From an optimization exercise on the open Yosys and OpenROAD flow, aimed at a short achievable clock period and few clock cycles; shortcuts taken in it are not production practice.
RTL that was checked went through simulation tests only; none was proved equivalent to the original.
The series may have gaps, and a smaller design here may also do less where the tests do not look.
Only the layout flow was run in runs 2 to 13 and 15 to 17; the RTL was not checked for function there.
The flow treats the clock pin as an ideal source, which a real chip does not have.
No activity file was given, so power comes from the tool's default toggle rates.

[flow/design.v]
`timescale 1ns / 1ps
module MUX2T1_32(input[31:0]I0,
				 input[31:0]I1,
				 input s,
				 output[31:0]o
    );
    assign o = s ? I1 : I0;
endmodule
`timescale 1ns / 1ps
module MUX4T1_32(
    input [1:0]s,
    input [31:0]I0, I1, I2, I3,
    output [31:0]o
    );
    wire s0 = s == 2'b00;
    wire s1 = s == 2'b01;
    wire s2 = s == 2'b10;
    wire s3 = s == 2'b11;
    assign o =  {32{s0}} & I0 |
                {32{s1}} & I1 |
                {32{s2}} & I2 |
                {32{s3}} & I3 ;
endmodule
`timescale 1ns / 1ps
module REG32(
                    input clk,
					input rst,
					input CE,
					input [31:0]D,
					output reg[31:0]Q
					);
	always @(posedge clk or posedge rst)
		if (rst)  Q <= 32'h00000000;
		else if (CE) Q <= D;
endmodule
`timescale 1ns / 1ps
module add_32(    input [31:0] a, 
				  input [31:0] b, 
				  output [31:0]c
    );
    assign c=a+b;
endmodule
`timescale 1ns / 1ps
module cmp_32(  input [31:0] a,
                input [31:0] b,
                input [2:0] ctrl,
                output c
    );
    localparam cmp_EQ  = 3'b001;
    localparam cmp_NE  = 3'b010;
    localparam cmp_LT  = 3'b011;
    localparam cmp_LTU = 3'b100;
    localparam cmp_GE  = 3'b101;
    localparam cmp_GEU = 3'b110;
    wire res_EQ  = a == b;
    wire res_NE  = ~res_EQ;
    wire res_LT  = (a[31] & ~b[31]) || (~(a[31] ^ b[31]) && a < b);
    wire res_LTU = a < b;
    wire res_GE  = ~res_LT;
    wire res_GEU = ~res_LTU;
    wire EQ  = ctrl == cmp_EQ ; 
    wire NE  = ctrl == cmp_NE ; 
    wire LT  = ctrl == cmp_LT ; 
    wire LTU = ctrl == cmp_LTU;
    wire GE  = ctrl == cmp_GE ; 
    wire GEU = ctrl == cmp_GEU;
    assign c = EQ  & res_EQ  |
               NE  & res_NE  |
               LT  & res_LT  |
               LTU & res_LTU |
               GE  & res_GE  |
               GEU & res_GEU ;
endmodule
`timescale 1ns / 1ps
module ALU(
    input[31:0] A, B,
    input[3:0] Control,
    output[31:0] res,
    output zero, overflow
);
    parameter ALU_ADD  = 4'b0001;
    parameter ALU_SUB  = 4'b0010;
    parameter ALU_AND  = 4'b0011;
    parameter ALU_OR   = 4'b0100;
    parameter ALU_XOR  = 4'b0101;
    parameter ALU_SLL  = 4'b0110;
    parameter ALU_SRL  = 4'b0111;
    parameter ALU_SLT  = 4'b1000;
    parameter ALU_SLTU = 4'b1001;
    parameter ALU_SRA  = 4'b1010;
    parameter ALU_Ap4  = 4'b1011;
    parameter ALU_Bout = 4'b1100;
    wire[4:0] shamt = B[4:0];
    wire[32:0] res_subu = {1'b0,A} - {1'b0,B};
    wire[31:0] res_ADD  = A + B;
    wire[31:0] res_SUB  = A - B;
    wire[31:0] res_AND  = A & B;
    wire[31:0] res_OR   = A | B;
    wire[31:0] res_XOR  = A ^ B;
    wire[31:0] res_SLL  = A << shamt;
    wire[31:0] res_SRL  = A >> shamt;
    wire add_of = A[31] & B[31] & ~res_ADD[31] |  
                  ~A[31] & ~B[31] & res_ADD[31];  
    wire sub_of = ~A[31] & B[31] & res_SUB[31] |  
                  A[31] & ~B[31] & ~res_SUB[31];  
    wire[31:0] res_SLT  = {31'b0, res_SUB[31] ^ sub_of};
    wire[31:0] res_SLTU = {31'b0, res_subu[32]};
    wire[31:0] res_SRA  = {{32{A[31]}}, A} >> shamt;
    wire[31:0] res_Ap4  = A + 4;
    wire[31:0] res_Bout = B;
    wire ADD  = Control == ALU_ADD ;
    wire SUB  = Control == ALU_SUB ;
    wire AND  = Control == ALU_AND ;
    wire OR   = Control == ALU_OR  ;
    wire XOR  = Control == ALU_XOR ;
    wire SLL  = Control == ALU_SLL ;
    wire SRL  = Control == ALU_SRL ;
    wire SLT  = Control == ALU_SLT ;
    wire SLTU = Control == ALU_SLTU;
    wire SRA  = Control == ALU_SRA ;
    wire Ap4  = Control == ALU_Ap4 ;
    wire Bout = Control == ALU_Bout;
    assign zero = ~|res;
    assign overflow = (Control == ALU_ADD && add_of) | 
                    (Control == ALU_SUB && sub_of);
    assign res = {32{ADD }} & res_ADD  |
                 {32{SUB }} & res_SUB  |
                 {32{AND }} & res_AND  |
                 {32{OR  }} & res_OR   |
                 {32{XOR }} & res_XOR  |
                 {32{SLL }} & res_SLL  |
                 {32{SRL }} & res_SRL  |
                 {32{SLT }} & res_SLT  |
                 {32{SLTU}} & res_SLTU |
                 {32{SRA }} & res_SRA  |
                 {32{Ap4 }} & res_Ap4  |
                 {32{Bout}} & res_Bout ;
endmodule
`timescale 1ns / 1ps
module ImmGen(
            input  wire [2:0] ImmSel,
            input  wire [31:0] inst_field,
            output[31:0] Imm_out
    );
    parameter Imm_type_I = 3'b001;
    parameter Imm_type_B = 3'b010;
    parameter Imm_type_J = 3'b011;
    parameter Imm_type_S = 3'b100;
    parameter Imm_type_U = 3'b101;
    wire I = ImmSel == Imm_type_I;
    wire B = ImmSel == Imm_type_B;
    wire J = ImmSel == Imm_type_J;
    wire S = ImmSel == Imm_type_S;
    wire U = ImmSel == Imm_type_U;
    wire[31:0] Imm_I = {{20{inst_field[31]}}, inst_field[31:20]};
    wire[31:0] Imm_B = {{20{inst_field[31]}}, inst_field[7], inst_field[30:25], inst_field[11:8], 1'b0};
    wire[31:0] Imm_J = {{12{inst_field[31]}}, inst_field[19:12], inst_field[20], inst_field[30:21],1'b0};
    wire[31:0] Imm_S = {{20{inst_field[31]}}, inst_field[31:25], inst_field[11:7]};
    wire[31:0] Imm_U = {inst_field[31:12], 12'b0};
    assign Imm_out = {32{I}} & Imm_I |
                     {32{B}} & Imm_B |
                     {32{J}} & Imm_J |
                     {32{S}} & Imm_S |
                     {32{U}} & Imm_U ;
endmodule
`timescale 1ns / 1ps
module CtrlUnit(
    input[31:0] inst,
    input cmp_res,
    output Branch, is_Branch, ALUSrc_A, ALUSrc_B, DatatoReg, RegWrite, mem_w,
        MIO, rs1use, rs2use,
    output [1:0] hazard_optype,
    output [2:0] ImmSel, cmp_ctrl,
    output [3:0] ALUControl,
    output JALR
);
    wire[6:0] funct7 = inst[31:25];
    wire[2:0] funct3 = inst[14:12];
    wire[6:0] opcode = inst[6:0];
    wire Rop = opcode == 7'b0110011;
    wire Iop = opcode == 7'b0010011;
    wire Bop = opcode == 7'b1100011;
    wire Lop = opcode == 7'b0000011;
    wire Sop = opcode == 7'b0100011;
    wire funct7_0  = funct7 == 7'h0;
    wire funct7_32 = funct7 == 7'h20;
    wire funct3_0 = funct3 == 3'h0;
    wire funct3_1 = funct3 == 3'h1;
    wire funct3_2 = funct3 == 3'h2;
    wire funct3_3 = funct3 == 3'h3;
    wire funct3_4 = funct3 == 3'h4;
    wire funct3_5 = funct3 == 3'h5;
    wire funct3_6 = funct3 == 3'h6;
    wire funct3_7 = funct3 == 3'h7;
    wire ADD  = Rop & funct3_0 & funct7_0;
    wire SUB  = Rop & funct3_0 & funct7_32;
    wire SLL  = Rop & funct3_1 & funct7_0;
    wire SLT  = Rop & funct3_2 & funct7_0;
    wire SLTU = Rop & funct3_3 & funct7_0;
    wire XOR  = Rop & funct3_4 & funct7_0;
    wire SRL  = Rop & funct3_5 & funct7_0;
    wire SRA  = Rop & funct3_5 & funct7_32;
    wire OR   = Rop & funct3_6 & funct7_0;
    wire AND  = Rop & funct3_7 & funct7_0;
    wire ADDI  = Iop & funct3_0;	
    wire SLTI  = Iop & funct3_2;
    wire SLTIU = Iop & funct3_3;
    wire XORI  = Iop & funct3_4;
    wire ORI   = Iop & funct3_6;
    wire ANDI  = Iop & funct3_7;
    wire SLLI  = Iop & funct3_1 & funct7_0;
    wire SRLI  = Iop & funct3_5 & funct7_0;
    wire SRAI  = Iop & funct3_5 & funct7_32;
    wire BEQ = Bop & funct3_0;
    wire BNE = Bop & funct3_1;
    wire BLT = Bop & funct3_4;
    wire BGE = Bop & funct3_5;
    wire BLTU = Bop & funct3_6;
    wire BGEU = Bop & funct3_7;
    wire LB =  Lop & funct3_0;
    wire LH =  Lop & funct3_1;
    wire LW =  Lop & funct3_2;
    wire LBU = Lop & funct3_4;
    wire LHU = Lop & funct3_5;
    wire SB = Sop & funct3_0;
    wire SH = Sop & funct3_1;
    wire SW = Sop & funct3_2;
    wire LUI   = opcode == 7'b0110111;
    wire AUIPC = opcode == 7'b0010111;
    wire JAL  =  opcode == 7'b1101111;
    assign JALR = (opcode == 7'b1100111) && funct3_0;
    wire R_valid = AND | OR | ADD | XOR | SLL | SRL | SRA | SUB | SLT | SLTU;
    wire I_valid = ANDI | ORI | ADDI | XORI | SLLI | SRLI | SRAI | SLTI | SLTIU;
    wire B_valid = BEQ | BNE | BLT | BGE | BLTU | BGEU;
    wire L_valid = LW | LH | LB | LHU | LBU;
    wire S_valid = SW | SH | SB;
    assign Branch = JAL | JALR | B_valid & cmp_res;
    localparam Imm_type_I = 3'b001;
    localparam Imm_type_B = 3'b010;
    localparam Imm_type_J = 3'b011;
    localparam Imm_type_S = 3'b100;
    localparam Imm_type_U = 3'b101;
    assign ImmSel = {3{I_valid | JALR | L_valid}} & Imm_type_I |
                    {3{B_valid}}                  & Imm_type_B |
                    {3{JAL}}                      & Imm_type_J |
                    {3{S_valid}}                  & Imm_type_S |
                    {3{LUI | AUIPC}}              & Imm_type_U ;
    localparam cmp_EQ  = 3'b001;
    localparam cmp_NE  = 3'b010;
    localparam cmp_LT  = 3'b011;
    localparam cmp_LTU = 3'b100;
    localparam cmp_GE  = 3'b101;
    localparam cmp_GEU = 3'b110;
    assign cmp_ctrl = {3{BEQ }} & cmp_EQ  |
                      {3{BNE }} & cmp_NE  |
                      {3{BLT }} & cmp_LT  |
                      {3{BLTU}} & cmp_LTU |
                      {3{BGE }} & cmp_GE  |
                      {3{BGEU}} & cmp_GEU ;
    assign ALUSrc_A = JAL | JALR | AUIPC;
    assign ALUSrc_B = I_valid | L_valid | S_valid | LUI | AUIPC;
    localparam ALU_ADD  = 4'b0001;
    localparam ALU_SUB  = 4'b0010;
    localparam ALU_AND  = 4'b0011;
    localparam ALU_OR   = 4'b0100;
    localparam ALU_XOR  = 4'b0101;
    localparam ALU_SLL  = 4'b0110;
    localparam ALU_SRL  = 4'b0111;
    localparam ALU_SLT  = 4'b1000;
    localparam ALU_SLTU = 4'b1001;
    localparam ALU_SRA  = 4'b1010;
    localparam ALU_Ap4  = 4'b1011;
    localparam ALU_Bout = 4'b1100;
    assign ALUControl = {4{ADD | ADDI | L_valid | S_valid | AUIPC}} & ALU_ADD  |
                        {4{SUB}}                                    & ALU_SUB  |
                        {4{AND | ANDI}}                             & ALU_AND  |
                        {4{OR | ORI}}                               & ALU_OR   |
                        {4{XOR | XORI}}                             & ALU_XOR  |
                        {4{SLL | SLLI}}                             & ALU_SLL  |
                        {4{SRL | SRLI}}                             & ALU_SRL  |
                        {4{SLT | SLTI}}                             & ALU_SLT  |
                        {4{SLTU | SLTIU}}                           & ALU_SLTU |
                        {4{SRA | SRAI}}                             & ALU_SRA  |
                        {4{JAL | JALR}}                             & ALU_Ap4  |
                        {4{LUI}}                                    & ALU_Bout ;
    assign DatatoReg = L_valid;
    assign RegWrite = R_valid | I_valid | JAL | JALR | L_valid | LUI | AUIPC;
    assign mem_w = S_valid;
    assign mem_r = L_valid;
    assign rs1use = R_valid | I_valid | B_valid | JALR | L_valid | S_valid;
    assign rs2use = R_valid | B_valid | S_valid;
    assign is_Branch = JAL | B_valid;
    localparam hazard_optype_ALU = 2'd1;
    localparam hazard_optype_LOAD = 2'd2;
    localparam hazard_optype_STORE = 2'd3;
    assign hazard_optype = {2{R_valid | I_valid | JAL | JALR | LUI | AUIPC}}
                                                     & hazard_optype_ALU  | 
                            {2{L_valid}}             & hazard_optype_LOAD |
                            {2{S_valid}}             & hazard_optype_STORE;
endmodule
`timescale 1ps/1ps
module HazardDetectionUnit(
    input clk,
    input fetch_fail, rs1use_ID, rs2use_ID,
    input[1:0] hazard_optype_ID,
    input[4:0] rd_EXE, rd_MEM, rs1_ID, rs2_ID, rs2_EXE,
    output PC_EN_IF, reg_FD_EN, reg_FD_stall, reg_FD_flush,
        reg_DE_EN, reg_DE_flush, reg_EM_EN, reg_EM_flush, reg_MW_EN,
    output forward_ctrl_ls,
    output[1:0] forward_ctrl_A, forward_ctrl_B
);
    reg[1:0] hazard_optype_EXE, hazard_optype_MEM;
    always@(posedge clk) begin
        hazard_optype_MEM <= hazard_optype_EXE;
        hazard_optype_EXE <= hazard_optype_ID & {2{~reg_DE_flush}};
    end
    localparam hazard_optype_ALU = 2'd1;
    localparam hazard_optype_LOAD = 2'd2;
    localparam hazard_optype_STORE = 2'd3;
    wire rs1_forward_1     = rs1use_ID && rs1_ID == rd_EXE && rd_EXE && hazard_optype_EXE == hazard_optype_ALU;
    wire rs1_forward_stall = rs1use_ID && rs1_ID == rd_EXE && rd_EXE && hazard_optype_EXE == hazard_optype_LOAD;
    wire rs1_forward_2     = rs1use_ID && rs1_ID == rd_MEM && rd_MEM && hazard_optype_MEM == hazard_optype_ALU;
    wire rs1_forward_3     = rs1use_ID && rs1_ID == rd_MEM && rd_MEM && hazard_optype_MEM == hazard_optype_LOAD;
    wire rs2_forward_1     = rs2use_ID && rs2_ID == rd_EXE && rd_EXE && hazard_optype_EXE == hazard_optype_ALU;
    wire rs2_forward_stall = rs2use_ID && rs2_ID == rd_EXE && rd_EXE && hazard_optype_EXE == hazard_optype_LOAD
                             && hazard_optype_ID != hazard_optype_STORE;
    wire rs2_forward_2     = rs2use_ID && rs2_ID == rd_MEM && rd_MEM && hazard_optype_MEM == hazard_optype_ALU;
    wire rs2_forward_3     = rs2use_ID && rs2_ID == rd_MEM && rd_MEM && hazard_optype_MEM == hazard_optype_LOAD;
    wire load_stall = rs1_forward_stall | rs2_forward_stall;
    assign PC_EN_IF = ~load_stall;
    assign reg_FD_stall = load_stall;
    assign reg_FD_flush = fetch_fail;
    assign reg_DE_flush = load_stall;
    assign reg_FD_EN = 1'b1;
    assign reg_DE_EN = 1'b1;
    assign reg_EM_EN = 1'b1;
    assign reg_EM_flush = 1'b0;
    assign reg_MW_EN = 1'b1;
    assign forward_ctrl_A = rs1_forward_1 ? 2'd1 :
                            rs1_forward_2 ? 2'd2 :
                            rs1_forward_3 ? 2'd3 : 2'd0;
    assign forward_ctrl_B = rs2_forward_1 ? 2'd1 :
                            rs2_forward_2 ? 2'd2 :
                            rs2_forward_3 ? 2'd3 : 2'd0;
    assign forward_ctrl_ls = rs2_EXE == rd_MEM && rd_MEM != 5'd0 && hazard_optype_EXE == hazard_optype_STORE
                            && hazard_optype_MEM == hazard_optype_LOAD;
endmodule
`timescale 1ns / 1ps
module BHT #(
        parameter  ADDR_TAG_LEN  = 4   
    )(
        input clk, rst,
        input [31:0] PC_IF,
        input [31:0] PC_ID,
        input Branch_ID,
        input is_Branch_ID,
        output Jmp
    );
    localparam BHT_SIZE = 1 << ADDR_TAG_LEN;
    wire hit_IF;
    reg  hit_ID;
    reg [31 : 0] BHT_TAG [BHT_SIZE-1 : 0];
    reg [1 : 0]  BHT_STA [BHT_SIZE-1 : 0];
    wire [ADDR_TAG_LEN-1 : 0] index_IF, index_ID;
    assign index_IF = PC_IF[ADDR_TAG_LEN+1 : 2];    
    assign index_ID = PC_ID[ADDR_TAG_LEN+1 : 2];
    assign hit_IF = (PC_IF == BHT_TAG[index_IF]);
    assign Jmp = BHT_STA[index_IF][1] & hit_IF;
    integer i;
    always@(posedge clk) begin
        hit_ID <= hit_IF;
    end
    always @(posedge clk or posedge rst) begin
        if (rst) begin
            for (i = 0; i < BHT_SIZE; i = i + 1) begin
                BHT_TAG[i] <= 0;
                BHT_STA[i] <= 2'b01;
            end
        end
        else begin
            if (is_Branch_ID) begin
                if (!hit_ID) BHT_TAG[index_ID] <= PC_ID;
                case(BHT_STA[index_ID])  
                    2'b00:BHT_STA[index_ID] <= Branch_ID ? 2'b01 : 2'b00;
                    2'b01:BHT_STA[index_ID] <= Branch_ID ? 2'b11 : 2'b00;
                    2'b10:BHT_STA[index_ID] <= Branch_ID ? 2'b11 : 2'b00;
                    2'b11:BHT_STA[index_ID] <= Branch_ID ? 2'b11 : 2'b10;
                endcase
            end
        end
    end
endmodule
`timescale 1ns / 1ps
module BTB #(
        parameter  ADDR_TAG_LEN  = 4   
    )(
        input clk, rst,
        input [31:0] PC_IF,
        input [31:0] PC_ID,
        input hit_ID,
        input Branch_ID,
        input is_Branch_ID,
        input [31:0] Branch_Addr,  
        output hit,
        output [31:0] Pred_PC
    );
    localparam BTB_SIZE = 1 << ADDR_TAG_LEN;
    reg [31 : 0] BTB_TAG [BTB_SIZE-1 : 0];   
    reg [31 : 0] BTB_PPC [BTB_SIZE-1 : 0];   
    integer i;
    wire [ADDR_TAG_LEN-1 : 0] index_IF, index_ID;
    assign index_IF = PC_IF[ADDR_TAG_LEN+1 : 2];    
    assign index_ID = PC_ID[ADDR_TAG_LEN+1 : 2];
    assign hit = (PC_IF == BTB_TAG[index_IF]);
    assign Pred_PC = BTB_PPC[index_IF];
    always@(posedge clk or posedge rst) begin
        if (rst) begin
            for(i = 0; i < BTB_SIZE; i = i + 1) begin
                BTB_TAG[i] <= 0;
                BTB_PPC[i] <= 0;
            end
        end
        else if(is_Branch_ID) begin
            if (!hit_ID) begin  
                BTB_TAG[index_ID] <= PC_ID;
                BTB_PPC[index_ID] <= Branch_Addr;
            end
        end
    end
endmodule
`timescale 1ns / 1ps
module BranchPredictUnit(
        input clk, rst,
        input [31:0] PC_IF,
        input [31:0] PC_ID,
        input data_stall,
        input flush,
        input Branch_ID,
        input is_Branch_ID,
        input [31:0] Branch_Addr,
        output fail,
        output [31:0] NPC
    );
    wire [31:0] Pred_PC_BTB;
    wire fail_1, fail_2;
    reg hit_ID;
    reg pred_jmp_ID;
    always@(posedge clk or posedge rst) begin
        if (rst) begin
            hit_ID <= 1'b0;
            pred_jmp_ID <= 1'b0;
        end
        else if (!data_stall & flush) begin
            hit_ID <= 1'b0;
            pred_jmp_ID <= 1'b0;
        end
        else if (!data_stall) begin
            hit_ID <= hit_IF;
            pred_jmp_ID <= pred_jmp_IF;
        end
        else begin
            hit_ID <= hit_ID;
            pred_jmp_ID <= pred_jmp_ID;
        end
    end
    BHT BHT (.clk(clk), .rst(rst), .PC_IF(PC_IF), .PC_ID(PC_ID),
             .Branch_ID(Branch_ID), .is_Branch_ID(is_Branch_ID),
             .Jmp(pred_jmp_IF));
    BTB BTB (.clk(clk), .rst(rst), .PC_IF(PC_IF), .PC_ID(PC_ID), .hit_ID(hit_ID),
             .Branch_ID(Branch_ID), .is_Branch_ID(is_Branch_ID), .Branch_Addr(Branch_Addr),
             .hit(hit_IF), .Pred_PC(Pred_PC_BTB));
    assign fail_1 = pred_jmp_ID ^ Branch_ID;
    assign fail_2 = pred_jmp_ID & ~hit_ID & ~fail_1;
    assign fail = fail_1 | fail_2;
    assign NPC = {32{~fail &  pred_jmp_IF}}  & Pred_PC_BTB |
                 {32{~fail & ~pred_jmp_IF}}  & PC_IF + 4   |
                 {32{fail_1 &  pred_jmp_ID}} & PC_ID + 4   |
                 {32{fail_1 & ~pred_jmp_ID | fail_2}} & Branch_Addr;
endmodule
`timescale 1ns / 1ps
module     Regs(input clk,
				input rst,
				input [4:0] R_addr_A, 
				input [4:0] R_addr_B, 
				input [4:0] Wt_addr, 
				input [31:0]Wt_data, 
				input L_S, 
				output [31:0] rdata_A, 
				output [31:0] rdata_B,
				input [4:0] Debug_addr,          
				output[31:0] Debug_regs         
			  );
reg [31:0] register [1:31]; 				 
integer i;
	assign rdata_A = (R_addr_A == 0)? 0 : register[R_addr_A]; 	  
	assign rdata_B = (R_addr_B == 0)? 0 : register[R_addr_B];     
	always @(negedge clk or posedge rst) 
      begin
		if (rst) 	 begin 			 
		    for (i=1; i<32; i=i+1)
		    register[i] <= 0;	 
		end 
		else begin
		     if ((Wt_addr != 0) && (L_S == 1)) 	 
		     register[Wt_addr] <= Wt_data;
		end
	end
    assign Debug_regs = (Debug_addr == 0) ? 0 : register[Debug_addr];                
endmodule
`timescale 1ns / 1ps
module    REG_IF_ID(input clk,                                       
                    input rst,
                    input EN,
                    input Data_stall,
                    input flush,
                    input [31:0] PCOUT,
                    input [31:0] IR,
                    output reg[31:0] IR_ID,
                    output reg[31:0] PCurrent_ID
                );
    always @(posedge clk or posedge rst) begin
        if(rst) begin
             IR_ID <= 32'h00000000;
             PCurrent_ID <= 32'h00000000;
            end
        else if(EN)begin
                if(Data_stall)begin
                    IR_ID <= IR_ID;                           
                    PCurrent_ID <= PCurrent_ID;  end          
                else if(flush)begin
                        IR_ID <= 32'h00000013;               
                        PCurrent_ID <= PCurrent_ID;  end     
                else begin
                        IR_ID <= IR;                        
                        PCurrent_ID <= PCOUT;  end          
            end
            else begin
                IR_ID <= IR_ID;
                PCurrent_ID <= PCurrent_ID;
            end
    end
endmodule
`timescale 1ns / 1ps
module    REG_ID_EX(input clk,                                          
                    input rst,
                    input EN,                                           
                    input flush,                                        
                    input [31:0] IR_ID,                                 
                    input [31:0] PCurrent_ID,                           
                    input [4:0] rs1_addr,                                
                    input [4:0] rs2_addr,                                
                    input [31:0] rs1_data,                              
                    input [31:0] rs2_data,                              
                    input [31:0] Imm32,                                 
                    input [4:0]  rd_addr,                               
                    input ALUSrc_A,                              
                    input ALUSrc_B,                              
                    input [3:0]  ALUC,                                  
                    input DatatoReg,                             
                    input RegWrite,                                     
                    input WR,
                    input [2:0] u_b_h_w,
                    input MIO,
                    output reg[31:0] PCurrent_EX,
                    output reg[31:0] IR_EX,                             
                    output reg[4:0]  rs1_EX,
                    output reg[4:0]  rs2_EX,
                    output reg[31:0] A_EX,                              
                    output reg[31:0] B_EX,                              
                    output reg[31:0] Imm32_EX,                           
                    output reg[4:0]  rd_EX,
                    output reg       ALUSrc_A_EX,                       
                    output reg       ALUSrc_B_EX,                       
                    output reg[3:0]  ALUC_EX,                           
                    output reg       DatatoReg_EX,                      
                    output reg       RegWrite_EX,
                    output reg       WR_EX,                             
                    output reg[2:0]  u_b_h_w_EX,
                    output reg       MIO_EX
                );
    always @(posedge clk or posedge rst) begin                            
    if(rst) begin
        rd_EX        <= 0;
        RegWrite_EX  <= 0;
        WR_EX        <= 0;
        IR_EX        <= 32'h00000000;
        PCurrent_EX  <= 32'h00000000 ;
        rs1_EX       <= 0;
        rs2_EX       <= 0;
        MIO_EX       <= 0;
        A_EX         <= 0;
        B_EX         <= 0;
        Imm32_EX     <= 0;
        ALUSrc_A_EX  <= 0;
        ALUSrc_B_EX  <= 0;
        ALUC_EX      <= 0;
        DatatoReg_EX <= 0;
        u_b_h_w_EX   <= 0;
    end
    else if(EN)begin
            if(flush)begin                                
                IR_EX       <= 32'h00000000;              
                rd_EX       <= 0;                         
                RegWrite_EX <= 0;                         
                WR_EX       <= 0;                         
                PCurrent_EX <= PCurrent_ID;               
                MIO_EX       <= 0;
            end
            else begin                                    
                PCurrent_EX <= PCurrent_ID;               
                IR_EX       <= IR_ID;                     
                A_EX        <= rs1_data;                  
                B_EX        <= rs2_data;                  
                Imm32_EX    <= Imm32;                     
                rd_EX       <= rd_addr;                   
                rs1_EX      <= rs1_addr;
                rs2_EX      <= rs2_addr;
                ALUSrc_A_EX <= ALUSrc_A;                  
                ALUSrc_B_EX <= ALUSrc_B;                  
                ALUC_EX     <= ALUC;                      
                DatatoReg_EX<= DatatoReg;                
                RegWrite_EX <= RegWrite;                  
                WR_EX       <= WR;                        
                u_b_h_w_EX    <= u_b_h_w;
                MIO_EX       <= MIO;
                end
        end
    end
endmodule
`timescale 1ns / 1ps
module   REG_EX_MEM(input clk,                                       
                    input rst,
                    input EN,                                        
                    input flush,                                     
                    input [31:0] IR_EX,                              
                    input [31:0] PCurrent_EX,                        
                    input [31:0] ALUO_EX,                            
                    input [31:0] B_EX,                               
                    input [4:0]  rd_EX,                              
                    input DatatoReg_EX,                       
                    input RegWrite_EX,                               
                    input WR_EX,                                     
                    input[2:0] u_b_h_w_EX,
                    input MIO_EX,
                    output reg[31:0] PCurrent_MEM,                   
                    output reg[31:0] IR_MEM,                         
                    output reg[31:0] ALUO_MEM,                       
                    output reg[31:0] Datao_MEM,                      
                    output reg[4:0]  rd_MEM,                         
                    output reg       DatatoReg_MEM,                  
                    output reg       RegWrite_MEM,                   
                    output reg       WR_MEM,                          
                    output reg[2:0]  u_b_h_w_MEM,
                    output reg       MIO_MEM
                );
    always @(posedge clk or posedge rst) begin
        if(rst) begin
            IR_MEM       <= 0;
            PCurrent_MEM <= 0;
            rd_MEM       <= 0;
            RegWrite_MEM <= 0;
            WR_MEM       <= 0;
            MIO_MEM      <= 0;
            ALUO_MEM     <= 0;
            Datao_MEM    <= 0;
            DatatoReg_MEM <= 0;
            u_b_h_w_MEM  <= 0;
        end
        else if(EN) begin                                       
                IR_MEM       <= IR_EX;
                PCurrent_MEM <= PCurrent_EX;                   
                ALUO_MEM     <= ALUO_EX;                       
                Datao_MEM    <= B_EX;                          
                DatatoReg_MEM <= DatatoReg_EX;                       
                RegWrite_MEM  <= RegWrite_EX;                  
                WR_MEM        <= WR_EX;                        
                rd_MEM        <= rd_EX;                        
                u_b_h_w_MEM   <= u_b_h_w_EX;
                MIO_MEM       <= MIO_EX;
        end
    end
endmodule
`timescale 1ns / 1ps
module   REG_MEM_WB(input clk,                                       
                    input rst,
                    input EN,
                    input [31:0] IR_MEM,                              
                    input [31:0] PCurrent_MEM,
                    input [31:0] ALUO_MEM,                            
                    input [31:0] Datai,                               
                    input [4:0]  rd_MEM,
                    input DatatoReg_MEM,                       
                    input RegWrite_MEM,
                    output reg[31:0] PCurrent_WB,
                    output reg[31:0] IR_WB,                         
                    output reg[31:0] ALUO_WB,                       
                    output reg[31:0] MDR_WB,                        
                    output reg[4:0]  rd_WB,
                    output reg       DatatoReg_WB,                  
                    output reg       RegWrite_WB
                );
    always @(posedge clk or posedge rst) begin
        if(rst) begin
            rd_WB       <= 0;
            RegWrite_WB <= 0;
            IR_WB       <= 0;
            PCurrent_WB <= 0;
        end
        else if(EN)begin                                       
                IR_WB       <= IR_MEM;
                PCurrent_WB <= PCurrent_MEM;             
                ALUO_WB     <= ALUO_MEM;                     
                MDR_WB      <= Datai;
                rd_WB       <= rd_MEM;
                RegWrite_WB <= RegWrite_MEM;
                DatatoReg_WB <= DatatoReg_MEM;           
            end
    end
endmodule
`timescale 1ns / 1ps
module MemIF(
    input [31:0] addr,
    input [31:0] wdata,
    input we,
    input [2:0] u_b_h_w,
    output[31:0] dmem_addr,
    output[31:0] dmem_wdata,
    output[3:0]  dmem_wstrb,
    input [31:0] dmem_rdata,
    output[31:0] rdata
);
    assign dmem_addr = addr;
    assign dmem_wdata = u_b_h_w[1] ? wdata :
                        u_b_h_w[0] ? {2{wdata[15:0]}} :
                                     {4{wdata[7:0]}};
    assign dmem_wstrb = {4{we}} & (u_b_h_w[1] ? 4'b1111 :
                                   u_b_h_w[0] ? (4'b0011 << addr[1:0]) :
                                                (4'b0001 << addr[1:0]));
    wire[15:0] half = addr[1] ? dmem_rdata[31:16] : dmem_rdata[15:0];
    wire[7:0]  byte_ = addr[0] ? half[15:8] : half[7:0];
    assign rdata = u_b_h_w[1] ? dmem_rdata :
                   u_b_h_w[0] ? {u_b_h_w[2] ? 16'b0 : {16{half[15]}}, half} :
                   {u_b_h_w[2] ? 24'b0 : {24{byte_[7]}}, byte_};
endmodule
`timescale 1ns / 1ps
module  RV32core(
        input clk,   
        input rst,   
        output[31:0] imem_addr,
        input [31:0] imem_data,
        output[31:0] dmem_addr,
        output[31:0] dmem_wdata,
        output[3:0]  dmem_wstrb,
        input [31:0] dmem_rdata
    );
    wire debug_clk = clk;
    wire Branch_ctrl, is_Branch_ctrl, JALR, RegWrite_ctrl, mem_w_ctrl, MIO_ctrl,
        ALUSrc_A_ctrl, ALUSrc_B_ctrl, DatatoReg_ctrl, rs1use_ctrl, rs2use_ctrl;
    wire[1:0] hazard_optype_ctrl;
    wire[2:0] ImmSel_ctrl, cmp_ctrl;
    wire[3:0] ALUControl_ctrl;
    wire fail;
    wire forward_ctrl_ls;
    wire[1:0] forward_ctrl_A, forward_ctrl_B;
    wire PC_EN_IF;
    wire [31:0] PC_IF, next_PC_IF, PC_4_IF, inst_IF;
    wire reg_FD_EN,reg_FD_stall,reg_FD_flush, cmp_res_ID;
    wire [31:0] jump_PC_ID, PC_ID, inst_ID, Debug_regs, rs1_data_reg, rs2_data_reg,
        Imm_out_ID, rs1_data_ID, rs2_data_ID, addA_ID;
    wire reg_DE_EN, reg_DE_flush, RegWrite_EXE, mem_w_EXE, MIO_EXE,
        ALUSrc_A_EXE, ALUSrc_B_EXE, ALUzero_EXE, ALUoverflow_EXE, DatatoReg_EXE;
    wire[2:0] u_b_h_w_EXE;
    wire[3:0] ALUControl_EXE;
    wire[4:0] rs1_EXE, rs2_EXE, rd_EXE;
    wire[31:0] ALUout_EXE, PC_EXE, inst_EXE, rs1_data_EXE, rs2_data_EXE, Imm_EXE,
        ALUA_EXE, ALUB_EXE, Dataout_EXE;
    wire reg_EM_EN, reg_EM_flush, RegWrite_MEM, DatatoReg_MEM, mem_w_MEM, MIO_MEM;
    wire[2:0] u_b_h_w_MEM;
    wire[4:0] rd_MEM;
    wire[31:0] ALUout_MEM, PC_MEM, inst_MEM, Dataout_MEM, Datain_MEM;
    wire reg_MW_EN, RegWrite_WB, DatatoReg_WB;
    wire[4:0] rd_WB;
    wire [31:0] wt_data_WB, PC_WB, inst_WB, ALUout_WB, Datain_WB;
    REG32 REG_PC(.clk(debug_clk),.rst(rst),.CE(PC_EN_IF),.D(next_PC_IF),.Q(PC_IF));
    add_32 add_IF(.a(PC_IF),.b(32'd4),.c(PC_4_IF));
    assign imem_addr = PC_IF;
    assign inst_IF = imem_data;
    BranchPredictUnit branch_unit(.clk(debug_clk), .rst(rst), .PC_IF(PC_IF), .PC_ID(PC_ID),
        .data_stall(reg_FD_stall), .flush(reg_FD_flush), .Branch_ID(Branch_ctrl), .is_Branch_ID(is_Branch_ctrl), .Branch_Addr(jump_PC_ID),
        .fail(fail), .NPC(next_PC_IF));
    REG_IF_ID reg_IF_ID(.clk(debug_clk),.rst(rst),.EN(reg_FD_EN),.Data_stall(reg_FD_stall),
        .flush(reg_FD_flush),.PCOUT(PC_IF),.IR(inst_IF),
        .IR_ID(inst_ID),.PCurrent_ID(PC_ID));
    CtrlUnit ctrl(.inst(inst_ID),.cmp_res(cmp_res_ID),
        .Branch(Branch_ctrl),.is_Branch(is_Branch_ctrl),
        .ALUSrc_A(ALUSrc_A_ctrl),.ALUSrc_B(ALUSrc_B_ctrl),.DatatoReg(DatatoReg_ctrl),.RegWrite(RegWrite_ctrl),
        .mem_w(mem_w_ctrl),.MIO(MIO_ctrl),.rs1use(rs1use_ctrl),.rs2use(rs2use_ctrl),
        .hazard_optype(hazard_optype_ctrl),.ImmSel(ImmSel_ctrl),.cmp_ctrl(cmp_ctrl),
        .ALUControl(ALUControl_ctrl),.JALR(JALR));
    Regs register(.clk(debug_clk),.rst(rst),.L_S(RegWrite_WB),.R_addr_A(inst_ID[19:15]),
        .R_addr_B(inst_ID[24:20]),.rdata_A(rs1_data_reg),.rdata_B(rs2_data_reg),
        .Wt_addr(rd_WB),.Wt_data(wt_data_WB),
        .Debug_addr(5'd0),.Debug_regs(Debug_regs));
    ImmGen imm_gen(.ImmSel(ImmSel_ctrl),.inst_field(inst_ID),.Imm_out(Imm_out_ID));
    MUX4T1_32 mux_forward_A(.I0(rs1_data_reg),.I1(ALUout_EXE),.I2(ALUout_MEM),.I3(Datain_MEM),         
        .s(forward_ctrl_A),.o(rs1_data_ID));
    MUX4T1_32 mux_forward_B(.I0(rs2_data_reg),.I1(ALUout_EXE),.I2(ALUout_MEM),.I3(Datain_MEM),         
        .s(forward_ctrl_B),.o(rs2_data_ID));
    MUX2T1_32 mux_branch_ID(.I0(PC_ID),.I1(rs1_data_ID),.s(JALR),.o(addA_ID));
    add_32 add_branch_ID(.a(addA_ID),.b(Imm_out_ID),.c(jump_PC_ID));
    cmp_32 cmp_ID(.a(rs1_data_ID),.b(rs2_data_ID),.ctrl(cmp_ctrl),.c(cmp_res_ID));        
    HazardDetectionUnit hazard_unit(.clk(debug_clk),.fetch_fail(fail | JALR),.rs1use_ID(rs1use_ctrl),
        .rs2use_ID(rs2use_ctrl),.hazard_optype_ID(hazard_optype_ctrl),.rd_EXE(rd_EXE),
        .rd_MEM(rd_MEM),.rs1_ID(inst_ID[19:15]),.rs2_ID(inst_ID[24:20]),.rs2_EXE(rs2_EXE),
        .PC_EN_IF(PC_EN_IF),.reg_FD_EN(reg_FD_EN),.reg_FD_stall(reg_FD_stall),
        .reg_FD_flush(reg_FD_flush),.reg_DE_EN(reg_DE_EN),.reg_DE_flush(reg_DE_flush),
        .reg_EM_EN(reg_EM_EN),.reg_EM_flush(reg_EM_flush),.reg_MW_EN(reg_MW_EN),
        .forward_ctrl_ls(forward_ctrl_ls),.forward_ctrl_A(forward_ctrl_A),
        .forward_ctrl_B(forward_ctrl_B));
    REG_ID_EX reg_ID_EX(.clk(debug_clk),.rst(rst),.EN(reg_DE_EN),.flush(reg_DE_flush),.IR_ID(inst_ID),
        .PCurrent_ID(PC_ID),.rs1_addr(inst_ID[19:15]),.rs2_addr(inst_ID[24:20]),.rs1_data(rs1_data_ID),
        .rs2_data(rs2_data_ID),.Imm32(Imm_out_ID),.rd_addr(inst_ID[11:7]),.ALUSrc_A(ALUSrc_A_ctrl),
        .ALUSrc_B(ALUSrc_B_ctrl),.ALUC(ALUControl_ctrl),.DatatoReg(DatatoReg_ctrl),
        .RegWrite(RegWrite_ctrl),.WR(mem_w_ctrl),.u_b_h_w(inst_ID[14:12]),.MIO(MIO_ctrl),
        .PCurrent_EX(PC_EXE),.IR_EX(inst_EXE),.rs1_EX(rs1_EXE),.rs2_EX(rs2_EXE),
        .A_EX(rs1_data_EXE),.B_EX(rs2_data_EXE),.Imm32_EX(Imm_EXE),.rd_EX(rd_EXE),
        .ALUSrc_A_EX(ALUSrc_A_EXE),.ALUSrc_B_EX(ALUSrc_B_EXE),.ALUC_EX(ALUControl_EXE),
        .DatatoReg_EX(DatatoReg_EXE),.RegWrite_EX(RegWrite_EXE),.WR_EX(mem_w_EXE),
        .u_b_h_w_EX(u_b_h_w_EXE),.MIO_EX(MIO_EXE));
    MUX2T1_32 mux_A_EXE(.I0(rs1_data_EXE),.I1(PC_EXE),.s(ALUSrc_A_EXE),.o(ALUA_EXE));      
    MUX2T1_32 mux_B_EXE(.I0(rs2_data_EXE),.I1(Imm_EXE),.s(ALUSrc_B_EXE),.o(ALUB_EXE));     
    ALU alu(.A(ALUA_EXE),.B(ALUB_EXE),.Control(ALUControl_EXE),
        .res(ALUout_EXE),.zero(ALUzero_EXE),.overflow(ALUoverflow_EXE));
    MUX2T1_32 mux_forward_EXE(.I0(rs2_data_EXE),.I1(Datain_MEM),.s(forward_ctrl_ls),.o(Dataout_EXE));         
    REG_EX_MEM reg_EXE_MEM(.clk(debug_clk),.rst(rst),.EN(reg_EM_EN),.flush(reg_EM_flush),
        .IR_EX(inst_EXE),.PCurrent_EX(PC_EXE),.ALUO_EX(ALUout_EXE),.B_EX(Dataout_EXE),
        .rd_EX(rd_EXE),.DatatoReg_EX(DatatoReg_EXE),.RegWrite_EX(RegWrite_EXE),
        .WR_EX(mem_w_EXE),.u_b_h_w_EX(u_b_h_w_EXE),.MIO_EX(MIO_EXE),
        .PCurrent_MEM(PC_MEM),.IR_MEM(inst_MEM),.ALUO_MEM(ALUout_MEM),.Datao_MEM(Dataout_MEM),
        .rd_MEM(rd_MEM),.DatatoReg_MEM(DatatoReg_MEM),.RegWrite_MEM(RegWrite_MEM),
        .WR_MEM(mem_w_MEM),.u_b_h_w_MEM(u_b_h_w_MEM),.MIO_MEM(MIO_MEM));
    MemIF mem_if(.addr(ALUout_MEM),.wdata(Dataout_MEM),.we(mem_w_MEM),.u_b_h_w(u_b_h_w_MEM),
        .dmem_addr(dmem_addr),.dmem_wdata(dmem_wdata),.dmem_wstrb(dmem_wstrb),.dmem_rdata(dmem_rdata),
        .rdata(Datain_MEM));
    REG_MEM_WB reg_MEM_WB(.clk(debug_clk),.rst(rst),.EN(reg_MW_EN),.IR_MEM(inst_MEM),
        .PCurrent_MEM(PC_MEM),.ALUO_MEM(ALUout_MEM),.Datai(Datain_MEM),.rd_MEM(rd_MEM),
        .DatatoReg_MEM(DatatoReg_MEM),.RegWrite_MEM(RegWrite_MEM),
        .PCurrent_WB(PC_WB),.IR_WB(inst_WB),.ALUO_WB(ALUout_WB),.MDR_WB(Datain_WB),
        .rd_WB(rd_WB),.DatatoReg_WB(DatatoReg_WB),.RegWrite_WB(RegWrite_WB));
    MUX2T1_32 mux_WB(.I0(ALUout_WB),.I1(Datain_WB),.s(DatatoReg_WB),.o(wt_data_WB));
endmodule
[flow/run.sh]
#!/bin/bash
# synth_recipe.tcl (not shown) runs the flow's synth.tcl, then flattens the netlist and writes it again
# the make line also repeats each setting of config.mk as NAME=value (left out here)
make -C /OpenROAD-flow-scripts/flow DESIGN_CONFIG=/design/flow/config.mk WORK_HOME=/design/flow/orfs CLKGATE_MAP_FILE= SYNTH_SCRIPT=/design/flow/synth_recipe.tcl finish
[flow/config.mk]
export PLATFORM = sky130hd
export DESIGN_NAME = RV32core
export DESIGN_NICKNAME = RV32core
export VERILOG_FILES = /design/flow/design.v
export SDC_FILE = /design/flow/constraint.sdc
export NUM_CORES = 8
export LEC_CHECK = 0
export CAP_MARGIN = 20
export CORE_MARGIN = 2
export CORE_UTILIZATION = 40
export SLEW_MARGIN = 20
[flow/constraint.sdc]
create_clock -name core_clock -period 17.0 [get_ports {clk}]
set_input_delay 3.4000 -clock core_clock [delete_from_list [all_inputs] [get_ports {clk}]]
set_output_delay 3.4000 -clock core_clock [all_outputs]
set_load 0.01 [all_outputs]
==> flow_summary.ini, run 1 <==
[clock_network]
clk_pin_slew_ns = 0.06
clock-sinks = 2959
cts_buffer_depth = 4
cts-htree-levels = 5
cts_tree = done
cts_hold_buf = 0

[drt]
dr.pass1.iters = 14
routed_wl_microns = 668100
drt-initial-drc-count = 22360

[worst_setup_path]
crit_path_end_kind = flop
crit-reg2reg-capture = REG_PC.Q[16]
r2r-start = register.register[3][16]

[sta]
hold_viol_final = 0
tightestPinTransition_ns = 1.354
finalSetupViolations = 0

[min_path]
min-delay-start = reg_ID_EX.RegWrite_EX
hold_depth = 0
hold_path.class = reg -> reg

[yosys]
synth.avg_cell_area_sq_um = 9.773
yosys_register_bits = 2959
syn_inst = 14910
synth_top_flop_cell = dfrtp_1
synth_edf_count = 65
synth_fp_nets = 15150
synthMostInstantiatedCell = nand2_1
ys_top_cells_by_count = nand2_1, dfrtp_1, o21ai_0
synth.cell_area_sq_um = 145700

[status]
status = no timing/DRC/antenna violations

[power]
p_leak_uw = 0.07467
p_per_area_nw_per_um2 = 122.5

[global_route]
grt_overflow = 0
antenna_found_initial = 39
gr-usage-all-layers_pct = 35.11

[die]
die-area_sq_um = 369100
core_area_sq_um = 362500
dieWidth_microns = 607.5

[placement]
dp_hpwl_microns = 397000
gp_congestion = 1.012

[layout]
syn_to_final_growth_pct = 12.79

[flow_run]
max_cap_viol_count = 0
Testbench counts for the RTL of run 1, summed over its fixed seeds: cycles 332,118.
## run 1: sequential cells by signal, indices dropped and copies added, names as in the netlist, 32 cells and up
signal                   flops
reg_MEM_WB.MDR_WB           32
reg_ID_EX.B_EX              32
REG_PC.Q                    32
reg_MEM_WB.ALUO_WB          32
reg_IF_ID.IR_ID             32
reg_ID_EX.A_EX              32
reg_ID_EX.Imm32_EX          32
branch_unit.BHT.BHT_TAG    512
reg_ID_EX.PCurrent_EX       32
register.register          992
branch_unit.BTB.BTB_TAG    512
reg_EXE_MEM.ALUO_MEM        32
reg_EXE_MEM.Datao_MEM       32
branch_unit.BHT.BHT_STA     32
branch_unit.BTB.BTB_PPC    512
reg_IF_ID.PCurrent_ID       32
## run 1: cell usage in the layout, fill, tap and decap left out, drive strengths merged, types with 64 or more instances in the layout
cell              n
a211oi           71
a21o             89
a21oi           941
a221oi          317
a222oi          161
a22o            274
a22oi           860
a31oi            67
buf             510
clkbuf          485
clkdlybuf4s50   165
clkinv           69
dfrtn           992
dfrtp          1881
edfxtp           65
ha              173
inv             174
mux2            839
mux2i           276
nand2          2344
nand2b           64
nand3           197
nand4           229
nor2           1012
nor3            114
o21ai          1288
xnor2           105
xor2             65
## run 1: report_power, final
group          internal [uW]  leakage (uW)  switching [uW]
combinational           1350        0.0314            3390
clock                   4210       0.00532            3070
sequential              7610        0.0379             473
total                  13200        0.0747            6940
## run 1: layer usage
| metal | wire length (microns) | global-route usage, % | vias up |
|---|---|---|---|
| met4 | 55050 | 23.54 | 16 |
| li1 | - | - | 53330 |
| met2 | 276700 | 50.37 | 9725 |
| met3 | 86150 | 10.27 | 2698 |
| met5 | 94 | 0 | - |
| met1 | 250000 | 45.78 | 64910 |
## run 1: cells by family (layout without fill, tap and decap cells)
logic type / count (synthesis) / in the layout / share of synthesized area [%]
adders and majority gates: 176 / 176 / 1.527
muxes: 1128 / 1128 / 8.596
buffers and inverters: 1537 / 1430 / 4.127
AOI/OAI and AO/OA: 4557 / 4557 / 20.75
DFF: 2959 / 2959 / 51.04
xor gates and xnor gates: 170 / 170 / 1.022
and+or+nand+nor: 4380 / 4380 / 12.93
other: 0 / 17 / 0
## run 1: cell type report
| cell class | count | area [sq um] |
|---|---|---|
| Clock inverter | 99 | 1185 |
| Fill cell | 34520 | 198200 |
| Timing Repair Buffer | 676 | 5748 |
| Multi-Input combinational cell | 10410 | 66670 |
| Inverter | 171 | 645.6 |
| Antenna cell | 17 | 42.54 |
| Clock buffer | 484 | 9629 |
| Tap cell | 4794 | 5998 |
| Sequential cell | 2959 | 74400 |
## run 1: per-stage QoR
stage | worst slack (ns) | hold slack, ns | util [%] | power [uW] | cell area (sq um)
5_1_grt | 0.4105 | 0.3784 | 45.32 | 20630 | 164300
3_3_place_gp | 0.8976 | 0.3349 | 42.29 | 12720 | 153300
3_5_place_dp | 0.9641 | 0.3459 | 42.30 | 12750 | 153300
6_report | 0.6092 | 0.3648 | 45.33 | 20120 | 164300
4_1_cts | 0.9796 | 0.3710 | 45.28 | 19950 | 164200
2_1_floorplan | -35.87 | 0.3312 | - | 10670 | 145700
## run 1: critical path, stage by stage, from the launching register on
cell       delay [ns]
dfrtn_1          0.37
a22oi_1          0.22
nand4_1          0.11
or3_1            0.39
nor4_1           0.46
nor3_1           0.25
buf_4            0.22
a221oi_1         0.60
nand2_1          0.12
ha_1             0.34
nand4_1          0.14
nor4_1           0.38
nand2_1          0.17
or4_1            0.53
nand3_1          0.10
o21ai_0          0.11
a22oi_1          0.60
o21a_1           0.66
ha_1             0.32
nand2_1          0.29
o21ai_2          0.31
buf_4            0.37
o221ai_1         0.19
a2111oi_0        0.42
a211oi_1         0.09
## run 1: worst max-delay path by stage
stage                                  start                     to  slack, ns  cells after the start
global route        register.register[3][16]            REG_PC.Q[9]       0.41                     25
CTS                 register.register[3][16]           REG_PC.Q[16]       0.98                     24
finish              register.register[3][16]           REG_PC.Q[16]       0.61                     24
global placement    register.register[3][16]            REG_PC.Q[9]       0.90                     24
detailed placement  register.register[3][16]           REG_PC.Q[16]       0.96                     24
floorplan                                rst  reg_MEM_WB.ALUO_WB[0]     -35.87                      1
**Run 1: clock network drawn from the DEF**

(1 px per micron)
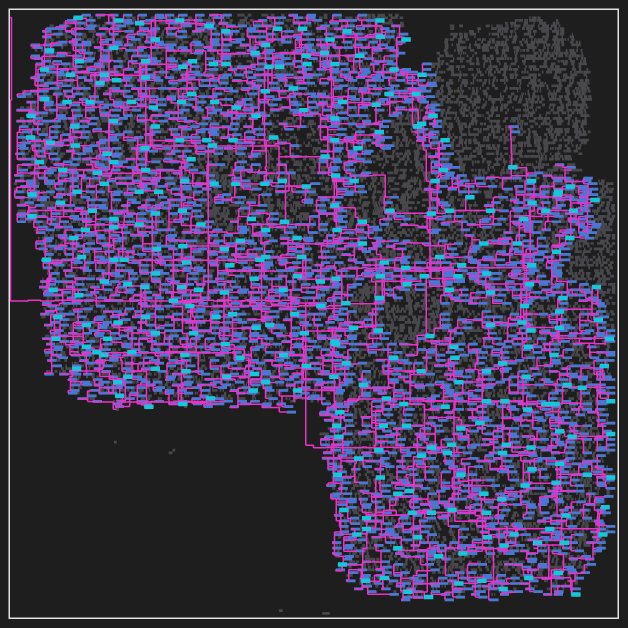
Key: flip-flops = blue [count 2,959]; cells driving clock nets = cyan [count 324]; clock wires = magenta [length 38.5 mm]
Position of the flops: all over the die. There are 325 routed clock nets.
Clk power: 7290 uW
clock share of power: 36.2%
worst-skew pair later-pin latency: 1.00 ns
Final Skew: 0.1487 ns

**Run 1: port wiring**

(1 px per micron)
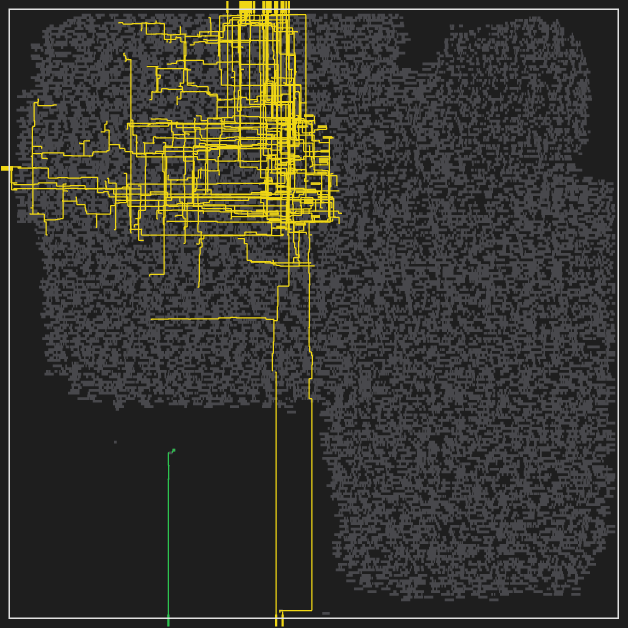
Key: rst = green [bits 1, direction input, end cells 1, buffers 1, wire 167 microns]; imem_addr = yellow [bits 32, direction output, end cells 32, buffers 54, wire 16,200 microns]
Ports: 166
Port-buffer cells: 165

**Run 1: congestion heat map**

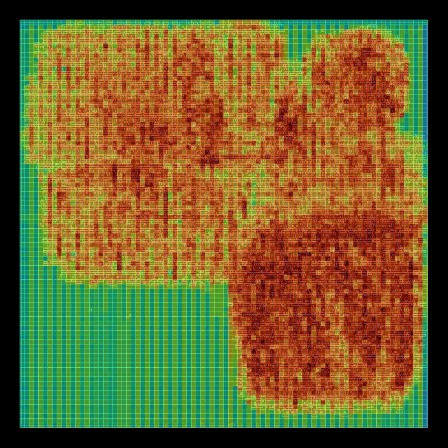
grt met3 use: 10.27%
met1 Usage GRT: 45.78%
met2 usage: 50.37%

==> run 2: a larger rewrite; changed files in full <==
==> flow/design.v <==
`timescale 1ns / 1ps
module RV32core(
        input clk,   
        input rst,   
        output[31:0] imem_addr,
        input [31:0] imem_data,
        output[31:0] dmem_addr,
        output[31:0] dmem_wdata,
        output[3:0]  dmem_wstrb,
        input [31:0] dmem_rdata
    );
    localparam BI = 4;               
    localparam NB = 1 << BI;
    localparam HI = 6;               
    localparam NH = 1 << HI;
    localparam RD = 4;               
    localparam T_BR = 2'd0, T_JAL = 2'd1, T_RET = 2'd2, T_IND = 2'd3;
    reg [31:0] pc_f;
    reg        v_d;
    reg [31:0] ir_d, pc_d, ptgt_d;
    reg        pt_d;                 
    reg        bp_d;                 
    reg [HI-1:0] bi_d;               
    reg        v_e;
    reg [31:0] a_e, b_e, sd_e;       
    reg        a_m, a_w, b_m, b_w, s_m, s_w;     
    reg [10:0] alu_e;                
    reg [31:0] link_e, alt_e, ctgt_e, jcmp_e, pc_e;
    reg        br_e, jal_e, jalr_e, ret_e, ld_e, st_e, wen_e, pt_e;
    reg [5:0]  bc_e;                 
    reg [2:0]  f3_e;
    reg [4:0]  rd_e;
    reg [HI-1:0] bi_e;
    reg [31:0] res_m, wdata_m;
    reg [3:0]  wstrb_m;
    reg        ld_m, wen_m;
    reg [2:0]  f3_m;
    reg [4:0]  rd_m;
    reg [31:0] val_w;
    reg        wen_w;
    reg [4:0]  rd_w;
    reg [31:0] rf [1:31];
    reg          btb_v   [0:NB-1];
    reg [31:BI+2] btb_tag [0:NB-1];
    reg [31:0]   btb_tgt [0:NB-1];
    reg [1:0]    btb_typ [0:NB-1];
    reg [1:0]    bht     [0:NH-1];
    reg [31:0]   ras     [0:RD-1];
    reg [1:0]    ras_sp;             
    assign imem_addr = pc_f;
    wire [BI-1:0] bx_f = pc_f[BI+1:2];
    wire [HI-1:0] hx_f = pc_f[HI+1:2];
    wire hit_f = btb_v[bx_f] && btb_tag[bx_f] == pc_f[31:BI+2];
    wire [1:0] typ_f = btb_typ[bx_f];
    wire bp_f = bht[hx_f][1];
    wire taken_f = hit_f && (typ_f != T_BR || bp_f);
    wire [31:0] ras_top = ras[ras_sp];
    wire [31:0] tgt_f = typ_f == T_RET ? ras_top : btb_tgt[bx_f];
    wire [31:0] pc4_f = pc_f + 32'd4;
    wire [6:0] op = ir_d[6:0];
    wire [2:0] f3 = ir_d[14:12];
    wire [4:0] rd = ir_d[11:7], rs1 = ir_d[19:15], rs2 = ir_d[24:20];
    wire is_lui   = v_d && op == 7'b0110111;
    wire is_auipc = v_d && op == 7'b0010111;
    wire is_jal   = v_d && op == 7'b1101111;
    wire is_jalr  = v_d && op == 7'b1100111;
    wire is_br    = v_d && op == 7'b1100011;
    wire is_ld    = v_d && op == 7'b0000011;
    wire is_st    = v_d && op == 7'b0100011;
    wire is_opi   = v_d && op == 7'b0010011;
    wire is_op    = v_d && op == 7'b0110011;
    wire writes  = is_lui | is_auipc | is_jal | is_jalr | is_ld | is_opi | is_op;
    wire wen_d   = writes && rd != 5'd0;
    wire a_rs1   = is_op | is_opi | is_ld | is_st | is_br | is_jalr;
    wire b_rs2   = is_op | is_br;
    wire use1    = a_rs1;
    wire use2    = is_op | is_br | is_st;
    wire is_call = (is_jal | is_jalr) && (rd == 5'd1 || rd == 5'd5);
    wire is_ret  = is_jalr && rd == 5'd0 && (rs1 == 5'd1 || rs1 == 5'd5);
    wire [31:0] imm_i = {{20{ir_d[31]}}, ir_d[31:20]};
    wire [31:0] imm_s = {{20{ir_d[31]}}, ir_d[31:25], ir_d[11:7]};
    wire [31:0] imm_b = {{20{ir_d[31]}}, ir_d[7], ir_d[30:25], ir_d[11:8], 1'b0};
    wire [31:0] imm_u = {ir_d[31:12], 12'b0};
    wire [31:0] imm_j = {{12{ir_d[31]}}, ir_d[19:12], ir_d[20], ir_d[30:21], 1'b0};
    wire [31:0] pc4_d  = pc_d + 32'd4;
    wire [31:0] brt_d  = pc_d + imm_b;
    wire [31:0] jalt_d = pc_d + imm_j;
    wire [31:0] rf1 = rs1 == 5'd0 ? 32'd0 : rf[rs1];
    wire [31:0] rf2 = rs2 == 5'd0 ? 32'd0 : rf[rs2];
    wire [31:0] rv1 = (wen_w && rd_w == rs1) ? val_w : rf1;
    wire [31:0] rv2 = (wen_w && rd_w == rs2) ? val_w : rf2;
    wire stall_d = ld_e && rd_e != 5'd0 &&
                   ((use1 && rs1 == rd_e) || (use2 && rs2 == rd_e));
    wire m1 = wen_e && rd_e == rs1, w1 = wen_m && rd_m == rs1;
    wire m2 = wen_e && rd_e == rs2, w2 = wen_m && rd_m == rs2;
    wire ras_ok = 1'b1;
    wire id_jal  = is_jal && !pt_d;
    wire id_br   = is_br && !pt_d && bp_d;
    wire id_ret  = is_ret && !pt_d && ras_ok;
    wire id_bad  = pt_d && !(is_br | is_jal | is_jalr);
    wire [31:0] id_tgt = id_jal ? jalt_d : id_br ? brt_d : id_ret ? ras_top : pc4_d;
    wire [31:0] A  = a_m ? res_m : a_w ? val_w : a_e;
    wire [31:0] B  = b_m ? res_m : b_w ? val_w : b_e;
    wire [31:0] SD = s_m ? res_m : s_w ? val_w : sd_e;
    wire [31:0] sum  = A + B;
    wire [32:0] diff = {1'b0, A} - {1'b0, B};
    wire ltu = diff[32];
    wire lt  = (A[31] ^ B[31]) ? A[31] : diff[31];
    wire eq  = A == B;
    wire [4:0] sh = B[4:0];
    wire [31:0] r_sll = A << sh;
    wire [31:0] r_srl = A >> sh;
    wire [31:0] r_sra = $signed(A) >>> sh;
    wire [31:0] res_e =
        {32{alu_e[0]}}  & sum |
        {32{alu_e[1]}}  & diff[31:0] |
        {32{alu_e[2]}}  & (A & B) |
        {32{alu_e[3]}}  & (A | B) |
        {32{alu_e[4]}}  & (A ^ B) |
        {32{alu_e[5]}}  & r_sll |
        {32{alu_e[6]}}  & r_srl |
        {32{alu_e[7]}}  & r_sra |
        {32{alu_e[8]}}  & {31'd0, lt} |
        {32{alu_e[9]}}  & {31'd0, ltu} |
        {32{alu_e[10]}} & link_e;
    wire taken_e = bc_e[0] & eq | bc_e[1] & ~eq | bc_e[2] & lt | bc_e[3] & ~lt |
                   bc_e[4] & ltu | bc_e[5] & ~ltu;
    wire jhit_e = pt_e && A == jcmp_e;
    wire redirect_ex = br_e && (taken_e != pt_e) || jalr_e && !jhit_e;
    wire [31:0] jtgt_e = {sum[31:1], 1'b0};
    wire [31:0] tgt_ex = jalr_e ? jtgt_e : alt_e;
    wire redirect_id = !redirect_ex && !stall_d && (id_jal | id_br | id_ret | id_bad);
    wire [3:0] strb_e = f3_e[1] ? 4'b1111 :
                        f3_e[0] ? (4'b0011 << sum[1:0]) : (4'b0001 << sum[1:0]);
    wire [31:0] wd_e = f3_e[1] ? SD : f3_e[0] ? {2{SD[15:0]}} : {4{SD[7:0]}};
    assign dmem_addr  = res_m;
    assign dmem_wdata = wdata_m;
    assign dmem_wstrb = wstrb_m;
    wire [15:0] ld_h = res_m[1] ? dmem_rdata[31:16] : dmem_rdata[15:0];
    wire [7:0]  ld_b = res_m[0] ? ld_h[15:8] : ld_h[7:0];
    wire [31:0] ld_v = f3_m[1] ? dmem_rdata :
                       f3_m[0] ? {{16{~f3_m[2] & ld_h[15]}}, ld_h} :
                                 {{24{~f3_m[2] & ld_b[7]}}, ld_b};
    wire [31:0] val_m = ld_m ? ld_v : res_m;
    integer i;
    always @(posedge clk or posedge rst) begin
        if (rst) begin
            pc_f <= 32'd0;
            v_d <= 1'b0;
            pt_d <= 1'b0;
        end else begin
            if (redirect_ex) pc_f <= tgt_ex;
            else if (stall_d) pc_f <= pc_f;
            else if (redirect_id) pc_f <= id_tgt;
            else if (taken_f) pc_f <= tgt_f;
            else pc_f <= pc4_f;
            if (redirect_ex || redirect_id) begin
                v_d <= 1'b0;
                pt_d <= 1'b0;
            end else if (!stall_d) begin
                v_d <= 1'b1;
                pt_d <= taken_f;
            end
        end
    end
    always @(posedge clk) begin
        if (!stall_d) begin
            ir_d <= imem_data;
            pc_d <= pc_f;
            ptgt_d <= tgt_f;
            bp_d <= bp_f;
            bi_d <= hx_f;
        end
    end
    wire go_e = !redirect_ex && !stall_d;
    wire pt_n = pt_d | id_br | id_ret;           
    wire [31:0] ptgt_n = pt_d ? ptgt_d : ras_top;
    always @(posedge clk or posedge rst) begin
        if (rst) begin
            v_e <= 1'b0;
            a_m <= 1'b0; a_w <= 1'b0; b_m <= 1'b0; b_w <= 1'b0; s_m <= 1'b0; s_w <= 1'b0;
            alu_e <= 11'd0;
            br_e <= 1'b0; jal_e <= 1'b0; jalr_e <= 1'b0; ret_e <= 1'b0;
            ld_e <= 1'b0; st_e <= 1'b0; wen_e <= 1'b0; pt_e <= 1'b0;
            bc_e <= 6'd0;
        end else if (!go_e) begin
            v_e <= 1'b0;
            a_m <= 1'b0; a_w <= 1'b0; b_m <= 1'b0; b_w <= 1'b0; s_m <= 1'b0; s_w <= 1'b0;
            alu_e <= 11'd0;
            br_e <= 1'b0; jal_e <= 1'b0; jalr_e <= 1'b0; ret_e <= 1'b0;
            ld_e <= 1'b0; st_e <= 1'b0; wen_e <= 1'b0; pt_e <= 1'b0;
            bc_e <= 6'd0;
        end else begin
            v_e <= v_d;
            a_m <= a_rs1 && m1;
            a_w <= a_rs1 && !m1 && w1;
            b_m <= b_rs2 && m2;
            b_w <= b_rs2 && !m2 && w2;
            s_m <= is_st && m2;
            s_w <= is_st && !m2 && w2;
            alu_e[0]  <= is_lui | is_auipc | is_ld | is_st |
                         (is_op & f3 == 3'd0 & ~ir_d[30]) | (is_opi & f3 == 3'd0);
            alu_e[1]  <= is_op & f3 == 3'd0 & ir_d[30];
            alu_e[2]  <= (is_op | is_opi) & f3 == 3'd7;
            alu_e[3]  <= (is_op | is_opi) & f3 == 3'd6;
            alu_e[4]  <= (is_op | is_opi) & f3 == 3'd4;
            alu_e[5]  <= (is_op | is_opi) & f3 == 3'd1;
            alu_e[6]  <= (is_op | is_opi) & f3 == 3'd5 & ~ir_d[30];
            alu_e[7]  <= (is_op | is_opi) & f3 == 3'd5 & ir_d[30];
            alu_e[8]  <= (is_op | is_opi) & f3 == 3'd2;
            alu_e[9]  <= (is_op | is_opi) & f3 == 3'd3;
            alu_e[10] <= is_jal | is_jalr;
            br_e <= is_br; jal_e <= is_jal; jalr_e <= is_jalr; ret_e <= is_ret;
            ld_e <= is_ld; st_e <= is_st; wen_e <= wen_d;
            pt_e <= pt_n;
            bc_e <= {is_br & f3 == 3'd7, is_br & f3 == 3'd6, is_br & f3 == 3'd5,
                     is_br & f3 == 3'd4, is_br & f3 == 3'd1, is_br & f3 == 3'd0};
        end
    end
    always @(posedge clk) begin
        a_e <= is_auipc ? pc_d : is_lui ? 32'd0 : rv1;
        b_e <= b_rs2 ? rv2 : is_st ? imm_s : (is_lui | is_auipc) ? imm_u : imm_i;
        sd_e <= rv2;
        link_e <= pc4_d;
        alt_e <= pt_n ? pc4_d : brt_d;
        ctgt_e <= is_jal ? jalt_d : brt_d;
        jcmp_e <= ptgt_n - imm_i;
        pc_e <= pc_d;
        f3_e <= f3;
        rd_e <= rd;
        bi_e <= bi_d;
    end
    always @(posedge clk or posedge rst) begin
        if (rst) begin
            wstrb_m <= 4'd0;
            ld_m <= 1'b0;
            wen_m <= 1'b0;
        end else begin
            wstrb_m <= st_e ? strb_e : 4'd0;
            ld_m <= ld_e;
            wen_m <= wen_e;
        end
    end
    always @(posedge clk) begin
        res_m <= res_e;
        wdata_m <= wd_e;
        f3_m <= f3_e;
        rd_m <= rd_e;
    end
    always @(posedge clk or posedge rst) begin
        if (rst) wen_w <= 1'b0;
        else wen_w <= wen_m;
    end
    always @(posedge clk) begin
        val_w <= val_m;
        rd_w <= rd_m;
    end
    always @(posedge clk) begin
        if (wen_w) rf[rd_w] <= val_w;
    end
    wire [BI-1:0] bx_e = pc_e[BI+1:2];
    wire btb_we = br_e && taken_e || jal_e || jalr_e;
    wire [1:0] typ_e = br_e ? T_BR : jal_e ? T_JAL : ret_e ? T_RET : T_IND;
    wire [31:0] btgt_e = jalr_e ? jtgt_e : ctgt_e;
    always @(posedge clk or posedge rst) begin
        if (rst) begin
            for (i = 0; i < NB; i = i + 1) btb_v[i] <= 1'b0;
            for (i = 0; i < NH; i = i + 1) bht[i] <= 2'b01;
            for (i = 0; i < RD; i = i + 1) ras[i] <= 32'd0;
            ras_sp <= 2'd0;
        end else begin
            if (btb_we) btb_v[bx_e] <= 1'b1;
            if (br_e) begin
                case (bht[bi_e])
                    2'b00: bht[bi_e] <= taken_e ? 2'b01 : 2'b00;
                    2'b01: bht[bi_e] <= taken_e ? 2'b10 : 2'b00;
                    2'b10: bht[bi_e] <= taken_e ? 2'b11 : 2'b01;
                    2'b11: bht[bi_e] <= taken_e ? 2'b11 : 2'b10;
                endcase
            end
            if (go_e && is_call) begin
                ras[ras_sp + 2'd1] <= pc4_d;
                ras_sp <= ras_sp + 2'd1;
            end else if (go_e && is_ret) begin
                ras_sp <= ras_sp - 2'd1;
            end
        end
    end
    always @(posedge clk) begin
        if (btb_we) begin
            btb_tag[bx_e] <= pc_e[31:BI+2];
            btb_tgt[bx_e] <= btgt_e;
            btb_typ[bx_e] <= typ_e;
        end
    end
endmodule
==> flow/config.mk <==
export PLATFORM = sky130hd
export DESIGN_NAME = RV32core
export DESIGN_NICKNAME = RV32core
export VERILOG_FILES = /design/flow/design.v
export SDC_FILE = /design/flow/constraint.sdc
export NUM_CORES = 8
export LEC_CHECK = 0
export ABC_CLOCK_PERIOD_IN_PS = 3000
export CAP_MARGIN = 20
export CORE_MARGIN = 2
export CORE_UTILIZATION = 40
export SLEW_MARGIN = 20
==> flow_summary.ini, run 2 <==
[status]
status = no timing/DRC/antenna violations

[power]
power_switching_uw = 7070
clockPowerShare_pct = 32.3
sw_frac_of_total_pct = 33.85
p_per_area_nw_per_um2 = 139.2
p_comb_share_pct = 26.5
intPower_uw = 13810
power.share.sequential_pct = 41.2

[worst_setup_path]
critPathMaxStageDelay_ns = 0.80
crit_buf_inv = 6
cpMaxStageDelayCell = a221oi_1
crit_path_frequent_cell = buf_4
crit_path_end_kind = flop
crit_family = compound AO/OA/AOI/OAI gates

[clock_network]
cts_buffer_depth = 4
cts-htree-levels = 5
clock-sinks = 2774
clk_latency_ns = 0.92
clk_pin_slew_ns = 0.06
cts_hold_buf = 0
cts_tree = done

[sta]
skew_ns = 0.05164
finalSetupViolations = 0
tightestPinTransition_ns = 1.267

[yosys]
synth.avg_cell_area_sq_um = 14.17
yosys_register_bits = 2774
ys_top_cells_by_count = edfxtp_1, mux4_2, nand2_1
synth_top_flop_cell = edfxtp_1
synth_fp_nets = 9600
synth_edf_count = 2049
syn_inst = 9343
synthMostInstantiatedCell = edfxtp_1
synth.cell_area_sq_um = 132400

[die]
die-area_sq_um = 335600
dieWidth_microns = 579.3
num_io_pins = 166
core_area_sq_um = 330000

[global_route]
busiest_layer = met2
gr-usage-met2_pct = 42.91
antenna_found_initial = 38
grt_pass1_vias = 86700
grt_util_met3_pct = 6.334
grt_overflow = 0

[min_path]
hold_path.class = reg -> reg

[layout]
fillers = 29160
final_cell_mix = edfxtp_1, mux4_2, nand2_1, nor2_1, mux2i_1
design_area_sq_um = 150000
layout_commonest_cell = edfxtp_1
largest_reg_flops = 992
syn_to_final_growth_pct = 13.28
largestRegisters = rf (992), btb_tgt (512), btb_tag (416)

[flow_run]
max_cap_viol_count = 0

[placement]
gp_congestion = 0.9916
dp_hpwl_microns = 322200
io_buffers = 165

[drt]
drt-initial-drc-count = 12280
-- run 2: power groups by stage --
stage,logic [uW],clock network [uW],registers [uW]
after floorplan,3230,0,8420
after global placement,5390,0,8700
after detailed placement,5420,0,8720
after CTS,5440,6810,8580
after global routing,5790,7060,8630
final,5540,6740,8600
-- run 2: layout make-up --
class	instances	area, sq um	area share (%)
multi-input combinational	5721	51630	34.42
clock inverter	154	1637	1.091
timing repair buffer	479	4083	2.722
sequential	2774	77930	51.96
tap	4366	5463	3.642
inverter	196	745.7	0.4972
antenna	12	30.03	0.02002
clock buffer	414	8464	5.644
-- run 2: metrics by stage --
stage          total power, uW  hold slack (ns)  setup slack [ns]  util, %  std cells
2_1_floorplan            11640           0.3096             4.112        -       9343
3_3_place_gp             14090           0.3116             7.816    42.34      13530
3_5_place_dp             14130           0.3213             7.927    42.36      13530
4_1_cts                  20830           0.3356             7.905    45.42      14100
5_1_grt                  21470           0.3442             7.468    45.44      14110
6_report                 20880           0.3364             7.712    45.45      14120
-- run 2: worst paths after layout --
path,depth (start not counted),slack (ns),from,end
min in group asynchronous,2,3.04,rst,bht[12][1]
max reg2reg,25,7.71,b_w,btb_v[15]
max in group asynchronous,4,11.74,rst,alu_e[2]
max,25,7.71,b_w,btb_v[15]
min reg2reg,0,0.34,f3_e[2],f3_m[2]
min,0,0.34,f3_e[2],f3_m[2]
-- run 2: metal layers --
| metal | up-vias | wire, microns |
|---|---|---|
| met5 | - | 156 |
| met4 | 18 | 29960 |
| met3 | 1018 | 48220 |
| met2 | 5104 | 214800 |
| met1 | 45980 | 188600 |
| li1 | 36830 | - |
-- run 2: cells by family (layout without fill, tap and decap cells) --
kind of cell	count (synthesis)	count (layout)	synth area share, %
xor gates and xnor gates	259	259	1.713
muxes	1511	1511	19.34
adders and majority gates	191	191	1.839
AOI/OAI and AO/OA	1880	1880	9.335
DFF	2774	2774	58.80
other	0	12	0
and+or+nand+nor	1880	1880	6.371
buffers and inverters	848	1243	2.601
**Run 2: port wiring**

(1 px per micron)
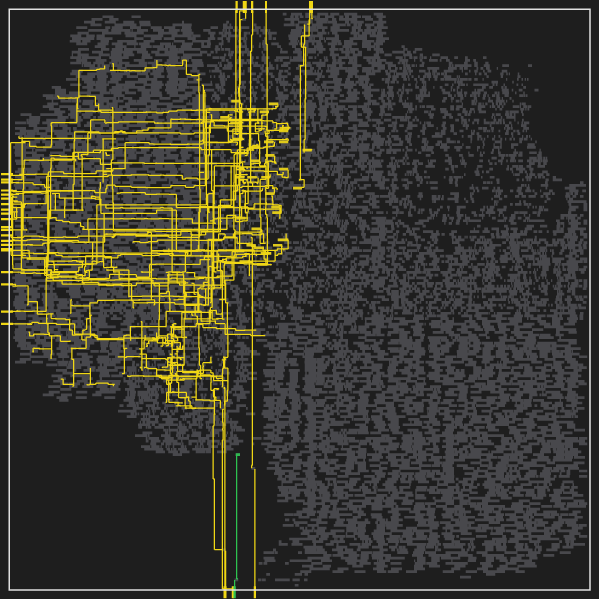
Key: rst = green [bits 1, direction input, end cells 1, buffers 1, wire 135 microns]; imem_addr = yellow [bits 32, direction output, end cells 32, buffers 57, wire 17,800 microns]

**Run 2: congestion heat map**

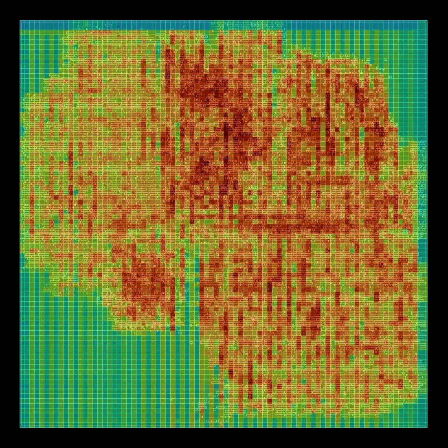
final core occ: 45.45%
met1 Usage GRT: 37.74%
GRT Resource Usage Total: 28.19%

==> run 2 -> run 3 <==
--- a/flow/design.v
+++ b/flow/design.v
@@ -26,7 +26,7 @@
     reg        a_m, a_w, b_m, b_w, s_m, s_w;     
     reg [10:0] alu_e;                
     reg [31:0] link_e, alt_e, ctgt_e, jcmp_e, pc_e;
-    reg        br_e, jal_e, jalr_e, ret_e, ld_e, st_e, wen_e, pt_e;
+    reg        br_e, jal_e, jalr_e, ret_e, call_e, ld_e, st_e, wen_e, pt_e;
     reg [5:0]  bc_e;                 
     reg [2:0]  f3_e;
     reg [4:0]  rd_e;
@@ -180,14 +180,14 @@
             v_e <= 1'b0;
             a_m <= 1'b0; a_w <= 1'b0; b_m <= 1'b0; b_w <= 1'b0; s_m <= 1'b0; s_w <= 1'b0;
             alu_e <= 11'd0;
-            br_e <= 1'b0; jal_e <= 1'b0; jalr_e <= 1'b0; ret_e <= 1'b0;
+            br_e <= 1'b0; jal_e <= 1'b0; jalr_e <= 1'b0; ret_e <= 1'b0; call_e <= 1'b0;
             ld_e <= 1'b0; st_e <= 1'b0; wen_e <= 1'b0; pt_e <= 1'b0;
             bc_e <= 6'd0;
         end else if (!go_e) begin
             v_e <= 1'b0;
             a_m <= 1'b0; a_w <= 1'b0; b_m <= 1'b0; b_w <= 1'b0; s_m <= 1'b0; s_w <= 1'b0;
             alu_e <= 11'd0;
-            br_e <= 1'b0; jal_e <= 1'b0; jalr_e <= 1'b0; ret_e <= 1'b0;
+            br_e <= 1'b0; jal_e <= 1'b0; jalr_e <= 1'b0; ret_e <= 1'b0; call_e <= 1'b0;
             ld_e <= 1'b0; st_e <= 1'b0; wen_e <= 1'b0; pt_e <= 1'b0;
             bc_e <= 6'd0;
         end else begin
@@ -210,7 +210,7 @@
             alu_e[8]  <= (is_op | is_opi) & f3 == 3'd2;
             alu_e[9]  <= (is_op | is_opi) & f3 == 3'd3;
             alu_e[10] <= is_jal | is_jalr;
-            br_e <= is_br; jal_e <= is_jal; jalr_e <= is_jalr; ret_e <= is_ret;
+            br_e <= is_br; jal_e <= is_jal; jalr_e <= is_jalr; ret_e <= is_ret; call_e <= is_call;
             ld_e <= is_ld; st_e <= is_st; wen_e <= wen_d;
             pt_e <= pt_n;
             bc_e <= {is_br & f3 == 3'd7, is_br & f3 == 3'd6, is_br & f3 == 3'd5,
@@ -258,39 +258,58 @@
     always @(posedge clk) begin
         if (wen_w) rf[rd_w] <= val_w;
     end
-    wire [BI-1:0] bx_e = pc_e[BI+1:2];
-    wire btb_we = br_e && taken_e || jal_e || jalr_e;
-    wire [1:0] typ_e = br_e ? T_BR : jal_e ? T_JAL : ret_e ? T_RET : T_IND;
-    wire [31:0] btgt_e = jalr_e ? jtgt_e : ctgt_e;
+    reg          u_btb, u_br, u_tk, rst_q;
+    reg [BI-1:0] u_bx;
+    reg [HI-1:0] u_hx;
+    reg [31:BI+2] u_tag;
+    reg [31:0]   u_tgt;
+    reg [1:0]    u_typ;
     always @(posedge clk or posedge rst) begin
         if (rst) begin
+            u_btb <= 1'b0; u_br <= 1'b0;
+        end else begin
+            u_btb <= br_e && taken_e || jal_e || jalr_e;
+            u_br <= br_e;
+        end
+    end
+    always @(posedge clk) begin
+        rst_q <= rst;
+        u_tk <= taken_e;
+        u_bx <= pc_e[BI+1:2];
+        u_hx <= bi_e;
+        u_tag <= pc_e[31:BI+2];
+        u_tgt <= jalr_e ? jtgt_e : ctgt_e;
+        u_typ <= br_e ? T_BR : jal_e ? T_JAL : ret_e ? T_RET : T_IND;
+    end
+    always @(posedge clk) begin
+        if (rst_q) begin
             for (i = 0; i < NB; i = i + 1) btb_v[i] <= 1'b0;
             for (i = 0; i < NH; i = i + 1) bht[i] <= 2'b01;
             for (i = 0; i < RD; i = i + 1) ras[i] <= 32'd0;
             ras_sp <= 2'd0;
         end else begin
-            if (btb_we) btb_v[bx_e] <= 1'b1;
-            if (br_e) begin
-                case (bht[bi_e])
-                    2'b00: bht[bi_e] <= taken_e ? 2'b01 : 2'b00;
-                    2'b01: bht[bi_e] <= taken_e ? 2'b10 : 2'b00;
-                    2'b10: bht[bi_e] <= taken_e ? 2'b11 : 2'b01;
-                    2'b11: bht[bi_e] <= taken_e ? 2'b11 : 2'b10;
+            if (u_btb) btb_v[u_bx] <= 1'b1;
+            if (u_br) begin
+                case (bht[u_hx])
+                    2'b00: bht[u_hx] <= u_tk ? 2'b01 : 2'b00;
+                    2'b01: bht[u_hx] <= u_tk ? 2'b10 : 2'b00;
+                    2'b10: bht[u_hx] <= u_tk ? 2'b11 : 2'b01;
+                    2'b11: bht[u_hx] <= u_tk ? 2'b11 : 2'b10;
                 endcase
             end
-            if (go_e && is_call) begin
-                ras[ras_sp + 2'd1] <= pc4_d;
+            if (call_e) begin
+                ras[ras_sp + 2'd1] <= link_e;
                 ras_sp <= ras_sp + 2'd1;
-            end else if (go_e && is_ret) begin
+            end else if (ret_e) begin
                 ras_sp <= ras_sp - 2'd1;
             end
         end
     end
     always @(posedge clk) begin
-        if (btb_we) begin
-            btb_tag[bx_e] <= pc_e[31:BI+2];
-            btb_tgt[bx_e] <= btgt_e;
-            btb_typ[bx_e] <= typ_e;
+        if (u_btb) begin
+            btb_tag[u_bx] <= u_tag;
+            btb_tgt[u_bx] <= u_tgt;
+            btb_typ[u_bx] <= u_typ;
         end
     end
 endmodule
==> flow/flow/run.sh (new file) <==
#!/bin/bash
# Layout: the standard ORFS flow, with timing repair asked to leave
# SETUP_SLACK_MARGIN ns of setup slack at the design's clock period.
set -euo pipefail
MARGIN=${MARGIN:-12.8}
bash standard.sh synth > synth.log 2>&1
bash standard.sh SETUP_SLACK_MARGIN=$MARGIN finish > layout.log 2>&1
==> flow/standard.sh (new file) <==
#!/bin/bash
# synth_recipe.tcl (not shown) runs the flow's synth.tcl, then flattens the netlist and writes it again
# the make line also repeats each setting of config.mk as NAME=value (left out here)
make -C /OpenROAD-flow-scripts/flow DESIGN_CONFIG=/design/flow/config.mk WORK_HOME=/design/flow/orfs CLKGATE_MAP_FILE= SYNTH_SCRIPT=/design/flow/synth_recipe.tcl "${@:-finish}"
--- a/flow/config.mk
+++ b/flow/config.mk
@@ -5,7 +5,7 @@
 export SDC_FILE = /design/flow/constraint.sdc
 export NUM_CORES = 8
 export LEC_CHECK = 0
-export ABC_CLOCK_PERIOD_IN_PS = 3000
+export ABC_CLOCK_PERIOD_IN_PS = 4000
 export CAP_MARGIN = 20
 export CORE_MARGIN = 2
 export CORE_UTILIZATION = 40
removed: flow/run.sh
==> flow_summary.ini, run 3 <==
[status]
status = no timing/DRC/antenna violations

[sta]
skew_ns = 0.07300
tightestPinTransition_ns = 1.375
fin_ws_ns = 11.36
finalSetupViolations = 0

[placement]
io_buffers = 165
dp_hpwl_microns = 329000
gp_congestion = 1.011
preCtsSetupSlack_ns = 9.748

[min_path]
hold_path.class = reg -> reg

[yosys]
synth_fp_nets = 9453
synth_top_flop_cell = edfxtp_1
synth_edf_count = 2305
synth.cell_area_sq_um = 133800
syn_inst = 9208
synth.avg_cell_area_sq_um = 14.54

[power]
total_power_uw = 21840
p_per_area_nw_per_um2 = 138.3

[layout]
final_cell_mix = edfxtp_1, mux4_2, nor2_1, nand2_1, mux2i_1
seq_area_sq_um = 80690
fillers = 28520
largestRegisters = rf (992), btb_tgt (512), btb_tag (416)
largest_reg_flops = 992
multi_input_area_sq_um = 52490
layout_commonest_cell = edfxtp_1

[global_route]
gr-usage-met2_pct = 45.37
busiest_layer = met2
gr-usage-all-layers_pct = 29.64
grt_pass1_vias = 88710

[die]
num_io_pins = 166
dieWidth_microns = 582.4

[clock_network]
clock-sinks = 2845
cts_buffer_depth = 4
cts_hold_buf = 0
cts_tree = done

[worst_setup_path]
crit_path_end_kind = flop
run 3: area by class of cell:
type                            instances  area share (%)
Sequential cell                      2845           51.09
Antenna cell                           22         0.03486
Clock inverter                        153           1.099
Multi-Input combinational cell       5461           33.23
Inverter                              253          0.6274
Tap cell                             4387           3.475
Clock buffer                          408           5.372
Timing Repair Buffer                  739           5.071
run 3: final timing paths:
check / slack (ns) / startpoint / end / depth (start not counted)
min: 0.31 / pc_e[9] / u_tag[9] / 0
max in group asynchronous: 12.89 / rst / s_m / 4
min reg2reg: 0.31 / pc_e[9] / u_tag[9] / 0
max reg2reg: 11.36 / a_w / pc_f[10] / 24
min in group asynchronous: 3.18 / rst / pc_f[11] / 3
max: 11.36 / a_w / pc_f[10] / 24
run 3: layer usage:
layer | part of all wire, % | vias to the layer above
met4 | 7.0 | 24
met1 | 37 | 47450
met2 | 45 | 5756
met3 | 10 | 1366
li1 | - | 36880
met5 | 0.032 | -
run 3: power breakdown:
part	switching, uW	internal (uW)
registers	672	8340
clock network	2870	3990
logic	3650	2310
total	7200	14600
run 3: cell families after synthesis:
group / synth area share (%)
mux: 19.52
fa+ha+maj: 1.715
flops: 60.07
xor+xnor: 1.688
compound gates: 7.648
buf+inv: 2.670
simple gates: 6.686
run 3: through the flow:
| step | cell area (sq um) | utilization (%) | std cells | hold slack, ns |
|---|---|---|---|---|
| detailed placement | 141300 | 42.43 | 13380 | 0.3120 |
| CTS | 156200 | 46.89 | 14170 | 0.3105 |
| global placement | 141300 | 42.42 | 13380 | 0.3134 |
| finish | 157900 | 47.41 | 14270 | 0.3119 |
| global route | 157900 | 47.40 | 14250 | 0.3169 |
| floorplan | 134500 | - | 9208 | 0.3096 |
run 3: what timing repair did:
item / 4_1_cts / 5_1_grt
buffers inserted: 197 / 71
resized for setup: 1046 / 233
endpoints found under the hold margin: 0 / 0
pin swaps: 72 / 81
setup endpoints to repair: 527 / 335
cloned: 30 / 6
run 3: worst max-delay path, cell delays in order (launching register included):
cell       delay (ns)
dfrtp_2          0.44
buf_4            0.18
bufbuf_16        0.31
mux2i_1          0.14
o21a_2           0.29
ha_1             0.48
clkinv_1         0.34
o21a_1           0.26
o21ai_0          0.15
a32o_1           0.17
a31o_4           0.13
o21ai_4          0.06
a221o_1          0.37
a21oi_2          0.15
o21ba_4          0.15
fa_2             0.30
mux2i_1          0.21
and3_4           0.23
and4_4           0.25
o31ai_4          0.07
buf_6            0.16
buf_12           0.14
buf_16           0.15
or3_1            0.30
o211a_1          0.13
**Run 3: port wiring**

(1 px per micron)
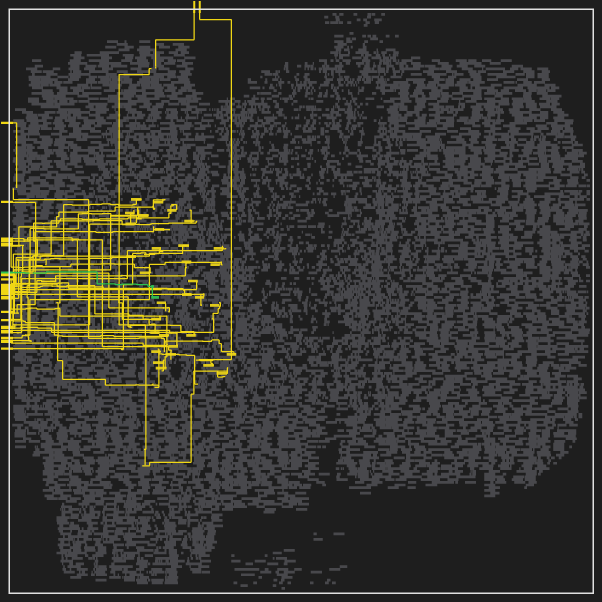
Key: rst = green [bits 1, direction input, end cells 2, buffers 1, wire 166 microns]; imem_addr = yellow [bits 32, direction output, end cells 32, buffers 48, wire 8,790 microns]

**Run 3: congestion heat map**

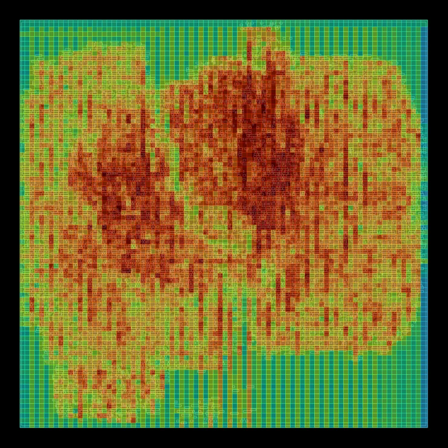
WL/cell: 36.12 microns
final core occ: 47.41%
met1 Usage GRT: 38.65%

==> run 3 -> run 4 <==
--- a/flow/design.v
+++ b/flow/design.v
@@ -27,7 +27,8 @@
     reg [10:0] alu_e;                
     reg [31:0] link_e, alt_e, ctgt_e, jcmp_e, pc_e;
     reg        br_e, jal_e, jalr_e, ret_e, call_e, ld_e, st_e, wen_e, pt_e;
-    reg [5:0]  bc_e;                 
+    reg [5:0]  mc_e;                 
+    reg        jx_e, jc_e;           
     reg [2:0]  f3_e;
     reg [4:0]  rd_e;
     reg [HI-1:0] bi_e;
@@ -103,10 +104,38 @@
     wire [31:0] B  = b_m ? res_m : b_w ? val_w : b_e;
     wire [31:0] SD = s_m ? res_m : s_w ? val_w : sd_e;
     wire [31:0] sum  = A + B;
-    wire [32:0] diff = {1'b0, A} - {1'b0, B};
-    wire ltu = diff[32];
-    wire lt  = (A[31] ^ B[31]) ? A[31] : diff[31];
+    wire [31:0] diff = A - B;
     wire eq  = A == B;
+    wire [30:0] c_lt0 = ~A[30:0] & B[30:0];
+    wire [30:0] c_eq0 = ~(A[30:0] ^ B[30:0]);
+    wire [15:0] c_lt1, c_eq1;
+    wire [7:0]  c_lt2, c_eq2;
+    wire [3:0]  c_lt3, c_eq3;
+    wire [1:0]  c_lt4, c_eq4;
+    genvar g;
+    generate
+        for (g = 0; g < 15; g = g + 1) begin : cmp1
+            assign c_lt1[g] = c_lt0[2*g+1] | c_eq0[2*g+1] & c_lt0[2*g];
+            assign c_eq1[g] = c_eq0[2*g+1] & c_eq0[2*g];
+        end
+        for (g = 0; g < 8; g = g + 1) begin : cmp2
+            assign c_lt2[g] = c_lt1[2*g+1] | c_eq1[2*g+1] & c_lt1[2*g];
+            assign c_eq2[g] = c_eq1[2*g+1] & c_eq1[2*g];
+        end
+        for (g = 0; g < 4; g = g + 1) begin : cmp3
+            assign c_lt3[g] = c_lt2[2*g+1] | c_eq2[2*g+1] & c_lt2[2*g];
+            assign c_eq3[g] = c_eq2[2*g+1] & c_eq2[2*g];
+        end
+        for (g = 0; g < 2; g = g + 1) begin : cmp4
+            assign c_lt4[g] = c_lt3[2*g+1] | c_eq3[2*g+1] & c_lt3[2*g];
+            assign c_eq4[g] = c_eq3[2*g+1] & c_eq3[2*g];
+        end
+    endgenerate
+    assign c_lt1[15] = c_lt0[30];
+    assign c_eq1[15] = c_eq0[30];
+    wire lt_lo = c_lt4[1] | c_eq4[1] & c_lt4[0];
+    wire ltu = ~A[31] & B[31] | ~(A[31] ^ B[31]) & lt_lo;
+    wire lt  = A[31] & ~B[31] | ~(A[31] ^ B[31]) & lt_lo;
     wire [4:0] sh = B[4:0];
     wire [31:0] r_sll = A << sh;
     wire [31:0] r_srl = A >> sh;
@@ -123,13 +152,15 @@
         {32{alu_e[8]}}  & {31'd0, lt} |
         {32{alu_e[9]}}  & {31'd0, ltu} |
         {32{alu_e[10]}} & link_e;
-    wire taken_e = bc_e[0] & eq | bc_e[1] & ~eq | bc_e[2] & lt | bc_e[3] & ~lt |
-                   bc_e[4] & ltu | bc_e[5] & ~ltu;
-    wire jhit_e = pt_e && A == jcmp_e;
-    wire redirect_ex = br_e && (taken_e != pt_e) || jalr_e && !jhit_e;
+    wire mis_br = mc_e[0] & eq | mc_e[1] & ~eq | mc_e[2] & lt | mc_e[3] & ~lt |
+                  mc_e[4] & ltu | mc_e[5] & ~ltu;
+    wire taken_e = mis_br ^ pt_e;
+    wire redirect_ex = mis_br | jx_e | jc_e & (A != jcmp_e);
     wire [31:0] jtgt_e = {sum[31:1], 1'b0};
     wire [31:0] tgt_ex = jalr_e ? jtgt_e : alt_e;
-    wire redirect_id = !redirect_ex && !stall_d && (id_jal | id_br | id_ret | id_bad);
+    wire redirect_id0 = id_jal | id_br | id_ret | id_bad;
+    wire redirect_id = !redirect_ex && !stall_d && redirect_id0;
+    wire [31:0] pc_nx = stall_d ? pc_f : redirect_id0 ? id_tgt : taken_f ? tgt_f : pc4_f;
     wire [3:0] strb_e = f3_e[1] ? 4'b1111 :
                         f3_e[0] ? (4'b0011 << sum[1:0]) : (4'b0001 << sum[1:0]);
     wire [31:0] wd_e = f3_e[1] ? SD : f3_e[0] ? {2{SD[15:0]}} : {4{SD[7:0]}};
@@ -149,11 +180,7 @@
             v_d <= 1'b0;
             pt_d <= 1'b0;
         end else begin
-            if (redirect_ex) pc_f <= tgt_ex;
-            else if (stall_d) pc_f <= pc_f;
-            else if (redirect_id) pc_f <= id_tgt;
-            else if (taken_f) pc_f <= tgt_f;
-            else pc_f <= pc4_f;
+            pc_f <= redirect_ex ? tgt_ex : pc_nx;
             if (redirect_ex || redirect_id) begin
                 v_d <= 1'b0;
                 pt_d <= 1'b0;
@@ -182,14 +209,14 @@
             alu_e <= 11'd0;
             br_e <= 1'b0; jal_e <= 1'b0; jalr_e <= 1'b0; ret_e <= 1'b0; call_e <= 1'b0;
             ld_e <= 1'b0; st_e <= 1'b0; wen_e <= 1'b0; pt_e <= 1'b0;
-            bc_e <= 6'd0;
+            mc_e <= 6'd0; jx_e <= 1'b0; jc_e <= 1'b0;
         end else if (!go_e) begin
             v_e <= 1'b0;
             a_m <= 1'b0; a_w <= 1'b0; b_m <= 1'b0; b_w <= 1'b0; s_m <= 1'b0; s_w <= 1'b0;
             alu_e <= 11'd0;
             br_e <= 1'b0; jal_e <= 1'b0; jalr_e <= 1'b0; ret_e <= 1'b0; call_e <= 1'b0;
             ld_e <= 1'b0; st_e <= 1'b0; wen_e <= 1'b0; pt_e <= 1'b0;
-            bc_e <= 6'd0;
+            mc_e <= 6'd0; jx_e <= 1'b0; jc_e <= 1'b0;
         end else begin
             v_e <= v_d;
             a_m <= a_rs1 && m1;
@@ -213,8 +240,11 @@
             br_e <= is_br; jal_e <= is_jal; jalr_e <= is_jalr; ret_e <= is_ret; call_e <= is_call;
             ld_e <= is_ld; st_e <= is_st; wen_e <= wen_d;
             pt_e <= pt_n;
-            bc_e <= {is_br & f3 == 3'd7, is_br & f3 == 3'd6, is_br & f3 == 3'd5,
-                     is_br & f3 == 3'd4, is_br & f3 == 3'd1, is_br & f3 == 3'd0};
+            mc_e <= {is_br & (f3 == (pt_n ? 3'd6 : 3'd7)), is_br & (f3 == (pt_n ? 3'd7 : 3'd6)),
+                     is_br & (f3 == (pt_n ? 3'd4 : 3'd5)), is_br & (f3 == (pt_n ? 3'd5 : 3'd4)),
+                     is_br & (f3 == (pt_n ? 3'd0 : 3'd1)), is_br & (f3 == (pt_n ? 3'd1 : 3'd0))};
+            jx_e <= is_jalr & ~pt_n;
+            jc_e <= is_jalr & pt_n;
         end
     end
     always @(posedge clk) begin
--- a/flow/config.mk
+++ b/flow/config.mk
@@ -5,7 +5,7 @@
 export SDC_FILE = /design/flow/constraint.sdc
 export NUM_CORES = 8
 export LEC_CHECK = 0
-export ABC_CLOCK_PERIOD_IN_PS = 4000
+export ABC_CLOCK_PERIOD_IN_PS = 1000
 export CAP_MARGIN = 20
 export CORE_MARGIN = 2
 export CORE_UTILIZATION = 40
==> flow_summary.ini, run 4 <==
[status]
status = no timing/DRC/antenna violations

[worst_setup_path]
crit_path_end_kind = output port
r2r-start = a_w
critPathLaunch = pc_f[2]
crit_chain = buf_16 > buf_6
cpMaxStageDelayCell = dfrtp_4
crit_buf_inv = 2
critPathMaxStageDelay_ns = 0.54
crit_family = flip-flops

[global_route]
grt_pass1_vias = 90460

[power]
p_comb_share_pct = 27.0
clockPowerShare_pct = 31.4
p_per_area_nw_per_um2 = 136.3
power.share.sequential_pct = 41.6
power_switching_uw = 7310
sw_frac_of_total_pct = 33.20
p_leak_uw = 0.05567
total_power_uw = 22020
intPower_uw = 14710

[layout]
largestRegisters = rf (992), btb_tgt (512), btb_tag (416)
fillers = 28920
drive_above_1_share_pct = 29.40
layout_commonest_cell = edfxtp_1
final_cell_mix = edfxtp_1, mux4_2, nor2_1, nand2_1, buf_4

[yosys]
synth_fp_nets = 9628
synth.cell_area_sq_um = 135000
syn_inst = 9352
ys_top_cells_by_count = edfxtp_1, mux4_2, nor2_1
synth_edf_count = 2305
yosysUniqueCellTypes = 92
synth.avg_cell_area_sq_um = 14.44

[placement]
gp_congestion = 0.9775
preCtsSetupSlack_ns = 10.10
dp_hpwl_microns = 340100
io_buffers = 165

[die]
rows = 213
dieWidth_microns = 585.0

[min_path]
hold_path.class = reg -> reg
min-delay-start = bi_e[0]

[sta]
finalSetupViolations = 0
relSlewSlack_pct = 24.76
tightestPinTransition_ns = 1.124
fin_ws_ns = 11.85
skew_ns = 0.06562

[clock_network]
cts_hold_buf = 0
cts_tree = done
clock-sinks = 2847
clk_latency_ns = 0.96
cts_buffer_depth = 4

[drt]
drc = 0
dr.pass1.iters = 6
==> run 4: changes by cell type in the layout (fill, tap and decap cells not counted), moves of 17 or more <==
cell	delta
a21oi_1	+24
a221o_1	-17
buf_4	+68
buf_6	+39
ha_4	+22
nand2b_1	+24
nor2b_1	+21
nor3_1	-27
o211ai_1	+49
o21ai_0	-42
xnor2_1	-20
==> run 4: path summary, 6_finish.rpt <==
| check | endpoint | slack (ns) | cells past startpoint |
|---|---|---|---|
| hold / removal | u_hx[0] | 0.32 | 0 |
| min in group asynchronous | pc_f[15] | 3.44 | 2 |
| setup / recovery | imem_addr[2] | 11.85 | 2 |
| max in group asynchronous | a_m | 12.83 | 3 |
| setup reg to reg | pc_f[25] | 11.93 | 13 |
| hold reg to reg | u_hx[0] | 0.32 | 0 |
==> run 4: cells by family (layout without fill, tap and decap cells) <==
| group | after synthesis | after routing | synth area share [%] |
|---|---|---|---|
| compound gates | 1608 | 1608 | 7.792 |
| xor+xnor | 228 | 228 | 1.479 |
| fa+ha+maj | 211 | 211 | 1.981 |
| buf+inv | 916 | 1673 | 2.657 |
| flops | 2847 | 2847 | 59.58 |
| mux | 1486 | 1486 | 19.61 |
| other cells | 0 | 21 | 0 |
| simple gates | 2056 | 2059 | 6.898 |
==> run 4: area by class of cell <==
cell class	count	area [sq um]	area share, %
flip-flops and latches	2847	80760	50.00
multi-input cells	5592	54840	33.95
repair buffers	838	8848	5.478
clock buffers	422	8620	5.337
well taps	4515	5649	3.498
clock inverters	155	1739	1.077
inverters	257	999.7	0.6189
diodes	21	52.55	0.03254
repair inverters	1	7.507	0.004648
==> run 4: per-stage QoR <==
step	instances	util [%]	area, sq um	hold WS, ns
3_5_place_dp	13660	42.51	143000	0.3120
3_3_place_gp	13660	42.51	143000	0.3123
6_report	14650	48.02	161500	0.3202
4_1_cts	14550	47.48	159700	0.3210
2_1_floorplan	9352	-	135800	0.3096
5_1_grt	14630	48.01	161500	0.3197
==> run 4: metal layers <==
layer	track usage [%]	wire length [microns]	vias up
met2	47.81	245700	5186
met3	6.340	48660	1268
met5	0	194	-
met4	17.84	37020	28
li1	-	-	37650
met1	39.32	201100	47800
==> run 4: repair_timing <==
item,4_1_cts,5_1_grt
setup buffers,291,72
setup endpoints to repair,571,270
pin swaps,120,102
cloned,24,2
gates resized for setup,1247,213
==> run 4: worst reg2reg max path, cell delays in order (launching register included) <==
cell and delay (ns):
dfrtp_4 0.53, buf_4 0.16, buf_4 0.16, mux2_2 0.31
o211ai_1 0.72, nand4_1 0.21, nor4_1 0.53, nand4_1 0.42
a21oi_2 0.75, nand4_1 0.32, buf_12 0.24, or3_4 0.34
a221oi_2 0.17, o41ai_1 0.11
==> run 4: power by group through the flow <==
| stage | logic, uW | clock network (uW) | registers [uW] |
|---|---|---|---|
| after floorplan | 3040 | 0 | 8920 |
| after global placement | 4950 | 0 | 9350 |
| after detailed placement | 4950 | 0 | 9390 |
| after CTS | 5730 | 6980 | 9130 |
| after global routing | 6140 | 7260 | 9190 |
| final | 5950 | 6910 | 9150 |
**Run 4: congestion heat map**

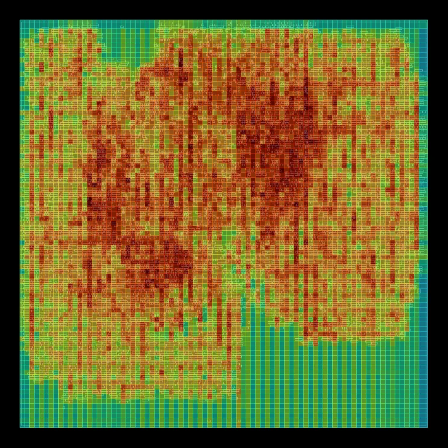
WL/cell: 36.36 microns
met2 usage: 47.81%
GRT Resource Usage Total: 30.52%
final core occ: 48.02%

**Run 4: metal 2**

(1 px per micron)
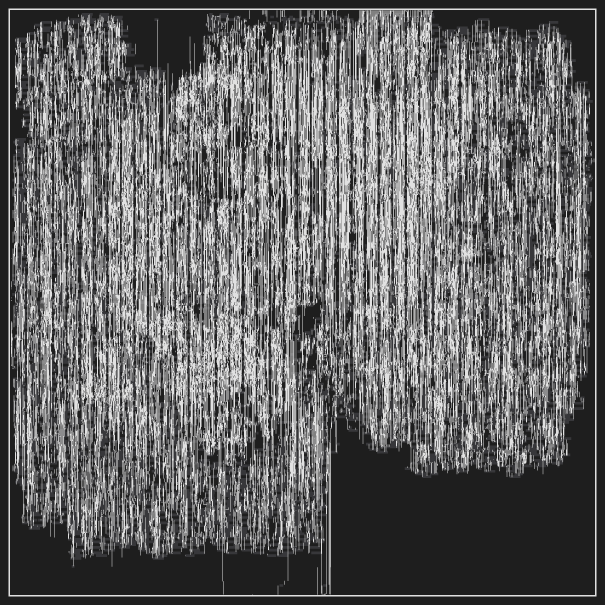
The layer carries 246 mm of wire. The layer holds 46% of the routed length. The longest straight run is 166 microns.
via count: 91,930
final wirelength: 532,700 microns

==> run 4 -> run 5 <==
--- a/flow/design.v
+++ b/flow/design.v
@@ -11,8 +11,10 @@
     );
     localparam BI = 4;               
     localparam NB = 1 << BI;
-    localparam HI = 6;               
+    localparam HI = 5;               
     localparam NH = 1 << HI;
+    localparam LH = 5;               
+    localparam NP = 1 << LH;
     localparam RD = 4;               
     localparam T_BR = 2'd0, T_JAL = 2'd1, T_RET = 2'd2, T_IND = 2'd3;
     reg [31:0] pc_f;
@@ -45,15 +47,22 @@
     reg [31:BI+2] btb_tag [0:NB-1];
     reg [31:0]   btb_tgt [0:NB-1];
     reg [1:0]    btb_typ [0:NB-1];
-    reg [1:0]    bht     [0:NH-1];
+    reg [LH-1:0] dh      [0:NH-1];   
+    reg          dp      [0:NH-1];   
+    reg [7:0]    lp_tag  [0:NH-1];
+    reg [4:0]    lp_trip [0:NH-1];   
+    reg [4:0]    lp_cnt  [0:NH-1];   
+    reg          lp_conf [0:NH-1];
+    reg [1:0]    pht     [0:NP-1];
     reg [31:0]   ras     [0:RD-1];
     reg [1:0]    ras_sp;             
-    assign imem_addr = pc_f;
+    reg [31:0] pc_o, res_o;
+    assign imem_addr = pc_o;
     wire [BI-1:0] bx_f = pc_f[BI+1:2];
     wire [HI-1:0] hx_f = pc_f[HI+1:2];
     wire hit_f = btb_v[bx_f] && btb_tag[bx_f] == pc_f[31:BI+2];
     wire [1:0] typ_f = btb_typ[bx_f];
-    wire bp_f = bht[hx_f][1];
+    wire bp_f = dp[hx_f];
     wire taken_f = hit_f && (typ_f != T_BR || bp_f);
     wire [31:0] ras_top = ras[ras_sp];
     wire [31:0] tgt_f = typ_f == T_RET ? ras_top : btb_tgt[bx_f];
@@ -164,7 +173,7 @@
     wire [3:0] strb_e = f3_e[1] ? 4'b1111 :
                         f3_e[0] ? (4'b0011 << sum[1:0]) : (4'b0001 << sum[1:0]);
     wire [31:0] wd_e = f3_e[1] ? SD : f3_e[0] ? {2{SD[15:0]}} : {4{SD[7:0]}};
-    assign dmem_addr  = res_m;
+    assign dmem_addr  = res_o;
     assign dmem_wdata = wdata_m;
     assign dmem_wstrb = wstrb_m;
     wire [15:0] ld_h = res_m[1] ? dmem_rdata[31:16] : dmem_rdata[15:0];
@@ -272,6 +281,8 @@
         end
     end
     always @(posedge clk) begin
+        pc_o <= rst ? 32'd0 : redirect_ex ? tgt_ex : pc_nx;
+        res_o <= rst ? 32'd0 : res_e;
         res_m <= res_e;
         wdata_m <= wd_e;
         f3_m <= f3_e;
@@ -291,6 +302,7 @@
     reg          u_btb, u_br, u_tk, rst_q;
     reg [BI-1:0] u_bx;
     reg [HI-1:0] u_hx;
+    reg [7:0]    u_ltag;
     reg [31:BI+2] u_tag;
     reg [31:0]   u_tgt;
     reg [1:0]    u_typ;
@@ -307,25 +319,65 @@
         u_tk <= taken_e;
         u_bx <= pc_e[BI+1:2];
         u_hx <= bi_e;
+        u_ltag <= pc_e[HI+9:HI+2];
         u_tag <= pc_e[31:BI+2];
         u_tgt <= jalr_e ? jtgt_e : ctgt_e;
         u_typ <= br_e ? T_BR : jal_e ? T_JAL : ret_e ? T_RET : T_IND;
     end
+    wire [LH-1:0] d_h  = dh[u_hx];
+    wire [1:0]    d_c  = pht[d_h];
+    wire [1:0]    d_c1 = u_tk ? (d_c == 2'b11 ? 2'b11 : d_c + 2'd1) :
+                                (d_c == 2'b00 ? 2'b00 : d_c - 2'd1);
+    wire [LH-1:0] d_h1 = {d_h[LH-2:0], u_tk};
+    wire          d_pn = d_h1 == d_h ? d_c1[1] : pht[d_h1][1];
+    wire          l_hit  = lp_tag[u_hx] == u_ltag;
+    wire [4:0]    l_cnt0  = l_hit ? lp_cnt[u_hx] : 5'd0;
+    wire [4:0]    l_trip0 = l_hit ? lp_trip[u_hx] : 5'd0;
+    wire          l_conf0 = l_hit & lp_conf[u_hx];
+    wire [5:0]    l_run   = {1'b0, l_cnt0} + 6'd1;       
+    reg  [4:0]    l_cnt1, l_trip1;
+    reg           l_conf1;
+    always @(*) begin
+        if (u_tk) begin
+            if (l_cnt0 == 5'd31) begin
+                l_cnt1 = 5'd0; l_trip1 = 5'd0; l_conf1 = 1'b0;
+            end else begin
+                l_cnt1 = l_cnt0 + 5'd1; l_trip1 = l_trip0; l_conf1 = l_conf0;
+            end
+        end else begin
+            l_cnt1 = 5'd0;
+            if (l_run == {1'b0, l_trip0}) begin
+                l_trip1 = l_trip0; l_conf1 = 1'b1;
+            end else begin
+                l_trip1 = l_run[4:0]; l_conf1 = 1'b0;
+            end
+        end
+    end
+    wire          l_pred = {1'b0, l_cnt1} + 6'd1 < {1'b0, l_trip1};
     always @(posedge clk) begin
         if (rst_q) begin
             for (i = 0; i < NB; i = i + 1) btb_v[i] <= 1'b0;
-            for (i = 0; i < NH; i = i + 1) bht[i] <= 2'b01;
+            for (i = 0; i < NH; i = i + 1) begin
+                dh[i] <= {LH{1'b0}};
+                dp[i] <= 1'b0;
+                lp_tag[i] <= 8'd0;
+                lp_trip[i] <= 5'd0;
+                lp_cnt[i] <= 5'd0;
+                lp_conf[i] <= 1'b0;
+            end
+            for (i = 0; i < NP; i = i + 1) pht[i] <= 2'b01;
             for (i = 0; i < RD; i = i + 1) ras[i] <= 32'd0;
             ras_sp <= 2'd0;
         end else begin
             if (u_btb) btb_v[u_bx] <= 1'b1;
             if (u_br) begin
-                case (bht[u_hx])
-                    2'b00: bht[u_hx] <= u_tk ? 2'b01 : 2'b00;
-                    2'b01: bht[u_hx] <= u_tk ? 2'b10 : 2'b00;
-                    2'b10: bht[u_hx] <= u_tk ? 2'b11 : 2'b01;
-                    2'b11: bht[u_hx] <= u_tk ? 2'b11 : 2'b10;
-                endcase
+                pht[d_h] <= d_c1;
+                dh[u_hx] <= d_h1;
+                lp_tag[u_hx] <= u_ltag;
+                lp_trip[u_hx] <= l_trip1;
+                lp_cnt[u_hx] <= l_cnt1;
+                lp_conf[u_hx] <= l_conf1;
+                dp[u_hx] <= l_conf1 ? l_pred : d_pn;
             end
             if (call_e) begin
                 ras[ras_sp + 2'd1] <= link_e;
==> flow_summary.ini, run 5 <==
[status]
status = no timing/DRC/antenna violations

[sta]
tightestPinTransition_ns = 1.248
finalSetupViolations = 0

[yosys]
synth.avg_cell_area_sq_um = 14.57
synth_fp_nets = 11870
synth_edf_count = 3041
yosysUniqueCellTypes = 107

[placement]
gp_congestion = 0.9774
dp.cells = 16740

[min_path]
hold_depth = 0
min-delay-start = pc_e[30]

[worst_setup_path]
critPathMaxStageDelay_ns = 0.39
r2r_cells = 32
crit_family = compound AO/OA/AOI/OAI gates
rrSetupSlack_ns = 11.14
r2r-start = u_hx[0]
crit_buf_inv = 8

[layout]
layout.cells.non_filler = 18030
largestRegisters = rf (992), btb_tgt (512), btb_tag (416)
design_area_sq_um = 202700
drive_above_1_share_pct = 30.34
layout_commonest_cell = edfxtp_1

[power]
p_leak_uw = 0.07042
p_per_area_nw_per_um2 = 143.1

[global_route]
gr-usage-all-layers_pct = 28.81
grt_pass1_vias = 110700

[drt]
dr.pass1.iters = 6
wl_per_cell_microns = 35.21

[clock_network]
cts_hold_buf = 0
cts_tree = done
cts_buffer_depth = 4

[die]
rows = 238
run 5: cell count changes after synthesis, sizes merged, moves of 64 or more:
| cell | before | now |
|---|---|---|
| edfxtp | 2305 | 3041 |
| clkbuf | 441 | 556 |
| o21ai | 274 | 354 |
| nor2 | 763 | 1338 |
| mux2i | 447 | 558 |
| and3 | 37 | 142 |
| and2 | 24 | 159 |
| dfxtp | 465 | 529 |
| mux4 | 915 | 1061 |
| a21oi | 483 | 415 |
| buf | 218 | 304 |
run 5: metal layers:
layer	GRT usage, %	wire [microns]	part of all wire [%]	vias up
met3	6.868	71900	11	1489
met2	42.90	277900	44	7323
met1	39.91	248200	39	59250
met5	0	241	0.038	-
li1	-	-	-	45860
met4	13.44	36410	5.7	32
run 5: how the worst max path moves through the flow:
| stage | start | end | slack [ns] | depth (start not counted) |
|---|---|---|---|---|
| floorplan | u_hx[0] | dp[16] | 11.59 | 29 |
| global placement | u_hx[0] | dp[1] | 7.75 | 26 |
| detailed placement | u_hx[0] | dp[0] | 7.80 | 25 |
| CTS | u_hx[0] | dp[31] | 11.18 | 32 |
| global route | u_hx[1] | dp[23] | 11.00 | 30 |
| finish | u_hx[0] | dp[31] | 11.14 | 32 |
run 5: report_power, final:
part / internal [uW] / leakage (uW) / switching (uW)
Combinational: 3750 / 0.0299 / 5460
Sequential: 10600 / 0.0345 / 849
Clock: 4710 / 0.00608 / 3660
Total: 19000 / 0.0704 / 9970
run 5: worst reg2reg max path, delay by kind of cell (launching register included):
kind / cells / cell delay [ns]
AO/OA/AOI/OAI: 8 / 1.65
XOR/XNOR: 1 / 0.12
adder cells (fa/ha/maj): 4 / 0.77
buffers and inverters: 8 / 1.25
flip-flops: 1 / 0.39
AND/OR/NAND/NOR: 11 / 1.50
run 5: what timing repair did:
item / 4_1_cts / 5_1_grt
setup buffers: 334 / 144
setup endpoints to repair: 1957 / 815
cloned: 63 / 18
gates resized for setup: 1468 / 604
pin swaps: 176 / 187
endpoints found under the hold margin: 0 / 0
run 5: kinds of logic after synthesis:
family	share of synthesized area, %
xor+xnor	1.410
compound gates	6.340
flops	61.56
fa+ha+maj	1.698
buf+inv	2.781
simple gates	7.916
mux	18.29
run 5: layout make-up:
type                            instances  area, sq um
Timing Repair inverter                  1        5.005
Timing Repair Buffer                 1048        11810
Clock buffer                          501        10450
Fill cell                           35420       217200
Tap cell                             5520         6907
Multi-Input combinational cell       6813        66180
Antenna cell                           18        45.04
Sequential cell                      3647       104200
Clock inverter                        211         1972
Inverter                              268         1124
run 5: metrics by stage:
| step | total power, uW | util, % | hold WS [ns] | worst slack (ns) |
|---|---|---|---|---|
| floorplan | 15850 | - | 0.3089 | 11.59 |
| global placement | 18660 | 42.24 | 0.3164 | 7.749 |
| detailed placement | 18720 | 42.25 | 0.3120 | 7.802 |
| CTS | 28390 | 47.28 | 0.2836 | 11.18 |
| global route | 29730 | 48.26 | 0.3011 | 11.00 |
| finish | 29000 | 48.27 | 0.2863 | 11.14 |
**Run 5: congestion heat map**

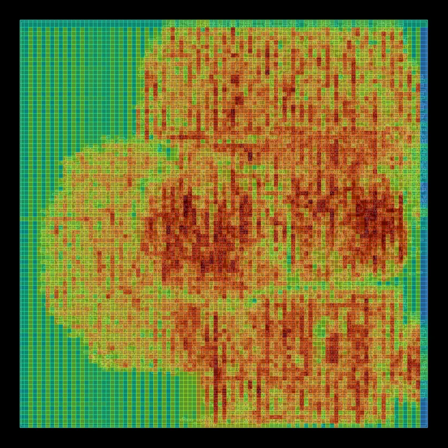
met1 Usage GRT: 39.91%
final core occ: 48.27%

**Run 5: clock network drawn from the DEF**

(1 px per micron)
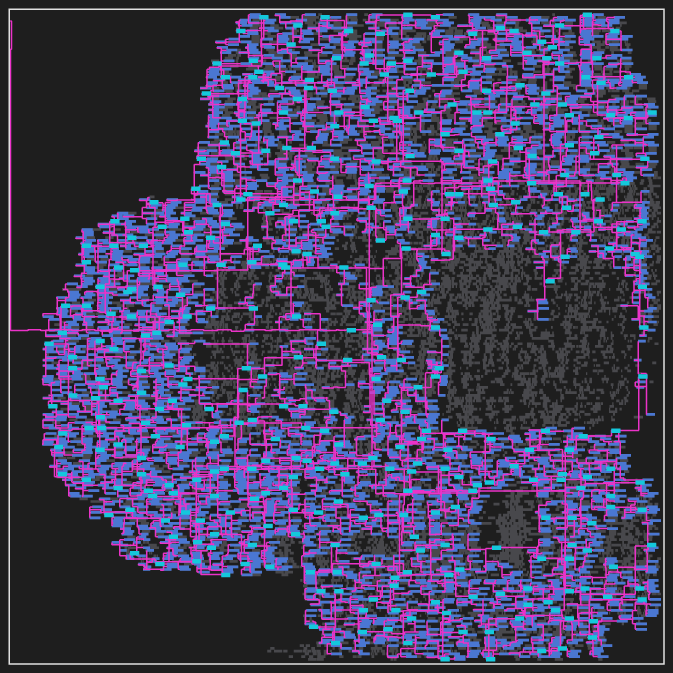
clock share of power: 28.8%
Clk power: 8360 uW
Final Skew: 0.08306 ns
worst-skew pair later-pin latency: 1.02 ns

==> run 5 -> run 6 <==
--- a/flow/design.v
+++ b/flow/design.v
@@ -19,13 +19,13 @@
     localparam T_BR = 2'd0, T_JAL = 2'd1, T_RET = 2'd2, T_IND = 2'd3;
     reg [31:0] pc_f;
     reg        v_d;
-    reg [31:0] ir_d, pc_d, ptgt_d;
+    reg [31:0] ir_d, pc_d, ptgt_d, pc4_d, brt_d, jalt_d;
     reg        pt_d;                 
     reg        bp_d;                 
     reg [HI-1:0] bi_d;               
     reg        v_e;
     reg [31:0] a_e, b_e, sd_e;       
-    reg        a_m, a_w, b_m, b_w, s_m, s_w;     
+    reg        a_m, b_m, s_m;       
     reg [10:0] alu_e;                
     reg [31:0] link_e, alt_e, ctgt_e, jcmp_e, pc_e;
     reg        br_e, jal_e, jalr_e, ret_e, call_e, ld_e, st_e, wen_e, pt_e;
@@ -56,6 +56,12 @@
     reg [1:0]    pht     [0:NP-1];
     reg [31:0]   ras     [0:RD-1];
     reg [1:0]    ras_sp;             
+    wire [15:0] ld_h = res_m[1] ? dmem_rdata[31:16] : dmem_rdata[15:0];
+    wire [7:0]  ld_b = res_m[0] ? ld_h[15:8] : ld_h[7:0];
+    wire [31:0] ld_v = f3_m[1] ? dmem_rdata :
+                       f3_m[0] ? {{16{~f3_m[2] & ld_h[15]}}, ld_h} :
+                                 {{24{~f3_m[2] & ld_b[7]}}, ld_b};
+    wire [31:0] val_m = ld_m ? ld_v : res_m;
     reg [31:0] pc_o, res_o;
     assign imem_addr = pc_o;
     wire [BI-1:0] bx_f = pc_f[BI+1:2];
@@ -67,6 +73,10 @@
     wire [31:0] ras_top = ras[ras_sp];
     wire [31:0] tgt_f = typ_f == T_RET ? ras_top : btb_tgt[bx_f];
     wire [31:0] pc4_f = pc_f + 32'd4;
+    wire [31:0] fimm_b = {{20{imem_data[31]}}, imem_data[7], imem_data[30:25], imem_data[11:8], 1'b0};
+    wire [31:0] fimm_j = {{12{imem_data[31]}}, imem_data[19:12], imem_data[20], imem_data[30:21], 1'b0};
+    wire [31:0] brt_f  = pc_f + fimm_b;
+    wire [31:0] jalt_f = pc_f + fimm_j;
     wire [6:0] op = ir_d[6:0];
     wire [2:0] f3 = ir_d[14:12];
     wire [4:0] rd = ir_d[11:7], rs1 = ir_d[19:15], rs2 = ir_d[24:20];
@@ -92,26 +102,23 @@
     wire [31:0] imm_b = {{20{ir_d[31]}}, ir_d[7], ir_d[30:25], ir_d[11:8], 1'b0};
     wire [31:0] imm_u = {ir_d[31:12], 12'b0};
     wire [31:0] imm_j = {{12{ir_d[31]}}, ir_d[19:12], ir_d[20], ir_d[30:21], 1'b0};
-    wire [31:0] pc4_d  = pc_d + 32'd4;
-    wire [31:0] brt_d  = pc_d + imm_b;
-    wire [31:0] jalt_d = pc_d + imm_j;
     wire [31:0] rf1 = rs1 == 5'd0 ? 32'd0 : rf[rs1];
     wire [31:0] rf2 = rs2 == 5'd0 ? 32'd0 : rf[rs2];
-    wire [31:0] rv1 = (wen_w && rd_w == rs1) ? val_w : rf1;
-    wire [31:0] rv2 = (wen_w && rd_w == rs2) ? val_w : rf2;
+    wire [31:0] rv1 = (wen_m && rd_m == rs1) ? val_m : (wen_w && rd_w == rs1) ? val_w : rf1;
+    wire [31:0] rv2 = (wen_m && rd_m == rs2) ? val_m : (wen_w && rd_w == rs2) ? val_w : rf2;
     wire stall_d = ld_e && rd_e != 5'd0 &&
                    ((use1 && rs1 == rd_e) || (use2 && rs2 == rd_e));
-    wire m1 = wen_e && rd_e == rs1, w1 = wen_m && rd_m == rs1;
-    wire m2 = wen_e && rd_e == rs2, w2 = wen_m && rd_m == rs2;
+    wire m1 = wen_e && rd_e == rs1;
+    wire m2 = wen_e && rd_e == rs2;
     wire ras_ok = 1'b1;
     wire id_jal  = is_jal && !pt_d;
     wire id_br   = is_br && !pt_d && bp_d;
     wire id_ret  = is_ret && !pt_d && ras_ok;
     wire id_bad  = pt_d && !(is_br | is_jal | is_jalr);
     wire [31:0] id_tgt = id_jal ? jalt_d : id_br ? brt_d : id_ret ? ras_top : pc4_d;
-    wire [31:0] A  = a_m ? res_m : a_w ? val_w : a_e;
-    wire [31:0] B  = b_m ? res_m : b_w ? val_w : b_e;
-    wire [31:0] SD = s_m ? res_m : s_w ? val_w : sd_e;
+    wire [31:0] A  = a_m ? res_m : a_e;
+    wire [31:0] B  = b_m ? res_m : b_e;
+    wire [31:0] SD = s_m ? res_m : sd_e;
     wire [31:0] sum  = A + B;
     wire [31:0] diff = A - B;
     wire eq  = A == B;
@@ -176,12 +183,6 @@
     assign dmem_addr  = res_o;
     assign dmem_wdata = wdata_m;
     assign dmem_wstrb = wstrb_m;
-    wire [15:0] ld_h = res_m[1] ? dmem_rdata[31:16] : dmem_rdata[15:0];
-    wire [7:0]  ld_b = res_m[0] ? ld_h[15:8] : ld_h[7:0];
-    wire [31:0] ld_v = f3_m[1] ? dmem_rdata :
-                       f3_m[0] ? {{16{~f3_m[2] & ld_h[15]}}, ld_h} :
-                                 {{24{~f3_m[2] & ld_b[7]}}, ld_b};
-    wire [31:0] val_m = ld_m ? ld_v : res_m;
     integer i;
     always @(posedge clk or posedge rst) begin
         if (rst) begin
@@ -203,6 +204,9 @@
         if (!stall_d) begin
             ir_d <= imem_data;
             pc_d <= pc_f;
+            pc4_d <= pc4_f;
+            brt_d <= brt_f;
+            jalt_d <= jalt_f;
             ptgt_d <= tgt_f;
             bp_d <= bp_f;
             bi_d <= hx_f;
@@ -214,14 +218,14 @@
     always @(posedge clk or posedge rst) begin
         if (rst) begin
             v_e <= 1'b0;
-            a_m <= 1'b0; a_w <= 1'b0; b_m <= 1'b0; b_w <= 1'b0; s_m <= 1'b0; s_w <= 1'b0;
+            a_m <= 1'b0; b_m <= 1'b0; s_m <= 1'b0;
             alu_e <= 11'd0;
             br_e <= 1'b0; jal_e <= 1'b0; jalr_e <= 1'b0; ret_e <= 1'b0; call_e <= 1'b0;
             ld_e <= 1'b0; st_e <= 1'b0; wen_e <= 1'b0; pt_e <= 1'b0;
             mc_e <= 6'd0; jx_e <= 1'b0; jc_e <= 1'b0;
         end else if (!go_e) begin
             v_e <= 1'b0;
-            a_m <= 1'b0; a_w <= 1'b0; b_m <= 1'b0; b_w <= 1'b0; s_m <= 1'b0; s_w <= 1'b0;
+            a_m <= 1'b0; b_m <= 1'b0; s_m <= 1'b0;
             alu_e <= 11'd0;
             br_e <= 1'b0; jal_e <= 1'b0; jalr_e <= 1'b0; ret_e <= 1'b0; call_e <= 1'b0;
             ld_e <= 1'b0; st_e <= 1'b0; wen_e <= 1'b0; pt_e <= 1'b0;
@@ -229,11 +233,8 @@
         end else begin
             v_e <= v_d;
             a_m <= a_rs1 && m1;
-            a_w <= a_rs1 && !m1 && w1;
             b_m <= b_rs2 && m2;
-            b_w <= b_rs2 && !m2 && w2;
             s_m <= is_st && m2;
-            s_w <= is_st && !m2 && w2;
             alu_e[0]  <= is_lui | is_auipc | is_ld | is_st |
                          (is_op & f3 == 3'd0 & ~ir_d[30]) | (is_opi & f3 == 3'd0);
             alu_e[1]  <= is_op & f3 == 3'd0 & ir_d[30];
@@ -329,7 +330,6 @@
     wire [1:0]    d_c1 = u_tk ? (d_c == 2'b11 ? 2'b11 : d_c + 2'd1) :
                                 (d_c == 2'b00 ? 2'b00 : d_c - 2'd1);
     wire [LH-1:0] d_h1 = {d_h[LH-2:0], u_tk};
-    wire          d_pn = d_h1 == d_h ? d_c1[1] : pht[d_h1][1];
     wire          l_hit  = lp_tag[u_hx] == u_ltag;
     wire [4:0]    l_cnt0  = l_hit ? lp_cnt[u_hx] : 5'd0;
     wire [4:0]    l_trip0 = l_hit ? lp_trip[u_hx] : 5'd0;
@@ -354,6 +354,21 @@
         end
     end
     wire          l_pred = {1'b0, l_cnt1} + 6'd1 < {1'b0, l_trip1};
+    reg           w_v, w_lc, w_lp;
+    reg [HI-1:0]  w_hx;
+    reg [LH-1:0]  w_h1;
+    always @(posedge clk or posedge rst) begin
+        if (rst) w_v <= 1'b0;
+        else w_v <= u_br;
+    end
+    always @(posedge clk) begin
+        w_hx <= u_hx;
+        w_h1 <= d_h1;
+        w_lc <= l_conf1;
+        w_lp <= l_pred;
+    end
+    wire [1:0]    w_c = pht[w_h1];
+    wire          w_pht = w_c[1];
     always @(posedge clk) begin
         if (rst_q) begin
             for (i = 0; i < NB; i = i + 1) btb_v[i] <= 1'b0;
@@ -377,8 +392,8 @@
                 lp_trip[u_hx] <= l_trip1;
                 lp_cnt[u_hx] <= l_cnt1;
                 lp_conf[u_hx] <= l_conf1;
-                dp[u_hx] <= l_conf1 ? l_pred : d_pn;
             end
+            if (w_v) dp[w_hx] <= w_lc ? w_lp : w_pht;
             if (call_e) begin
                 ras[ras_sp + 2'd1] <= link_e;
                 ras_sp <= ras_sp + 2'd1;
==> flow_summary.ini, run 6 <==
[drt]
ant_nets = 0
drt-initial-drc-count = 14830
dr.pass1.iters = 5

[yosys]
yosysUniqueCellTypes = 88
synth_area_leaders = edfxtp_1, mux4_2, dfxtp_1
synth.avg_cell_area_sq_um = 14.91
synth_fp_nets = 11760
async_flop_share_pct = 1.999
synth_edf_count = 3133

[layout]
layout.nets = 12410
largest-register = rf
design_area_sq_um = 208000
fillers = 35770
layout.cells.non_filler = 18280
largestRegisters = rf (992), btb_tgt (512), btb_tag (416)
drive_above_1_share_pct = 32.44
layout_commonest_cell = edfxtp_1
syn_to_final_growth_pct = 21.60

[status]
status = no timing/DRC/antenna violations

[worst_setup_path]
crit_buf_inv = 1
critPathMaxStageDelay_ns = 0.48
crit_family = flip-flops
crit_fanout = 1

[power]
power_switching_uw = 10120
intPower_uw = 19650
clockPowerShare_pct = 29.8
p_leak_uw = 0.07262
p_per_area_nw_per_um2 = 143.1
power.share.sequential_pct = 41.0
p_comb_share_pct = 29.3
sw_frac_of_total_pct = 33.98

[placement]
gp_congestion = 1.004
dp.cells = 16800
preCtsSetupSlack_ns = 9.487

[global_route]
grt_pass1_vias = 112000
grt_first_pass_wirelength_microns = 911800
gr-usage-all-layers_pct = 30.10

[clock_network]
cts-htree-levels = 5
clk_latency_ns = 1.01
cts_buffer_depth = 4
cts_hold_buf = 0
clock-sinks = 3751
cts_tree = done

[sta]
hold_ws_ns = 0.2986
finalSetupViolations = 0
tightestPinTransition_ns = 1.368
skew_ns = 0.09290
finalCritPeriodShare_pct = 29.58
fin_ws_ns = 11.97

[min_path]
hold_path.class = reg -> reg

[die]
rows = 240
initial_core_util_pct = 40.09
run 6: cell count changes after synthesis, moves of 34 or more:
cell | before | now
a21o_1 | 70 | 104
inv_1 | 254 | 217
and2_1 | 157 | 230
clkbuf_1 | 555 | 607
nand2b_1 | 118 | 84
a21oi_1 | 415 | 343
nor2_1 | 1307 | 1155
nand2_1 | 650 | 517
o21a_1 | 80 | 27
and3_1 | 142 | 246
edfxtp_1 | 3041 | 3133
a22oi_1 | 46 | 110
mux2_2 | 120 | 233
run 6: power groups by stage:
stage | logic (uW) | clock network [uW] | registers (uW)
floorplan | 4320 | 0 | 11600
global route | 8970 | 9300 | 12200
finish | 8710 | 8860 | 12200
CTS | 7980 | 8950 | 12100
detailed placement | 6760 | 0 | 12300
global placement | 6740 | 0 | 12300
run 6: cell families (layout without fill, tap and decap cells):
logic type | after synthesis | count (layout) | share of synthesized area, %
buf+inv | 1079 | 2068 | 2.489
mux | 1797 | 1797 | 18.20
compound gates | 1607 | 1607 | 6.321
fa+ha+maj | 218 | 221 | 1.614
flops | 3751 | 3751 | 62.45
xor+xnor | 245 | 245 | 1.254
other cells | 0 | 115 | 0
simple gates | 2778 | 2786 | 7.670
run 6: final timing paths:
path | start | end | slack, ns | cells after the start
max | pc_o[19] | imem_addr[19] | 11.97 | 1
min | pc_e[11] | u_tag[11] | 0.30 | 0
max reg2reg | u_hx[0] | w_lp | 12.14 | 25
min reg2reg | pc_e[11] | u_tag[11] | 0.30 | 0
max in group asynchronous | rst | pt_d | 13.55 | 3
min in group asynchronous | rst | wstrb_m[0] | 2.52 | 2
run 6: timing repair:
item,in CTS,in global routing
setup endpoints to repair,1906,795
buffers inserted,329,197
cloned,57,24
resized for setup,1751,591
pin swaps,240,281
endpoints found under the hold margin,0,0
run 6: through the flow:
stage	power (uW)	util (%)
after global routing	30460	48.73
after CTS	29050	47.55
after floorplan	15900	-
final	29770	48.75
after detailed placement	19070	42.31
after global placement	19010	42.30
run 6: layout make-up:
cell class / instances / area (sq um) / share of cell area, %
Clock inverter: 211 / 2113 / 1.016
Sequential cell: 3751 / 107100 / 51.51
Multi-Input combinational cell: 6656 / 67160 / 32.29
Clock buffer: 538 / 11090 / 5.329
Antenna cell: 115 / 287.8 / 0.1383
Timing Repair inverter: 4 / 30.03 / 0.01444
Tap cell: 5687 / 7116 / 3.421
Timing Repair Buffer: 1092 / 12150 / 5.842
Inverter: 223 / 917.1 / 0.4409
run 6: metal layers:
layer,routed length [microns],track usage (%),vias to the layer above
met2,311500,47.42,6690
met3,59010,5.581,1703
met4,60320,22.15,16
met1,244900,37.25,59610
li1,-,-,46150
met5,107,0,-
**Run 6: congestion heat map**

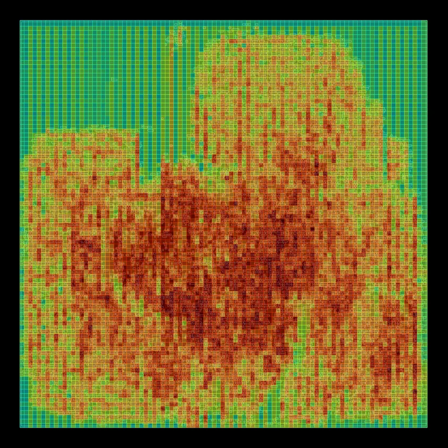
grt met3 use: 5.581%
final core occ: 48.75%
met2 usage: 47.42%
WL/cell: 36.98 microns

**Run 6: metal 2**

(1 px per micron)
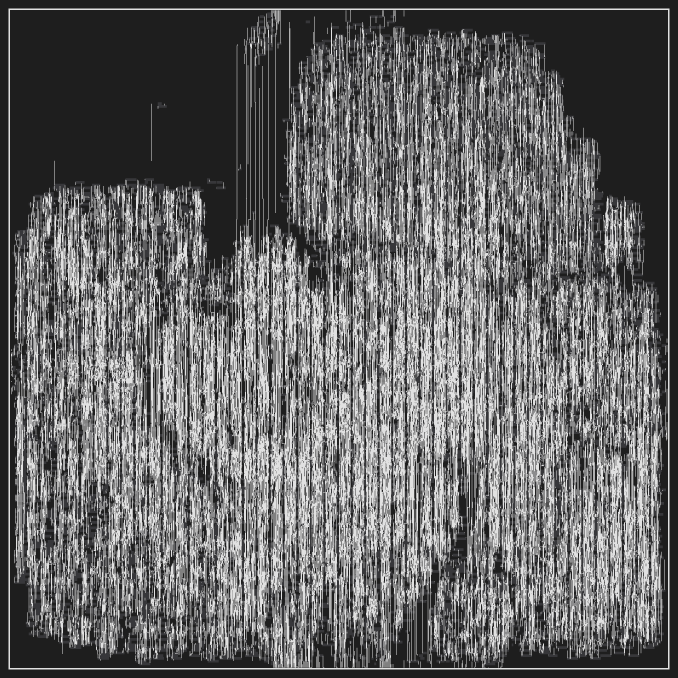
11,081 nets have wire on it. The longest straight run is 249 microns. The layer holds 46% of the routed length.
via count: 114,200
final wirelength: 675,800 microns

==> run 6 -> run 7 <==
--- a/flow/design.v
+++ b/flow/design.v
@@ -26,6 +26,7 @@
     reg        v_e;
     reg [31:0] a_e, b_e, sd_e;       
     reg        a_m, b_m, s_m;       
+    reg        a_h, b_h;            
     reg [10:0] alu_e;                
     reg [31:0] link_e, alt_e, ctgt_e, jcmp_e, pc_e;
     reg        br_e, jal_e, jalr_e, ret_e, call_e, ld_e, st_e, wen_e, pt_e;
@@ -75,8 +76,18 @@
     wire [31:0] pc4_f = pc_f + 32'd4;
     wire [31:0] fimm_b = {{20{imem_data[31]}}, imem_data[7], imem_data[30:25], imem_data[11:8], 1'b0};
     wire [31:0] fimm_j = {{12{imem_data[31]}}, imem_data[19:12], imem_data[20], imem_data[30:21], 1'b0};
-    wire [31:0] brt_f  = pc_f + fimm_b;
-    wire [31:0] jalt_f = pc_f + fimm_j;
+    wire [13:0] brt_lo  = {1'b0, pc_f[12:0]} + {1'b0, fimm_b[12:0]};
+    wire [18:0] brt_hp  = pc_f[31:13] + 19'd1;
+    wire [18:0] brt_hm  = pc_f[31:13] - 19'd1;
+    wire [18:0] brt_hi  = (fimm_b[31] & ~brt_lo[13]) ? brt_hm :
+                          (~fimm_b[31] & brt_lo[13]) ? brt_hp : pc_f[31:13];
+    wire [31:0] brt_f   = {brt_hi, brt_lo[12:0]};
+    wire [21:0] jalt_lo = {1'b0, pc_f[20:0]} + {1'b0, fimm_j[20:0]};
+    wire [10:0] jalt_hp = pc_f[31:21] + 11'd1;
+    wire [10:0] jalt_hm = pc_f[31:21] - 11'd1;
+    wire [10:0] jalt_hi = (fimm_j[31] & ~jalt_lo[21]) ? jalt_hm :
+                          (~fimm_j[31] & jalt_lo[21]) ? jalt_hp : pc_f[31:21];
+    wire [31:0] jalt_f  = {jalt_hi, jalt_lo[20:0]};
     wire [6:0] op = ir_d[6:0];
     wire [2:0] f3 = ir_d[14:12];
     wire [4:0] rd = ir_d[11:7], rs1 = ir_d[19:15], rs2 = ir_d[24:20];
@@ -116,8 +127,8 @@
     wire id_ret  = is_ret && !pt_d && ras_ok;
     wire id_bad  = pt_d && !(is_br | is_jal | is_jalr);
     wire [31:0] id_tgt = id_jal ? jalt_d : id_br ? brt_d : id_ret ? ras_top : pc4_d;
-    wire [31:0] A  = a_m ? res_m : a_e;
-    wire [31:0] B  = b_m ? res_m : b_e;
+    wire [31:0] A  = {a_h ? res_m[31:16] : a_e[31:16], a_m ? res_m[15:0] : a_e[15:0]};
+    wire [31:0] B  = {b_h ? res_m[31:16] : b_e[31:16], b_m ? res_m[15:0] : b_e[15:0]};
     wire [31:0] SD = s_m ? res_m : sd_e;
     wire [31:0] sum  = A + B;
     wire [31:0] diff = A - B;
@@ -258,6 +269,8 @@
         end
     end
     always @(posedge clk) begin
+        a_h <= !rst && go_e && a_rs1 && m1;
+        b_h <= !rst && go_e && b_rs2 && m2;
         a_e <= is_auipc ? pc_d : is_lui ? 32'd0 : rv1;
         b_e <= b_rs2 ? rv2 : is_st ? imm_s : (is_lui | is_auipc) ? imm_u : imm_i;
         sd_e <= rv2;
@@ -353,8 +366,8 @@
             end
         end
     end
-    wire          l_pred = {1'b0, l_cnt1} + 6'd1 < {1'b0, l_trip1};
-    reg           w_v, w_lc, w_lp;
+    reg           w_v, w_lc;
+    reg [4:0]     w_cnt, w_trip;
     reg [HI-1:0]  w_hx;
     reg [LH-1:0]  w_h1;
     always @(posedge clk or posedge rst) begin
@@ -365,10 +378,12 @@
         w_hx <= u_hx;
         w_h1 <= d_h1;
         w_lc <= l_conf1;
-        w_lp <= l_pred;
+        w_cnt <= l_cnt1;
+        w_trip <= l_trip1;
     end
     wire [1:0]    w_c = pht[w_h1];
     wire          w_pht = w_c[1];
+    wire          w_lp = {1'b0, w_cnt} + 6'd1 < {1'b0, w_trip};
     always @(posedge clk) begin
         if (rst_q) begin
             for (i = 0; i < NB; i = i + 1) btb_v[i] <= 1'b0;
--- a/flow/config.mk
+++ b/flow/config.mk
@@ -8,5 +8,5 @@
 export ABC_CLOCK_PERIOD_IN_PS = 1000
 export CAP_MARGIN = 20
 export CORE_MARGIN = 2
-export CORE_UTILIZATION = 40
+export CORE_UTILIZATION = 55
 export SLEW_MARGIN = 20
==> flow_summary.ini, run 7 <==
[die]
initial_core_util_pct = 55.15
rows = 204

[power]
sw_frac_of_total_pct = 33.59
p_comb_share_pct = 30.3
power_switching_uw = 10030
p_per_area_nw_per_um2 = 144.7
intPower_uw = 19820

[yosys]
synth_top_family_by_area = multiplexers
synth_xor_area_share_pct = 1.293
async_flop_share_pct = 1.994
synth_fp_nets = 11640
synth.avg_cell_area_sq_um = 14.96

[layout]
layout.cells.non_filler = 16630
drive_above_1_share_pct = 33.62
syn_to_final_growth_pct = 21.34
design_area_sq_um = 206300
largest-register = rf
layout.nets = 12260

[status]
so.violations = capacitance limit, slew limit
status = complete, but fails checks

[clock_network]
cts_tree = done
cts_buffer_depth = 4
cts_hold_buf = 0
cts-htree-levels = 5

[global_route]
grt_pass1_vias = 109000
gr-usage-all-layers_pct = 38.95

[worst_setup_path]
critPathMaxStageDelay_ns = 0.24
crit_buf_inv = 5
crit_fanout = 5

[min_path]
hold_path.class = reg -> reg

[drt]
dr.pass1.iters = 7
wl_per_cell_microns = 37.47
route.vias.total = 112600
drt-initial-drc-count = 15550
routed_wl_microns = 623000

[flow_run]
max_cap_viol_count = 1

[sta]
tightestPinTransition_ns = 1.526
finalSetupViolations = 0
slew_violations = 18
finalCritPeriodShare_pct = 30.77

[placement]
dp.cells = 15120
gp_congestion = 1.011
==> run 7: cell count changes after synthesis, moves of 27 or more <==
cell | previous run | this run
nand2_1 | 517 | 621
mux2_2 | 233 | 162
mux2i_1 | 536 | 468
nor2_1 | 1155 | 1218
a22oi_1 | 110 | 54
and3_1 | 246 | 195
and2_1 | 230 | 183
nor2b_1 | 45 | 86
a21o_1 | 104 | 68
o211ai_1 | 45 | 78
a21oi_1 | 343 | 371
nor3_1 | 110 | 82
buf_1 | 143 | 116
==> run 7: power groups by stage <==
stage / sequential, uW / clock (uW) / combinational [uW]
global route: 12100 / 9200 / 9240
floorplan: 11500 / 0 / 4310
detailed placement: 12200 / 0 / 6620
CTS: 12000 / 8830 / 8350
finish: 12000 / 8790 / 9030
global placement: 12200 / 0 / 6590
==> run 7: cells by family after synthesis <==
family                     after synthesis
AOI/OAI and AO/OA                     1577
xor gates and xnor gates               251
adders and majority gates              205
buffers and inverters                 1091
DFF                                   3762
muxes                                 1693
and+or+nand+nor                       2791
==> run 7: final timing paths <==
check	startpoint	endpoint	slack, ns	cells after the start
max reg2reg	u_hx[0]	lp_conf[27]	12.01	19
max	imem_data[8]	brt_d[29]	11.77	18
min in group asynchronous	rst	pc_f[19]	2.88	3
min reg2reg	pc_e[14]	u_tag[14]	0.31	0
min	pc_e[14]	u_tag[14]	0.31	0
max in group asynchronous	rst	jalr_e	13.29	4
==> run 7: final cells by class <==
cell class | count | area, sq um
flip-flops and latches | 3762 | 107300
fillers | 21470 | 102000
multi-input cells | 6536 | 66700
repair buffers | 1053 | 12450
clock buffers | 521 | 10950
well taps | 4120 | 5155
clock inverters | 210 | 2216
inverters | 246 | 1056
diodes | 174 | 435.4
repair inverters | 4 | 32.53
==> run 7: worst register-to-register path, cell delays in order (launching register included) <==
cell and delay, ns:
dfxtp_4 0.37, buf_12 0.15, buf_12 0.14, buf_16 0.12, or3b_4 0.46, o221ai_4 0.24
o32ai_2 0.13, a221oi_2 0.28, xnor2_1 0.17, nand3_1 0.12, or4_4 0.68, buf_4 0.26
nor2b_1 0.25, ha_4 0.26, xor2_1 0.18, nor4_2 0.25, a31oi_2 0.15, buf_4 0.17
or2_4 0.33, nor2_2 0.10
==> run 7: through the flow <==
step	utilization (%)	total power, uW	hold slack [ns]	setup slack, ns
3_3_place_gp	57.50	18780	0.3102	9.579
2_1_floorplan	-	15860	0.3095	11.22
3_5_place_dp	57.50	18840	0.3121	9.636
4_1_cts	65.21	29150	0.3042	11.97
6_report	66.92	29850	0.3145	11.77
5_1_grt	66.90	30500	0.3092	11.71
==> run 7: metal layers <==
| metal | track usage (%) | share of wire (%) | wire length [microns] | up-vias |
|---|---|---|---|---|
| li1 | - | - | - | 45490 |
| met1 | 51.39 | 37 | 227500 | 58350 |
| met2 | 59.65 | 46 | 284800 | 7175 |
| met3 | 8.229 | 10 | 64140 | 1588 |
| met4 | 23.91 | 7.4 | 46300 | 34 |
| met5 | 0 | 0.038 | 236 | - |
==> run 7: what timing repair did <==
item                                     CTS  global route
gates cloned                              85            10
buffers inserted                         361           147
pin swaps                                313           358
endpoints found under the setup margin  1741           936
endpoints found under the hold margin      0             0
gates resized for setup                 1814           828
**Run 7: clock network drawn from the DEF**

(1 px per micron)
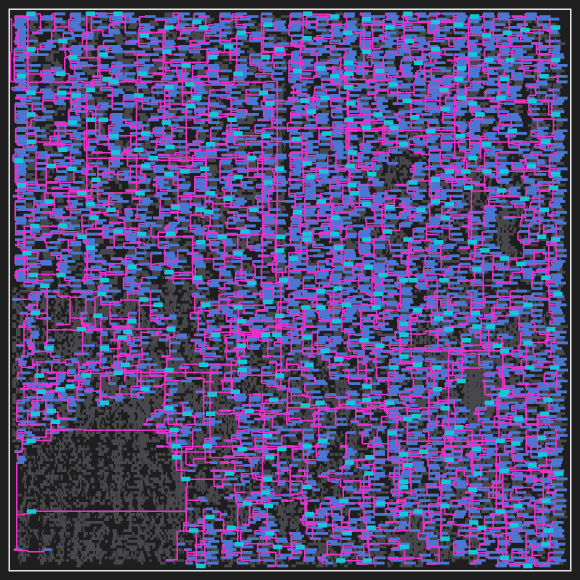
Key: flip-flops = blue [count 3,762]; clock wires = magenta [length 44.9 mm]; cells driving clock nets = cyan [count 390]
Position of the flops: all over the die. There are 391 routed clock nets.
Clk power: 8790 uW
clock share of power: 29.4%
worst-skew pair later-pin latency: 1.00 ns
Final Skew: 0.07124 ns

**Run 7: port wiring**

(1 px per micron)
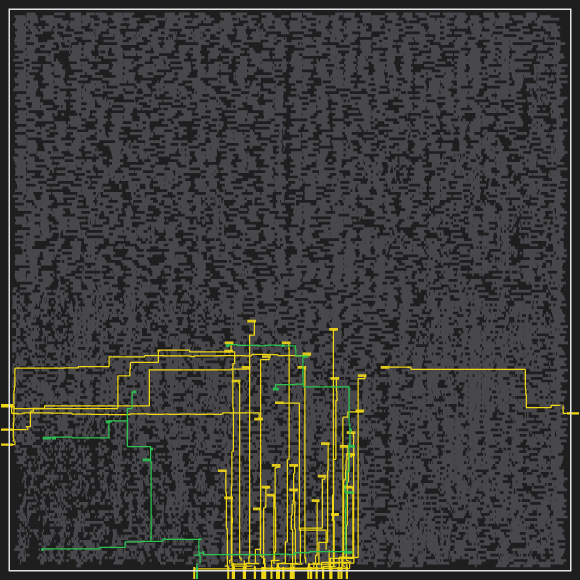

==> run 7 -> run 8 <==
--- a/flow/config.mk
+++ b/flow/config.mk
@@ -8,5 +8,5 @@
 export ABC_CLOCK_PERIOD_IN_PS = 1000
 export CAP_MARGIN = 20
 export CORE_MARGIN = 2
-export CORE_UTILIZATION = 55
+export CORE_UTILIZATION = 40
 export SLEW_MARGIN = 20
==> flow_summary.ini, run 8 <==
[status]
status = no timing/DRC/antenna violations

[global_route]
use_met1_pct = 37.12
gr-usage-all-layers_pct = 28.86
grt_pass1_vias = 109400
busiest_layer = met2

[yosys]
synth_fp_nets = 11640
async_flop_share_pct = 1.994
synth.avg_cell_area_sq_um = 14.96

[power]
intPower_uw = 19490
p_comb_share_pct = 28.5
total_power_uw = 29180
power_switching_uw = 9690

[layout]
seq_area_sq_um = 107300
drive_above_1_share_pct = 33.55
fillers = 35480
largest-register = rf
layout.nets = 12220
syn_to_final_growth_pct = 21.66

[worst_setup_path]
crit_fanout = 3

[placement]
gp_congestion = 0.9929

[sta]
finalSetupViolations = 0
hold_ws_ns = 0.3189
slew_violations = 0
fin_ws_ns = 11.74

[clock_network]
cts_buffer_depth = 4

[drt]
wl_per_cell_microns = 35.64

[flow_run]
max_cap_viol_count = 0

[die]
initial_core_util_pct = 40.16
-- run 8: changes by cell type in the layout (fill, tap and decap cells not counted), moves of 23 or more --
cell | previous run | this run
dfxtp_2 | 76 | 110
buf_6 | 235 | 211
dfxtp_1 | 432 | 409
nor2_4 | 254 | 223
diode_2 | 174 | 92
nor2_2 | 75 | 101
-- run 8: area by class of cell --
type,count,share of cell area [%]
Inverter,246,0.5111
Clock buffer,534,5.396
Tap cell,5663,3.425
Timing Repair Buffer,1006,5.606
Sequential cell,3762,51.89
Antenna cell,92,0.1113
Multi-Input combinational cell,6540,32.07
Clock inverter,199,0.9956
-- run 8: power groups by stage --
stage          Sequential (uW)  Clock [uW]  Combinational, uW
3_3_place_gp             12200           0               6470
4_1_cts                  12000        8920               7830
6_report                 12000        8850               8300
3_5_place_dp             12200           0               6490
2_1_floorplan            11500           0               4310
5_1_grt                  12100        9260               8550
-- run 8: repair_timing --
action / in CTS / in global routing
hold buffers: 0 / 0
gates resized for setup: 1845 / 731
buffers inserted: 334 / 151
setup endpoints to repair: 1729 / 927
cloned: 77 / 9
pin swaps: 329 / 344
-- run 8: metal layers --
metal	share of wire, %	wire length, microns	vias up
met3	9.1	58740	1612
met4	8.1	52110	6
met2	46	295600	6742
li1	-	-	45330
met5	0.0062	40	-
met1	37	236500	58260
-- run 8: path summary, 6_finish.rpt --
| kind | start | end | slack, ns | cells after the start |
|---|---|---|---|---|
| max | imem_data[8] | brt_d[17] | 11.74 | 19 |
| min | bi_e[0] | u_hx[0] | 0.32 | 0 |
| max reg2reg | u_hx[0] | lp_conf[12] | 11.92 | 19 |
| min reg2reg | bi_e[0] | u_hx[0] | 0.32 | 0 |
| max in group asynchronous | rst | wstrb_m[3] | 13.09 | 4 |
| min in group asynchronous | rst | pc_f[12] | 2.82 | 3 |
-- run 8: cell families after synthesis --
logic type,share of synthesized area (%)
flops,62.95
compound gates,6.207
buf+inv,2.605
simple gates,7.521
fa+ha+maj,1.528
mux,17.89
xor+xnor,1.293
-- run 8: metrics by stage --
step / cells / area (sq um) / util [%]
2_1_floorplan: 11370 / 171300 / -
3_3_place_gp: 16640 / 179100 / 42.31
5_1_grt: 18020 / 206800 / 48.84
6_report: 18040 / 206900 / 48.85
3_5_place_dp: 16650 / 179200 / 42.32
4_1_cts: 17790 / 202300 / 47.78
-- run 8: critical path, delay by kind of cell --
kind                     cells  cell delay (ns)
adder cells (fa/ha/maj)      2             0.47
XOR/XNOR                     1             0.15
buffers and inverters        6             0.67
AO/OA/AOI/OAI                7             0.95
AND/OR/NAND/NOR              3             0.33
**Run 8: metal 2**

(1 px per micron)
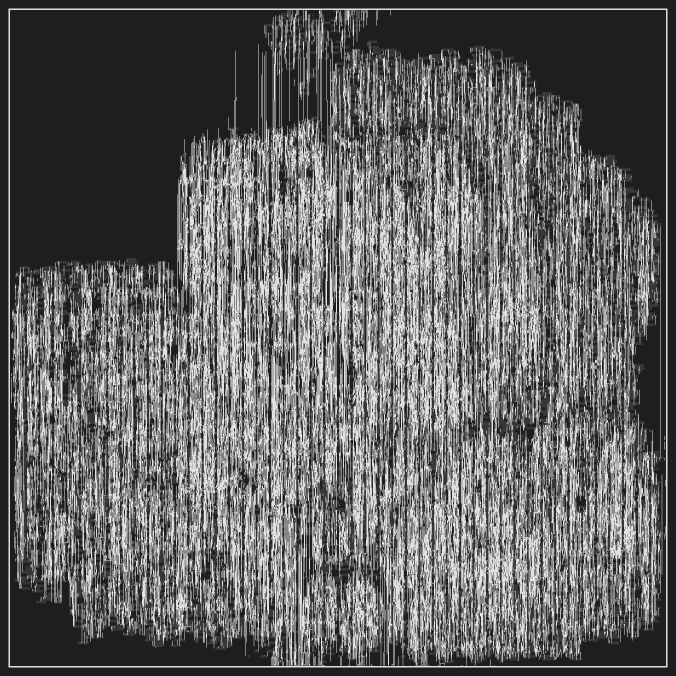
final wirelength: 643,000 microns
met2 usage: 45.43%
via count: 112,000

**Run 8: clock network drawn from the DEF**

(1 px per micron)
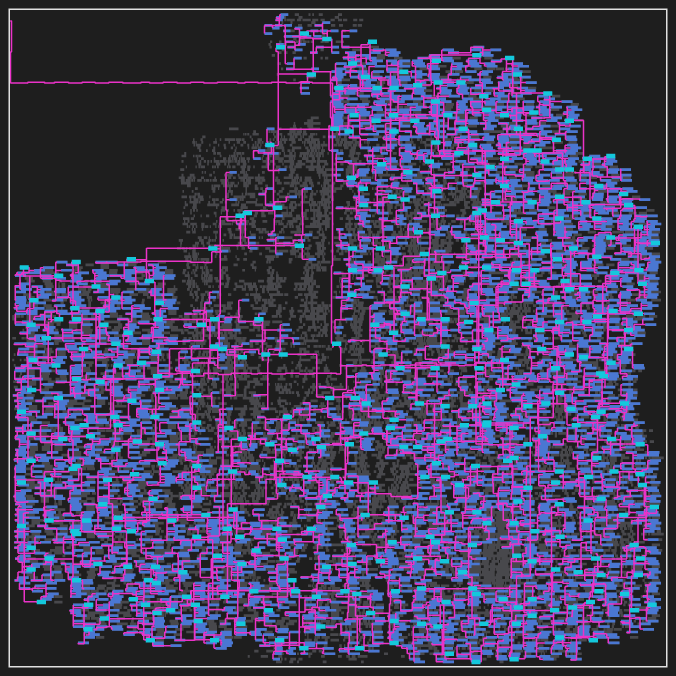
Key: clock wires = magenta [length 46.3 mm]; cells driving clock nets = cyan [count 395]; flip-flops = blue [count 3,762]
Position of the flops: all over the die.
Final Skew: 0.08143 ns
Clk power: 8850 uW
worst-skew pair later-pin latency: 1.03 ns
clock share of power: 30.3%

==> run 8 -> run 9 <==
--- a/flow/design.v
+++ b/flow/design.v
@@ -70,9 +70,9 @@
     wire hit_f = btb_v[bx_f] && btb_tag[bx_f] == pc_f[31:BI+2];
     wire [1:0] typ_f = btb_typ[bx_f];
     wire bp_f = dp[hx_f];
-    wire taken_f = hit_f && (typ_f != T_BR || bp_f);
+    wire btb_f = hit_f && (typ_f != T_BR || bp_f);
     wire [31:0] ras_top = ras[ras_sp];
-    wire [31:0] tgt_f = typ_f == T_RET ? ras_top : btb_tgt[bx_f];
+    wire [31:0] btgt_f = typ_f == T_RET ? ras_top : btb_tgt[bx_f];
     wire [31:0] pc4_f = pc_f + 32'd4;
     wire [31:0] fimm_b = {{20{imem_data[31]}}, imem_data[7], imem_data[30:25], imem_data[11:8], 1'b0};
     wire [31:0] fimm_j = {{12{imem_data[31]}}, imem_data[19:12], imem_data[20], imem_data[30:21], 1'b0};
@@ -88,6 +88,16 @@
     wire [10:0] jalt_hi = (fimm_j[31] & ~jalt_lo[21]) ? jalt_hm :
                           (~fimm_j[31] & jalt_lo[21]) ? jalt_hp : pc_f[31:21];
     wire [31:0] jalt_f  = {jalt_hi, jalt_lo[20:0]};
+    wire f_jal = imem_data[6:0] == 7'b1101111;
+    wire f_br  = imem_data[6:0] == 7'b1100011;
+    wire f_ret = imem_data[6:0] == 7'b1100111 && imem_data[11:7] == 5'd0 &&
+                 (imem_data[19:15] == 5'd1 || imem_data[19:15] == 5'd5);
+    wire f_dir = f_jal | f_br | f_ret;
+    wire taken_f = f_jal | f_br & bp_f | f_ret | ~f_dir & btb_f;
+    wire [31:0] tgt_f = f_jal ? jalt_f : f_br ? brt_f : f_ret ? ras_top : btgt_f;
+    wire [31:0] seq_f = btb_f ? btgt_f : pc4_f;      
+    wire [31:0] brs_f = bp_f ? brt_f : pc4_f;
+    wire [31:0] fnx_f = f_jal ? jalt_f : f_br ? brs_f : f_ret ? ras_top : seq_f;
     wire [6:0] op = ir_d[6:0];
     wire [2:0] f3 = ir_d[14:12];
     wire [4:0] rd = ir_d[11:7], rs1 = ir_d[19:15], rs2 = ir_d[24:20];
@@ -166,7 +176,8 @@
     wire [4:0] sh = B[4:0];
     wire [31:0] r_sll = A << sh;
     wire [31:0] r_srl = A >> sh;
-    wire [31:0] r_sra = $signed(A) >>> sh;
+    wire [63:0] r_sra64 = {{32{A[31]}}, A} >> sh;
+    wire [31:0] r_sra = r_sra64[31:0];
     wire [31:0] res_e =
         {32{alu_e[0]}}  & sum |
         {32{alu_e[1]}}  & diff[31:0] |
@@ -187,7 +198,7 @@
     wire [31:0] tgt_ex = jalr_e ? jtgt_e : alt_e;
     wire redirect_id0 = id_jal | id_br | id_ret | id_bad;
     wire redirect_id = !redirect_ex && !stall_d && redirect_id0;
-    wire [31:0] pc_nx = stall_d ? pc_f : redirect_id0 ? id_tgt : taken_f ? tgt_f : pc4_f;
+    wire [31:0] pc_nx = stall_d ? pc_f : redirect_id0 ? id_tgt : fnx_f;
     wire [3:0] strb_e = f3_e[1] ? 4'b1111 :
                         f3_e[0] ? (4'b0011 << sum[1:0]) : (4'b0001 << sum[1:0]);
     wire [31:0] wd_e = f3_e[1] ? SD : f3_e[0] ? {2{SD[15:0]}} : {4{SD[7:0]}};
@@ -324,7 +335,7 @@
         if (rst) begin
             u_btb <= 1'b0; u_br <= 1'b0;
         end else begin
-            u_btb <= br_e && taken_e || jal_e || jalr_e;
+            u_btb <= jalr_e && !ret_e;
             u_br <= br_e;
         end
     end
==> flow/flow/run.sh (replaced) <==
#!/bin/bash
# Layout: the standard ORFS flow with two changes.
#  * synthesis leaves adders to abc as plain gates (ADDER_MAP_FILE empty)
#    instead of mapping them onto the library's full/half adder cells
#  * timing repair is asked to leave SETUP_SLACK_MARGIN ns of setup slack at
#    the design's clock period, so it works on the real critical paths
# Each tool's output is in synth.log and layout.log, and ORFS's logs under orfs/.
set -euo pipefail
MARGIN=${MARGIN:-12.8}
bash standard.sh ADDER_MAP_FILE= synth > synth.log 2>&1
bash standard.sh ADDER_MAP_FILE= SETUP_SLACK_MARGIN=$MARGIN finish > layout.log 2>&1
==> flow_summary.ini, run 9 <==
[global_route]
grt_first_pass_wirelength_microns = 856200
grt_pass1_vias = 110000

[worst_setup_path]
crit_buf_inv = 4
crit-reg2reg-capture = pc_o[26]
crit_fanout = 6
critPathRequiredTime_ns = 17.89
rrSetupSlack_ns = 12.15

[power]
power_switching_uw = 9957
p_comb_share_pct = 30.1
clockPowerShare_pct = 29.1
intPower_uw = 19860

[min_path]
hold-path-endpoint = u_tag[26]
hold_depth = 0
min-delay-start = pc_e[26]

[drt]
route.vias.total = 112300
wl_per_cell_microns = 34.11

[placement]
io_buffers = 165
gp_congestion = 0.9803

[yosys]
synth.avg_cell_area_sq_um = 14.75
async_flop_share_pct = 1.994

[layout]
syn_to_final_growth_pct = 18.92
layout.nets = 12140
fillers = 36430
largest-register = rf

[die]
initial_core_util_pct = 40.08

[clock_network]
cts_buffer_depth = 4
clk_latency_ns = 1.02

[flow_run]
max_cap_viol_count = 0

[sta]
slew_violations = 0
fin_ws_ns = 11.54
skew_ns = 0.1043
hold_ws_ns = 0.3277

[status]
status = no timing/DRC/antenna violations
==> run 9: cell count changes after synthesis, sizes merged, moves of 36 or more <==
cell,change
a21oi,+51
and3,+44
buf,+37
clkbuf,+36
ha,-198
inv,-70
maj3,+51
mux4,+83
nor2,+86
nor2b,-38
nor3,+36
xnor2,+96
xor2,+43
==> run 9: worst register-to-register path, delay by kind of cell, from the launching register on <==
kind | cells | cell delay [ns]
simple gates | 5 | 1.90
flops | 1 | 0.68
xor+xnor | 1 | 0.41
compound gates | 5 | 0.99
buf+inv | 2 | 0.74
==> run 9: area by class of cell <==
cell class / count / area, sq um / area share, %
Multi-Input combinational cell: 6836 / 66730 / 32.56
Tap cell: 5710 / 7144 / 3.486
Sequential cell: 3762 / 107400 / 52.39
Inverter: 172 / 679.4 / 0.3315
Clock buffer: 496 / 10630 / 5.187
Timing Repair Buffer: 904 / 10010 / 4.887
Clock inverter: 238 / 2311 / 1.128
Antenna cell: 21 / 52.55 / 0.02564
==> run 9: through the flow <==
| step | cells | instance area (sq um) |
|---|---|---|
| after floorplan | 11680 | 173700 |
| after global placement | 16920 | 181300 |
| after detailed placement | 16920 | 181300 |
| after CTS | 17960 | 201600 |
| after global routing | 18130 | 204900 |
| final | 18140 | 204900 |
==> run 9: worst max-delay path by stage <==
stage | end | slack (ns) | startpoint | cells after the start
2_1_floorplan | pc_o[26] | 10.86 | imem_data[29] | 13
3_3_place_gp | pc_o[26] | 8.87 | imem_data[13] | 12
3_5_place_dp | pc_o[25] | 8.90 | imem_data[28] | 12
4_1_cts | pc_o[25] | 11.46 | imem_data[28] | 14
5_1_grt | pc_f[25] | 11.51 | imem_data[30] | 15
6_report | pc_f[25] | 11.54 | imem_data[30] | 15
==> run 9: power groups by stage <==
stage,clock network (uW),registers (uW),logic (uW)
finish,8680,12200,8970
global placement,0,12300,6890
detailed placement,0,12400,6940
CTS,8780,12100,8400
global route,9120,12200,9330
floorplan,0,11600,4910
==> run 9: timing repair <==
item / 4_1_cts / 5_1_grt
pin swaps: 206 / 204
buffers inserted: 258 / 149
endpoints found under the setup margin: 1251 / 664
hold buffers: 0 / 0
gates cloned: 47 / 6
gates resized for setup: 1571 / 430
==> run 9: kinds of logic (layout without fill, tap and decap cells) <==
logic type	count (synthesis)	in the layout	share of synthesized area (%)
and+or+nand+nor	2985	2987	7.972
muxes	1761	1761	18.66
buffers and inverters	1090	1810	2.627
AOI/OAI and AO/OA	1640	1640	6.334
xor gates and xnor gates	390	390	1.982
other	0	21	0
adders and majority gates	53	58	0.3115
DFF	3762	3762	62.12
==> run 9: per-layer routing <==
layer	vias up	routed length, microns
li1	46220	-
met1	58450	239400
met2	6305	283800
met3	1303	56250
met4	22	39160
met5	-	155
**Run 9: metal 2**

(1 px per micron)
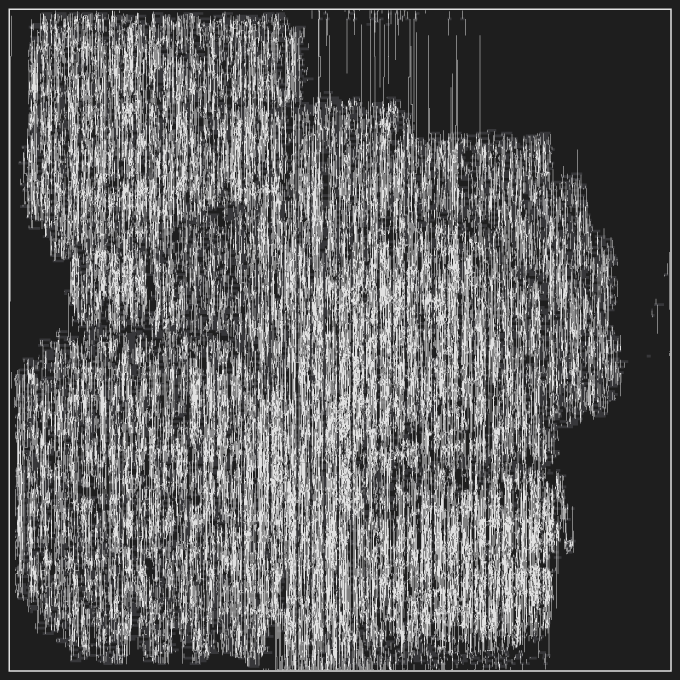
final wirelength: 618,800 microns
met2 usage: 42.90%

**Run 9: congestion heat map**

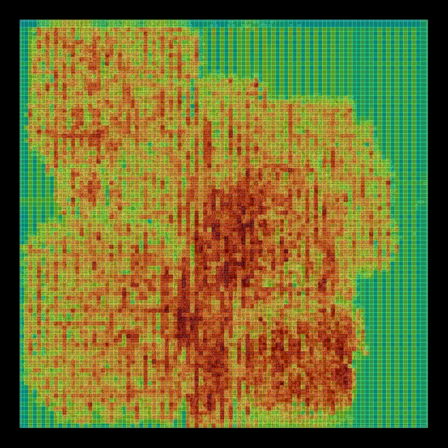
final core occ: 47.66%
GRT Resource Usage Total: 27.64%
met1 Usage GRT: 36.94%
GRT busiest layer: met2

==> run 9 -> run 10 <==
--- a/flow/design.v
+++ b/flow/design.v
@@ -70,9 +70,9 @@
     wire hit_f = btb_v[bx_f] && btb_tag[bx_f] == pc_f[31:BI+2];
     wire [1:0] typ_f = btb_typ[bx_f];
     wire bp_f = dp[hx_f];
-    wire btb_f = hit_f && (typ_f != T_BR || bp_f);
+    wire taken_f = hit_f && (typ_f != T_BR || bp_f);
     wire [31:0] ras_top = ras[ras_sp];
-    wire [31:0] btgt_f = typ_f == T_RET ? ras_top : btb_tgt[bx_f];
+    wire [31:0] tgt_f = typ_f == T_RET ? ras_top : btb_tgt[bx_f];
     wire [31:0] pc4_f = pc_f + 32'd4;
     wire [31:0] fimm_b = {{20{imem_data[31]}}, imem_data[7], imem_data[30:25], imem_data[11:8], 1'b0};
     wire [31:0] fimm_j = {{12{imem_data[31]}}, imem_data[19:12], imem_data[20], imem_data[30:21], 1'b0};
@@ -88,16 +88,6 @@
     wire [10:0] jalt_hi = (fimm_j[31] & ~jalt_lo[21]) ? jalt_hm :
                           (~fimm_j[31] & jalt_lo[21]) ? jalt_hp : pc_f[31:21];
     wire [31:0] jalt_f  = {jalt_hi, jalt_lo[20:0]};
-    wire f_jal = imem_data[6:0] == 7'b1101111;
-    wire f_br  = imem_data[6:0] == 7'b1100011;
-    wire f_ret = imem_data[6:0] == 7'b1100111 && imem_data[11:7] == 5'd0 &&
-                 (imem_data[19:15] == 5'd1 || imem_data[19:15] == 5'd5);
-    wire f_dir = f_jal | f_br | f_ret;
-    wire taken_f = f_jal | f_br & bp_f | f_ret | ~f_dir & btb_f;
-    wire [31:0] tgt_f = f_jal ? jalt_f : f_br ? brt_f : f_ret ? ras_top : btgt_f;
-    wire [31:0] seq_f = btb_f ? btgt_f : pc4_f;      
-    wire [31:0] brs_f = bp_f ? brt_f : pc4_f;
-    wire [31:0] fnx_f = f_jal ? jalt_f : f_br ? brs_f : f_ret ? ras_top : seq_f;
     wire [6:0] op = ir_d[6:0];
     wire [2:0] f3 = ir_d[14:12];
     wire [4:0] rd = ir_d[11:7], rs1 = ir_d[19:15], rs2 = ir_d[24:20];
@@ -198,7 +188,10 @@
     wire [31:0] tgt_ex = jalr_e ? jtgt_e : alt_e;
     wire redirect_id0 = id_jal | id_br | id_ret | id_bad;
     wire redirect_id = !redirect_ex && !stall_d && redirect_id0;
-    wire [31:0] pc_nx = stall_d ? pc_f : redirect_id0 ? id_tgt : fnx_f;
+    wire f_ret = imem_data[6:0] == 7'b1100111 && imem_data[11:7] == 5'd0 &&
+                 (imem_data[19:15] == 5'd1 || imem_data[19:15] == 5'd5);
+    wire [31:0] pc_nx = stall_d ? pc_f : redirect_id0 ? id_tgt : f_ret ? ras_top :
+                        taken_f ? tgt_f : pc4_f;
     wire [3:0] strb_e = f3_e[1] ? 4'b1111 :
                         f3_e[0] ? (4'b0011 << sum[1:0]) : (4'b0001 << sum[1:0]);
     wire [31:0] wd_e = f3_e[1] ? SD : f3_e[0] ? {2{SD[15:0]}} : {4{SD[7:0]}};
@@ -218,7 +211,7 @@
                 pt_d <= 1'b0;
             end else if (!stall_d) begin
                 v_d <= 1'b1;
-                pt_d <= taken_f;
+                pt_d <= taken_f | f_ret;
             end
         end
     end
@@ -229,7 +222,7 @@
             pc4_d <= pc4_f;
             brt_d <= brt_f;
             jalt_d <= jalt_f;
-            ptgt_d <= tgt_f;
+            ptgt_d <= f_ret ? ras_top : tgt_f;
             bp_d <= bp_f;
             bi_d <= hx_f;
         end
@@ -331,11 +324,15 @@
     reg [31:BI+2] u_tag;
     reg [31:0]   u_tgt;
     reg [1:0]    u_typ;
+    reg [LH-1:0] u_h;
+    reg [7:0]    u_otag;
+    reg [4:0]    u_cnt, u_trip;
+    reg          u_conf;
     always @(posedge clk or posedge rst) begin
         if (rst) begin
             u_btb <= 1'b0; u_br <= 1'b0;
         end else begin
-            u_btb <= jalr_e && !ret_e;
+            u_btb <= br_e && taken_e || jal_e || jalr_e && !ret_e;
             u_br <= br_e;
         end
     end
@@ -349,15 +346,15 @@
         u_tgt <= jalr_e ? jtgt_e : ctgt_e;
         u_typ <= br_e ? T_BR : jal_e ? T_JAL : ret_e ? T_RET : T_IND;
     end
-    wire [LH-1:0] d_h  = dh[u_hx];
+    wire [LH-1:0] d_h  = u_h;
     wire [1:0]    d_c  = pht[d_h];
     wire [1:0]    d_c1 = u_tk ? (d_c == 2'b11 ? 2'b11 : d_c + 2'd1) :
                                 (d_c == 2'b00 ? 2'b00 : d_c - 2'd1);
     wire [LH-1:0] d_h1 = {d_h[LH-2:0], u_tk};
-    wire          l_hit  = lp_tag[u_hx] == u_ltag;
-    wire [4:0]    l_cnt0  = l_hit ? lp_cnt[u_hx] : 5'd0;
-    wire [4:0]    l_trip0 = l_hit ? lp_trip[u_hx] : 5'd0;
-    wire          l_conf0 = l_hit & lp_conf[u_hx];
+    wire          l_hit  = u_otag == u_ltag;
+    wire [4:0]    l_cnt0  = l_hit ? u_cnt : 5'd0;
+    wire [4:0]    l_trip0 = l_hit ? u_trip : 5'd0;
+    wire          l_conf0 = l_hit & u_conf;
     wire [5:0]    l_run   = {1'b0, l_cnt0} + 6'd1;       
     reg  [4:0]    l_cnt1, l_trip1;
     reg           l_conf1;
@@ -377,6 +374,14 @@
             end
         end
     end
+    wire          e_same = u_br && u_hx == bi_e;
+    always @(posedge clk) begin
+        u_h    <= e_same ? d_h1    : dh[bi_e];
+        u_otag <= e_same ? u_ltag  : lp_tag[bi_e];
+        u_cnt  <= e_same ? l_cnt1  : lp_cnt[bi_e];
+        u_trip <= e_same ? l_trip1 : lp_trip[bi_e];
+        u_conf <= e_same ? l_conf1 : lp_conf[bi_e];
+    end
     reg           w_v, w_lc;
     reg [4:0]     w_cnt, w_trip;
     reg [HI-1:0]  w_hx;
==> flow_summary.ini, run 10 <==
[worst_setup_path]
rrSetupSlack_ns = 12.30
critPathLaunch = imem_data[24]
crit_fanout = 7
crit-reg2reg-capture = pc_o[2]
critPathRequiredTime_ns = 17.72

[yosys]
synth.avg_cell_area_sq_um = 15.10
async_flop_share_pct = 1.981

[placement]
io_buffers = 165
gp_congestion = 1.019

[global_route]
grt_pass1_vias = 107800
grt_first_pass_wirelength_microns = 839500
gr-usage-all-layers_pct = 27.26

[layout]
layout.nets = 11720
multi_input_area_sq_um = 64170
largest-register = rf
syn_to_final_growth_pct = 17.99
fillers = 36190
seq_area_sq_um = 107800

[power]
p_comb_share_pct = 25.9
power_switching_uw = 9272
intPower_uw = 19530

[clock_network]
cts_tree = done
cts_buffer_depth = 4
clk_latency_ns = 1.03

[flow_run]
max_cap_viol_count = 0

[status]
status = no timing/DRC/antenna violations

[min_path]
hold-path-endpoint = u_tag[22]

[drt]
wl_per_cell_microns = 34.26
routed_wl_microns = 606300

[sta]
hold_ws_ns = 0.3224
slew_violations = 0

[die]
initial_core_util_pct = 40.09
run 10: worst reg2reg max path, stage by stage, from the launching register on:
cell and delay [ns]:
dfrtp_4 0.49, buf_12 0.16, buf_16 0.16, buf_16 0.21, buf_12 0.12, mux4_2 0.41, mux4_2 0.56, xnor2_4 0.24
nand4_1 0.14, nor4_2 0.30, buf_4 0.21, nand2_1 0.43, or3_1 0.57, o2111ai_4 0.11, a22oi_2 0.08, mux2i_2 0.28
and2_1 0.17
run 10: power by group through the flow:
stage,logic (uW),clock network (uW),registers [uW]
6_report,7470,8930,12400
2_1_floorplan,4330,0,11700
4_1_cts,7230,9030,12400
3_5_place_dp,6470,0,12500
3_3_place_gp,6440,0,12500
5_1_grt,7770,9370,12400
run 10: layout make-up:
cell class	count	share of cell area [%]
antenna	15	0.01861
clock buffer	501	5.319
clock inverter	240	1.296
inverter	121	0.2512
multi-input combinational	6528	31.81
sequential	3786	53.46
tap	5687	3.528
timing repair buffer	818	4.314
run 10: worst max path at each step:
stage | endpoint | slack, ns | depth (start not counted)
6_report | jalt_d[31] | 11.33 | 16
4_1_cts | jalt_d[22] | 11.42 | 16
3_5_place_dp | jalt_d[23] | 9.42 | 12
5_1_grt | jalt_d[22] | 11.23 | 16
3_3_place_gp | jalt_d[23] | 9.33 | 12
2_1_floorplan | jalt_d[25] | 10.95 | 12
run 10: timing repair:
action / 4_1_cts / 5_1_grt
pin swaps: 220 / 152
resized for setup: 1397 / 341
setup endpoints to repair: 844 / 497
cloned: 33 / 5
hold buffers: 0 / 0
setup buffers: 221 / 79
endpoints found under the hold margin: 0 / 0
run 10: metrics by stage:
step / power (uW) / cells / utilization (%) / instance area (sq um) / worst slack, ns
2_1_floorplan: 16050 / 11320 / - / 172200 / 10.95
3_3_place_gp: 18940 / 16600 / 42.31 / 180400 / 9.330
3_5_place_dp: 19020 / 16600 / 42.33 / 180500 / 9.423
4_1_cts: 28630 / 17600 / 46.79 / 199500 / 11.42
5_1_grt: 29580 / 17690 / 47.30 / 201700 / 11.23
6_report: 28800 / 17700 / 47.31 / 201700 / 11.33
run 10: routing by layer:
metal  vias up  wire [microns]  global-route usage (%)
met5         -             104                       0
met4        16           39550                   15.19
met3      1175           53120                   4.687
met2      5916          275500                   41.83
met1     57340          238100                   36.97
li1      45050               -                       -
run 10: logic make-up (layout without fill, tap and decap cells):
family | count (synthesis) | after routing | share of synthesized area (%)
AOI/OAI and AO/OA | 1529 | 1531 | 5.976
and+or+nand+nor | 2871 | 2875 | 8.040
xor gates and xnor gates | 383 | 383 | 1.962
DFF | 3786 | 3786 | 62.90
adders and majority gates | 41 | 41 | 0.2400
other | 0 | 15 | 0
muxes | 1698 | 1698 | 18.55
buffers and inverters | 1012 | 1680 | 2.340
**Run 10: clock network drawn from the DEF**

(1 px per micron)
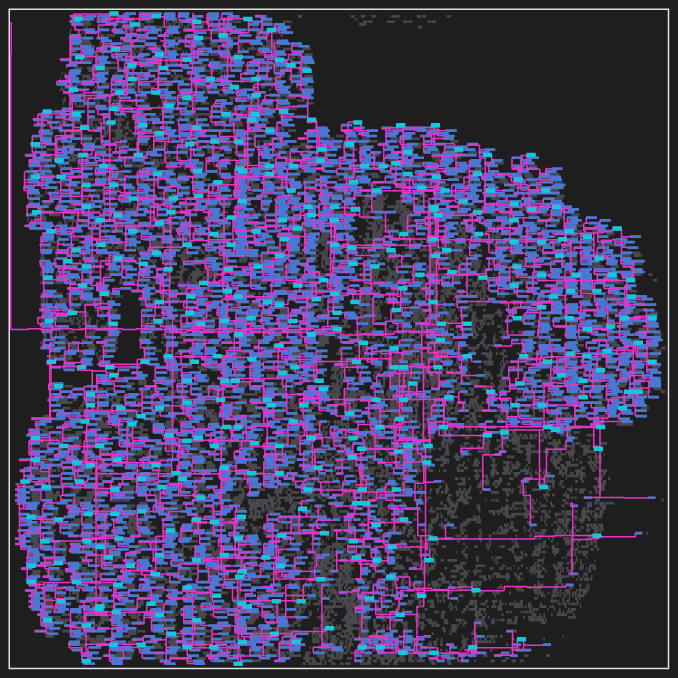
clock share of power: 31.0%
Clk power: 8930 uW
Final Skew: 0.07986 ns

**Run 10: metal 2**

(1 px per micron)
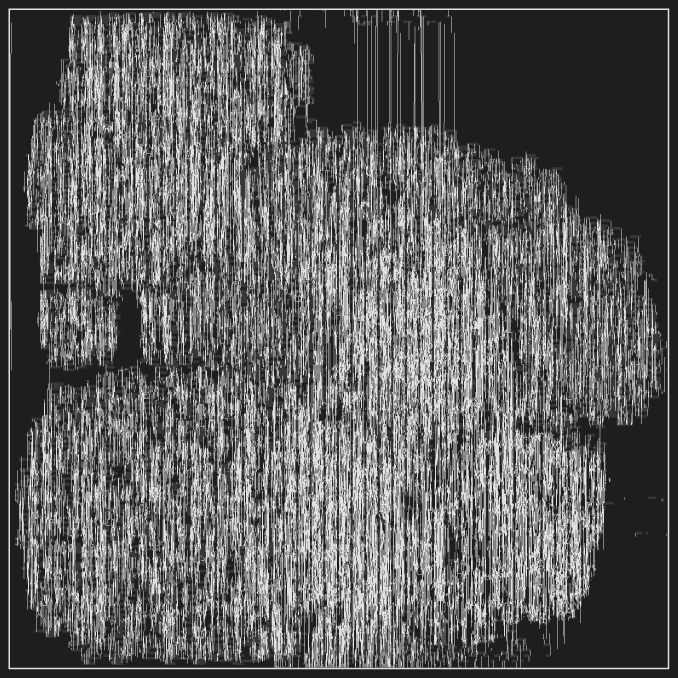
The layer carries 275 mm of wire. 10,429 nets have wire on it. The wires run mostly vertical.
met2 usage: 41.83%
via count: 109,500

==> run 10 -> run 11 <==
--- a/flow/design.v
+++ b/flow/design.v
@@ -19,7 +19,9 @@
     localparam T_BR = 2'd0, T_JAL = 2'd1, T_RET = 2'd2, T_IND = 2'd3;
     reg [31:0] pc_f;
     reg        v_d;
-    reg [31:0] ir_d, pc_d, ptgt_d, pc4_d, brt_d, jalt_d;
+    reg [31:0] ir_d, pc_d, ptgt_d, pc4_d;
+    reg [13:0] brl_d;                
+    reg [21:0] jall_d;               
     reg        pt_d;                 
     reg        bp_d;                 
     reg [HI-1:0] bi_d;               
@@ -77,17 +79,7 @@
     wire [31:0] fimm_b = {{20{imem_data[31]}}, imem_data[7], imem_data[30:25], imem_data[11:8], 1'b0};
     wire [31:0] fimm_j = {{12{imem_data[31]}}, imem_data[19:12], imem_data[20], imem_data[30:21], 1'b0};
     wire [13:0] brt_lo  = {1'b0, pc_f[12:0]} + {1'b0, fimm_b[12:0]};
-    wire [18:0] brt_hp  = pc_f[31:13] + 19'd1;
-    wire [18:0] brt_hm  = pc_f[31:13] - 19'd1;
-    wire [18:0] brt_hi  = (fimm_b[31] & ~brt_lo[13]) ? brt_hm :
-                          (~fimm_b[31] & brt_lo[13]) ? brt_hp : pc_f[31:13];
-    wire [31:0] brt_f   = {brt_hi, brt_lo[12:0]};
     wire [21:0] jalt_lo = {1'b0, pc_f[20:0]} + {1'b0, fimm_j[20:0]};
-    wire [10:0] jalt_hp = pc_f[31:21] + 11'd1;
-    wire [10:0] jalt_hm = pc_f[31:21] - 11'd1;
-    wire [10:0] jalt_hi = (fimm_j[31] & ~jalt_lo[21]) ? jalt_hm :
-                          (~fimm_j[31] & jalt_lo[21]) ? jalt_hp : pc_f[31:21];
-    wire [31:0] jalt_f  = {jalt_hi, jalt_lo[20:0]};
     wire [6:0] op = ir_d[6:0];
     wire [2:0] f3 = ir_d[14:12];
     wire [4:0] rd = ir_d[11:7], rs1 = ir_d[19:15], rs2 = ir_d[24:20];
@@ -113,6 +105,16 @@
     wire [31:0] imm_b = {{20{ir_d[31]}}, ir_d[7], ir_d[30:25], ir_d[11:8], 1'b0};
     wire [31:0] imm_u = {ir_d[31:12], 12'b0};
     wire [31:0] imm_j = {{12{ir_d[31]}}, ir_d[19:12], ir_d[20], ir_d[30:21], 1'b0};
+    wire [18:0] brt_hp  = pc_d[31:13] + 19'd1;
+    wire [18:0] brt_hm  = pc_d[31:13] - 19'd1;
+    wire [18:0] brt_hi  = (ir_d[31] & ~brl_d[13]) ? brt_hm :
+                          (~ir_d[31] & brl_d[13]) ? brt_hp : pc_d[31:13];
+    wire [31:0] brt_d   = {brt_hi, brl_d[12:0]};
+    wire [10:0] jalt_hp = pc_d[31:21] + 11'd1;
+    wire [10:0] jalt_hm = pc_d[31:21] - 11'd1;
+    wire [10:0] jalt_hi = (ir_d[31] & ~jall_d[21]) ? jalt_hm :
+                          (~ir_d[31] & jall_d[21]) ? jalt_hp : pc_d[31:21];
+    wire [31:0] jalt_d  = {jalt_hi, jall_d[20:0]};
     wire [31:0] rf1 = rs1 == 5'd0 ? 32'd0 : rf[rs1];
     wire [31:0] rf2 = rs2 == 5'd0 ? 32'd0 : rf[rs2];
     wire [31:0] rv1 = (wen_m && rd_m == rs1) ? val_m : (wen_w && rd_w == rs1) ? val_w : rf1;
@@ -220,8 +222,8 @@
             ir_d <= imem_data;
             pc_d <= pc_f;
             pc4_d <= pc4_f;
-            brt_d <= brt_f;
-            jalt_d <= jalt_f;
+            brl_d <= brt_lo;
+            jall_d <= jalt_lo;
             ptgt_d <= f_ret ? ras_top : tgt_f;
             bp_d <= bp_f;
             bi_d <= hx_f;
==> flow_summary.ini, run 11 <==
[placement]
place_area_sq_um = 179000
preCtsSetupSlack_ns = 8.673
dp.cells = 16650
io_buffers = 165
gp_congestion = 0.9877

[flow_run]
max_cap_viol_count = 0

[power]
intPower_uw = 18850
p_comb_share_pct = 24.8
power_switching_uw = 8818

[status]
status = no timing/DRC/antenna violations

[global_route]
grt_first_pass_wirelength_microns = 839400
gr-usage-all-layers_pct = 27.24
grt_pass1_vias = 108500

[clock_network]
cts_hold_buf = 0
cts_buffer_depth = 4
cts_tree = done

[layout]
fillers = 36180
layout.nets = 11800
design_area_sq_um = 200200
syn_to_final_growth_pct = 17.77
multi_input_area_sq_um = 63690
utilization_pct = 47.27
layout.cells.non_filler = 17750
largest-register = rf

[yosys]
synth.avg_cell_area_sq_um = 14.92
async_flop_share_pct = 1.996

[die]
initial_core_util_pct = 40.14

[sta]
fin_ws_ns = 10.81
finalCritPeriodShare_pct = 36.39
slew_violations = 0

[worst_setup_path]
crit_type = in -> reg
crit_fanout = 4

[drt]
wl_per_cell_microns = 33.97
## run 11: cell count changes in the layout (fill, tap and decap cells not counted), moves of 31 or more
cell | before | now
buf_6 | 208 | 150
o21ai_0 | 190 | 266
nand2_1 | 490 | 627
mux2i_1 | 335 | 366
nor2_2 | 61 | 30
mux2_2 | 149 | 87
## run 11: stage by stage
step | hold WS, ns | total power (uW)
after floorplan | 0.3096 | 15670
after global placement | 0.3157 | 18230
after detailed placement | 0.3142 | 18300
after CTS | 0.2629 | 27430
after global routing | 0.2679 | 28460
final | 0.2721 | 27670
## run 11: layout make-up
type | count | area share [%]
timing repair buffer | 805 | 4.465
clock buffer | 513 | 5.415
inverter | 122 | 0.2519
antenna | 20 | 0.02500
timing repair inverter | 1 | 0.004375
tap | 5663 | 3.540
sequential | 3758 | 53.46
multi-input combinational | 6646 | 31.82
clock inverter | 226 | 1.020
## run 11: worst paths after layout
| check | startpoint | end | slack [ns] | depth (start not counted) |
|---|---|---|---|---|
| worst min-delay path | pc_e[12] | u_tag[12] | 0.27 | 0 |
| min in group asynchronous | rst | pc_f[2] | 2.80 | 3 |
| worst min register to register | pc_e[12] | u_tag[12] | 0.27 | 0 |
| max in group asynchronous | rst | b_m | 13.24 | 4 |
| worst max register to register | pc_f[2] | pc_o[0] | 12.43 | 15 |
| worst max-delay path | imem_data[8] | brl_d[13] | 10.81 | 13 |
## run 11: kinds of logic after synthesis
kind of cell    synth area share (%)
compound gates                 6.249
xor+xnor                       2.066
fa+ha+maj                     0.2959
buf+inv                        2.301
flops                          62.77
mux                            18.18
simple gates                   8.138
## run 11: what timing repair did
item                                    in CTS  in global routing
setup buffers                              175                126
gates cloned                                42                  5
gates resized for setup                   1348                392
pin swaps                                  145                169
endpoints found under the setup margin     555                365
hold endpoints to repair                     0                  0
## run 11: layer usage
metal / vias up / track usage (%) / wire length, microns
met5: - / 0 / 147
met4: 22 / 16.05 / 42370
met3: 1434 / 5.287 / 53270
met2: 5898 / 42.53 / 277500
met1: 57180 / 35.52 / 229700
li1: 45200 / - / -
## run 11: critical path: cells and delay by family
kind                     cells  cell delay (ns)
AND/OR/NAND/NOR              1             0.07
adder cells (fa/ha/maj)     10             3.26
AO/OA/AOI/OAI                1             0.08
buffers and inverters        1             0.12
## run 11: power groups by stage
stage / Sequential, uW / Clock, uW / Combinational (uW)
global route: 12200 / 9120 / 7160
global placement: 12300 / 0 / 5940
floorplan: 11500 / 0 / 4150
detailed placement: 12300 / 0 / 5970
finish: 12200 / 8660 / 6860
CTS: 12100 / 8760 / 6550
**Run 11: metal 2**

(1 px per micron)
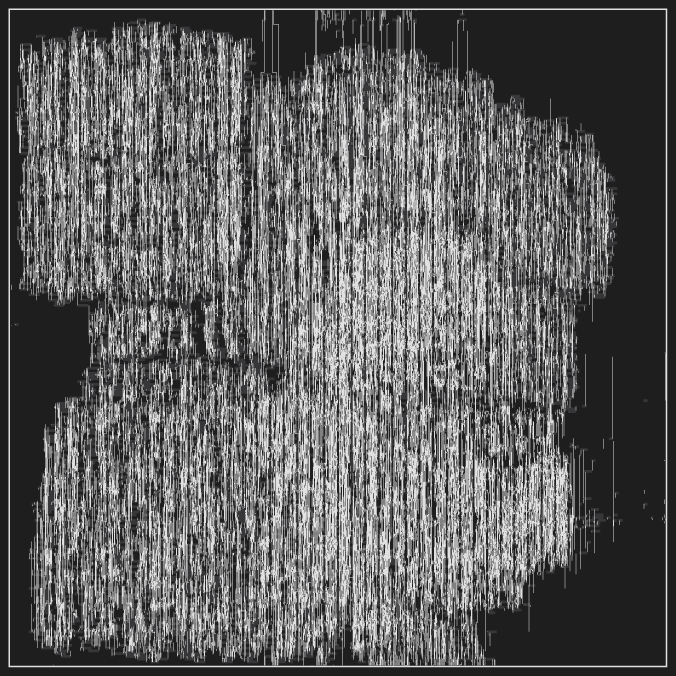
10,415 nets have wire on it. The layer carries 278 mm of wire.
via count: 109,700
met2 usage: 42.53%
final wirelength: 603,100 microns

**Run 11: clock network drawn from the DEF**

(1 px per micron)
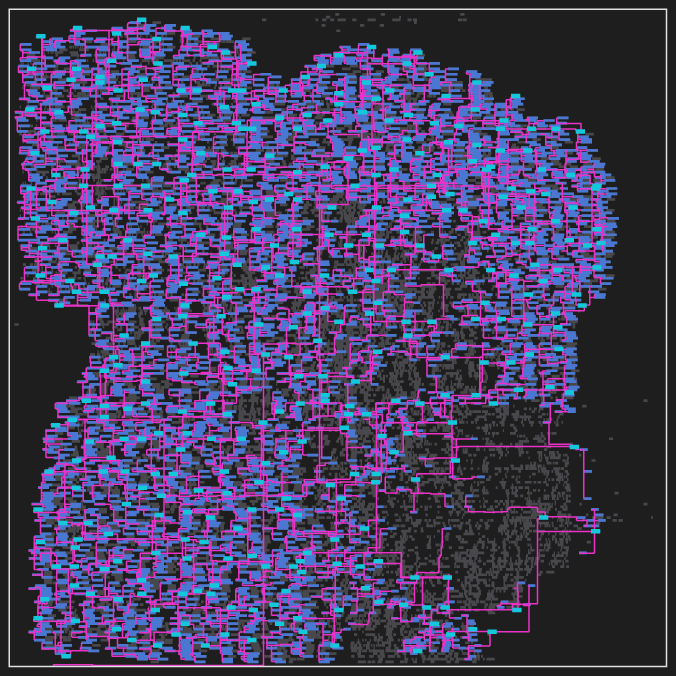
Final Skew: 0.09347 ns
clock share of power: 31.3%
worst-skew pair later-pin latency: 1.02 ns

==> run 11 -> run 12 <==
--- a/flow/design.v
+++ b/flow/design.v
@@ -9,7 +9,7 @@
         output[3:0]  dmem_wstrb,
         input [31:0] dmem_rdata
     );
-    localparam BI = 4;               
+    localparam BI = 5;               
     localparam NB = 1 << BI;
     localparam HI = 5;               
     localparam NH = 1 << HI;
@@ -20,8 +20,6 @@
     reg [31:0] pc_f;
     reg        v_d;
     reg [31:0] ir_d, pc_d, ptgt_d, pc4_d;
-    reg [13:0] brl_d;                
-    reg [21:0] jall_d;               
     reg        pt_d;                 
     reg        bp_d;                 
     reg [HI-1:0] bi_d;               
@@ -67,8 +65,9 @@
     wire [31:0] val_m = ld_m ? ld_v : res_m;
     reg [31:0] pc_o, res_o;
     assign imem_addr = pc_o;
-    wire [BI-1:0] bx_f = pc_f[BI+1:2];
-    wire [HI-1:0] hx_f = pc_f[HI+1:2];
+    reg  [4:0]    px_f;
+    wire [BI-1:0] bx_f = px_f[BI-1:0];
+    wire [HI-1:0] hx_f = px_f[HI-1:0];
     wire hit_f = btb_v[bx_f] && btb_tag[bx_f] == pc_f[31:BI+2];
     wire [1:0] typ_f = btb_typ[bx_f];
     wire bp_f = dp[hx_f];
@@ -76,10 +75,6 @@
     wire [31:0] ras_top = ras[ras_sp];
     wire [31:0] tgt_f = typ_f == T_RET ? ras_top : btb_tgt[bx_f];
     wire [31:0] pc4_f = pc_f + 32'd4;
-    wire [31:0] fimm_b = {{20{imem_data[31]}}, imem_data[7], imem_data[30:25], imem_data[11:8], 1'b0};
-    wire [31:0] fimm_j = {{12{imem_data[31]}}, imem_data[19:12], imem_data[20], imem_data[30:21], 1'b0};
-    wire [13:0] brt_lo  = {1'b0, pc_f[12:0]} + {1'b0, fimm_b[12:0]};
-    wire [21:0] jalt_lo = {1'b0, pc_f[20:0]} + {1'b0, fimm_j[20:0]};
     wire [6:0] op = ir_d[6:0];
     wire [2:0] f3 = ir_d[14:12];
     wire [4:0] rd = ir_d[11:7], rs1 = ir_d[19:15], rs2 = ir_d[24:20];
@@ -105,16 +100,8 @@
     wire [31:0] imm_b = {{20{ir_d[31]}}, ir_d[7], ir_d[30:25], ir_d[11:8], 1'b0};
     wire [31:0] imm_u = {ir_d[31:12], 12'b0};
     wire [31:0] imm_j = {{12{ir_d[31]}}, ir_d[19:12], ir_d[20], ir_d[30:21], 1'b0};
-    wire [18:0] brt_hp  = pc_d[31:13] + 19'd1;
-    wire [18:0] brt_hm  = pc_d[31:13] - 19'd1;
-    wire [18:0] brt_hi  = (ir_d[31] & ~brl_d[13]) ? brt_hm :
-                          (~ir_d[31] & brl_d[13]) ? brt_hp : pc_d[31:13];
-    wire [31:0] brt_d   = {brt_hi, brl_d[12:0]};
-    wire [10:0] jalt_hp = pc_d[31:21] + 11'd1;
-    wire [10:0] jalt_hm = pc_d[31:21] - 11'd1;
-    wire [10:0] jalt_hi = (ir_d[31] & ~jall_d[21]) ? jalt_hm :
-                          (~ir_d[31] & jall_d[21]) ? jalt_hp : pc_d[31:21];
-    wire [31:0] jalt_d  = {jalt_hi, jall_d[20:0]};
+    wire [31:0] brt_d  = pc_d + imm_b;
+    wire [31:0] jalt_d = pc_d + imm_j;
     wire [31:0] rf1 = rs1 == 5'd0 ? 32'd0 : rf[rs1];
     wire [31:0] rf2 = rs2 == 5'd0 ? 32'd0 : rf[rs2];
     wire [31:0] rv1 = (wen_m && rd_m == rs1) ? val_m : (wen_w && rd_w == rs1) ? val_w : rf1;
@@ -190,10 +177,7 @@
     wire [31:0] tgt_ex = jalr_e ? jtgt_e : alt_e;
     wire redirect_id0 = id_jal | id_br | id_ret | id_bad;
     wire redirect_id = !redirect_ex && !stall_d && redirect_id0;
-    wire f_ret = imem_data[6:0] == 7'b1100111 && imem_data[11:7] == 5'd0 &&
-                 (imem_data[19:15] == 5'd1 || imem_data[19:15] == 5'd5);
-    wire [31:0] pc_nx = stall_d ? pc_f : redirect_id0 ? id_tgt : f_ret ? ras_top :
-                        taken_f ? tgt_f : pc4_f;
+    wire [31:0] pc_nx = stall_d ? pc_f : redirect_id0 ? id_tgt : taken_f ? tgt_f : pc4_f;
     wire [3:0] strb_e = f3_e[1] ? 4'b1111 :
                         f3_e[0] ? (4'b0011 << sum[1:0]) : (4'b0001 << sum[1:0]);
     wire [31:0] wd_e = f3_e[1] ? SD : f3_e[0] ? {2{SD[15:0]}} : {4{SD[7:0]}};
@@ -213,7 +197,7 @@
                 pt_d <= 1'b0;
             end else if (!stall_d) begin
                 v_d <= 1'b1;
-                pt_d <= taken_f | f_ret;
+                pt_d <= taken_f;
             end
         end
     end
@@ -222,9 +206,7 @@
             ir_d <= imem_data;
             pc_d <= pc_f;
             pc4_d <= pc4_f;
-            brl_d <= brt_lo;
-            jall_d <= jalt_lo;
-            ptgt_d <= f_ret ? ras_top : tgt_f;
+            ptgt_d <= tgt_f;
             bp_d <= bp_f;
             bi_d <= hx_f;
         end
@@ -302,6 +284,7 @@
     end
     always @(posedge clk) begin
         pc_o <= rst ? 32'd0 : redirect_ex ? tgt_ex : pc_nx;
+        px_f <= redirect_ex ? tgt_ex[6:2] : pc_nx[6:2];
         res_o <= rst ? 32'd0 : res_e;
         res_m <= res_e;
         wdata_m <= wd_e;
@@ -334,7 +317,7 @@
         if (rst) begin
             u_btb <= 1'b0; u_br <= 1'b0;
         end else begin
-            u_btb <= br_e && taken_e || jal_e || jalr_e && !ret_e;
+            u_btb <= br_e && taken_e || jal_e || jalr_e;
             u_br <= br_e;
         end
     end
==> flow/flow/run.sh (replaced) <==
#!/bin/bash
# Layout: the standard ORFS flow with three changes.
#  * synthesis leaves adders to abc as plain gates (ADDER_MAP_FILE empty)
#    instead of mapping them onto the library's full/half adder cells
#  * timing repair is asked to leave SETUP_SLACK_MARGIN ns of setup slack at
#    the design's clock period, so it works on the real critical paths
#  * before detailed placement, each flip-flop that drives an output port's
#    buffer is moved next to that buffer (flow/pull_outs.tcl)
# Each tool's output is in synth.log and layout.log, and ORFS's logs under orfs/.
set -euo pipefail
MARGIN=${MARGIN:-12.8}
HERE=$(pwd)
bash standard.sh ADDER_MAP_FILE= synth > synth.log 2>&1
bash standard.sh ADDER_MAP_FILE= SETUP_SLACK_MARGIN=$MARGIN PRE_DETAIL_PLACE_TCL=$HERE/flow/pull_outs.tcl finish > layout.log 2>&1
==> flow/flow/pull_outs.tcl (new file) <==
# Pull each flip-flop that drives an output port's buffer next to that buffer,
# so the flop's Q net is short; detailed placement then legalizes.
set block [ord::get_db_block]
set moved 0
foreach bterm [$block getBTerms] {
  if {[$bterm getIoType] ne "OUTPUT"} { continue }
  set net [$bterm getNet]
  if {$net eq "NULL"} { continue }
  set buf ""
  foreach it [$net getITerms] { if {[$it isOutputSignal]} { set buf [$it getInst] } }
  if {$buf eq ""} { continue }
  set n2 ""
  foreach it [$buf getITerms] { if {[$it isInputSignal]} { set n2 [$it getNet] } }
  if {$n2 eq "" || $n2 eq "NULL"} { continue }
  if {[llength [$n2 getITerms]] != 2} { continue }
  set ff ""
  foreach it [$n2 getITerms] { if {[$it isOutputSignal]} { set ff [$it getInst] } }
  if {$ff eq ""} { continue }
  if {![string match "*df*" [[$ff getMaster] getName]]} { continue }
  set loc [$buf getLocation]
  $ff setLocation [lindex $loc 0] [lindex $loc 1]
  incr moved
}
puts "pull_outs: moved $moved flip-flops next to their output buffers"
--- a/flow/config.mk
+++ b/flow/config.mk
@@ -5,7 +5,7 @@
 export SDC_FILE = /design/flow/constraint.sdc
 export NUM_CORES = 8
 export LEC_CHECK = 0
-export ABC_CLOCK_PERIOD_IN_PS = 1000
+export ABC_CLOCK_PERIOD_IN_PS = 100
 export CAP_MARGIN = 20
 export CORE_MARGIN = 2
 export CORE_UTILIZATION = 40
==> flow_summary.ini, run 12 <==
[worst_setup_path]
crit_type = reg -> out
r2r_cells = 18
r2r-start = px_f[0]
critPathLaunch = wstrb_m[0]
crit-reg2reg-capture = pc_o[6]
crit_family = flip-flops
cp.depth = 1
rrSetupSlack_ns = 12.21

[placement]
io_buffers = 165
gp_congestion = 1.002

[yosys]
async_flop_share_pct = 1.600

[layout]
layout.cells.non_filler = 20660
syn_to_final_growth_pct = 16.86
fillers = 43640
layout.nets = 13480

[status]
status = no timing/DRC/antenna violations

[min_path]
min-delay-start = pc_e[11]
hold-path-endpoint = u_tag[11]

[sta]
hold_ws_ns = 0.3182
skew_ns = 0.07904
finalCritPeriodShare_pct = 29.14

[clock_network]
clk_latency_ns = 1.10
cts_tree = done

[global_route]
grt_first_pass_wirelength_microns = 999000

[drt]
wl_per_cell_microns = 35.04
[run 12: per-layer routing]
metal,GRT usage [%],up-vias,wire (microns)
met5,0,-,287
met4,13.82,44,45140
met3,5.712,1652,75340
met2,40.80,7618,322100
met1,37.22,67750,281200
li1,-,52460,-
[run 12: stage by stage]
| step | power [uW] | instance area, sq um | setup slack (ns) | util [%] |
|---|---|---|---|---|
| after floorplan | 19360 | 206400 | 12.06 | - |
| after global placement | 22600 | 216200 | 9.422 | 42.12 |
| after detailed placement | 22630 | 216200 | 8.287 | 42.12 |
| after CTS | 34560 | 238900 | 11.97 | 46.54 |
| after global routing | 35720 | 241100 | 12.01 | 46.97 |
| final | 34780 | 241200 | 12.05 | 46.98 |
[run 12: cell type report]
cell class,instances,area [sq um],share of cell area (%)
clock buffers,701,14380,5.964
inverters,120,496.7,0.2060
clock inverters,244,2621,1.087
diodes,67,167.7,0.06952
flip-flops and latches,4687,134500,55.76
well taps,6757,8454,3.505
multi-input cells,7234,71370,29.59
repair buffers,850,9213,3.820
[run 12: worst max path at each step]
stage,slack [ns],to
after floorplan,12.06,b_e[17]
after global placement,9.42,pc_o[5]
after detailed placement,8.29,pc_o[15]
after CTS,11.97,dmem_wstrb[0]
after global routing,12.01,dmem_wstrb[0]
final,12.05,dmem_wstrb[0]
[run 12: power by group]
group / switching, uW / leakage (uW) / internal [uW] / total [uW]
registers: 1420 / 0.0439 / 13800 / 15200
logic: 4930 / 0.0302 / 3370 / 8300
clock network: 4810 / 0.00828 / 6440 / 11200
[run 12: what timing repair did]
| item | in CTS | in global routing |
|---|---|---|
| endpoints found under the setup margin | 663 | 320 |
| setup buffers | 179 | 74 |
| resized for setup | 1189 | 289 |
| pin swaps | 125 | 126 |
| hold buffers | 0 | 0 |
| cloned | 45 | 5 |
[run 12: cell families (layout without fill, tap and decap cells)]
kind of cell | count (synthesis) | count (layout) | share of synthesized area [%]
multiplexers | 1895 | 1896 | 17.65
adder cells (fa/ha/maj) | 44 | 44 | 0.2146
other | 0 | 67 | 0
flip-flops | 4687 | 4687 | 65.06
AO/OA/AOI/OAI | 1768 | 1769 | 5.778
AND/OR/NAND/NOR | 3101 | 3104 | 7.268
XOR/XNOR | 421 | 421 | 1.794
buffers and inverters | 1120 | 1915 | 2.233
**Run 12: metal 2**

(1 px per micron)
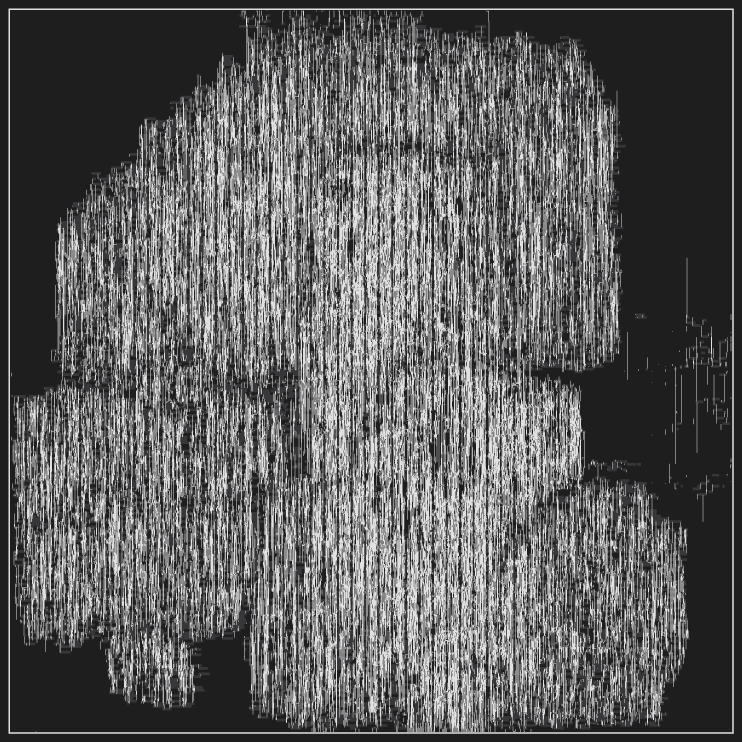
The layer carries 322 mm of wire. The wires run mostly vertical.
met2 usage: 40.80%
via count: 129,500
final wirelength: 724,000 microns

**Run 12: port wiring**

(1 px per micron)
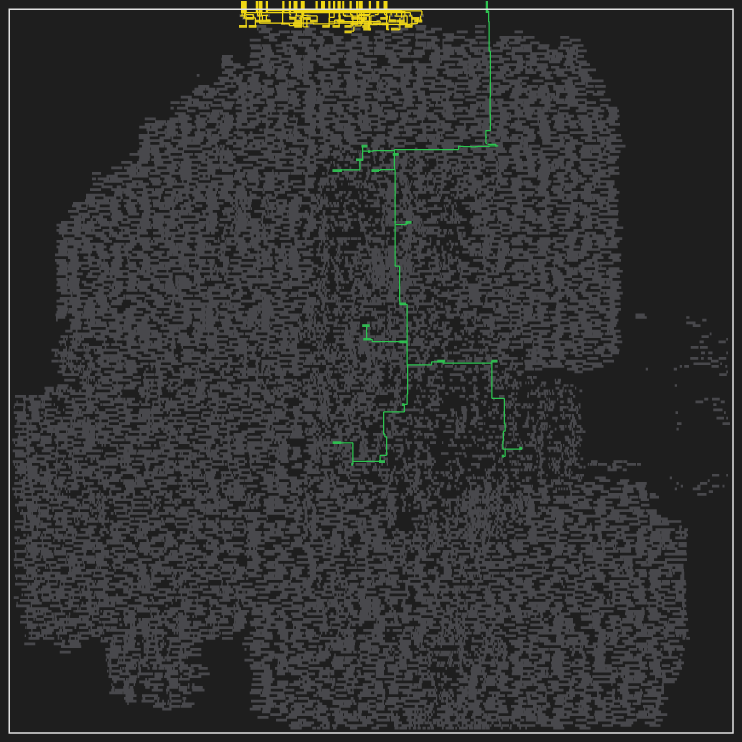
Key: rst = green [bits 1, direction input, end cells 19, buffers 2, wire 1,070 microns]; imem_addr = yellow [bits 32, direction output, end cells 32, buffers 32, wire 1,520 microns]

==> run 12 -> run 13 <==
==> flow/flow/run.sh (replaced) <==
#!/bin/bash
set -euo pipefail
MARGIN=${MARGIN:-12.8}
HERE=$(pwd)
bash standard.sh ADDER_MAP_FILE= synth > synth.log 2>&1
bash standard.sh ADDER_MAP_FILE= SETUP_SLACK_MARGIN=$MARGIN \
  PRE_DETAIL_PLACE_TCL=$HERE/flow/pull_outs.tcl POST_CTS_TCL=$HERE/flow/drop_root.tcl \
  finish > layout.log 2>&1
==> flow/flow/drop_root.tcl (new file) <==
set block [ord::get_db_block]
set clknet [[$block findBTerm clk] getNet]
set loads {}
foreach it [$clknet getITerms] { if {[$it isInputSignal]} { lappend loads $it } }
if {[llength $loads] == 1} {
  set root [[lindex $loads 0] getInst]
  set onet ""
  foreach it [$root getITerms] { if {[$it isOutputSignal]} { set onet [$it getNet] } }
  set sinks {}
  if {$onet ne ""} {
    foreach it [$onet getITerms] { if {[$it isInputSignal]} { lappend sinks $it } }
  }
  if {$onet ne "" && [llength $sinks] > 0 && [llength $sinks] <= 4 && [string match "*clkbuf*" [[$root getMaster] getName]]} {
    foreach it $sinks { $it disconnect; $it connect $clknet }
    foreach it [$root getITerms] { $it disconnect }
    odb::dbInst_destroy $root
    odb::dbNet_destroy $onet
    puts "drop_root: [llength $sinks] clock buffers now driven by the clock port"
  } else {
    puts "drop_root: root buffer kept ([llength $sinks] loads)"
  }
} else {
  puts "drop_root: clock port drives [llength $loads] pins; nothing done"
}
==> flow_summary.ini, run 13 <==
[placement]
preCtsSetupSlack_ns = 8.287
io_buffers = 165
gp_congestion = 1.002

[yosys]
synthMostInstantiatedCell = edfxtp_1
synth_adder_area_share_pct = 0.2146
synth_top_family_by_area = multiplexers
synth_compound_area_share_pct = 5.778
yosys.area_share.simple_pct = 7.268
async_flop_share_pct = 1.600
synthMuxAreaShare_pct = 17.65
synth_xor_area_share_pct = 1.794
synth.avg_cell_area_sq_um = 15.83

[worst_setup_path]
crit_type = reg -> reg
crit-reg2reg-capture = pc_o[1]
r2r_cells = 20
rrSetupSlack_ns = 12.21
crit_family = buffers and inverters
r2r-start = px_f[0]

[layout]
layout_commonest_cell = edfxtp_1
syn_to_final_growth_pct = 17.09
fillers = 43600
layout.nets = 13500
utilization_pct = 47.08

[min_path]
hold_depth = 0
hold-path-endpoint = u_tag[11]
min-delay-start = pc_e[11]

[power]
intPower_uw = 23620
power_switching_uw = 11110
power.share.sequential_pct = 43.8
p_leak_uw = 0.08257
sw_frac_of_total_pct = 31.99
p_comb_share_pct = 23.9
vdd_ir_drop_max_v = 0.0001177

[status]
status = no timing/DRC/antenna violations

[drt]
routed_wl_microns = 724200
drt-initial-drc-count = 18600
route.vias.total = 129600

[clock_network]
cts_tree = done

[sta]
finalCritPeriodShare_pct = 28.19
fin_ws_ns = 12.21
## run 13: cell type report
type | instances | area, sq um | area share [%]
clock inverters | 244 | 2621 | 1.085
flip-flops and latches | 4687 | 134500 | 55.65
clock buffers | 700 | 14360 | 5.942
inverters | 120 | 504.2 | 0.2087
multi-input cells | 7234 | 71650 | 29.65
well taps | 6757 | 8454 | 3.498
diodes | 70 | 175.2 | 0.07249
repair buffers | 875 | 9419 | 3.898
## run 13: cell families (layout without fill, tap and decap cells)
kind of cell | count (synthesis) | after routing
DFF | 4687 | 4687
buffers and inverters | 1120 | 1939
other | 0 | 70
xor gates and xnor gates | 421 | 421
AOI/OAI and AO/OA | 1768 | 1769
and+or+nand+nor | 3101 | 3104
adders and majority gates | 44 | 44
muxes | 1895 | 1896
## run 13: power by group through the flow
stage                     logic (uW)  clock network (uW)  registers, uW
after global placement          7100                   0          15500
after floorplan                 4770                   0          14600
after detailed placement        7190                   0          15400
final                           8310               11200          15200
after global routing            8620               11800          15300
## run 13: worst max-delay path by stage
stage	from	endpoint	cells past startpoint	slack, ns
5_1_grt	px_f[0]	pc_o[4]	19	12.22
6_report	px_f[0]	pc_o[1]	20	12.21
2_1_floorplan	dmem_rdata[7]	b_e[17]	10	12.06
3_3_place_gp	px_f[0]	pc_o[5]	16	9.42
3_5_place_dp	px_f[0]	pc_o[15]	16	8.29
## run 13: metrics by stage
stage          instances  total power (uW)  cell area, sq um
3_3_place_gp       19340             22600            216200
2_1_floorplan      13040             19360            206400
3_5_place_dp       19340             22630            216200
6_report           20690             34740            241700
5_1_grt            20660             35680            241600
## run 13: routing by layer
layer	global-route usage (%)	routed length [microns]	vias up	part of all wire (%)
met5	0	356	-	0.049
met4	13.40	44870	52	6.2
met3	5.819	75730	1629	10
met2	40.81	322300	7611	44
met1	37.21	281000	67750	39
li1	-	-	52520	-
**Run 13: clock network drawn from the DEF**

(1 px per micron)
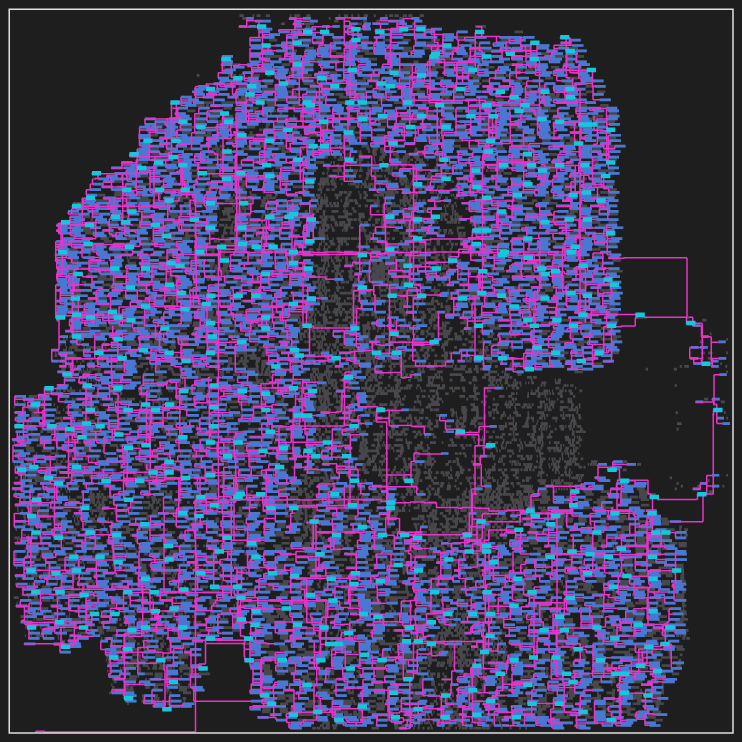
Key: flip-flops = blue [count 4,687]; clock wires = magenta [length 57.4 mm]; cells driving clock nets = cyan [count 517]
There are 518 routed clock nets. Position of the flops: all over the die.
clock share of power: 32.3%
Clk power: 11,200 uW
Final Skew: 0.06543 ns
worst-skew pair later-pin latency: 0.82 ns

**Run 13: congestion heat map**

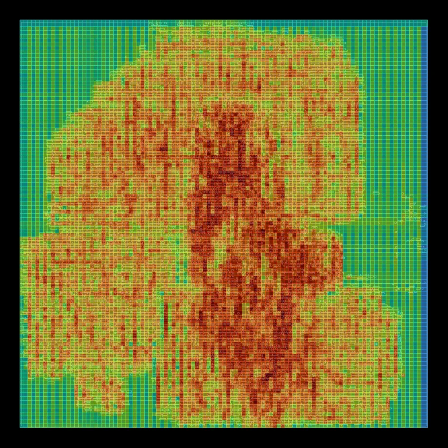
GRT Resource Usage Total: 27.05%
WL/cell: 35.01 microns

==> run 13 -> run 14 <==
--- a/flow/design.v
+++ b/flow/design.v
@@ -43,19 +43,20 @@
     reg [31:0] val_w;
     reg        wen_w;
     reg [4:0]  rd_w;
-    reg [31:0] rf [1:31];
-    reg          btb_v   [0:NB-1];
-    reg [31:BI+2] btb_tag [0:NB-1];
-    reg [31:0]   btb_tgt [0:NB-1];
-    reg [1:0]    btb_typ [0:NB-1];
-    reg [LH-1:0] dh      [0:NH-1];   
-    reg          dp      [0:NH-1];   
-    reg [7:0]    lp_tag  [0:NH-1];
-    reg [4:0]    lp_trip [0:NH-1];   
-    reg [4:0]    lp_cnt  [0:NH-1];   
-    reg          lp_conf [0:NH-1];
-    reg [1:0]    pht     [0:NP-1];
-    reg [31:0]   ras     [0:RD-1];
+    reg [32*32-1:0] rf;              
+    localparam TW = 30 - BI;         
+    reg [NB-1:0]    btb_v;
+    reg [NB*TW-1:0] btb_tag;
+    reg [NB*32-1:0] btb_tgt;
+    reg [NB*2-1:0]  btb_typ;
+    reg [NH*LH-1:0] dh;              
+    reg [NH-1:0]    dp;              
+    reg [NH*8-1:0]  lp_tag;
+    reg [NH*5-1:0]  lp_trip;         
+    reg [NH*5-1:0]  lp_cnt;          
+    reg [NH-1:0]    lp_conf;
+    reg [NP*2-1:0]  pht;
+    reg [RD*32-1:0] ras;
     reg [1:0]    ras_sp;             
     wire [15:0] ld_h = res_m[1] ? dmem_rdata[31:16] : dmem_rdata[15:0];
     wire [7:0]  ld_b = res_m[0] ? ld_h[15:8] : ld_h[7:0];
@@ -68,12 +69,13 @@
     reg  [4:0]    px_f;
     wire [BI-1:0] bx_f = px_f[BI-1:0];
     wire [HI-1:0] hx_f = px_f[HI-1:0];
-    wire hit_f = btb_v[bx_f] && btb_tag[bx_f] == pc_f[31:BI+2];
-    wire [1:0] typ_f = btb_typ[bx_f];
+    wire hit_f = btb_v[bx_f] && btb_tag[bx_f*TW +: TW] == pc_f[31:BI+2];
+    wire [1:0] typ_f = btb_typ[bx_f*2 +: 2];
     wire bp_f = dp[hx_f];
     wire taken_f = hit_f && (typ_f != T_BR || bp_f);
-    wire [31:0] ras_top = ras[ras_sp];
-    wire [31:0] tgt_f = typ_f == T_RET ? ras_top : btb_tgt[bx_f];
+    wire [31:0] ras_top = ras[ras_sp*32 +: 32];
+    wire [1:0]  ras_up = ras_sp + 2'd1;
+    wire [31:0] tgt_f = typ_f == T_RET ? ras_top : btb_tgt[bx_f*32 +: 32];
     wire [31:0] pc4_f = pc_f + 32'd4;
     wire [6:0] op = ir_d[6:0];
     wire [2:0] f3 = ir_d[14:12];
@@ -102,8 +104,8 @@
     wire [31:0] imm_j = {{12{ir_d[31]}}, ir_d[19:12], ir_d[20], ir_d[30:21], 1'b0};
     wire [31:0] brt_d  = pc_d + imm_b;
     wire [31:0] jalt_d = pc_d + imm_j;
-    wire [31:0] rf1 = rs1 == 5'd0 ? 32'd0 : rf[rs1];
-    wire [31:0] rf2 = rs2 == 5'd0 ? 32'd0 : rf[rs2];
+    wire [31:0] rf1 = rs1 == 5'd0 ? 32'd0 : rf[rs1*32 +: 32];
+    wire [31:0] rf2 = rs2 == 5'd0 ? 32'd0 : rf[rs2*32 +: 32];
     wire [31:0] rv1 = (wen_m && rd_m == rs1) ? val_m : (wen_w && rd_w == rs1) ? val_w : rf1;
     wire [31:0] rv2 = (wen_m && rd_m == rs2) ? val_m : (wen_w && rd_w == rs2) ? val_w : rf2;
     wire stall_d = ld_e && rd_e != 5'd0 &&
@@ -184,7 +186,6 @@
     assign dmem_addr  = res_o;
     assign dmem_wdata = wdata_m;
     assign dmem_wstrb = wstrb_m;
-    integer i;
     always @(posedge clk or posedge rst) begin
         if (rst) begin
             pc_f <= 32'd0;
@@ -300,7 +301,7 @@
         rd_w <= rd_m;
     end
     always @(posedge clk) begin
-        if (wen_w) rf[rd_w] <= val_w;
+        if (wen_w) rf[rd_w*32 +: 32] <= val_w;
     end
     reg          u_btb, u_br, u_tk, rst_q;
     reg [BI-1:0] u_bx;
@@ -332,7 +333,7 @@
         u_typ <= br_e ? T_BR : jal_e ? T_JAL : ret_e ? T_RET : T_IND;
     end
     wire [LH-1:0] d_h  = u_h;
-    wire [1:0]    d_c  = pht[d_h];
+    wire [1:0]    d_c  = pht[d_h*2 +: 2];
     wire [1:0]    d_c1 = u_tk ? (d_c == 2'b11 ? 2'b11 : d_c + 2'd1) :
                                 (d_c == 2'b00 ? 2'b00 : d_c - 2'd1);
     wire [LH-1:0] d_h1 = {d_h[LH-2:0], u_tk};
@@ -361,10 +362,10 @@
     end
     wire          e_same = u_br && u_hx == bi_e;
     always @(posedge clk) begin
-        u_h    <= e_same ? d_h1    : dh[bi_e];
-        u_otag <= e_same ? u_ltag  : lp_tag[bi_e];
-        u_cnt  <= e_same ? l_cnt1  : lp_cnt[bi_e];
-        u_trip <= e_same ? l_trip1 : lp_trip[bi_e];
+        u_h    <= e_same ? d_h1    : dh[bi_e*LH +: LH];
+        u_otag <= e_same ? u_ltag  : lp_tag[bi_e*8 +: 8];
+        u_cnt  <= e_same ? l_cnt1  : lp_cnt[bi_e*5 +: 5];
+        u_trip <= e_same ? l_trip1 : lp_trip[bi_e*5 +: 5];
         u_conf <= e_same ? l_conf1 : lp_conf[bi_e];
     end
     reg           w_v, w_lc;
@@ -382,36 +383,34 @@
         w_cnt <= l_cnt1;
         w_trip <= l_trip1;
     end
-    wire [1:0]    w_c = pht[w_h1];
+    wire [1:0]    w_c = pht[w_h1*2 +: 2];
     wire          w_pht = w_c[1];
     wire          w_lp = {1'b0, w_cnt} + 6'd1 < {1'b0, w_trip};
     always @(posedge clk) begin
         if (rst_q) begin
-            for (i = 0; i < NB; i = i + 1) btb_v[i] <= 1'b0;
-            for (i = 0; i < NH; i = i + 1) begin
-                dh[i] <= {LH{1'b0}};
-                dp[i] <= 1'b0;
-                lp_tag[i] <= 8'd0;
-                lp_trip[i] <= 5'd0;
-                lp_cnt[i] <= 5'd0;
-                lp_conf[i] <= 1'b0;
-            end
-            for (i = 0; i < NP; i = i + 1) pht[i] <= 2'b01;
-            for (i = 0; i < RD; i = i + 1) ras[i] <= 32'd0;
+            btb_v <= {NB{1'b0}};
+            dh <= {NH*LH{1'b0}};
+            dp <= {NH{1'b0}};
+            lp_tag <= {NH*8{1'b0}};
+            lp_trip <= {NH*5{1'b0}};
+            lp_cnt <= {NH*5{1'b0}};
+            lp_conf <= {NH{1'b0}};
+            pht <= {NP{2'b01}};
+            ras <= {RD*32{1'b0}};
             ras_sp <= 2'd0;
         end else begin
             if (u_btb) btb_v[u_bx] <= 1'b1;
             if (u_br) begin
-                pht[d_h] <= d_c1;
-                dh[u_hx] <= d_h1;
-                lp_tag[u_hx] <= u_ltag;
-                lp_trip[u_hx] <= l_trip1;
-                lp_cnt[u_hx] <= l_cnt1;
+                pht[d_h*2 +: 2] <= d_c1;
+                dh[u_hx*LH +: LH] <= d_h1;
+                lp_tag[u_hx*8 +: 8] <= u_ltag;
+                lp_trip[u_hx*5 +: 5] <= l_trip1;
+                lp_cnt[u_hx*5 +: 5] <= l_cnt1;
                 lp_conf[u_hx] <= l_conf1;
             end
             if (w_v) dp[w_hx] <= w_lc ? w_lp : w_pht;
             if (call_e) begin
-                ras[ras_sp + 2'd1] <= link_e;
+                ras[ras_up*32 +: 32] <= link_e;
                 ras_sp <= ras_sp + 2'd1;
             end else if (ret_e) begin
                 ras_sp <= ras_sp - 2'd1;
@@ -420,9 +419,9 @@
     end
     always @(posedge clk) begin
         if (u_btb) begin
-            btb_tag[u_bx] <= u_tag;
-            btb_tgt[u_bx] <= u_tgt;
-            btb_typ[u_bx] <= u_typ;
+            btb_tag[u_bx*TW +: TW] <= u_tag;
+            btb_tgt[u_bx*32 +: 32] <= u_tgt;
+            btb_typ[u_bx*2 +: 2] <= u_typ;
         end
     end
 endmodule
==> flow_summary.ini, run 14 <==
[power]
power.share.sequential_pct = 39.5
vdd_ir_drop_max_v = 0.0001334
p_comb_share_pct = 28.0
clockPowerShare_pct = 32.5
p_leak_uw = 0.09253
intPower_uw = 23480
sw_frac_of_total_pct = 34.88
power_switching_uw = 12580
p_per_area_nw_per_um2 = 131.0

[layout]
layout_commonest_cell = edfxtp_1
syn_to_final_growth_pct = 14.32
layout.cells.non_filler = 27270
layout.nets = 18770
drive_above_1_share_pct = 34.10

[clock_network]
clk_pin_slew_ns = 0.07
cts_tree = done
clk_latency_ns = 0.84

[drt]
wl_per_cell_microns = 31.67
drt-initial-drc-count = 22820

[sta]
skew_ns = 0.1257
finalCritPeriodShare_pct = 29.50
finalSetupViolations = 0

[global_route]
gr-usage-all-layers_pct = 27.16
grt_util_met3_pct = 5.297
busiest_layer = met2
use_met1_pct = 37.42
antenna_found_initial = 66

[yosys]
synth.cell_area_sq_um = 240800
ys_warn_count = 1
async_flop_share_pct = 1.593
synth.avg_cell_area_sq_um = 12.61
synth_area_leaders = edfxtp_1, mux4_2, dfxtp_1
synthMostInstantiatedCell = edfxtp_1

[placement]
io_buffers = 165
dp.cells = 25970
gp_congestion = 1.013

[worst_setup_path]
crit_type = reg -> reg
critPathRequiredTime_ns = 17.59

[die]
num_io_pins = 166

[status]
status = no timing/DRC/antenna violations
Testbench counts for the RTL of run 14, summed over its fixed seeds: cycles 328,684.
-- run 14: cell families (layout without fill, tap and decap cells) --
| logic type | after synthesis | in the layout | synth area share, % |
|---|---|---|---|
| AND/OR/NAND/NOR | 4760 | 4765 | 8.300 |
| flip-flops | 4707 | 4707 | 51.93 |
| multiplexers | 4567 | 4567 | 27.74 |
| AO/OA/AOI/OAI | 2726 | 2726 | 7.333 |
| buffers and inverters | 1877 | 1909 | 2.991 |
| XOR/XNOR | 420 | 420 | 1.541 |
| adder cells (fa/ha/maj) | 40 | 40 | 0.1662 |
| other | 0 | 97 | 0 |
-- run 14: stage by stage --
| step | instance area [sq um] | setup slack [ns] | total power [uW] | hold WS (ns) | util [%] |
|---|---|---|---|---|---|
| after detailed placement | 250500 | 8.678 | 23440 | 0.3127 | 41.67 |
| after global placement | 250400 | 10.14 | 23380 | 0.3105 | 41.65 |
| final | 275300 | 11.99 | 36060 | 0.3171 | 45.80 |
| after floorplan | 240900 | -5.721 | 19510 | 0.3096 | - |
| after global routing | 275200 | 12.01 | 36920 | 0.3285 | 45.78 |
-- run 14: power by group through the flow --
stage / clock [uW] / combinational [uW] / sequential [uW]
detailed placement: 0 / 9010 / 14400
floorplan: 0 / 6020 / 13500
global route: 12300 / 10400 / 14300
global placement: 0 / 8850 / 14500
finish: 11700 / 10100 / 14200
-- run 14: cell type report --
| class | count | area, sq um |
|---|---|---|
| inverter | 81 | 340.3 |
| clock buffer | 752 | 15230 |
| antenna | 97 | 242.7 |
| multi-input combinational | 12520 | 112700 |
| sequential | 4707 | 125300 |
| tap | 8036 | 10050 |
| timing repair buffer | 859 | 9219 |
| fill | 53770 | 325900 |
| clock inverter | 217 | 2308 |
-- run 14: path summary, 6_finish.rpt --
kind | from | to | slack (ns) | cells past startpoint
setup / recovery | px_f[0] | pc_o[20] | 11.99 | 21
hold / removal | pc_e[2] | u_bx[0] | 0.32 | 0
setup reg to reg | px_f[0] | pc_o[20] | 11.99 | 21
hold reg to reg | pc_e[2] | u_bx[0] | 0.32 | 0
max in group asynchronous | rst | pc_f[5] | 13.19 | 3
min in group asynchronous | rst | pc_f[14] | 2.74 | 2
-- run 14: critical path, stage by stage, from the launching register on --
cell      delay, ns
dfxtp_4        0.38
buf_12         0.14
buf_16         0.16
buf_12         0.12
buf_16         0.12
buf_12         0.11
mux4_2         0.48
a22o_1         0.26
nor2_4         0.22
a31o_4         0.19
o211ai_1       0.13
nor4_4         0.42
and4_4         0.37
buf_12         0.14
buf_4          0.11
buf_6          0.10
buf_12         0.11
buf_16         0.12
nand3_2        0.05
o211ai_1       0.13
nor2_2         0.09
a211oi_4       0.77
-- run 14: routing by layer --
| metal | vias to the layer above | part of all wire (%) |
|---|---|---|
| li1 | 71640 | - |
| met1 | 88410 | 40 |
| met2 | 9262 | 44 |
| met3 | 2019 | 9.8 |
| met4 | 26 | 6.4 |
| met5 | - | 0.053 |
**Run 14: metal 2**

(1 px per micron)
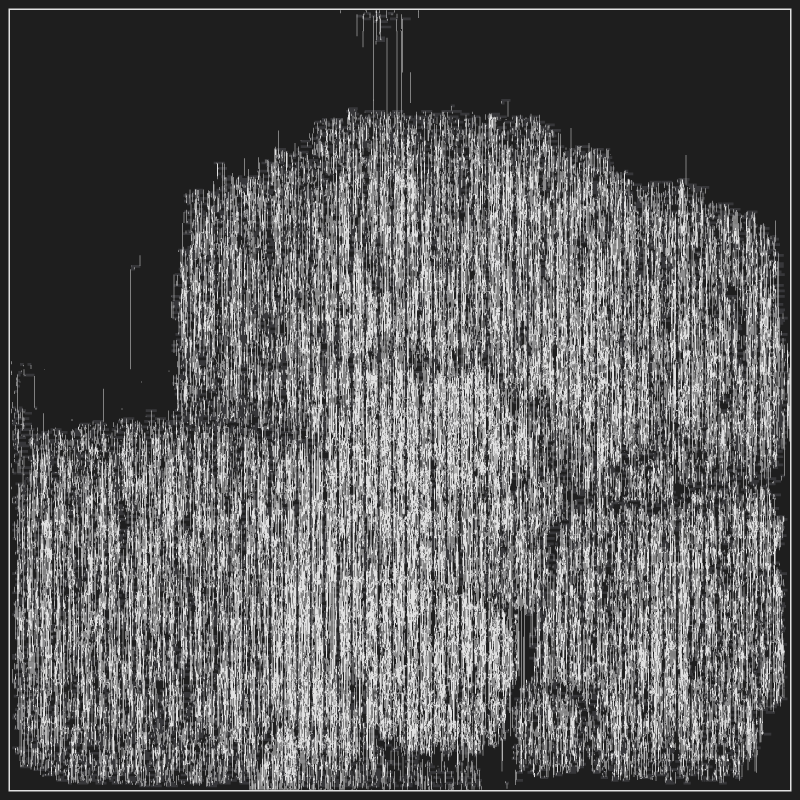
16,060 nets have wire on it. The wires run mostly vertical.
final wirelength: 863,700 microns
via count: 171,300
met2 usage: 40.60%

**Run 14: port wiring**

(1 px per micron)
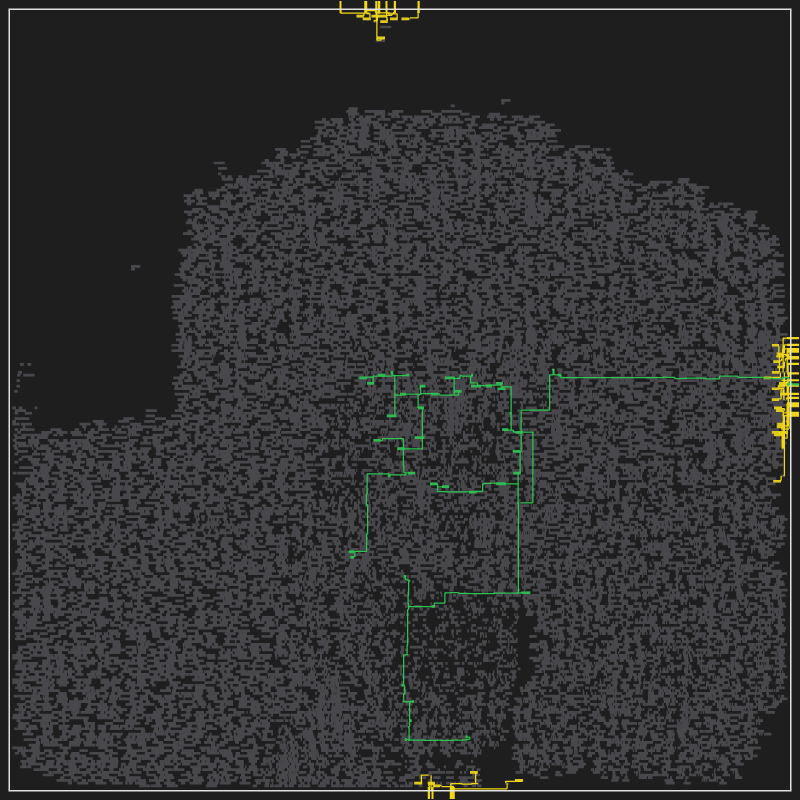
Key: rst = green [bits 1, direction input, end cells 42, buffers 3, wire 1,740 microns]; imem_addr = yellow [bits 32, direction output, end cells 32, buffers 32, wire 1,010 microns]

==> run 14 -> run 15 <==
--- a/flow/design.v
+++ b/flow/design.v
@@ -22,6 +22,8 @@
     reg [31:0] ir_d, pc_d, ptgt_d, pc4_d;
     reg        pt_d;                 
     reg        bp_d;                 
+    reg [13:0] dc_d;                 
+    reg        stall_q;              
     reg [HI-1:0] bi_d;               
     reg        v_e;
     reg [31:0] a_e, b_e, sd_e;       
@@ -77,26 +79,43 @@
     wire [1:0]  ras_up = ras_sp + 2'd1;
     wire [31:0] tgt_f = typ_f == T_RET ? ras_top : btb_tgt[bx_f*32 +: 32];
     wire [31:0] pc4_f = pc_f + 32'd4;
-    wire [6:0] op = ir_d[6:0];
+    wire [6:0] f_op = imem_data[6:0];
+    wire [4:0] f_rd = imem_data[11:7], f_rs1 = imem_data[19:15], f_rs2 = imem_data[24:20];
+    wire f_lui   = f_op == 7'b0110111;
+    wire f_auipc = f_op == 7'b0010111;
+    wire f_jal   = f_op == 7'b1101111;
+    wire f_jalr  = f_op == 7'b1100111;
+    wire f_br    = f_op == 7'b1100011;
+    wire f_ld    = f_op == 7'b0000011;
+    wire f_st    = f_op == 7'b0100011;
+    wire f_opi   = f_op == 7'b0010011;
+    wire f_opr   = f_op == 7'b0110011;
+    wire f_use1  = f_opr | f_opi | f_ld | f_st | f_br | f_jalr;
+    wire f_use2  = f_opr | f_br | f_st;
+    wire [13:0] f_dc = {
+        (f_lui | f_auipc | f_jal | f_jalr | f_ld | f_opi | f_opr) && f_rd != 5'd0,
+        f_use2, f_use1,
+        f_jalr && f_rd == 5'd0 && (f_rs1 == 5'd1 || f_rs1 == 5'd5),
+        (f_jal | f_jalr) && (f_rd == 5'd1 || f_rd == 5'd5),
+        f_opr, f_opi, f_st, f_ld, f_br, f_jalr, f_jal, f_auipc, f_lui};
     wire [2:0] f3 = ir_d[14:12];
     wire [4:0] rd = ir_d[11:7], rs1 = ir_d[19:15], rs2 = ir_d[24:20];
-    wire is_lui   = v_d && op == 7'b0110111;
-    wire is_auipc = v_d && op == 7'b0010111;
-    wire is_jal   = v_d && op == 7'b1101111;
-    wire is_jalr  = v_d && op == 7'b1100111;
-    wire is_br    = v_d && op == 7'b1100011;
-    wire is_ld    = v_d && op == 7'b0000011;
-    wire is_st    = v_d && op == 7'b0100011;
-    wire is_opi   = v_d && op == 7'b0010011;
-    wire is_op    = v_d && op == 7'b0110011;
-    wire writes  = is_lui | is_auipc | is_jal | is_jalr | is_ld | is_opi | is_op;
-    wire wen_d   = writes && rd != 5'd0;
-    wire a_rs1   = is_op | is_opi | is_ld | is_st | is_br | is_jalr;
+    wire is_lui   = v_d && dc_d[0];
+    wire is_auipc = v_d && dc_d[1];
+    wire is_jal   = v_d && dc_d[2];
+    wire is_jalr  = v_d && dc_d[3];
+    wire is_br    = v_d && dc_d[4];
+    wire is_ld    = v_d && dc_d[5];
+    wire is_st    = v_d && dc_d[6];
+    wire is_opi   = v_d && dc_d[7];
+    wire is_op    = v_d && dc_d[8];
+    wire is_call  = v_d && dc_d[9];
+    wire is_ret   = v_d && dc_d[10];
+    wire use1     = v_d && dc_d[11];
+    wire use2     = v_d && dc_d[12];
+    wire wen_d    = v_d && dc_d[13];
+    wire a_rs1   = use1;
     wire b_rs2   = is_op | is_br;
-    wire use1    = a_rs1;
-    wire use2    = is_op | is_br | is_st;
-    wire is_call = (is_jal | is_jalr) && (rd == 5'd1 || rd == 5'd5);
-    wire is_ret  = is_jalr && rd == 5'd0 && (rs1 == 5'd1 || rs1 == 5'd5);
     wire [31:0] imm_i = {{20{ir_d[31]}}, ir_d[31:20]};
     wire [31:0] imm_s = {{20{ir_d[31]}}, ir_d[31:25], ir_d[11:7]};
     wire [31:0] imm_b = {{20{ir_d[31]}}, ir_d[7], ir_d[30:25], ir_d[11:8], 1'b0};
@@ -108,8 +127,7 @@
     wire [31:0] rf2 = rs2 == 5'd0 ? 32'd0 : rf[rs2*32 +: 32];
     wire [31:0] rv1 = (wen_m && rd_m == rs1) ? val_m : (wen_w && rd_w == rs1) ? val_w : rf1;
     wire [31:0] rv2 = (wen_m && rd_m == rs2) ? val_m : (wen_w && rd_w == rs2) ? val_w : rf2;
-    wire stall_d = ld_e && rd_e != 5'd0 &&
-                   ((use1 && rs1 == rd_e) || (use2 && rs2 == rd_e));
+    wire stall_d = stall_q;
     wire m1 = wen_e && rd_e == rs1;
     wire m2 = wen_e && rd_e == rs2;
     wire ras_ok = 1'b1;
@@ -190,9 +208,12 @@
         if (rst) begin
             pc_f <= 32'd0;
             v_d <= 1'b0;
+            stall_q <= 1'b0;
             pt_d <= 1'b0;
         end else begin
             pc_f <= redirect_ex ? tgt_ex : pc_nx;
+            stall_q <= !redirect_ex && !stall_d && !redirect_id0 && is_ld && rd != 5'd0 &&
+                       ((f_use1 && f_rs1 == rd) || (f_use2 && f_rs2 == rd));
             if (redirect_ex || redirect_id) begin
                 v_d <= 1'b0;
                 pt_d <= 1'b0;
@@ -205,6 +226,7 @@
     always @(posedge clk) begin
         if (!stall_d) begin
             ir_d <= imem_data;
+            dc_d <= f_dc;
             pc_d <= pc_f;
             pc4_d <= pc4_f;
             ptgt_d <= tgt_f;
==> flow/flow/run.sh (replaced) <==
#!/bin/bash
set -euo pipefail
MARGIN=${MARGIN:-12.8}
HERE=$(pwd)
bash standard.sh ADDER_MAP_FILE= synth > synth.log 2>&1
bash standard.sh ADDER_MAP_FILE= SETUP_SLACK_MARGIN=$MARGIN \
  PRE_DETAIL_PLACE_TCL=$HERE/flow/pull_outs.tcl POST_CTS_TCL=$HERE/flow/post_cts.tcl \
  finish > layout.log 2>&1
==> flow/flow/post_cts.tcl (new file) <==
# After clock tree synthesis: drop the tree's root buffer (flow/drop_root.tcl),
# then one more round of timing repair with the final clock tree, and
# legalize again.
source [file join [file dirname [info script]] drop_root.tcl]
estimate_parasitics -placement
repair_timing -setup -setup_margin $::env(SETUP_SLACK_MARGIN) -repair_tns 100 -max_passes 40 -verbose
detailed_placement
check_placement -verbose
estimate_parasitics -placement
report_worst_slack -max
==> flow_summary.ini, run 15 <==
[status]
status = complete, but fails checks
so.violations = capacitance limit, slew limit

[min_path]
hold_path.class = reg -> reg

[drt]
vias_per_cell = 6.261
wl_met1_microns = 346400
wl_met3_microns = 87560
drt-initial-drc-count = 21990
highest_layer = met5
wl_per_cell_microns = 31.39
wl_met2_microns = 378500

[sta]
fmax_ghz = 0.1939
fin_tns_setup_ns = 0
fin_crit_ns = 5.157
finalCritPeriodShare_pct = 30.33
finalSetupViolations = 0
skew_ns = 0.1281
slew_violations = 3

[power]
power_switching_uw = 13120
p_leak_uw = 0.09454
clockPowerShare_pct = 31.2
sw_frac_of_total_pct = 35.19
intPower_uw = 24170
vdd_ir_drop_max_v = 0.0001334
p_comb_share_pct = 30.3
p_per_area_nw_per_um2 = 133.2

[layout]
layout_commonest_cell = edfxtp_1
utilization_pct = 46.50
syn_to_final_growth_pct = 15.85
drive_above_1_share_pct = 35.09
layout.nets = 19130

[worst_setup_path]
critPathRequiredTime_ns = 17.60
crit_type = reg -> reg
critPathMaxStageDelay_ns = 0.77
cpMaxStageDelayCell = a311oi_4
crit_chain = buf_12 > buf_16 > buf_16 > mux4_2 > a22o_1 > a221oi_4 > a31o_2 > nand2_1 > or4_4 > or4_4 > nor2_8 > buf_12 > nand2_2 > a311o_1 > a311oi_4

[placement]
gp_congestion = 1.036
io_buffers = 165

[yosys]
async_flop_share_pct = 1.612
ys_warn_count = 1
synth.cell_area_sq_um = 241600
synthMostInstantiatedCell = edfxtp_1
synth_area_leaders = edfxtp_1, mux4_2, dfxtp_1
synth.avg_cell_area_sq_um = 12.57

[clock_network]
clk_latency_ns = 0.85
clk_pin_slew_ns = 0.06
cts_tree = done

[die]
num_io_pins = 166
die_y_microns = 781.1

[global_route]
antenna_found_initial = 64
gr-usage-all-layers_pct = 27.16

[flow_run]
max_cap_viol_count = 1
-- run 15: final cells by class --
class                      count  area [sq um]
clock buffer                 765         15210
timing repair buffer        1093         12340
fill                       53380        322100
inverter                     139         566.8
clock inverter               205          2222
multi-input combinational  12580        113800
sequential                  4714        125500
tap                         8036         10050
antenna                       67         167.7
-- run 15: stage by stage --
stage / std cells / instance area [sq um] / power, uW / setup slack [ns] / hold WS, ns
final: 27600 / 279900 / 37290 / 11.84 / 0.3261
after global routing: 27550 / 279700 / 38140 / 11.90 / 0.3250
after detailed placement: 26090 / 250900 / 23910 / 8.318 / 0.3136
after global placement: 26090 / 250800 / 23870 / 9.327 / 0.3106
after floorplan: 19220 / 241600 / 19960 / -5.721 / 0.3096
-- run 15: layer usage --
| layer | GRT usage (%) | vias up |
|---|---|---|
| li1 | - | 72340 |
| met1 | 37.46 | 88760 |
| met2 | 40.56 | 9583 |
| met3 | 5.618 | 2093 |
| met4 | 13.94 | 44 |
| met5 | 0 | - |
-- run 15: worst paths after layout --
| path | startpoint | endpoint | slack (ns) | cells past startpoint |
|---|---|---|---|---|
| worst max-delay path | px_f[1] | pc_o[6] | 11.84 | 15 |
| worst min-delay path | pc_e[4] | u_bx[2] | 0.33 | 0 |
| worst max register to register | px_f[1] | pc_o[6] | 11.84 | 15 |
| worst min register to register | pc_e[4] | u_bx[2] | 0.33 | 0 |
| max in group asynchronous | rst | jalr_e | 13.50 | 3 |
| min in group asynchronous | rst | wstrb_m[0] | 2.62 | 2 |
-- run 15: power by group through the flow --
stage               Clock (uW)  Sequential (uW)  Combinational, uW
finish                   11600            14400              11300
detailed placement           0            14600               9290
global route             12200            14400              11600
floorplan                    0            13600               6360
global placement             0            14700               9150
-- run 15: kinds of logic after synthesis --
| logic type | Yosys count | share of synthesized area (%) |
|---|---|---|
| XOR/XNOR | 440 | 1.595 |
| multiplexers | 4549 | 27.67 |
| AO/OA/AOI/OAI | 2747 | 7.244 |
| flip-flops | 4714 | 51.86 |
| AND/OR/NAND/NOR | 4790 | 8.284 |
| adder cells (fa/ha/maj) | 46 | 0.1906 |
| buffers and inverters | 1937 | 3.158 |
-- run 15: critical path: cells and delay by family (launching register included) --
| kind | cells | cell delay (ns) |
|---|---|---|
| AOI/OAI and AO/OA | 5 | 1.99 |
| buffers and inverters | 4 | 0.61 |
| DFF | 1 | 0.37 |
| muxes | 1 | 0.51 |
| and+or+nand+nor | 5 | 1.42 |
**Run 15: port wiring**

(1 px per micron)
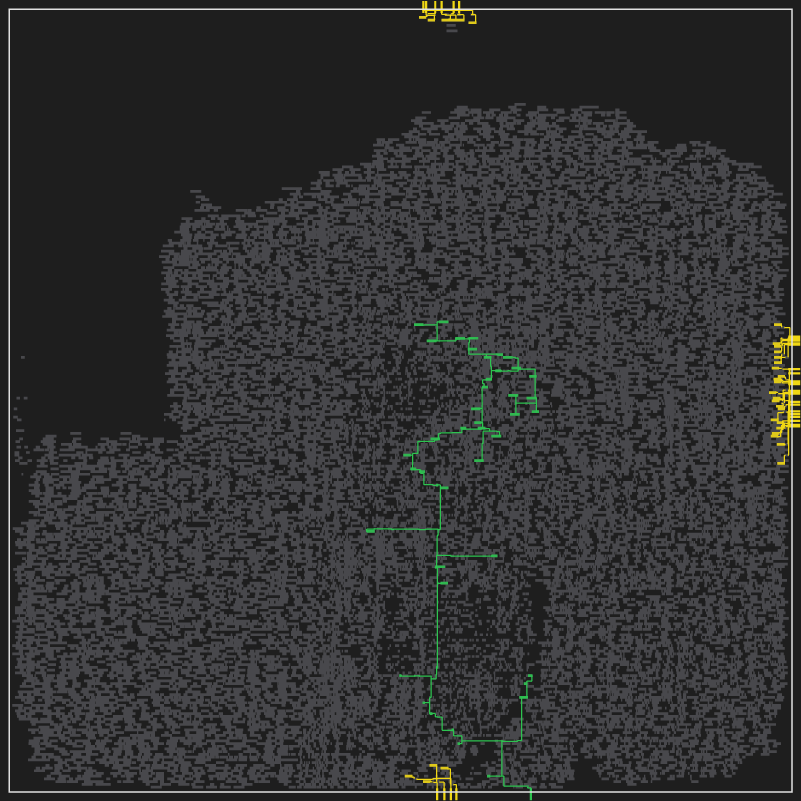

**Run 15: metal 2**

(1 px per micron)
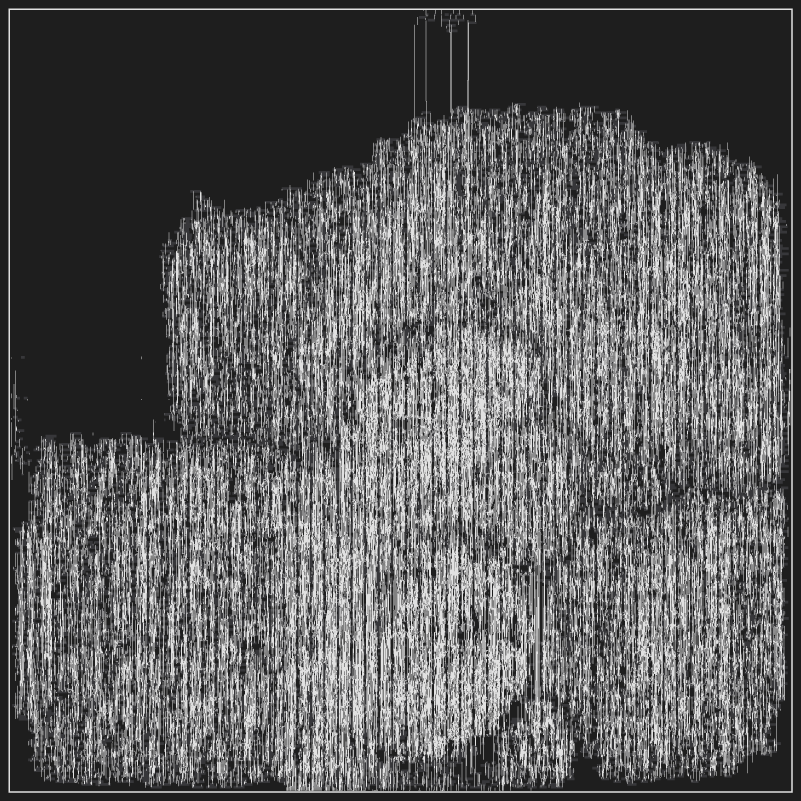
The layer holds 44% of the routed length. The longest straight run is 313 microns.
final wirelength: 866,300 microns
via count: 172,800
met2 usage: 40.56%

==> run 15 -> run 16 <==
--- a/flow/design.v
+++ b/flow/design.v
@@ -41,6 +41,8 @@
     reg [3:0]  wstrb_m;
     reg        ld_m, wen_m;
     reg [2:0]  f3_m;
+    reg [12:0] ls_m;                 
+    reg [31:0] res_nl;               
     reg [4:0]  rd_m;
     reg [31:0] val_w;
     reg        wen_w;
@@ -60,24 +62,66 @@
     reg [NP*2-1:0]  pht;
     reg [RD*32-1:0] ras;
     reg [1:0]    ras_sp;             
-    wire [15:0] ld_h = res_m[1] ? dmem_rdata[31:16] : dmem_rdata[15:0];
-    wire [7:0]  ld_b = res_m[0] ? ld_h[15:8] : ld_h[7:0];
-    wire [31:0] ld_v = f3_m[1] ? dmem_rdata :
-                       f3_m[0] ? {{16{~f3_m[2] & ld_h[15]}}, ld_h} :
-                                 {{24{~f3_m[2] & ld_b[7]}}, ld_b};
-    wire [31:0] val_m = ld_m ? ld_v : res_m;
+    wire [31:0] dr = dmem_rdata;
+    wire ld_sx = ls_m[7] & dr[15] | ls_m[8] & dr[31];
+    wire ld_sb = ls_m[9] & dr[7] | ls_m[10] & dr[15] | ls_m[11] & dr[23] | ls_m[12] & dr[31];
+    wire [31:0] ld_v = {
+        {16{ls_m[6]}} & dr[31:16] | {16{ld_sx | ld_sb}},
+        {8{ls_m[4]}} & dr[15:8] | {8{ls_m[5]}} & dr[31:24] | {8{ld_sb}},
+        {8{ls_m[0]}} & dr[7:0] | {8{ls_m[1]}} & dr[15:8] | {8{ls_m[2]}} & dr[23:16] |
+        {8{ls_m[3]}} & dr[31:24]};
+    wire [31:0] val_m = ld_v | res_nl;
     reg [31:0] pc_o, res_o;
     assign imem_addr = pc_o;
     reg  [4:0]    px_f;
     wire [BI-1:0] bx_f = px_f[BI-1:0];
     wire [HI-1:0] hx_f = px_f[HI-1:0];
-    wire hit_f = btb_v[bx_f] && btb_tag[bx_f*TW +: TW] == pc_f[31:BI+2];
-    wire [1:0] typ_f = btb_typ[bx_f*2 +: 2];
-    wire bp_f = dp[hx_f];
+    reg  [1-1:0] bv_f;
+    always @(*) begin : rd_bv_f
+        integer k;
+        bv_f = {1{1'b0}};
+        for (k = 0; k < NB; k = k + 1)
+            bv_f = bv_f | ({1{bx_f == k}} & btb_v[k*1 +: 1]);
+    end
+    reg  [TW-1:0] btag_f;
+    always @(*) begin : rd_btag_f
+        integer k;
+        btag_f = {TW{1'b0}};
+        for (k = 0; k < NB; k = k + 1)
+            btag_f = btag_f | ({TW{bx_f == k}} & btb_tag[k*TW +: TW]);
+    end
+    reg  [2-1:0] typ_f;
+    always @(*) begin : rd_typ_f
+        integer k;
+        typ_f = {2{1'b0}};
+        for (k = 0; k < NB; k = k + 1)
+            typ_f = typ_f | ({2{bx_f == k}} & btb_typ[k*2 +: 2]);
+    end
+    reg  [1-1:0] bp_f;
+    always @(*) begin : rd_bp_f
+        integer k;
+        bp_f = {1{1'b0}};
+        for (k = 0; k < NH; k = k + 1)
+            bp_f = bp_f | ({1{hx_f == k}} & dp[k*1 +: 1]);
+    end
+    reg  [32-1:0] btgt_f;
+    always @(*) begin : rd_btgt_f
+        integer k;
+        btgt_f = {32{1'b0}};
+        for (k = 0; k < NB; k = k + 1)
+            btgt_f = btgt_f | ({32{bx_f == k}} & btb_tgt[k*32 +: 32]);
+    end
+    wire hit_f = bv_f && btag_f == pc_f[31:BI+2];
     wire taken_f = hit_f && (typ_f != T_BR || bp_f);
-    wire [31:0] ras_top = ras[ras_sp*32 +: 32];
+    reg  [32-1:0] ras_top;
+    always @(*) begin : rd_ras_top
+        integer k;
+        ras_top = {32{1'b0}};
+        for (k = 0; k < RD; k = k + 1)
+            ras_top = ras_top | ({32{ras_sp == k}} & ras[k*32 +: 32]);
+    end
     wire [1:0]  ras_up = ras_sp + 2'd1;
-    wire [31:0] tgt_f = typ_f == T_RET ? ras_top : btb_tgt[bx_f*32 +: 32];
+    wire [31:0] tgt_f = typ_f == T_RET ? ras_top : btgt_f;
     wire [31:0] pc4_f = pc_f + 32'd4;
     wire [6:0] f_op = imem_data[6:0];
     wire [4:0] f_rd = imem_data[11:7], f_rs1 = imem_data[19:15], f_rs2 = imem_data[24:20];
@@ -123,8 +167,20 @@
     wire [31:0] imm_j = {{12{ir_d[31]}}, ir_d[19:12], ir_d[20], ir_d[30:21], 1'b0};
     wire [31:0] brt_d  = pc_d + imm_b;
     wire [31:0] jalt_d = pc_d + imm_j;
-    wire [31:0] rf1 = rs1 == 5'd0 ? 32'd0 : rf[rs1*32 +: 32];
-    wire [31:0] rf2 = rs2 == 5'd0 ? 32'd0 : rf[rs2*32 +: 32];
+    reg  [32-1:0] rf1;
+    always @(*) begin : rd_rf1
+        integer k;
+        rf1 = {32{1'b0}};
+        for (k = 1; k < 32; k = k + 1)
+            rf1 = rf1 | ({32{rs1 == k}} & rf[k*32 +: 32]);
+    end
+    reg  [32-1:0] rf2;
+    always @(*) begin : rd_rf2
+        integer k;
+        rf2 = {32{1'b0}};
+        for (k = 1; k < 32; k = k + 1)
+            rf2 = rf2 | ({32{rs2 == k}} & rf[k*32 +: 32]);
+    end
     wire [31:0] rv1 = (wen_m && rd_m == rs1) ? val_m : (wen_w && rd_w == rs1) ? val_w : rf1;
     wire [31:0] rv2 = (wen_m && rd_m == rs2) ? val_m : (wen_w && rd_w == rs2) ? val_w : rf2;
     wire stall_d = stall_q;
@@ -198,6 +254,17 @@
     wire redirect_id0 = id_jal | id_br | id_ret | id_bad;
     wire redirect_id = !redirect_ex && !stall_d && redirect_id0;
     wire [31:0] pc_nx = stall_d ? pc_f : redirect_id0 ? id_tgt : taken_f ? tgt_f : pc4_f;
+    wire [1:0] la = sum[1:0];
+    wire l_w = ld_e & f3_e[1];
+    wire l_h = ld_e & ~f3_e[1] & f3_e[0];
+    wire l_b = ld_e & ~f3_e[1] & ~f3_e[0];
+    wire l_s = ~f3_e[2];
+    wire [12:0] ls_e = {
+        l_b & l_s & la == 2'd3, l_b & l_s & la == 2'd2, l_b & l_s & la == 2'd1, l_b & l_s & la == 2'd0,
+        l_h & l_s & la[1], l_h & l_s & ~la[1],
+        l_w,
+        l_h & la[1], l_w | l_h & ~la[1],
+        l_b & la == 2'd3, l_h & la[1] | l_b & la == 2'd2, l_b & la == 2'd1, l_w | l_h & ~la[1] | l_b & la == 2'd0};
     wire [3:0] strb_e = f3_e[1] ? 4'b1111 :
                         f3_e[0] ? (4'b0011 << sum[1:0]) : (4'b0001 << sum[1:0]);
     wire [31:0] wd_e = f3_e[1] ? SD : f3_e[0] ? {2{SD[15:0]}} : {4{SD[7:0]}};
@@ -312,6 +379,8 @@
         res_m <= res_e;
         wdata_m <= wd_e;
         f3_m <= f3_e;
+        ls_m <= ls_e;
+        res_nl <= ld_e ? 32'd0 : res_e;
         rd_m <= rd_e;
     end
     always @(posedge clk or posedge rst) begin
@@ -322,8 +391,10 @@
         val_w <= val_m;
         rd_w <= rd_m;
     end
-    always @(posedge clk) begin
-        if (wen_w) rf[rd_w*32 +: 32] <= val_w;
+    always @(posedge clk) begin : wr_rf
+        integer k;
+        for (k = 1; k < 32; k = k + 1)
+            if (wen_w && rd_w == k) rf[k*32 +: 32] <= val_w;
     end
     reg          u_btb, u_br, u_tk, rst_q;
     reg [BI-1:0] u_bx;
@@ -355,7 +426,13 @@
         u_typ <= br_e ? T_BR : jal_e ? T_JAL : ret_e ? T_RET : T_IND;
     end
     wire [LH-1:0] d_h  = u_h;
-    wire [1:0]    d_c  = pht[d_h*2 +: 2];
+    reg  [2-1:0] d_c;
+    always @(*) begin : rd_d_c
+        integer k;
+        d_c = {2{1'b0}};
+        for (k = 0; k < NP; k = k + 1)
+            d_c = d_c | ({2{d_h == k}} & pht[k*2 +: 2]);
+    end
     wire [1:0]    d_c1 = u_tk ? (d_c == 2'b11 ? 2'b11 : d_c + 2'd1) :
                                 (d_c == 2'b00 ? 2'b00 : d_c - 2'd1);
     wire [LH-1:0] d_h1 = {d_h[LH-2:0], u_tk};
@@ -382,13 +459,48 @@
             end
         end
     end
+    reg  [LH-1:0] e_h;
+    always @(*) begin : rd_e_h
+        integer k;
+        e_h = {LH{1'b0}};
+        for (k = 0; k < NH; k = k + 1)
+            e_h = e_h | ({LH{bi_e == k}} & dh[k*LH +: LH]);
+    end
+    reg  [8-1:0] e_otag;
+    always @(*) begin : rd_e_otag
+        integer k;
+        e_otag = {8{1'b0}};
+        for (k = 0; k < NH; k = k + 1)
+            e_otag = e_otag | ({8{bi_e == k}} & lp_tag[k*8 +: 8]);
+    end
+    reg  [5-1:0] e_cnt;
+    always @(*) begin : rd_e_cnt
+        integer k;
+        e_cnt = {5{1'b0}};
+        for (k = 0; k < NH; k = k + 1)
+            e_cnt = e_cnt | ({5{bi_e == k}} & lp_cnt[k*5 +: 5]);
+    end
+    reg  [5-1:0] e_trip;
+    always @(*) begin : rd_e_trip
+        integer k;
+        e_trip = {5{1'b0}};
+        for (k = 0; k < NH; k = k + 1)
+            e_trip = e_trip | ({5{bi_e == k}} & lp_trip[k*5 +: 5]);
+    end
+    reg  [1-1:0] e_conf;
+    always @(*) begin : rd_e_conf
+        integer k;
+        e_conf = {1{1'b0}};
+        for (k = 0; k < NH; k = k + 1)
+            e_conf = e_conf | ({1{bi_e == k}} & lp_conf[k*1 +: 1]);
+    end
     wire          e_same = u_br && u_hx == bi_e;
     always @(posedge clk) begin
-        u_h    <= e_same ? d_h1    : dh[bi_e*LH +: LH];
-        u_otag <= e_same ? u_ltag  : lp_tag[bi_e*8 +: 8];
-        u_cnt  <= e_same ? l_cnt1  : lp_cnt[bi_e*5 +: 5];
-        u_trip <= e_same ? l_trip1 : lp_trip[bi_e*5 +: 5];
-        u_conf <= e_same ? l_conf1 : lp_conf[bi_e];
+        u_h    <= e_same ? d_h1    : e_h;
+        u_otag <= e_same ? u_ltag  : e_otag;
+        u_cnt  <= e_same ? l_cnt1  : e_cnt;
+        u_trip <= e_same ? l_trip1 : e_trip;
+        u_conf <= e_same ? l_conf1 : e_conf;
     end
     reg           w_v, w_lc;
     reg [4:0]     w_cnt, w_trip;
@@ -405,10 +517,17 @@
         w_cnt <= l_cnt1;
         w_trip <= l_trip1;
     end
-    wire [1:0]    w_c = pht[w_h1*2 +: 2];
+    reg  [2-1:0] w_c;
+    always @(*) begin : rd_w_c
+        integer k;
+        w_c = {2{1'b0}};
+        for (k = 0; k < NP; k = k + 1)
+            w_c = w_c | ({2{w_h1 == k}} & pht[k*2 +: 2]);
+    end
     wire          w_pht = w_c[1];
     wire          w_lp = {1'b0, w_cnt} + 6'd1 < {1'b0, w_trip};
-    always @(posedge clk) begin
+    always @(posedge clk) begin : wr_pred
+        integer k;
         if (rst_q) begin
             btb_v <= {NB{1'b0}};
             dh <= {NH*LH{1'b0}};
@@ -421,29 +540,38 @@
             ras <= {RD*32{1'b0}};
             ras_sp <= 2'd0;
         end else begin
-            if (u_btb) btb_v[u_bx] <= 1'b1;
-            if (u_br) begin
-                pht[d_h*2 +: 2] <= d_c1;
-                dh[u_hx*LH +: LH] <= d_h1;
-                lp_tag[u_hx*8 +: 8] <= u_ltag;
-                lp_trip[u_hx*5 +: 5] <= l_trip1;
-                lp_cnt[u_hx*5 +: 5] <= l_cnt1;
-                lp_conf[u_hx] <= l_conf1;
+            for (k = 0; k < NB; k = k + 1)
+                if (u_btb && u_bx == k) btb_v[k] <= 1'b1;
+            for (k = 0; k < NP; k = k + 1)
+                if (u_br && d_h == k) pht[k*2 +: 2] <= d_c1;
+            for (k = 0; k < NH; k = k + 1) begin
+                if (u_br && u_hx == k) begin
+                    dh[k*LH +: LH] <= d_h1;
+                    lp_tag[k*8 +: 8] <= u_ltag;
+                    lp_trip[k*5 +: 5] <= l_trip1;
+                    lp_cnt[k*5 +: 5] <= l_cnt1;
+                    lp_conf[k] <= l_conf1;
+                end
+                if (w_v && w_hx == k) dp[k] <= w_lc ? w_lp : w_pht;
             end
-            if (w_v) dp[w_hx] <= w_lc ? w_lp : w_pht;
             if (call_e) begin
-                ras[ras_up*32 +: 32] <= link_e;
+                for (k = 0; k < RD; k = k + 1)
+                    if (ras_up == k) ras[k*32 +: 32] <= link_e;
                 ras_sp <= ras_sp + 2'd1;
             end else if (ret_e) begin
                 ras_sp <= ras_sp - 2'd1;
             end
         end
     end
-    always @(posedge clk) begin
+    always @(posedge clk) begin : wr_btb
+        integer k;
         if (u_btb) begin
-            btb_tag[u_bx*TW +: TW] <= u_tag;
-            btb_tgt[u_bx*32 +: 32] <= u_tgt;
-            btb_typ[u_bx*2 +: 2] <= u_typ;
+            for (k = 0; k < NB; k = k + 1)
+                if (u_bx == k) begin
+                    btb_tag[k*TW +: TW] <= u_tag;
+                    btb_tgt[k*32 +: 32] <= u_tgt;
+                    btb_typ[k*2 +: 2] <= u_typ;
+                end
         end
     end
 endmodule
==> flow_summary.ini, run 16 <==
[worst_setup_path]
rrSetupSlack_ns = 11.62
crit_type = reg -> reg
critPathRequiredTime_ns = 17.64
critPathMaxStageDelay_ns = 0.92
crit_path_frequent_cell = buf_4
cpMaxStageDelayCell = a2111oi_1
crit_path_end_kind = flop

[sta]
fin_crit_ns = 5.385
fin_tns_setup_ns = 0
fmax_ghz = 0.1857
finalSetupViolations = 0
slew_violations = 0

[yosys]
synth_xor_area_share_pct = 1.791
synth.avg_cell_area_sq_um = 11.48
synthMuxAreaShare_pct = 1.934
synth_compound_area_share_pct = 16.58
synth_area_leaders = edfxtp_1, dfxtp_1, a22oi_1
synth_top_family_by_area = compound AO/OA/AOI/OAI gates
syn_inst = 16990
ys_warn_count = 1
yosysSeqAreaShare_pct = 64.15
yosysUniqueCellTypes = 95
synth_adder_area_share_pct = 0.2052
yosys.area_share.simple_pct = 12.61

[drt]
vias_per_cell = 6.754
drt-initial-drc-count = 32580
wl_per_cell_microns = 38.62
route.vias.total = 165500

[status]
status = no timing/DRC/antenna violations

[layout]
syn_to_final_growth_pct = 20.78
layout.nets = 17570
layout_commonest_cell = edfxtp_1
drive_above_1_share_pct = 17.63
layout.cells.non_filler = 24500

[power]
p_per_area_nw_per_um2 = 145.2
p_leak_uw = 0.08011

[placement]
dp.cells = 22920
gp_congestion = 1.022
io_buffers = 165

[flow_run]
max_cap_viol_count = 0

[die]
die-area_sq_um = 493300
dieWidth_microns = 702.3

[min_path]
hold_path.class = reg -> reg

[global_route]
antenna_found_initial = 100

[clock_network]
clk_pin_slew_ns = 0.07
## run 16: changes by cell type after synthesis, sizes merged, moves of 189 or more
cell    change
a21oi     +189
and3      +336
mux2     -2639
a22oi    +1065
nand2     -574
a221oi    +305
mux4     -1396
mux2i     -189
clkbuf    -243
a22o      +318
nand4     +327
nor2      +256
buf       -260
## run 16: logic make-up (layout without fill, tap and decap cells)
| kind of cell | count (synthesis) | in the layout |
|---|---|---|
| and+or+nand+nor | 5440 | 5446 |
| DFF | 4723 | 4723 |
| AOI/OAI and AO/OA | 4669 | 4669 |
| buffers and inverters | 1394 | 2322 |
| xor gates and xnor gates | 399 | 399 |
| muxes | 325 | 325 |
| adders and majority gates | 40 | 40 |
| other | 0 | 124 |
## run 16: final timing paths
path	from	endpoint	cells past startpoint
min in group asynchronous	rst	wstrb_m[2]	2
min reg2reg	pc_e[7]	u_tag[7]	0
max reg2reg	px_f[0]	pc_o[25]	25
max	px_f[0]	pc_o[25]	25
min	pc_e[7]	u_tag[7]	0
max in group asynchronous	rst	pc_f[12]	4
## run 16: power by group
group / switching [uW] / leakage, uW / internal [uW]
combinational: 6010 / 0.0302 / 2780
sequential: 1080 / 0.0420 / 13400
clock: 4760 / 0.00792 / 6160
total: 11800 / 0.0801 / 22400
## run 16: final cells by class
cell class	count	area (sq um)	share of cell area (%)
timing repair buffer	1314	14110	5.991
inverter	99	395.4	0.1678
multi-input combinational	10880	71200	30.22
clock inverter	244	2671	1.134
antenna	124	310.3	0.1317
tap	6450	8070	3.425
clock buffer	665	13540	5.747
sequential	4723	125300	53.18
## run 16: metal layers
metal | wire length, microns | global-route usage [%] | share of wire, %
met5 | 530 | 0 | 0.056
met3 | 136900 | 11.74 | 14
met1 | 331000 | 46.36 | 35
met2 | 392600 | 53.02 | 41
met4 | 85060 | 26.40 | 9.0
## run 16: critical path: cells and delay by family (launching register included)
kind            cells  cell delay [ns]
simple gates        4             0.47
flops               1             0.42
compound gates      8             2.60
buf+inv            13             1.71
## run 16: per-stage QoR
step           setup WS [ns]  util [%]  area (sq um)  power (uW)  hold slack, ns
3_5_place_dp           9.211     42.52        206600       21270          0.3120
5_1_grt                11.61     48.47        235500       34590          0.3052
2_1_floorplan          11.95         -        195300       17360          0.3096
6_report               11.62     48.49        235600       34210          0.2944
3_3_place_gp           9.693     42.48        206400       21260          0.3116
**Run 16: clock network drawn from the DEF**

(1 px per micron)
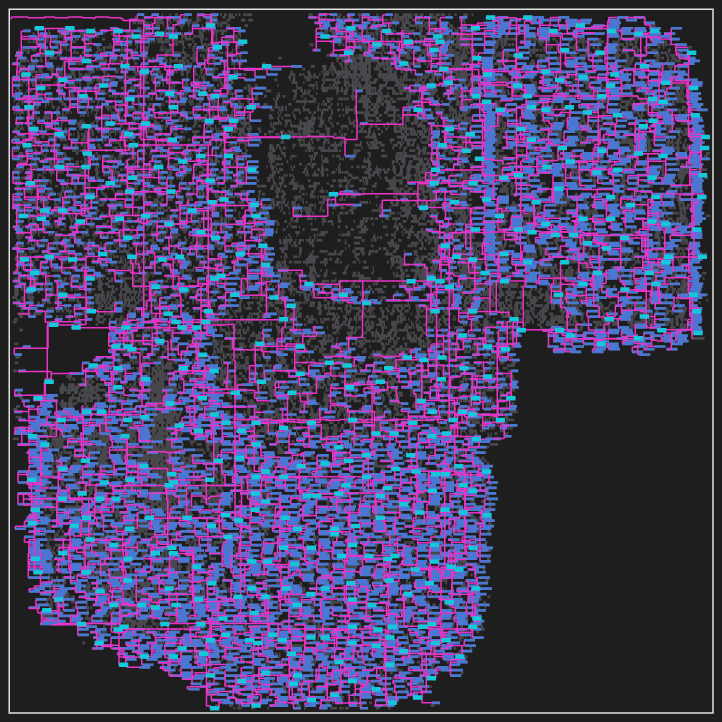
Key: flip-flops = blue [count 4,723]; clock wires = magenta [length 55.9 mm]; cells driving clock nets = cyan [count 482]
There are 483 routed clock nets. Position of the flops: all over the die.
Final Skew: 0.1830 ns
Clk power: 10,900 uW
worst-skew pair later-pin latency: 0.86 ns
clock share of power: 31.9%

**Run 16: port wiring**

(1 px per micron)
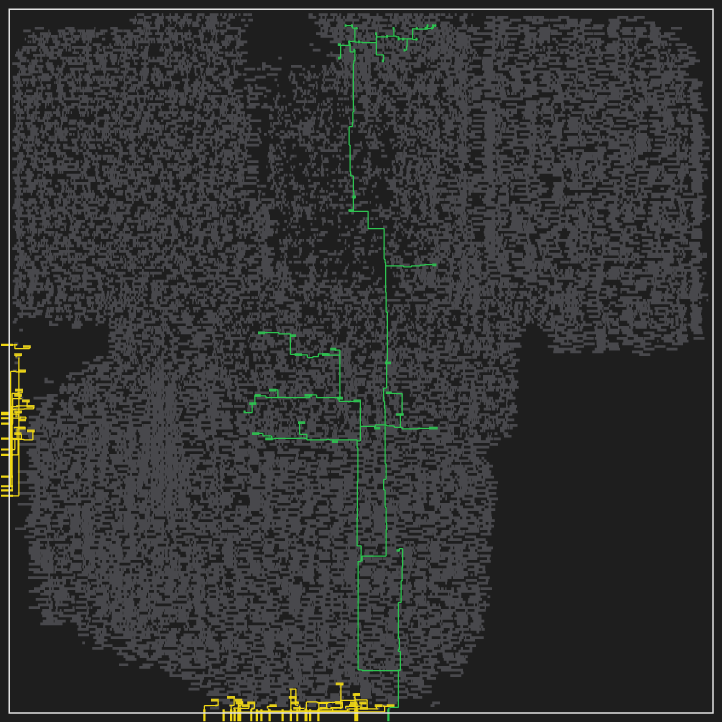
Key: rst = green [bits 1, direction input, end cells 50, buffers 3, wire 1,980 microns]; imem_addr = yellow [bits 32, direction output, end cells 32, buffers 32, wire 1,630 microns]

==> run 16 -> run 17 <==
--- a/flow/design.v
+++ b/flow/design.v
@@ -9,7 +9,7 @@
         output[3:0]  dmem_wstrb,
         input [31:0] dmem_rdata
     );
-    localparam BI = 5;               
+    localparam BI = 4;               
     localparam NB = 1 << BI;
     localparam HI = 5;               
     localparam NH = 1 << HI;
==> flow_summary.ini, run 17 <==
[yosys]
synth_xor_area_share_pct = 2.183
ys_top_cells_by_count = nand2_1, edfxtp_1, dfxtp_1
synth_adder_area_share_pct = 0.2095
ys_warn_count = 1
synth_compound_area_share_pct = 18.86
synth_area_leaders = edfxtp_1, dfxtp_1, nand2_1
synthMuxAreaShare_pct = 3.346
syn_inst = 15060
synth.avg_cell_area_sq_um = 10.79
yosysSeqAreaShare_pct = 59.67
yosys.area_share.simple_pct = 12.62
yosysUniqueCellTypes = 103
synth_top_family_by_area = compound AO/OA/AOI/OAI gates
synth_top_flop_cell = edfxtp_1
yosys_register_bits = 3779

[drt]
wl_per_cell_microns = 37.29
drt-initial-drc-count = 25820
route.vias.total = 141200
vias_per_cell = 6.719
drc = 0

[layout]
layout.nets = 15280
layout_commonest_cell = nand2_1
syn_to_final_growth_pct = 18.94
drive_above_1_share_pct = 16.83

[min_path]
hold_path.class = reg -> reg
hold_depth = 0

[sta]
slew_violations = 0
fin_crit_ns = 4.722
fin_ws_ns = 12.28
fin_tns_setup_ns = 0
skew_ns = 0.1316
fmax_ghz = 0.2118
finalSetupViolations = 0

[flow_run]
max_cap_viol_count = 0

[worst_setup_path]
crit_path_end_kind = flop
critPathRequiredTime_ns = 17.65
critPathMaxStageDelay_ns = 0.47
crit_family = simple AND/OR/NAND/NOR gates
crit_path_frequent_cell = buf_6
crit_buf_inv = 5
start_kind = flop
cpMaxStageDelayCell = dfxtp_4
cp.depth = 16
r2r_cells = 16
crit_type = reg -> reg

[die]
dieWidth_microns = 641.3
die-area_sq_um = 411300

[status]
status = no timing/DRC/antenna violations

[power]
p_leak_uw = 0.06511
p_per_area_nw_per_um2 = 142.6

[global_route]
antenna_found_initial = 61

[clock_network]
clk_pin_slew_ns = 0.06
clk_latency_ns = 0.80

[placement]
preCtsSetupSlack_ns = 9.650
dp_hpwl_microns = 476200
io_buffers = 165
gp_congestion = 1.021
run 17: changes by cell type in the layout (fill, tap and decap cells not counted), sizes merged, moves of 95 or more:
cell    before   now
nand3      357   244
nand4      370   258
and3       411    82
nand2     2282  2147
clkbuf     675   551
buf       1205   870
edfxtp    3018  2090
a221oi     387   482
mux2i      215   321
a22oi     1283   793
a22o       352   456
run 17: metrics by stage:
stage / cells / hold slack (ns) / area (sq um) / utilization, % / total power (uW)
2_1_floorplan: 15060 / 0.3096 / 162600 / - / 14360
6_report: 21020 / 0.3044 / 193200 / 47.69 / 27560
3_3_place_gp: 19940 / 0.3100 / 171500 / 42.32 / 17270
5_1_grt: 20990 / 0.2966 / 193200 / 47.67 / 28060
3_5_place_dp: 19940 / 0.3120 / 171500 / 42.33 / 17280
run 17: path summary, 6_finish.rpt:
kind / endpoint / slack (ns) / from
max in group asynchronous: u_br / 13.45 / rst
setup / recovery: a_h / 12.28 / a_h
hold / removal: u_tag[6] / 0.30 / pc_e[6]
min in group asynchronous: pc_f[27] / 2.99 / rst
setup reg to reg: a_h / 12.28 / a_h
hold reg to reg: u_tag[6] / 0.30 / pc_e[6]
run 17: cells by family (layout without fill, tap and decap cells):
kind of cell | Yosys count | after routing
flip-flops | 3779 | 3779
other | 0 | 40
multiplexers | 479 | 479
buffers and inverters | 1295 | 1780
AO/OA/AOI/OAI | 4395 | 4395
AND/OR/NAND/NOR | 4677 | 4678
adder cells (fa/ha/maj) | 34 | 34
XOR/XNOR | 405 | 405
run 17: metal layers:
metal | up-vias | routed length (microns) | global-route usage (%)
met3 | 3414 | 103300 | 10.92
met1 | 68740 | 277200 | 45.77
met5 | - | 407 | 0
li1 | 57130 | - | -
met4 | 62 | 73270 | 26.91
met2 | 11880 | 329500 | 53.83
run 17: final cells by class:
cell class	count	area (sq um)
diodes	40	100.1
clock buffers	542	11290
clock inverters	194	2271
multi-input cells	9991	65680
inverters	96	405.4
flip-flops and latches	3779	97120
fillers	36520	212000
repair inverters	2	17.52
repair buffers	946	9569
well taps	5428	6792
run 17: power breakdown:
part           switching (uW)  internal, uW  leakage, uW  total [uW]
logic                    4440          2270       0.0247        6710
clock network            3880          5210      0.00665        9090
registers                1170         10600       0.0337       11800
**Run 17: metal 2**

(1 px per micron)
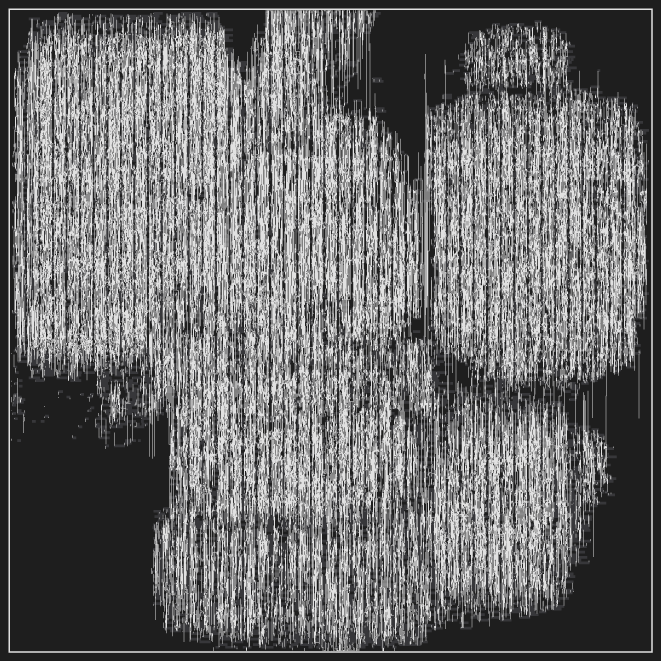
final wirelength: 783,700 microns
met2 usage: 53.83%

**Run 17: congestion heat map**

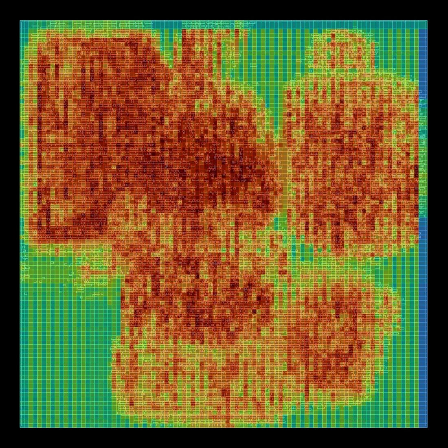
final core occ: 47.69%
met1 Usage GRT: 45.77%
GRT Resource Usage Total: 36.68%


==> notes/layouts.md <==
Pictures saved along the way, in no particular order.

Clock network drawn from the DEF.
(1 px per micron)
shot_01.png
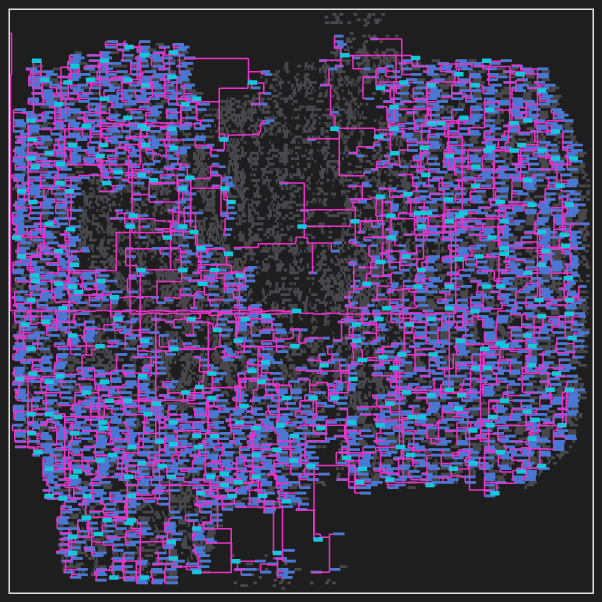
shot_02.png
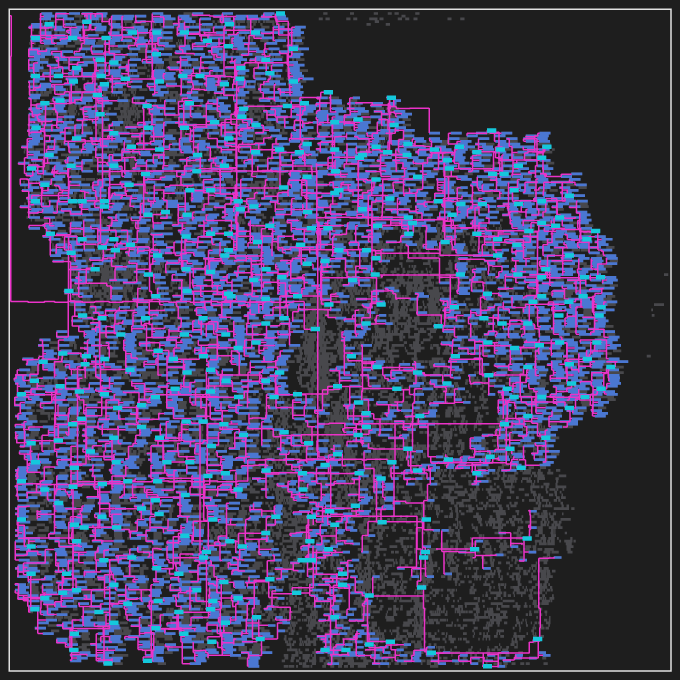
shot_03.png
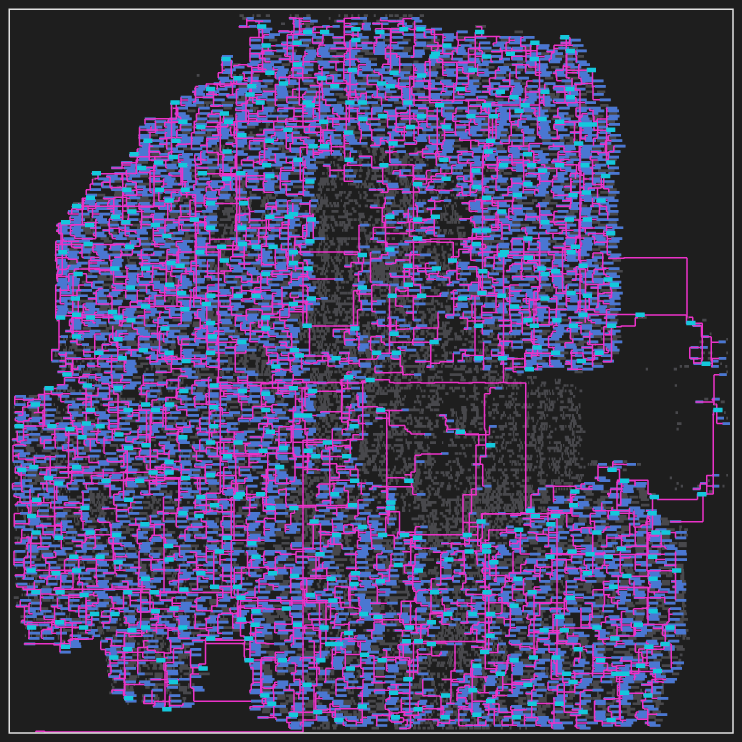
shot_04.png
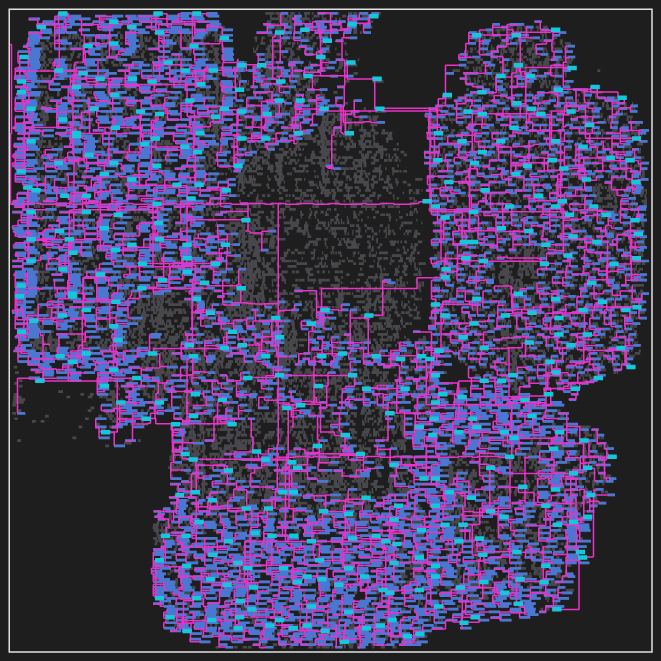
shot_05.png
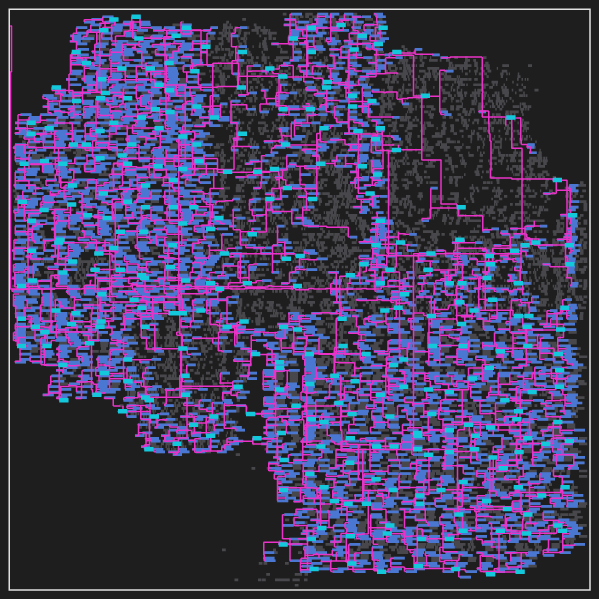
shot_06.png
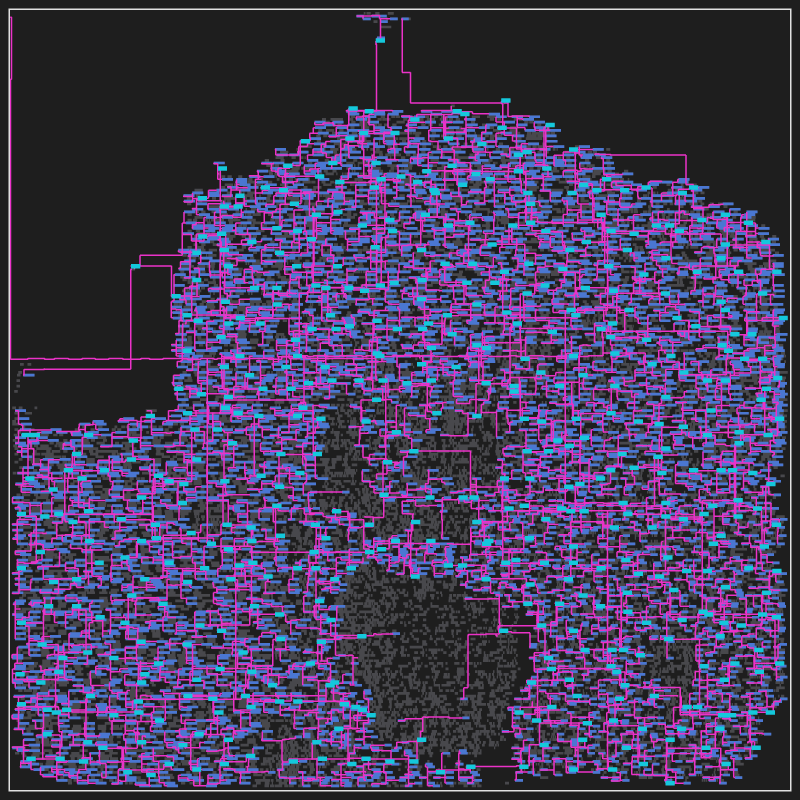
Of these, largest die: shot_06.png
| from | picture |
|---|---|
| run 14 | shot_06.png |
| run 17 | shot_04.png |
| run 3 | shot_01.png |
| run 9 | shot_02.png |
| run 2 | shot_05.png |
| run 12 | shot_03.png |

Key to shot_06.png:
Key: flip-flops = blue [count 4,707]; cells driving clock nets = cyan [count 534]; clock wires = magenta [length 63.5 mm]
Position of the flops: all over the die. There are 535 routed clock nets.


==> screenshots <==
Congestion heat map.
panel A
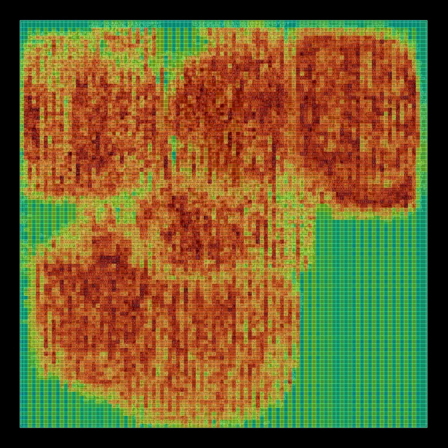
panel B
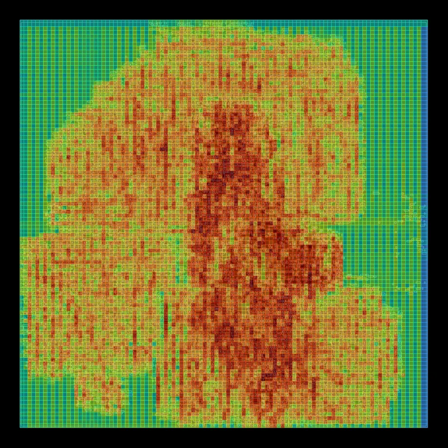
panel C
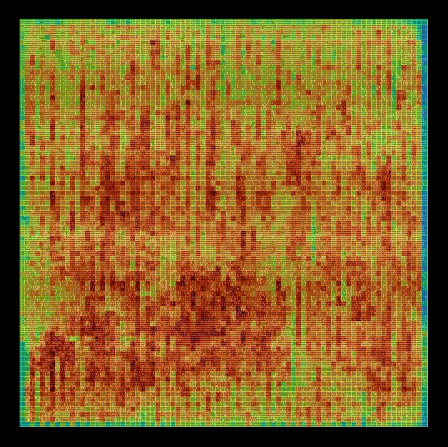
panel D
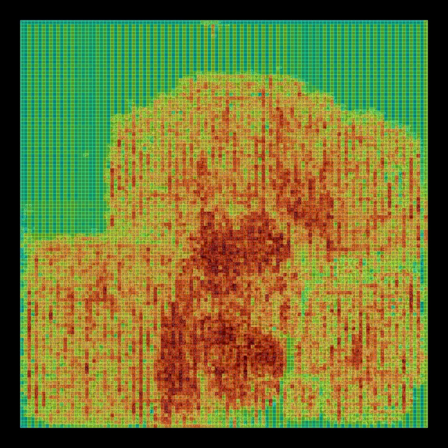
panel E
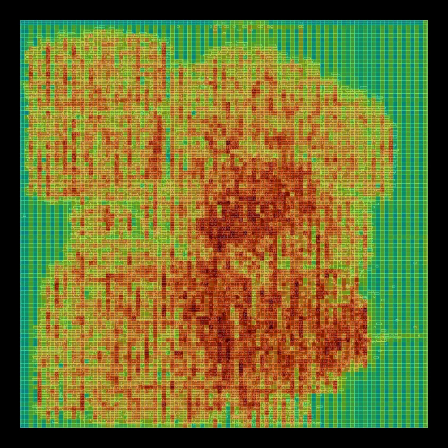
panel F
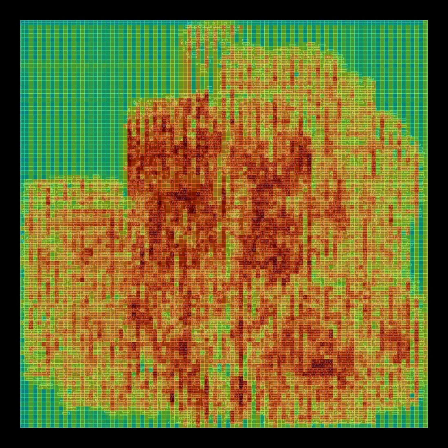
run 16 -> panel A
run 7 -> panel C
run 8 -> panel F
run 11 -> panel E
run 12 -> panel B
run 14 -> panel D
Of these, highest utilization: panel C

==> port drivers added, routing unchanged <==
The results above use ideal ports. As a check the final layouts listed here were re-extracted and re-timed, cells and wires unchanged.
Step 1: set_driving_cell puts a clkbuf_16 on clk and a buf_2 on each other input, an assumption about the parent block.
Step 2 times the ports against the registers' clock, not the clock port: input delays grow and output delays shrink by t, the midpoint of the rising clock arrivals with the driver on.
Slacks: no drivers / after step 1 / after step 2; pairs: no drivers / after step 1.
run	t, ns	slack for setup (ns)
run 2	1.006	7.712 / 7.712 / 7.712
run 3	1.021	11.358 / 11.358 / 11.358
run 4	1.033	11.851 / 11.741 / 11.880
run 5	1.083	11.139 / 11.139 / 11.139
run 6	1.086	11.972 / 11.855 / 10.973
run 7	1.072	11.769 / 11.819 / 10.747
run 8	1.104	11.735 / 11.719 / 10.615
run 9	1.062	11.540 / 11.499 / 10.437
run 10	1.080	11.326 / 11.281 / 10.201
run 11	1.081	10.814 / 10.742 / 9.660
run 12	1.183	12.046 / 11.927 / 11.548
run 13	1.036	12.208 / 12.071 / 11.444
run 14	1.002	11.985 / 11.985 / 11.368
run 15	1.011	11.843 / 11.843 / 11.664
run 16	1.018	11.615 / 11.615 / 11.295
run 17	0.968	12.278 / 12.154 / 11.793
Setup slack includes reset recovery checks.
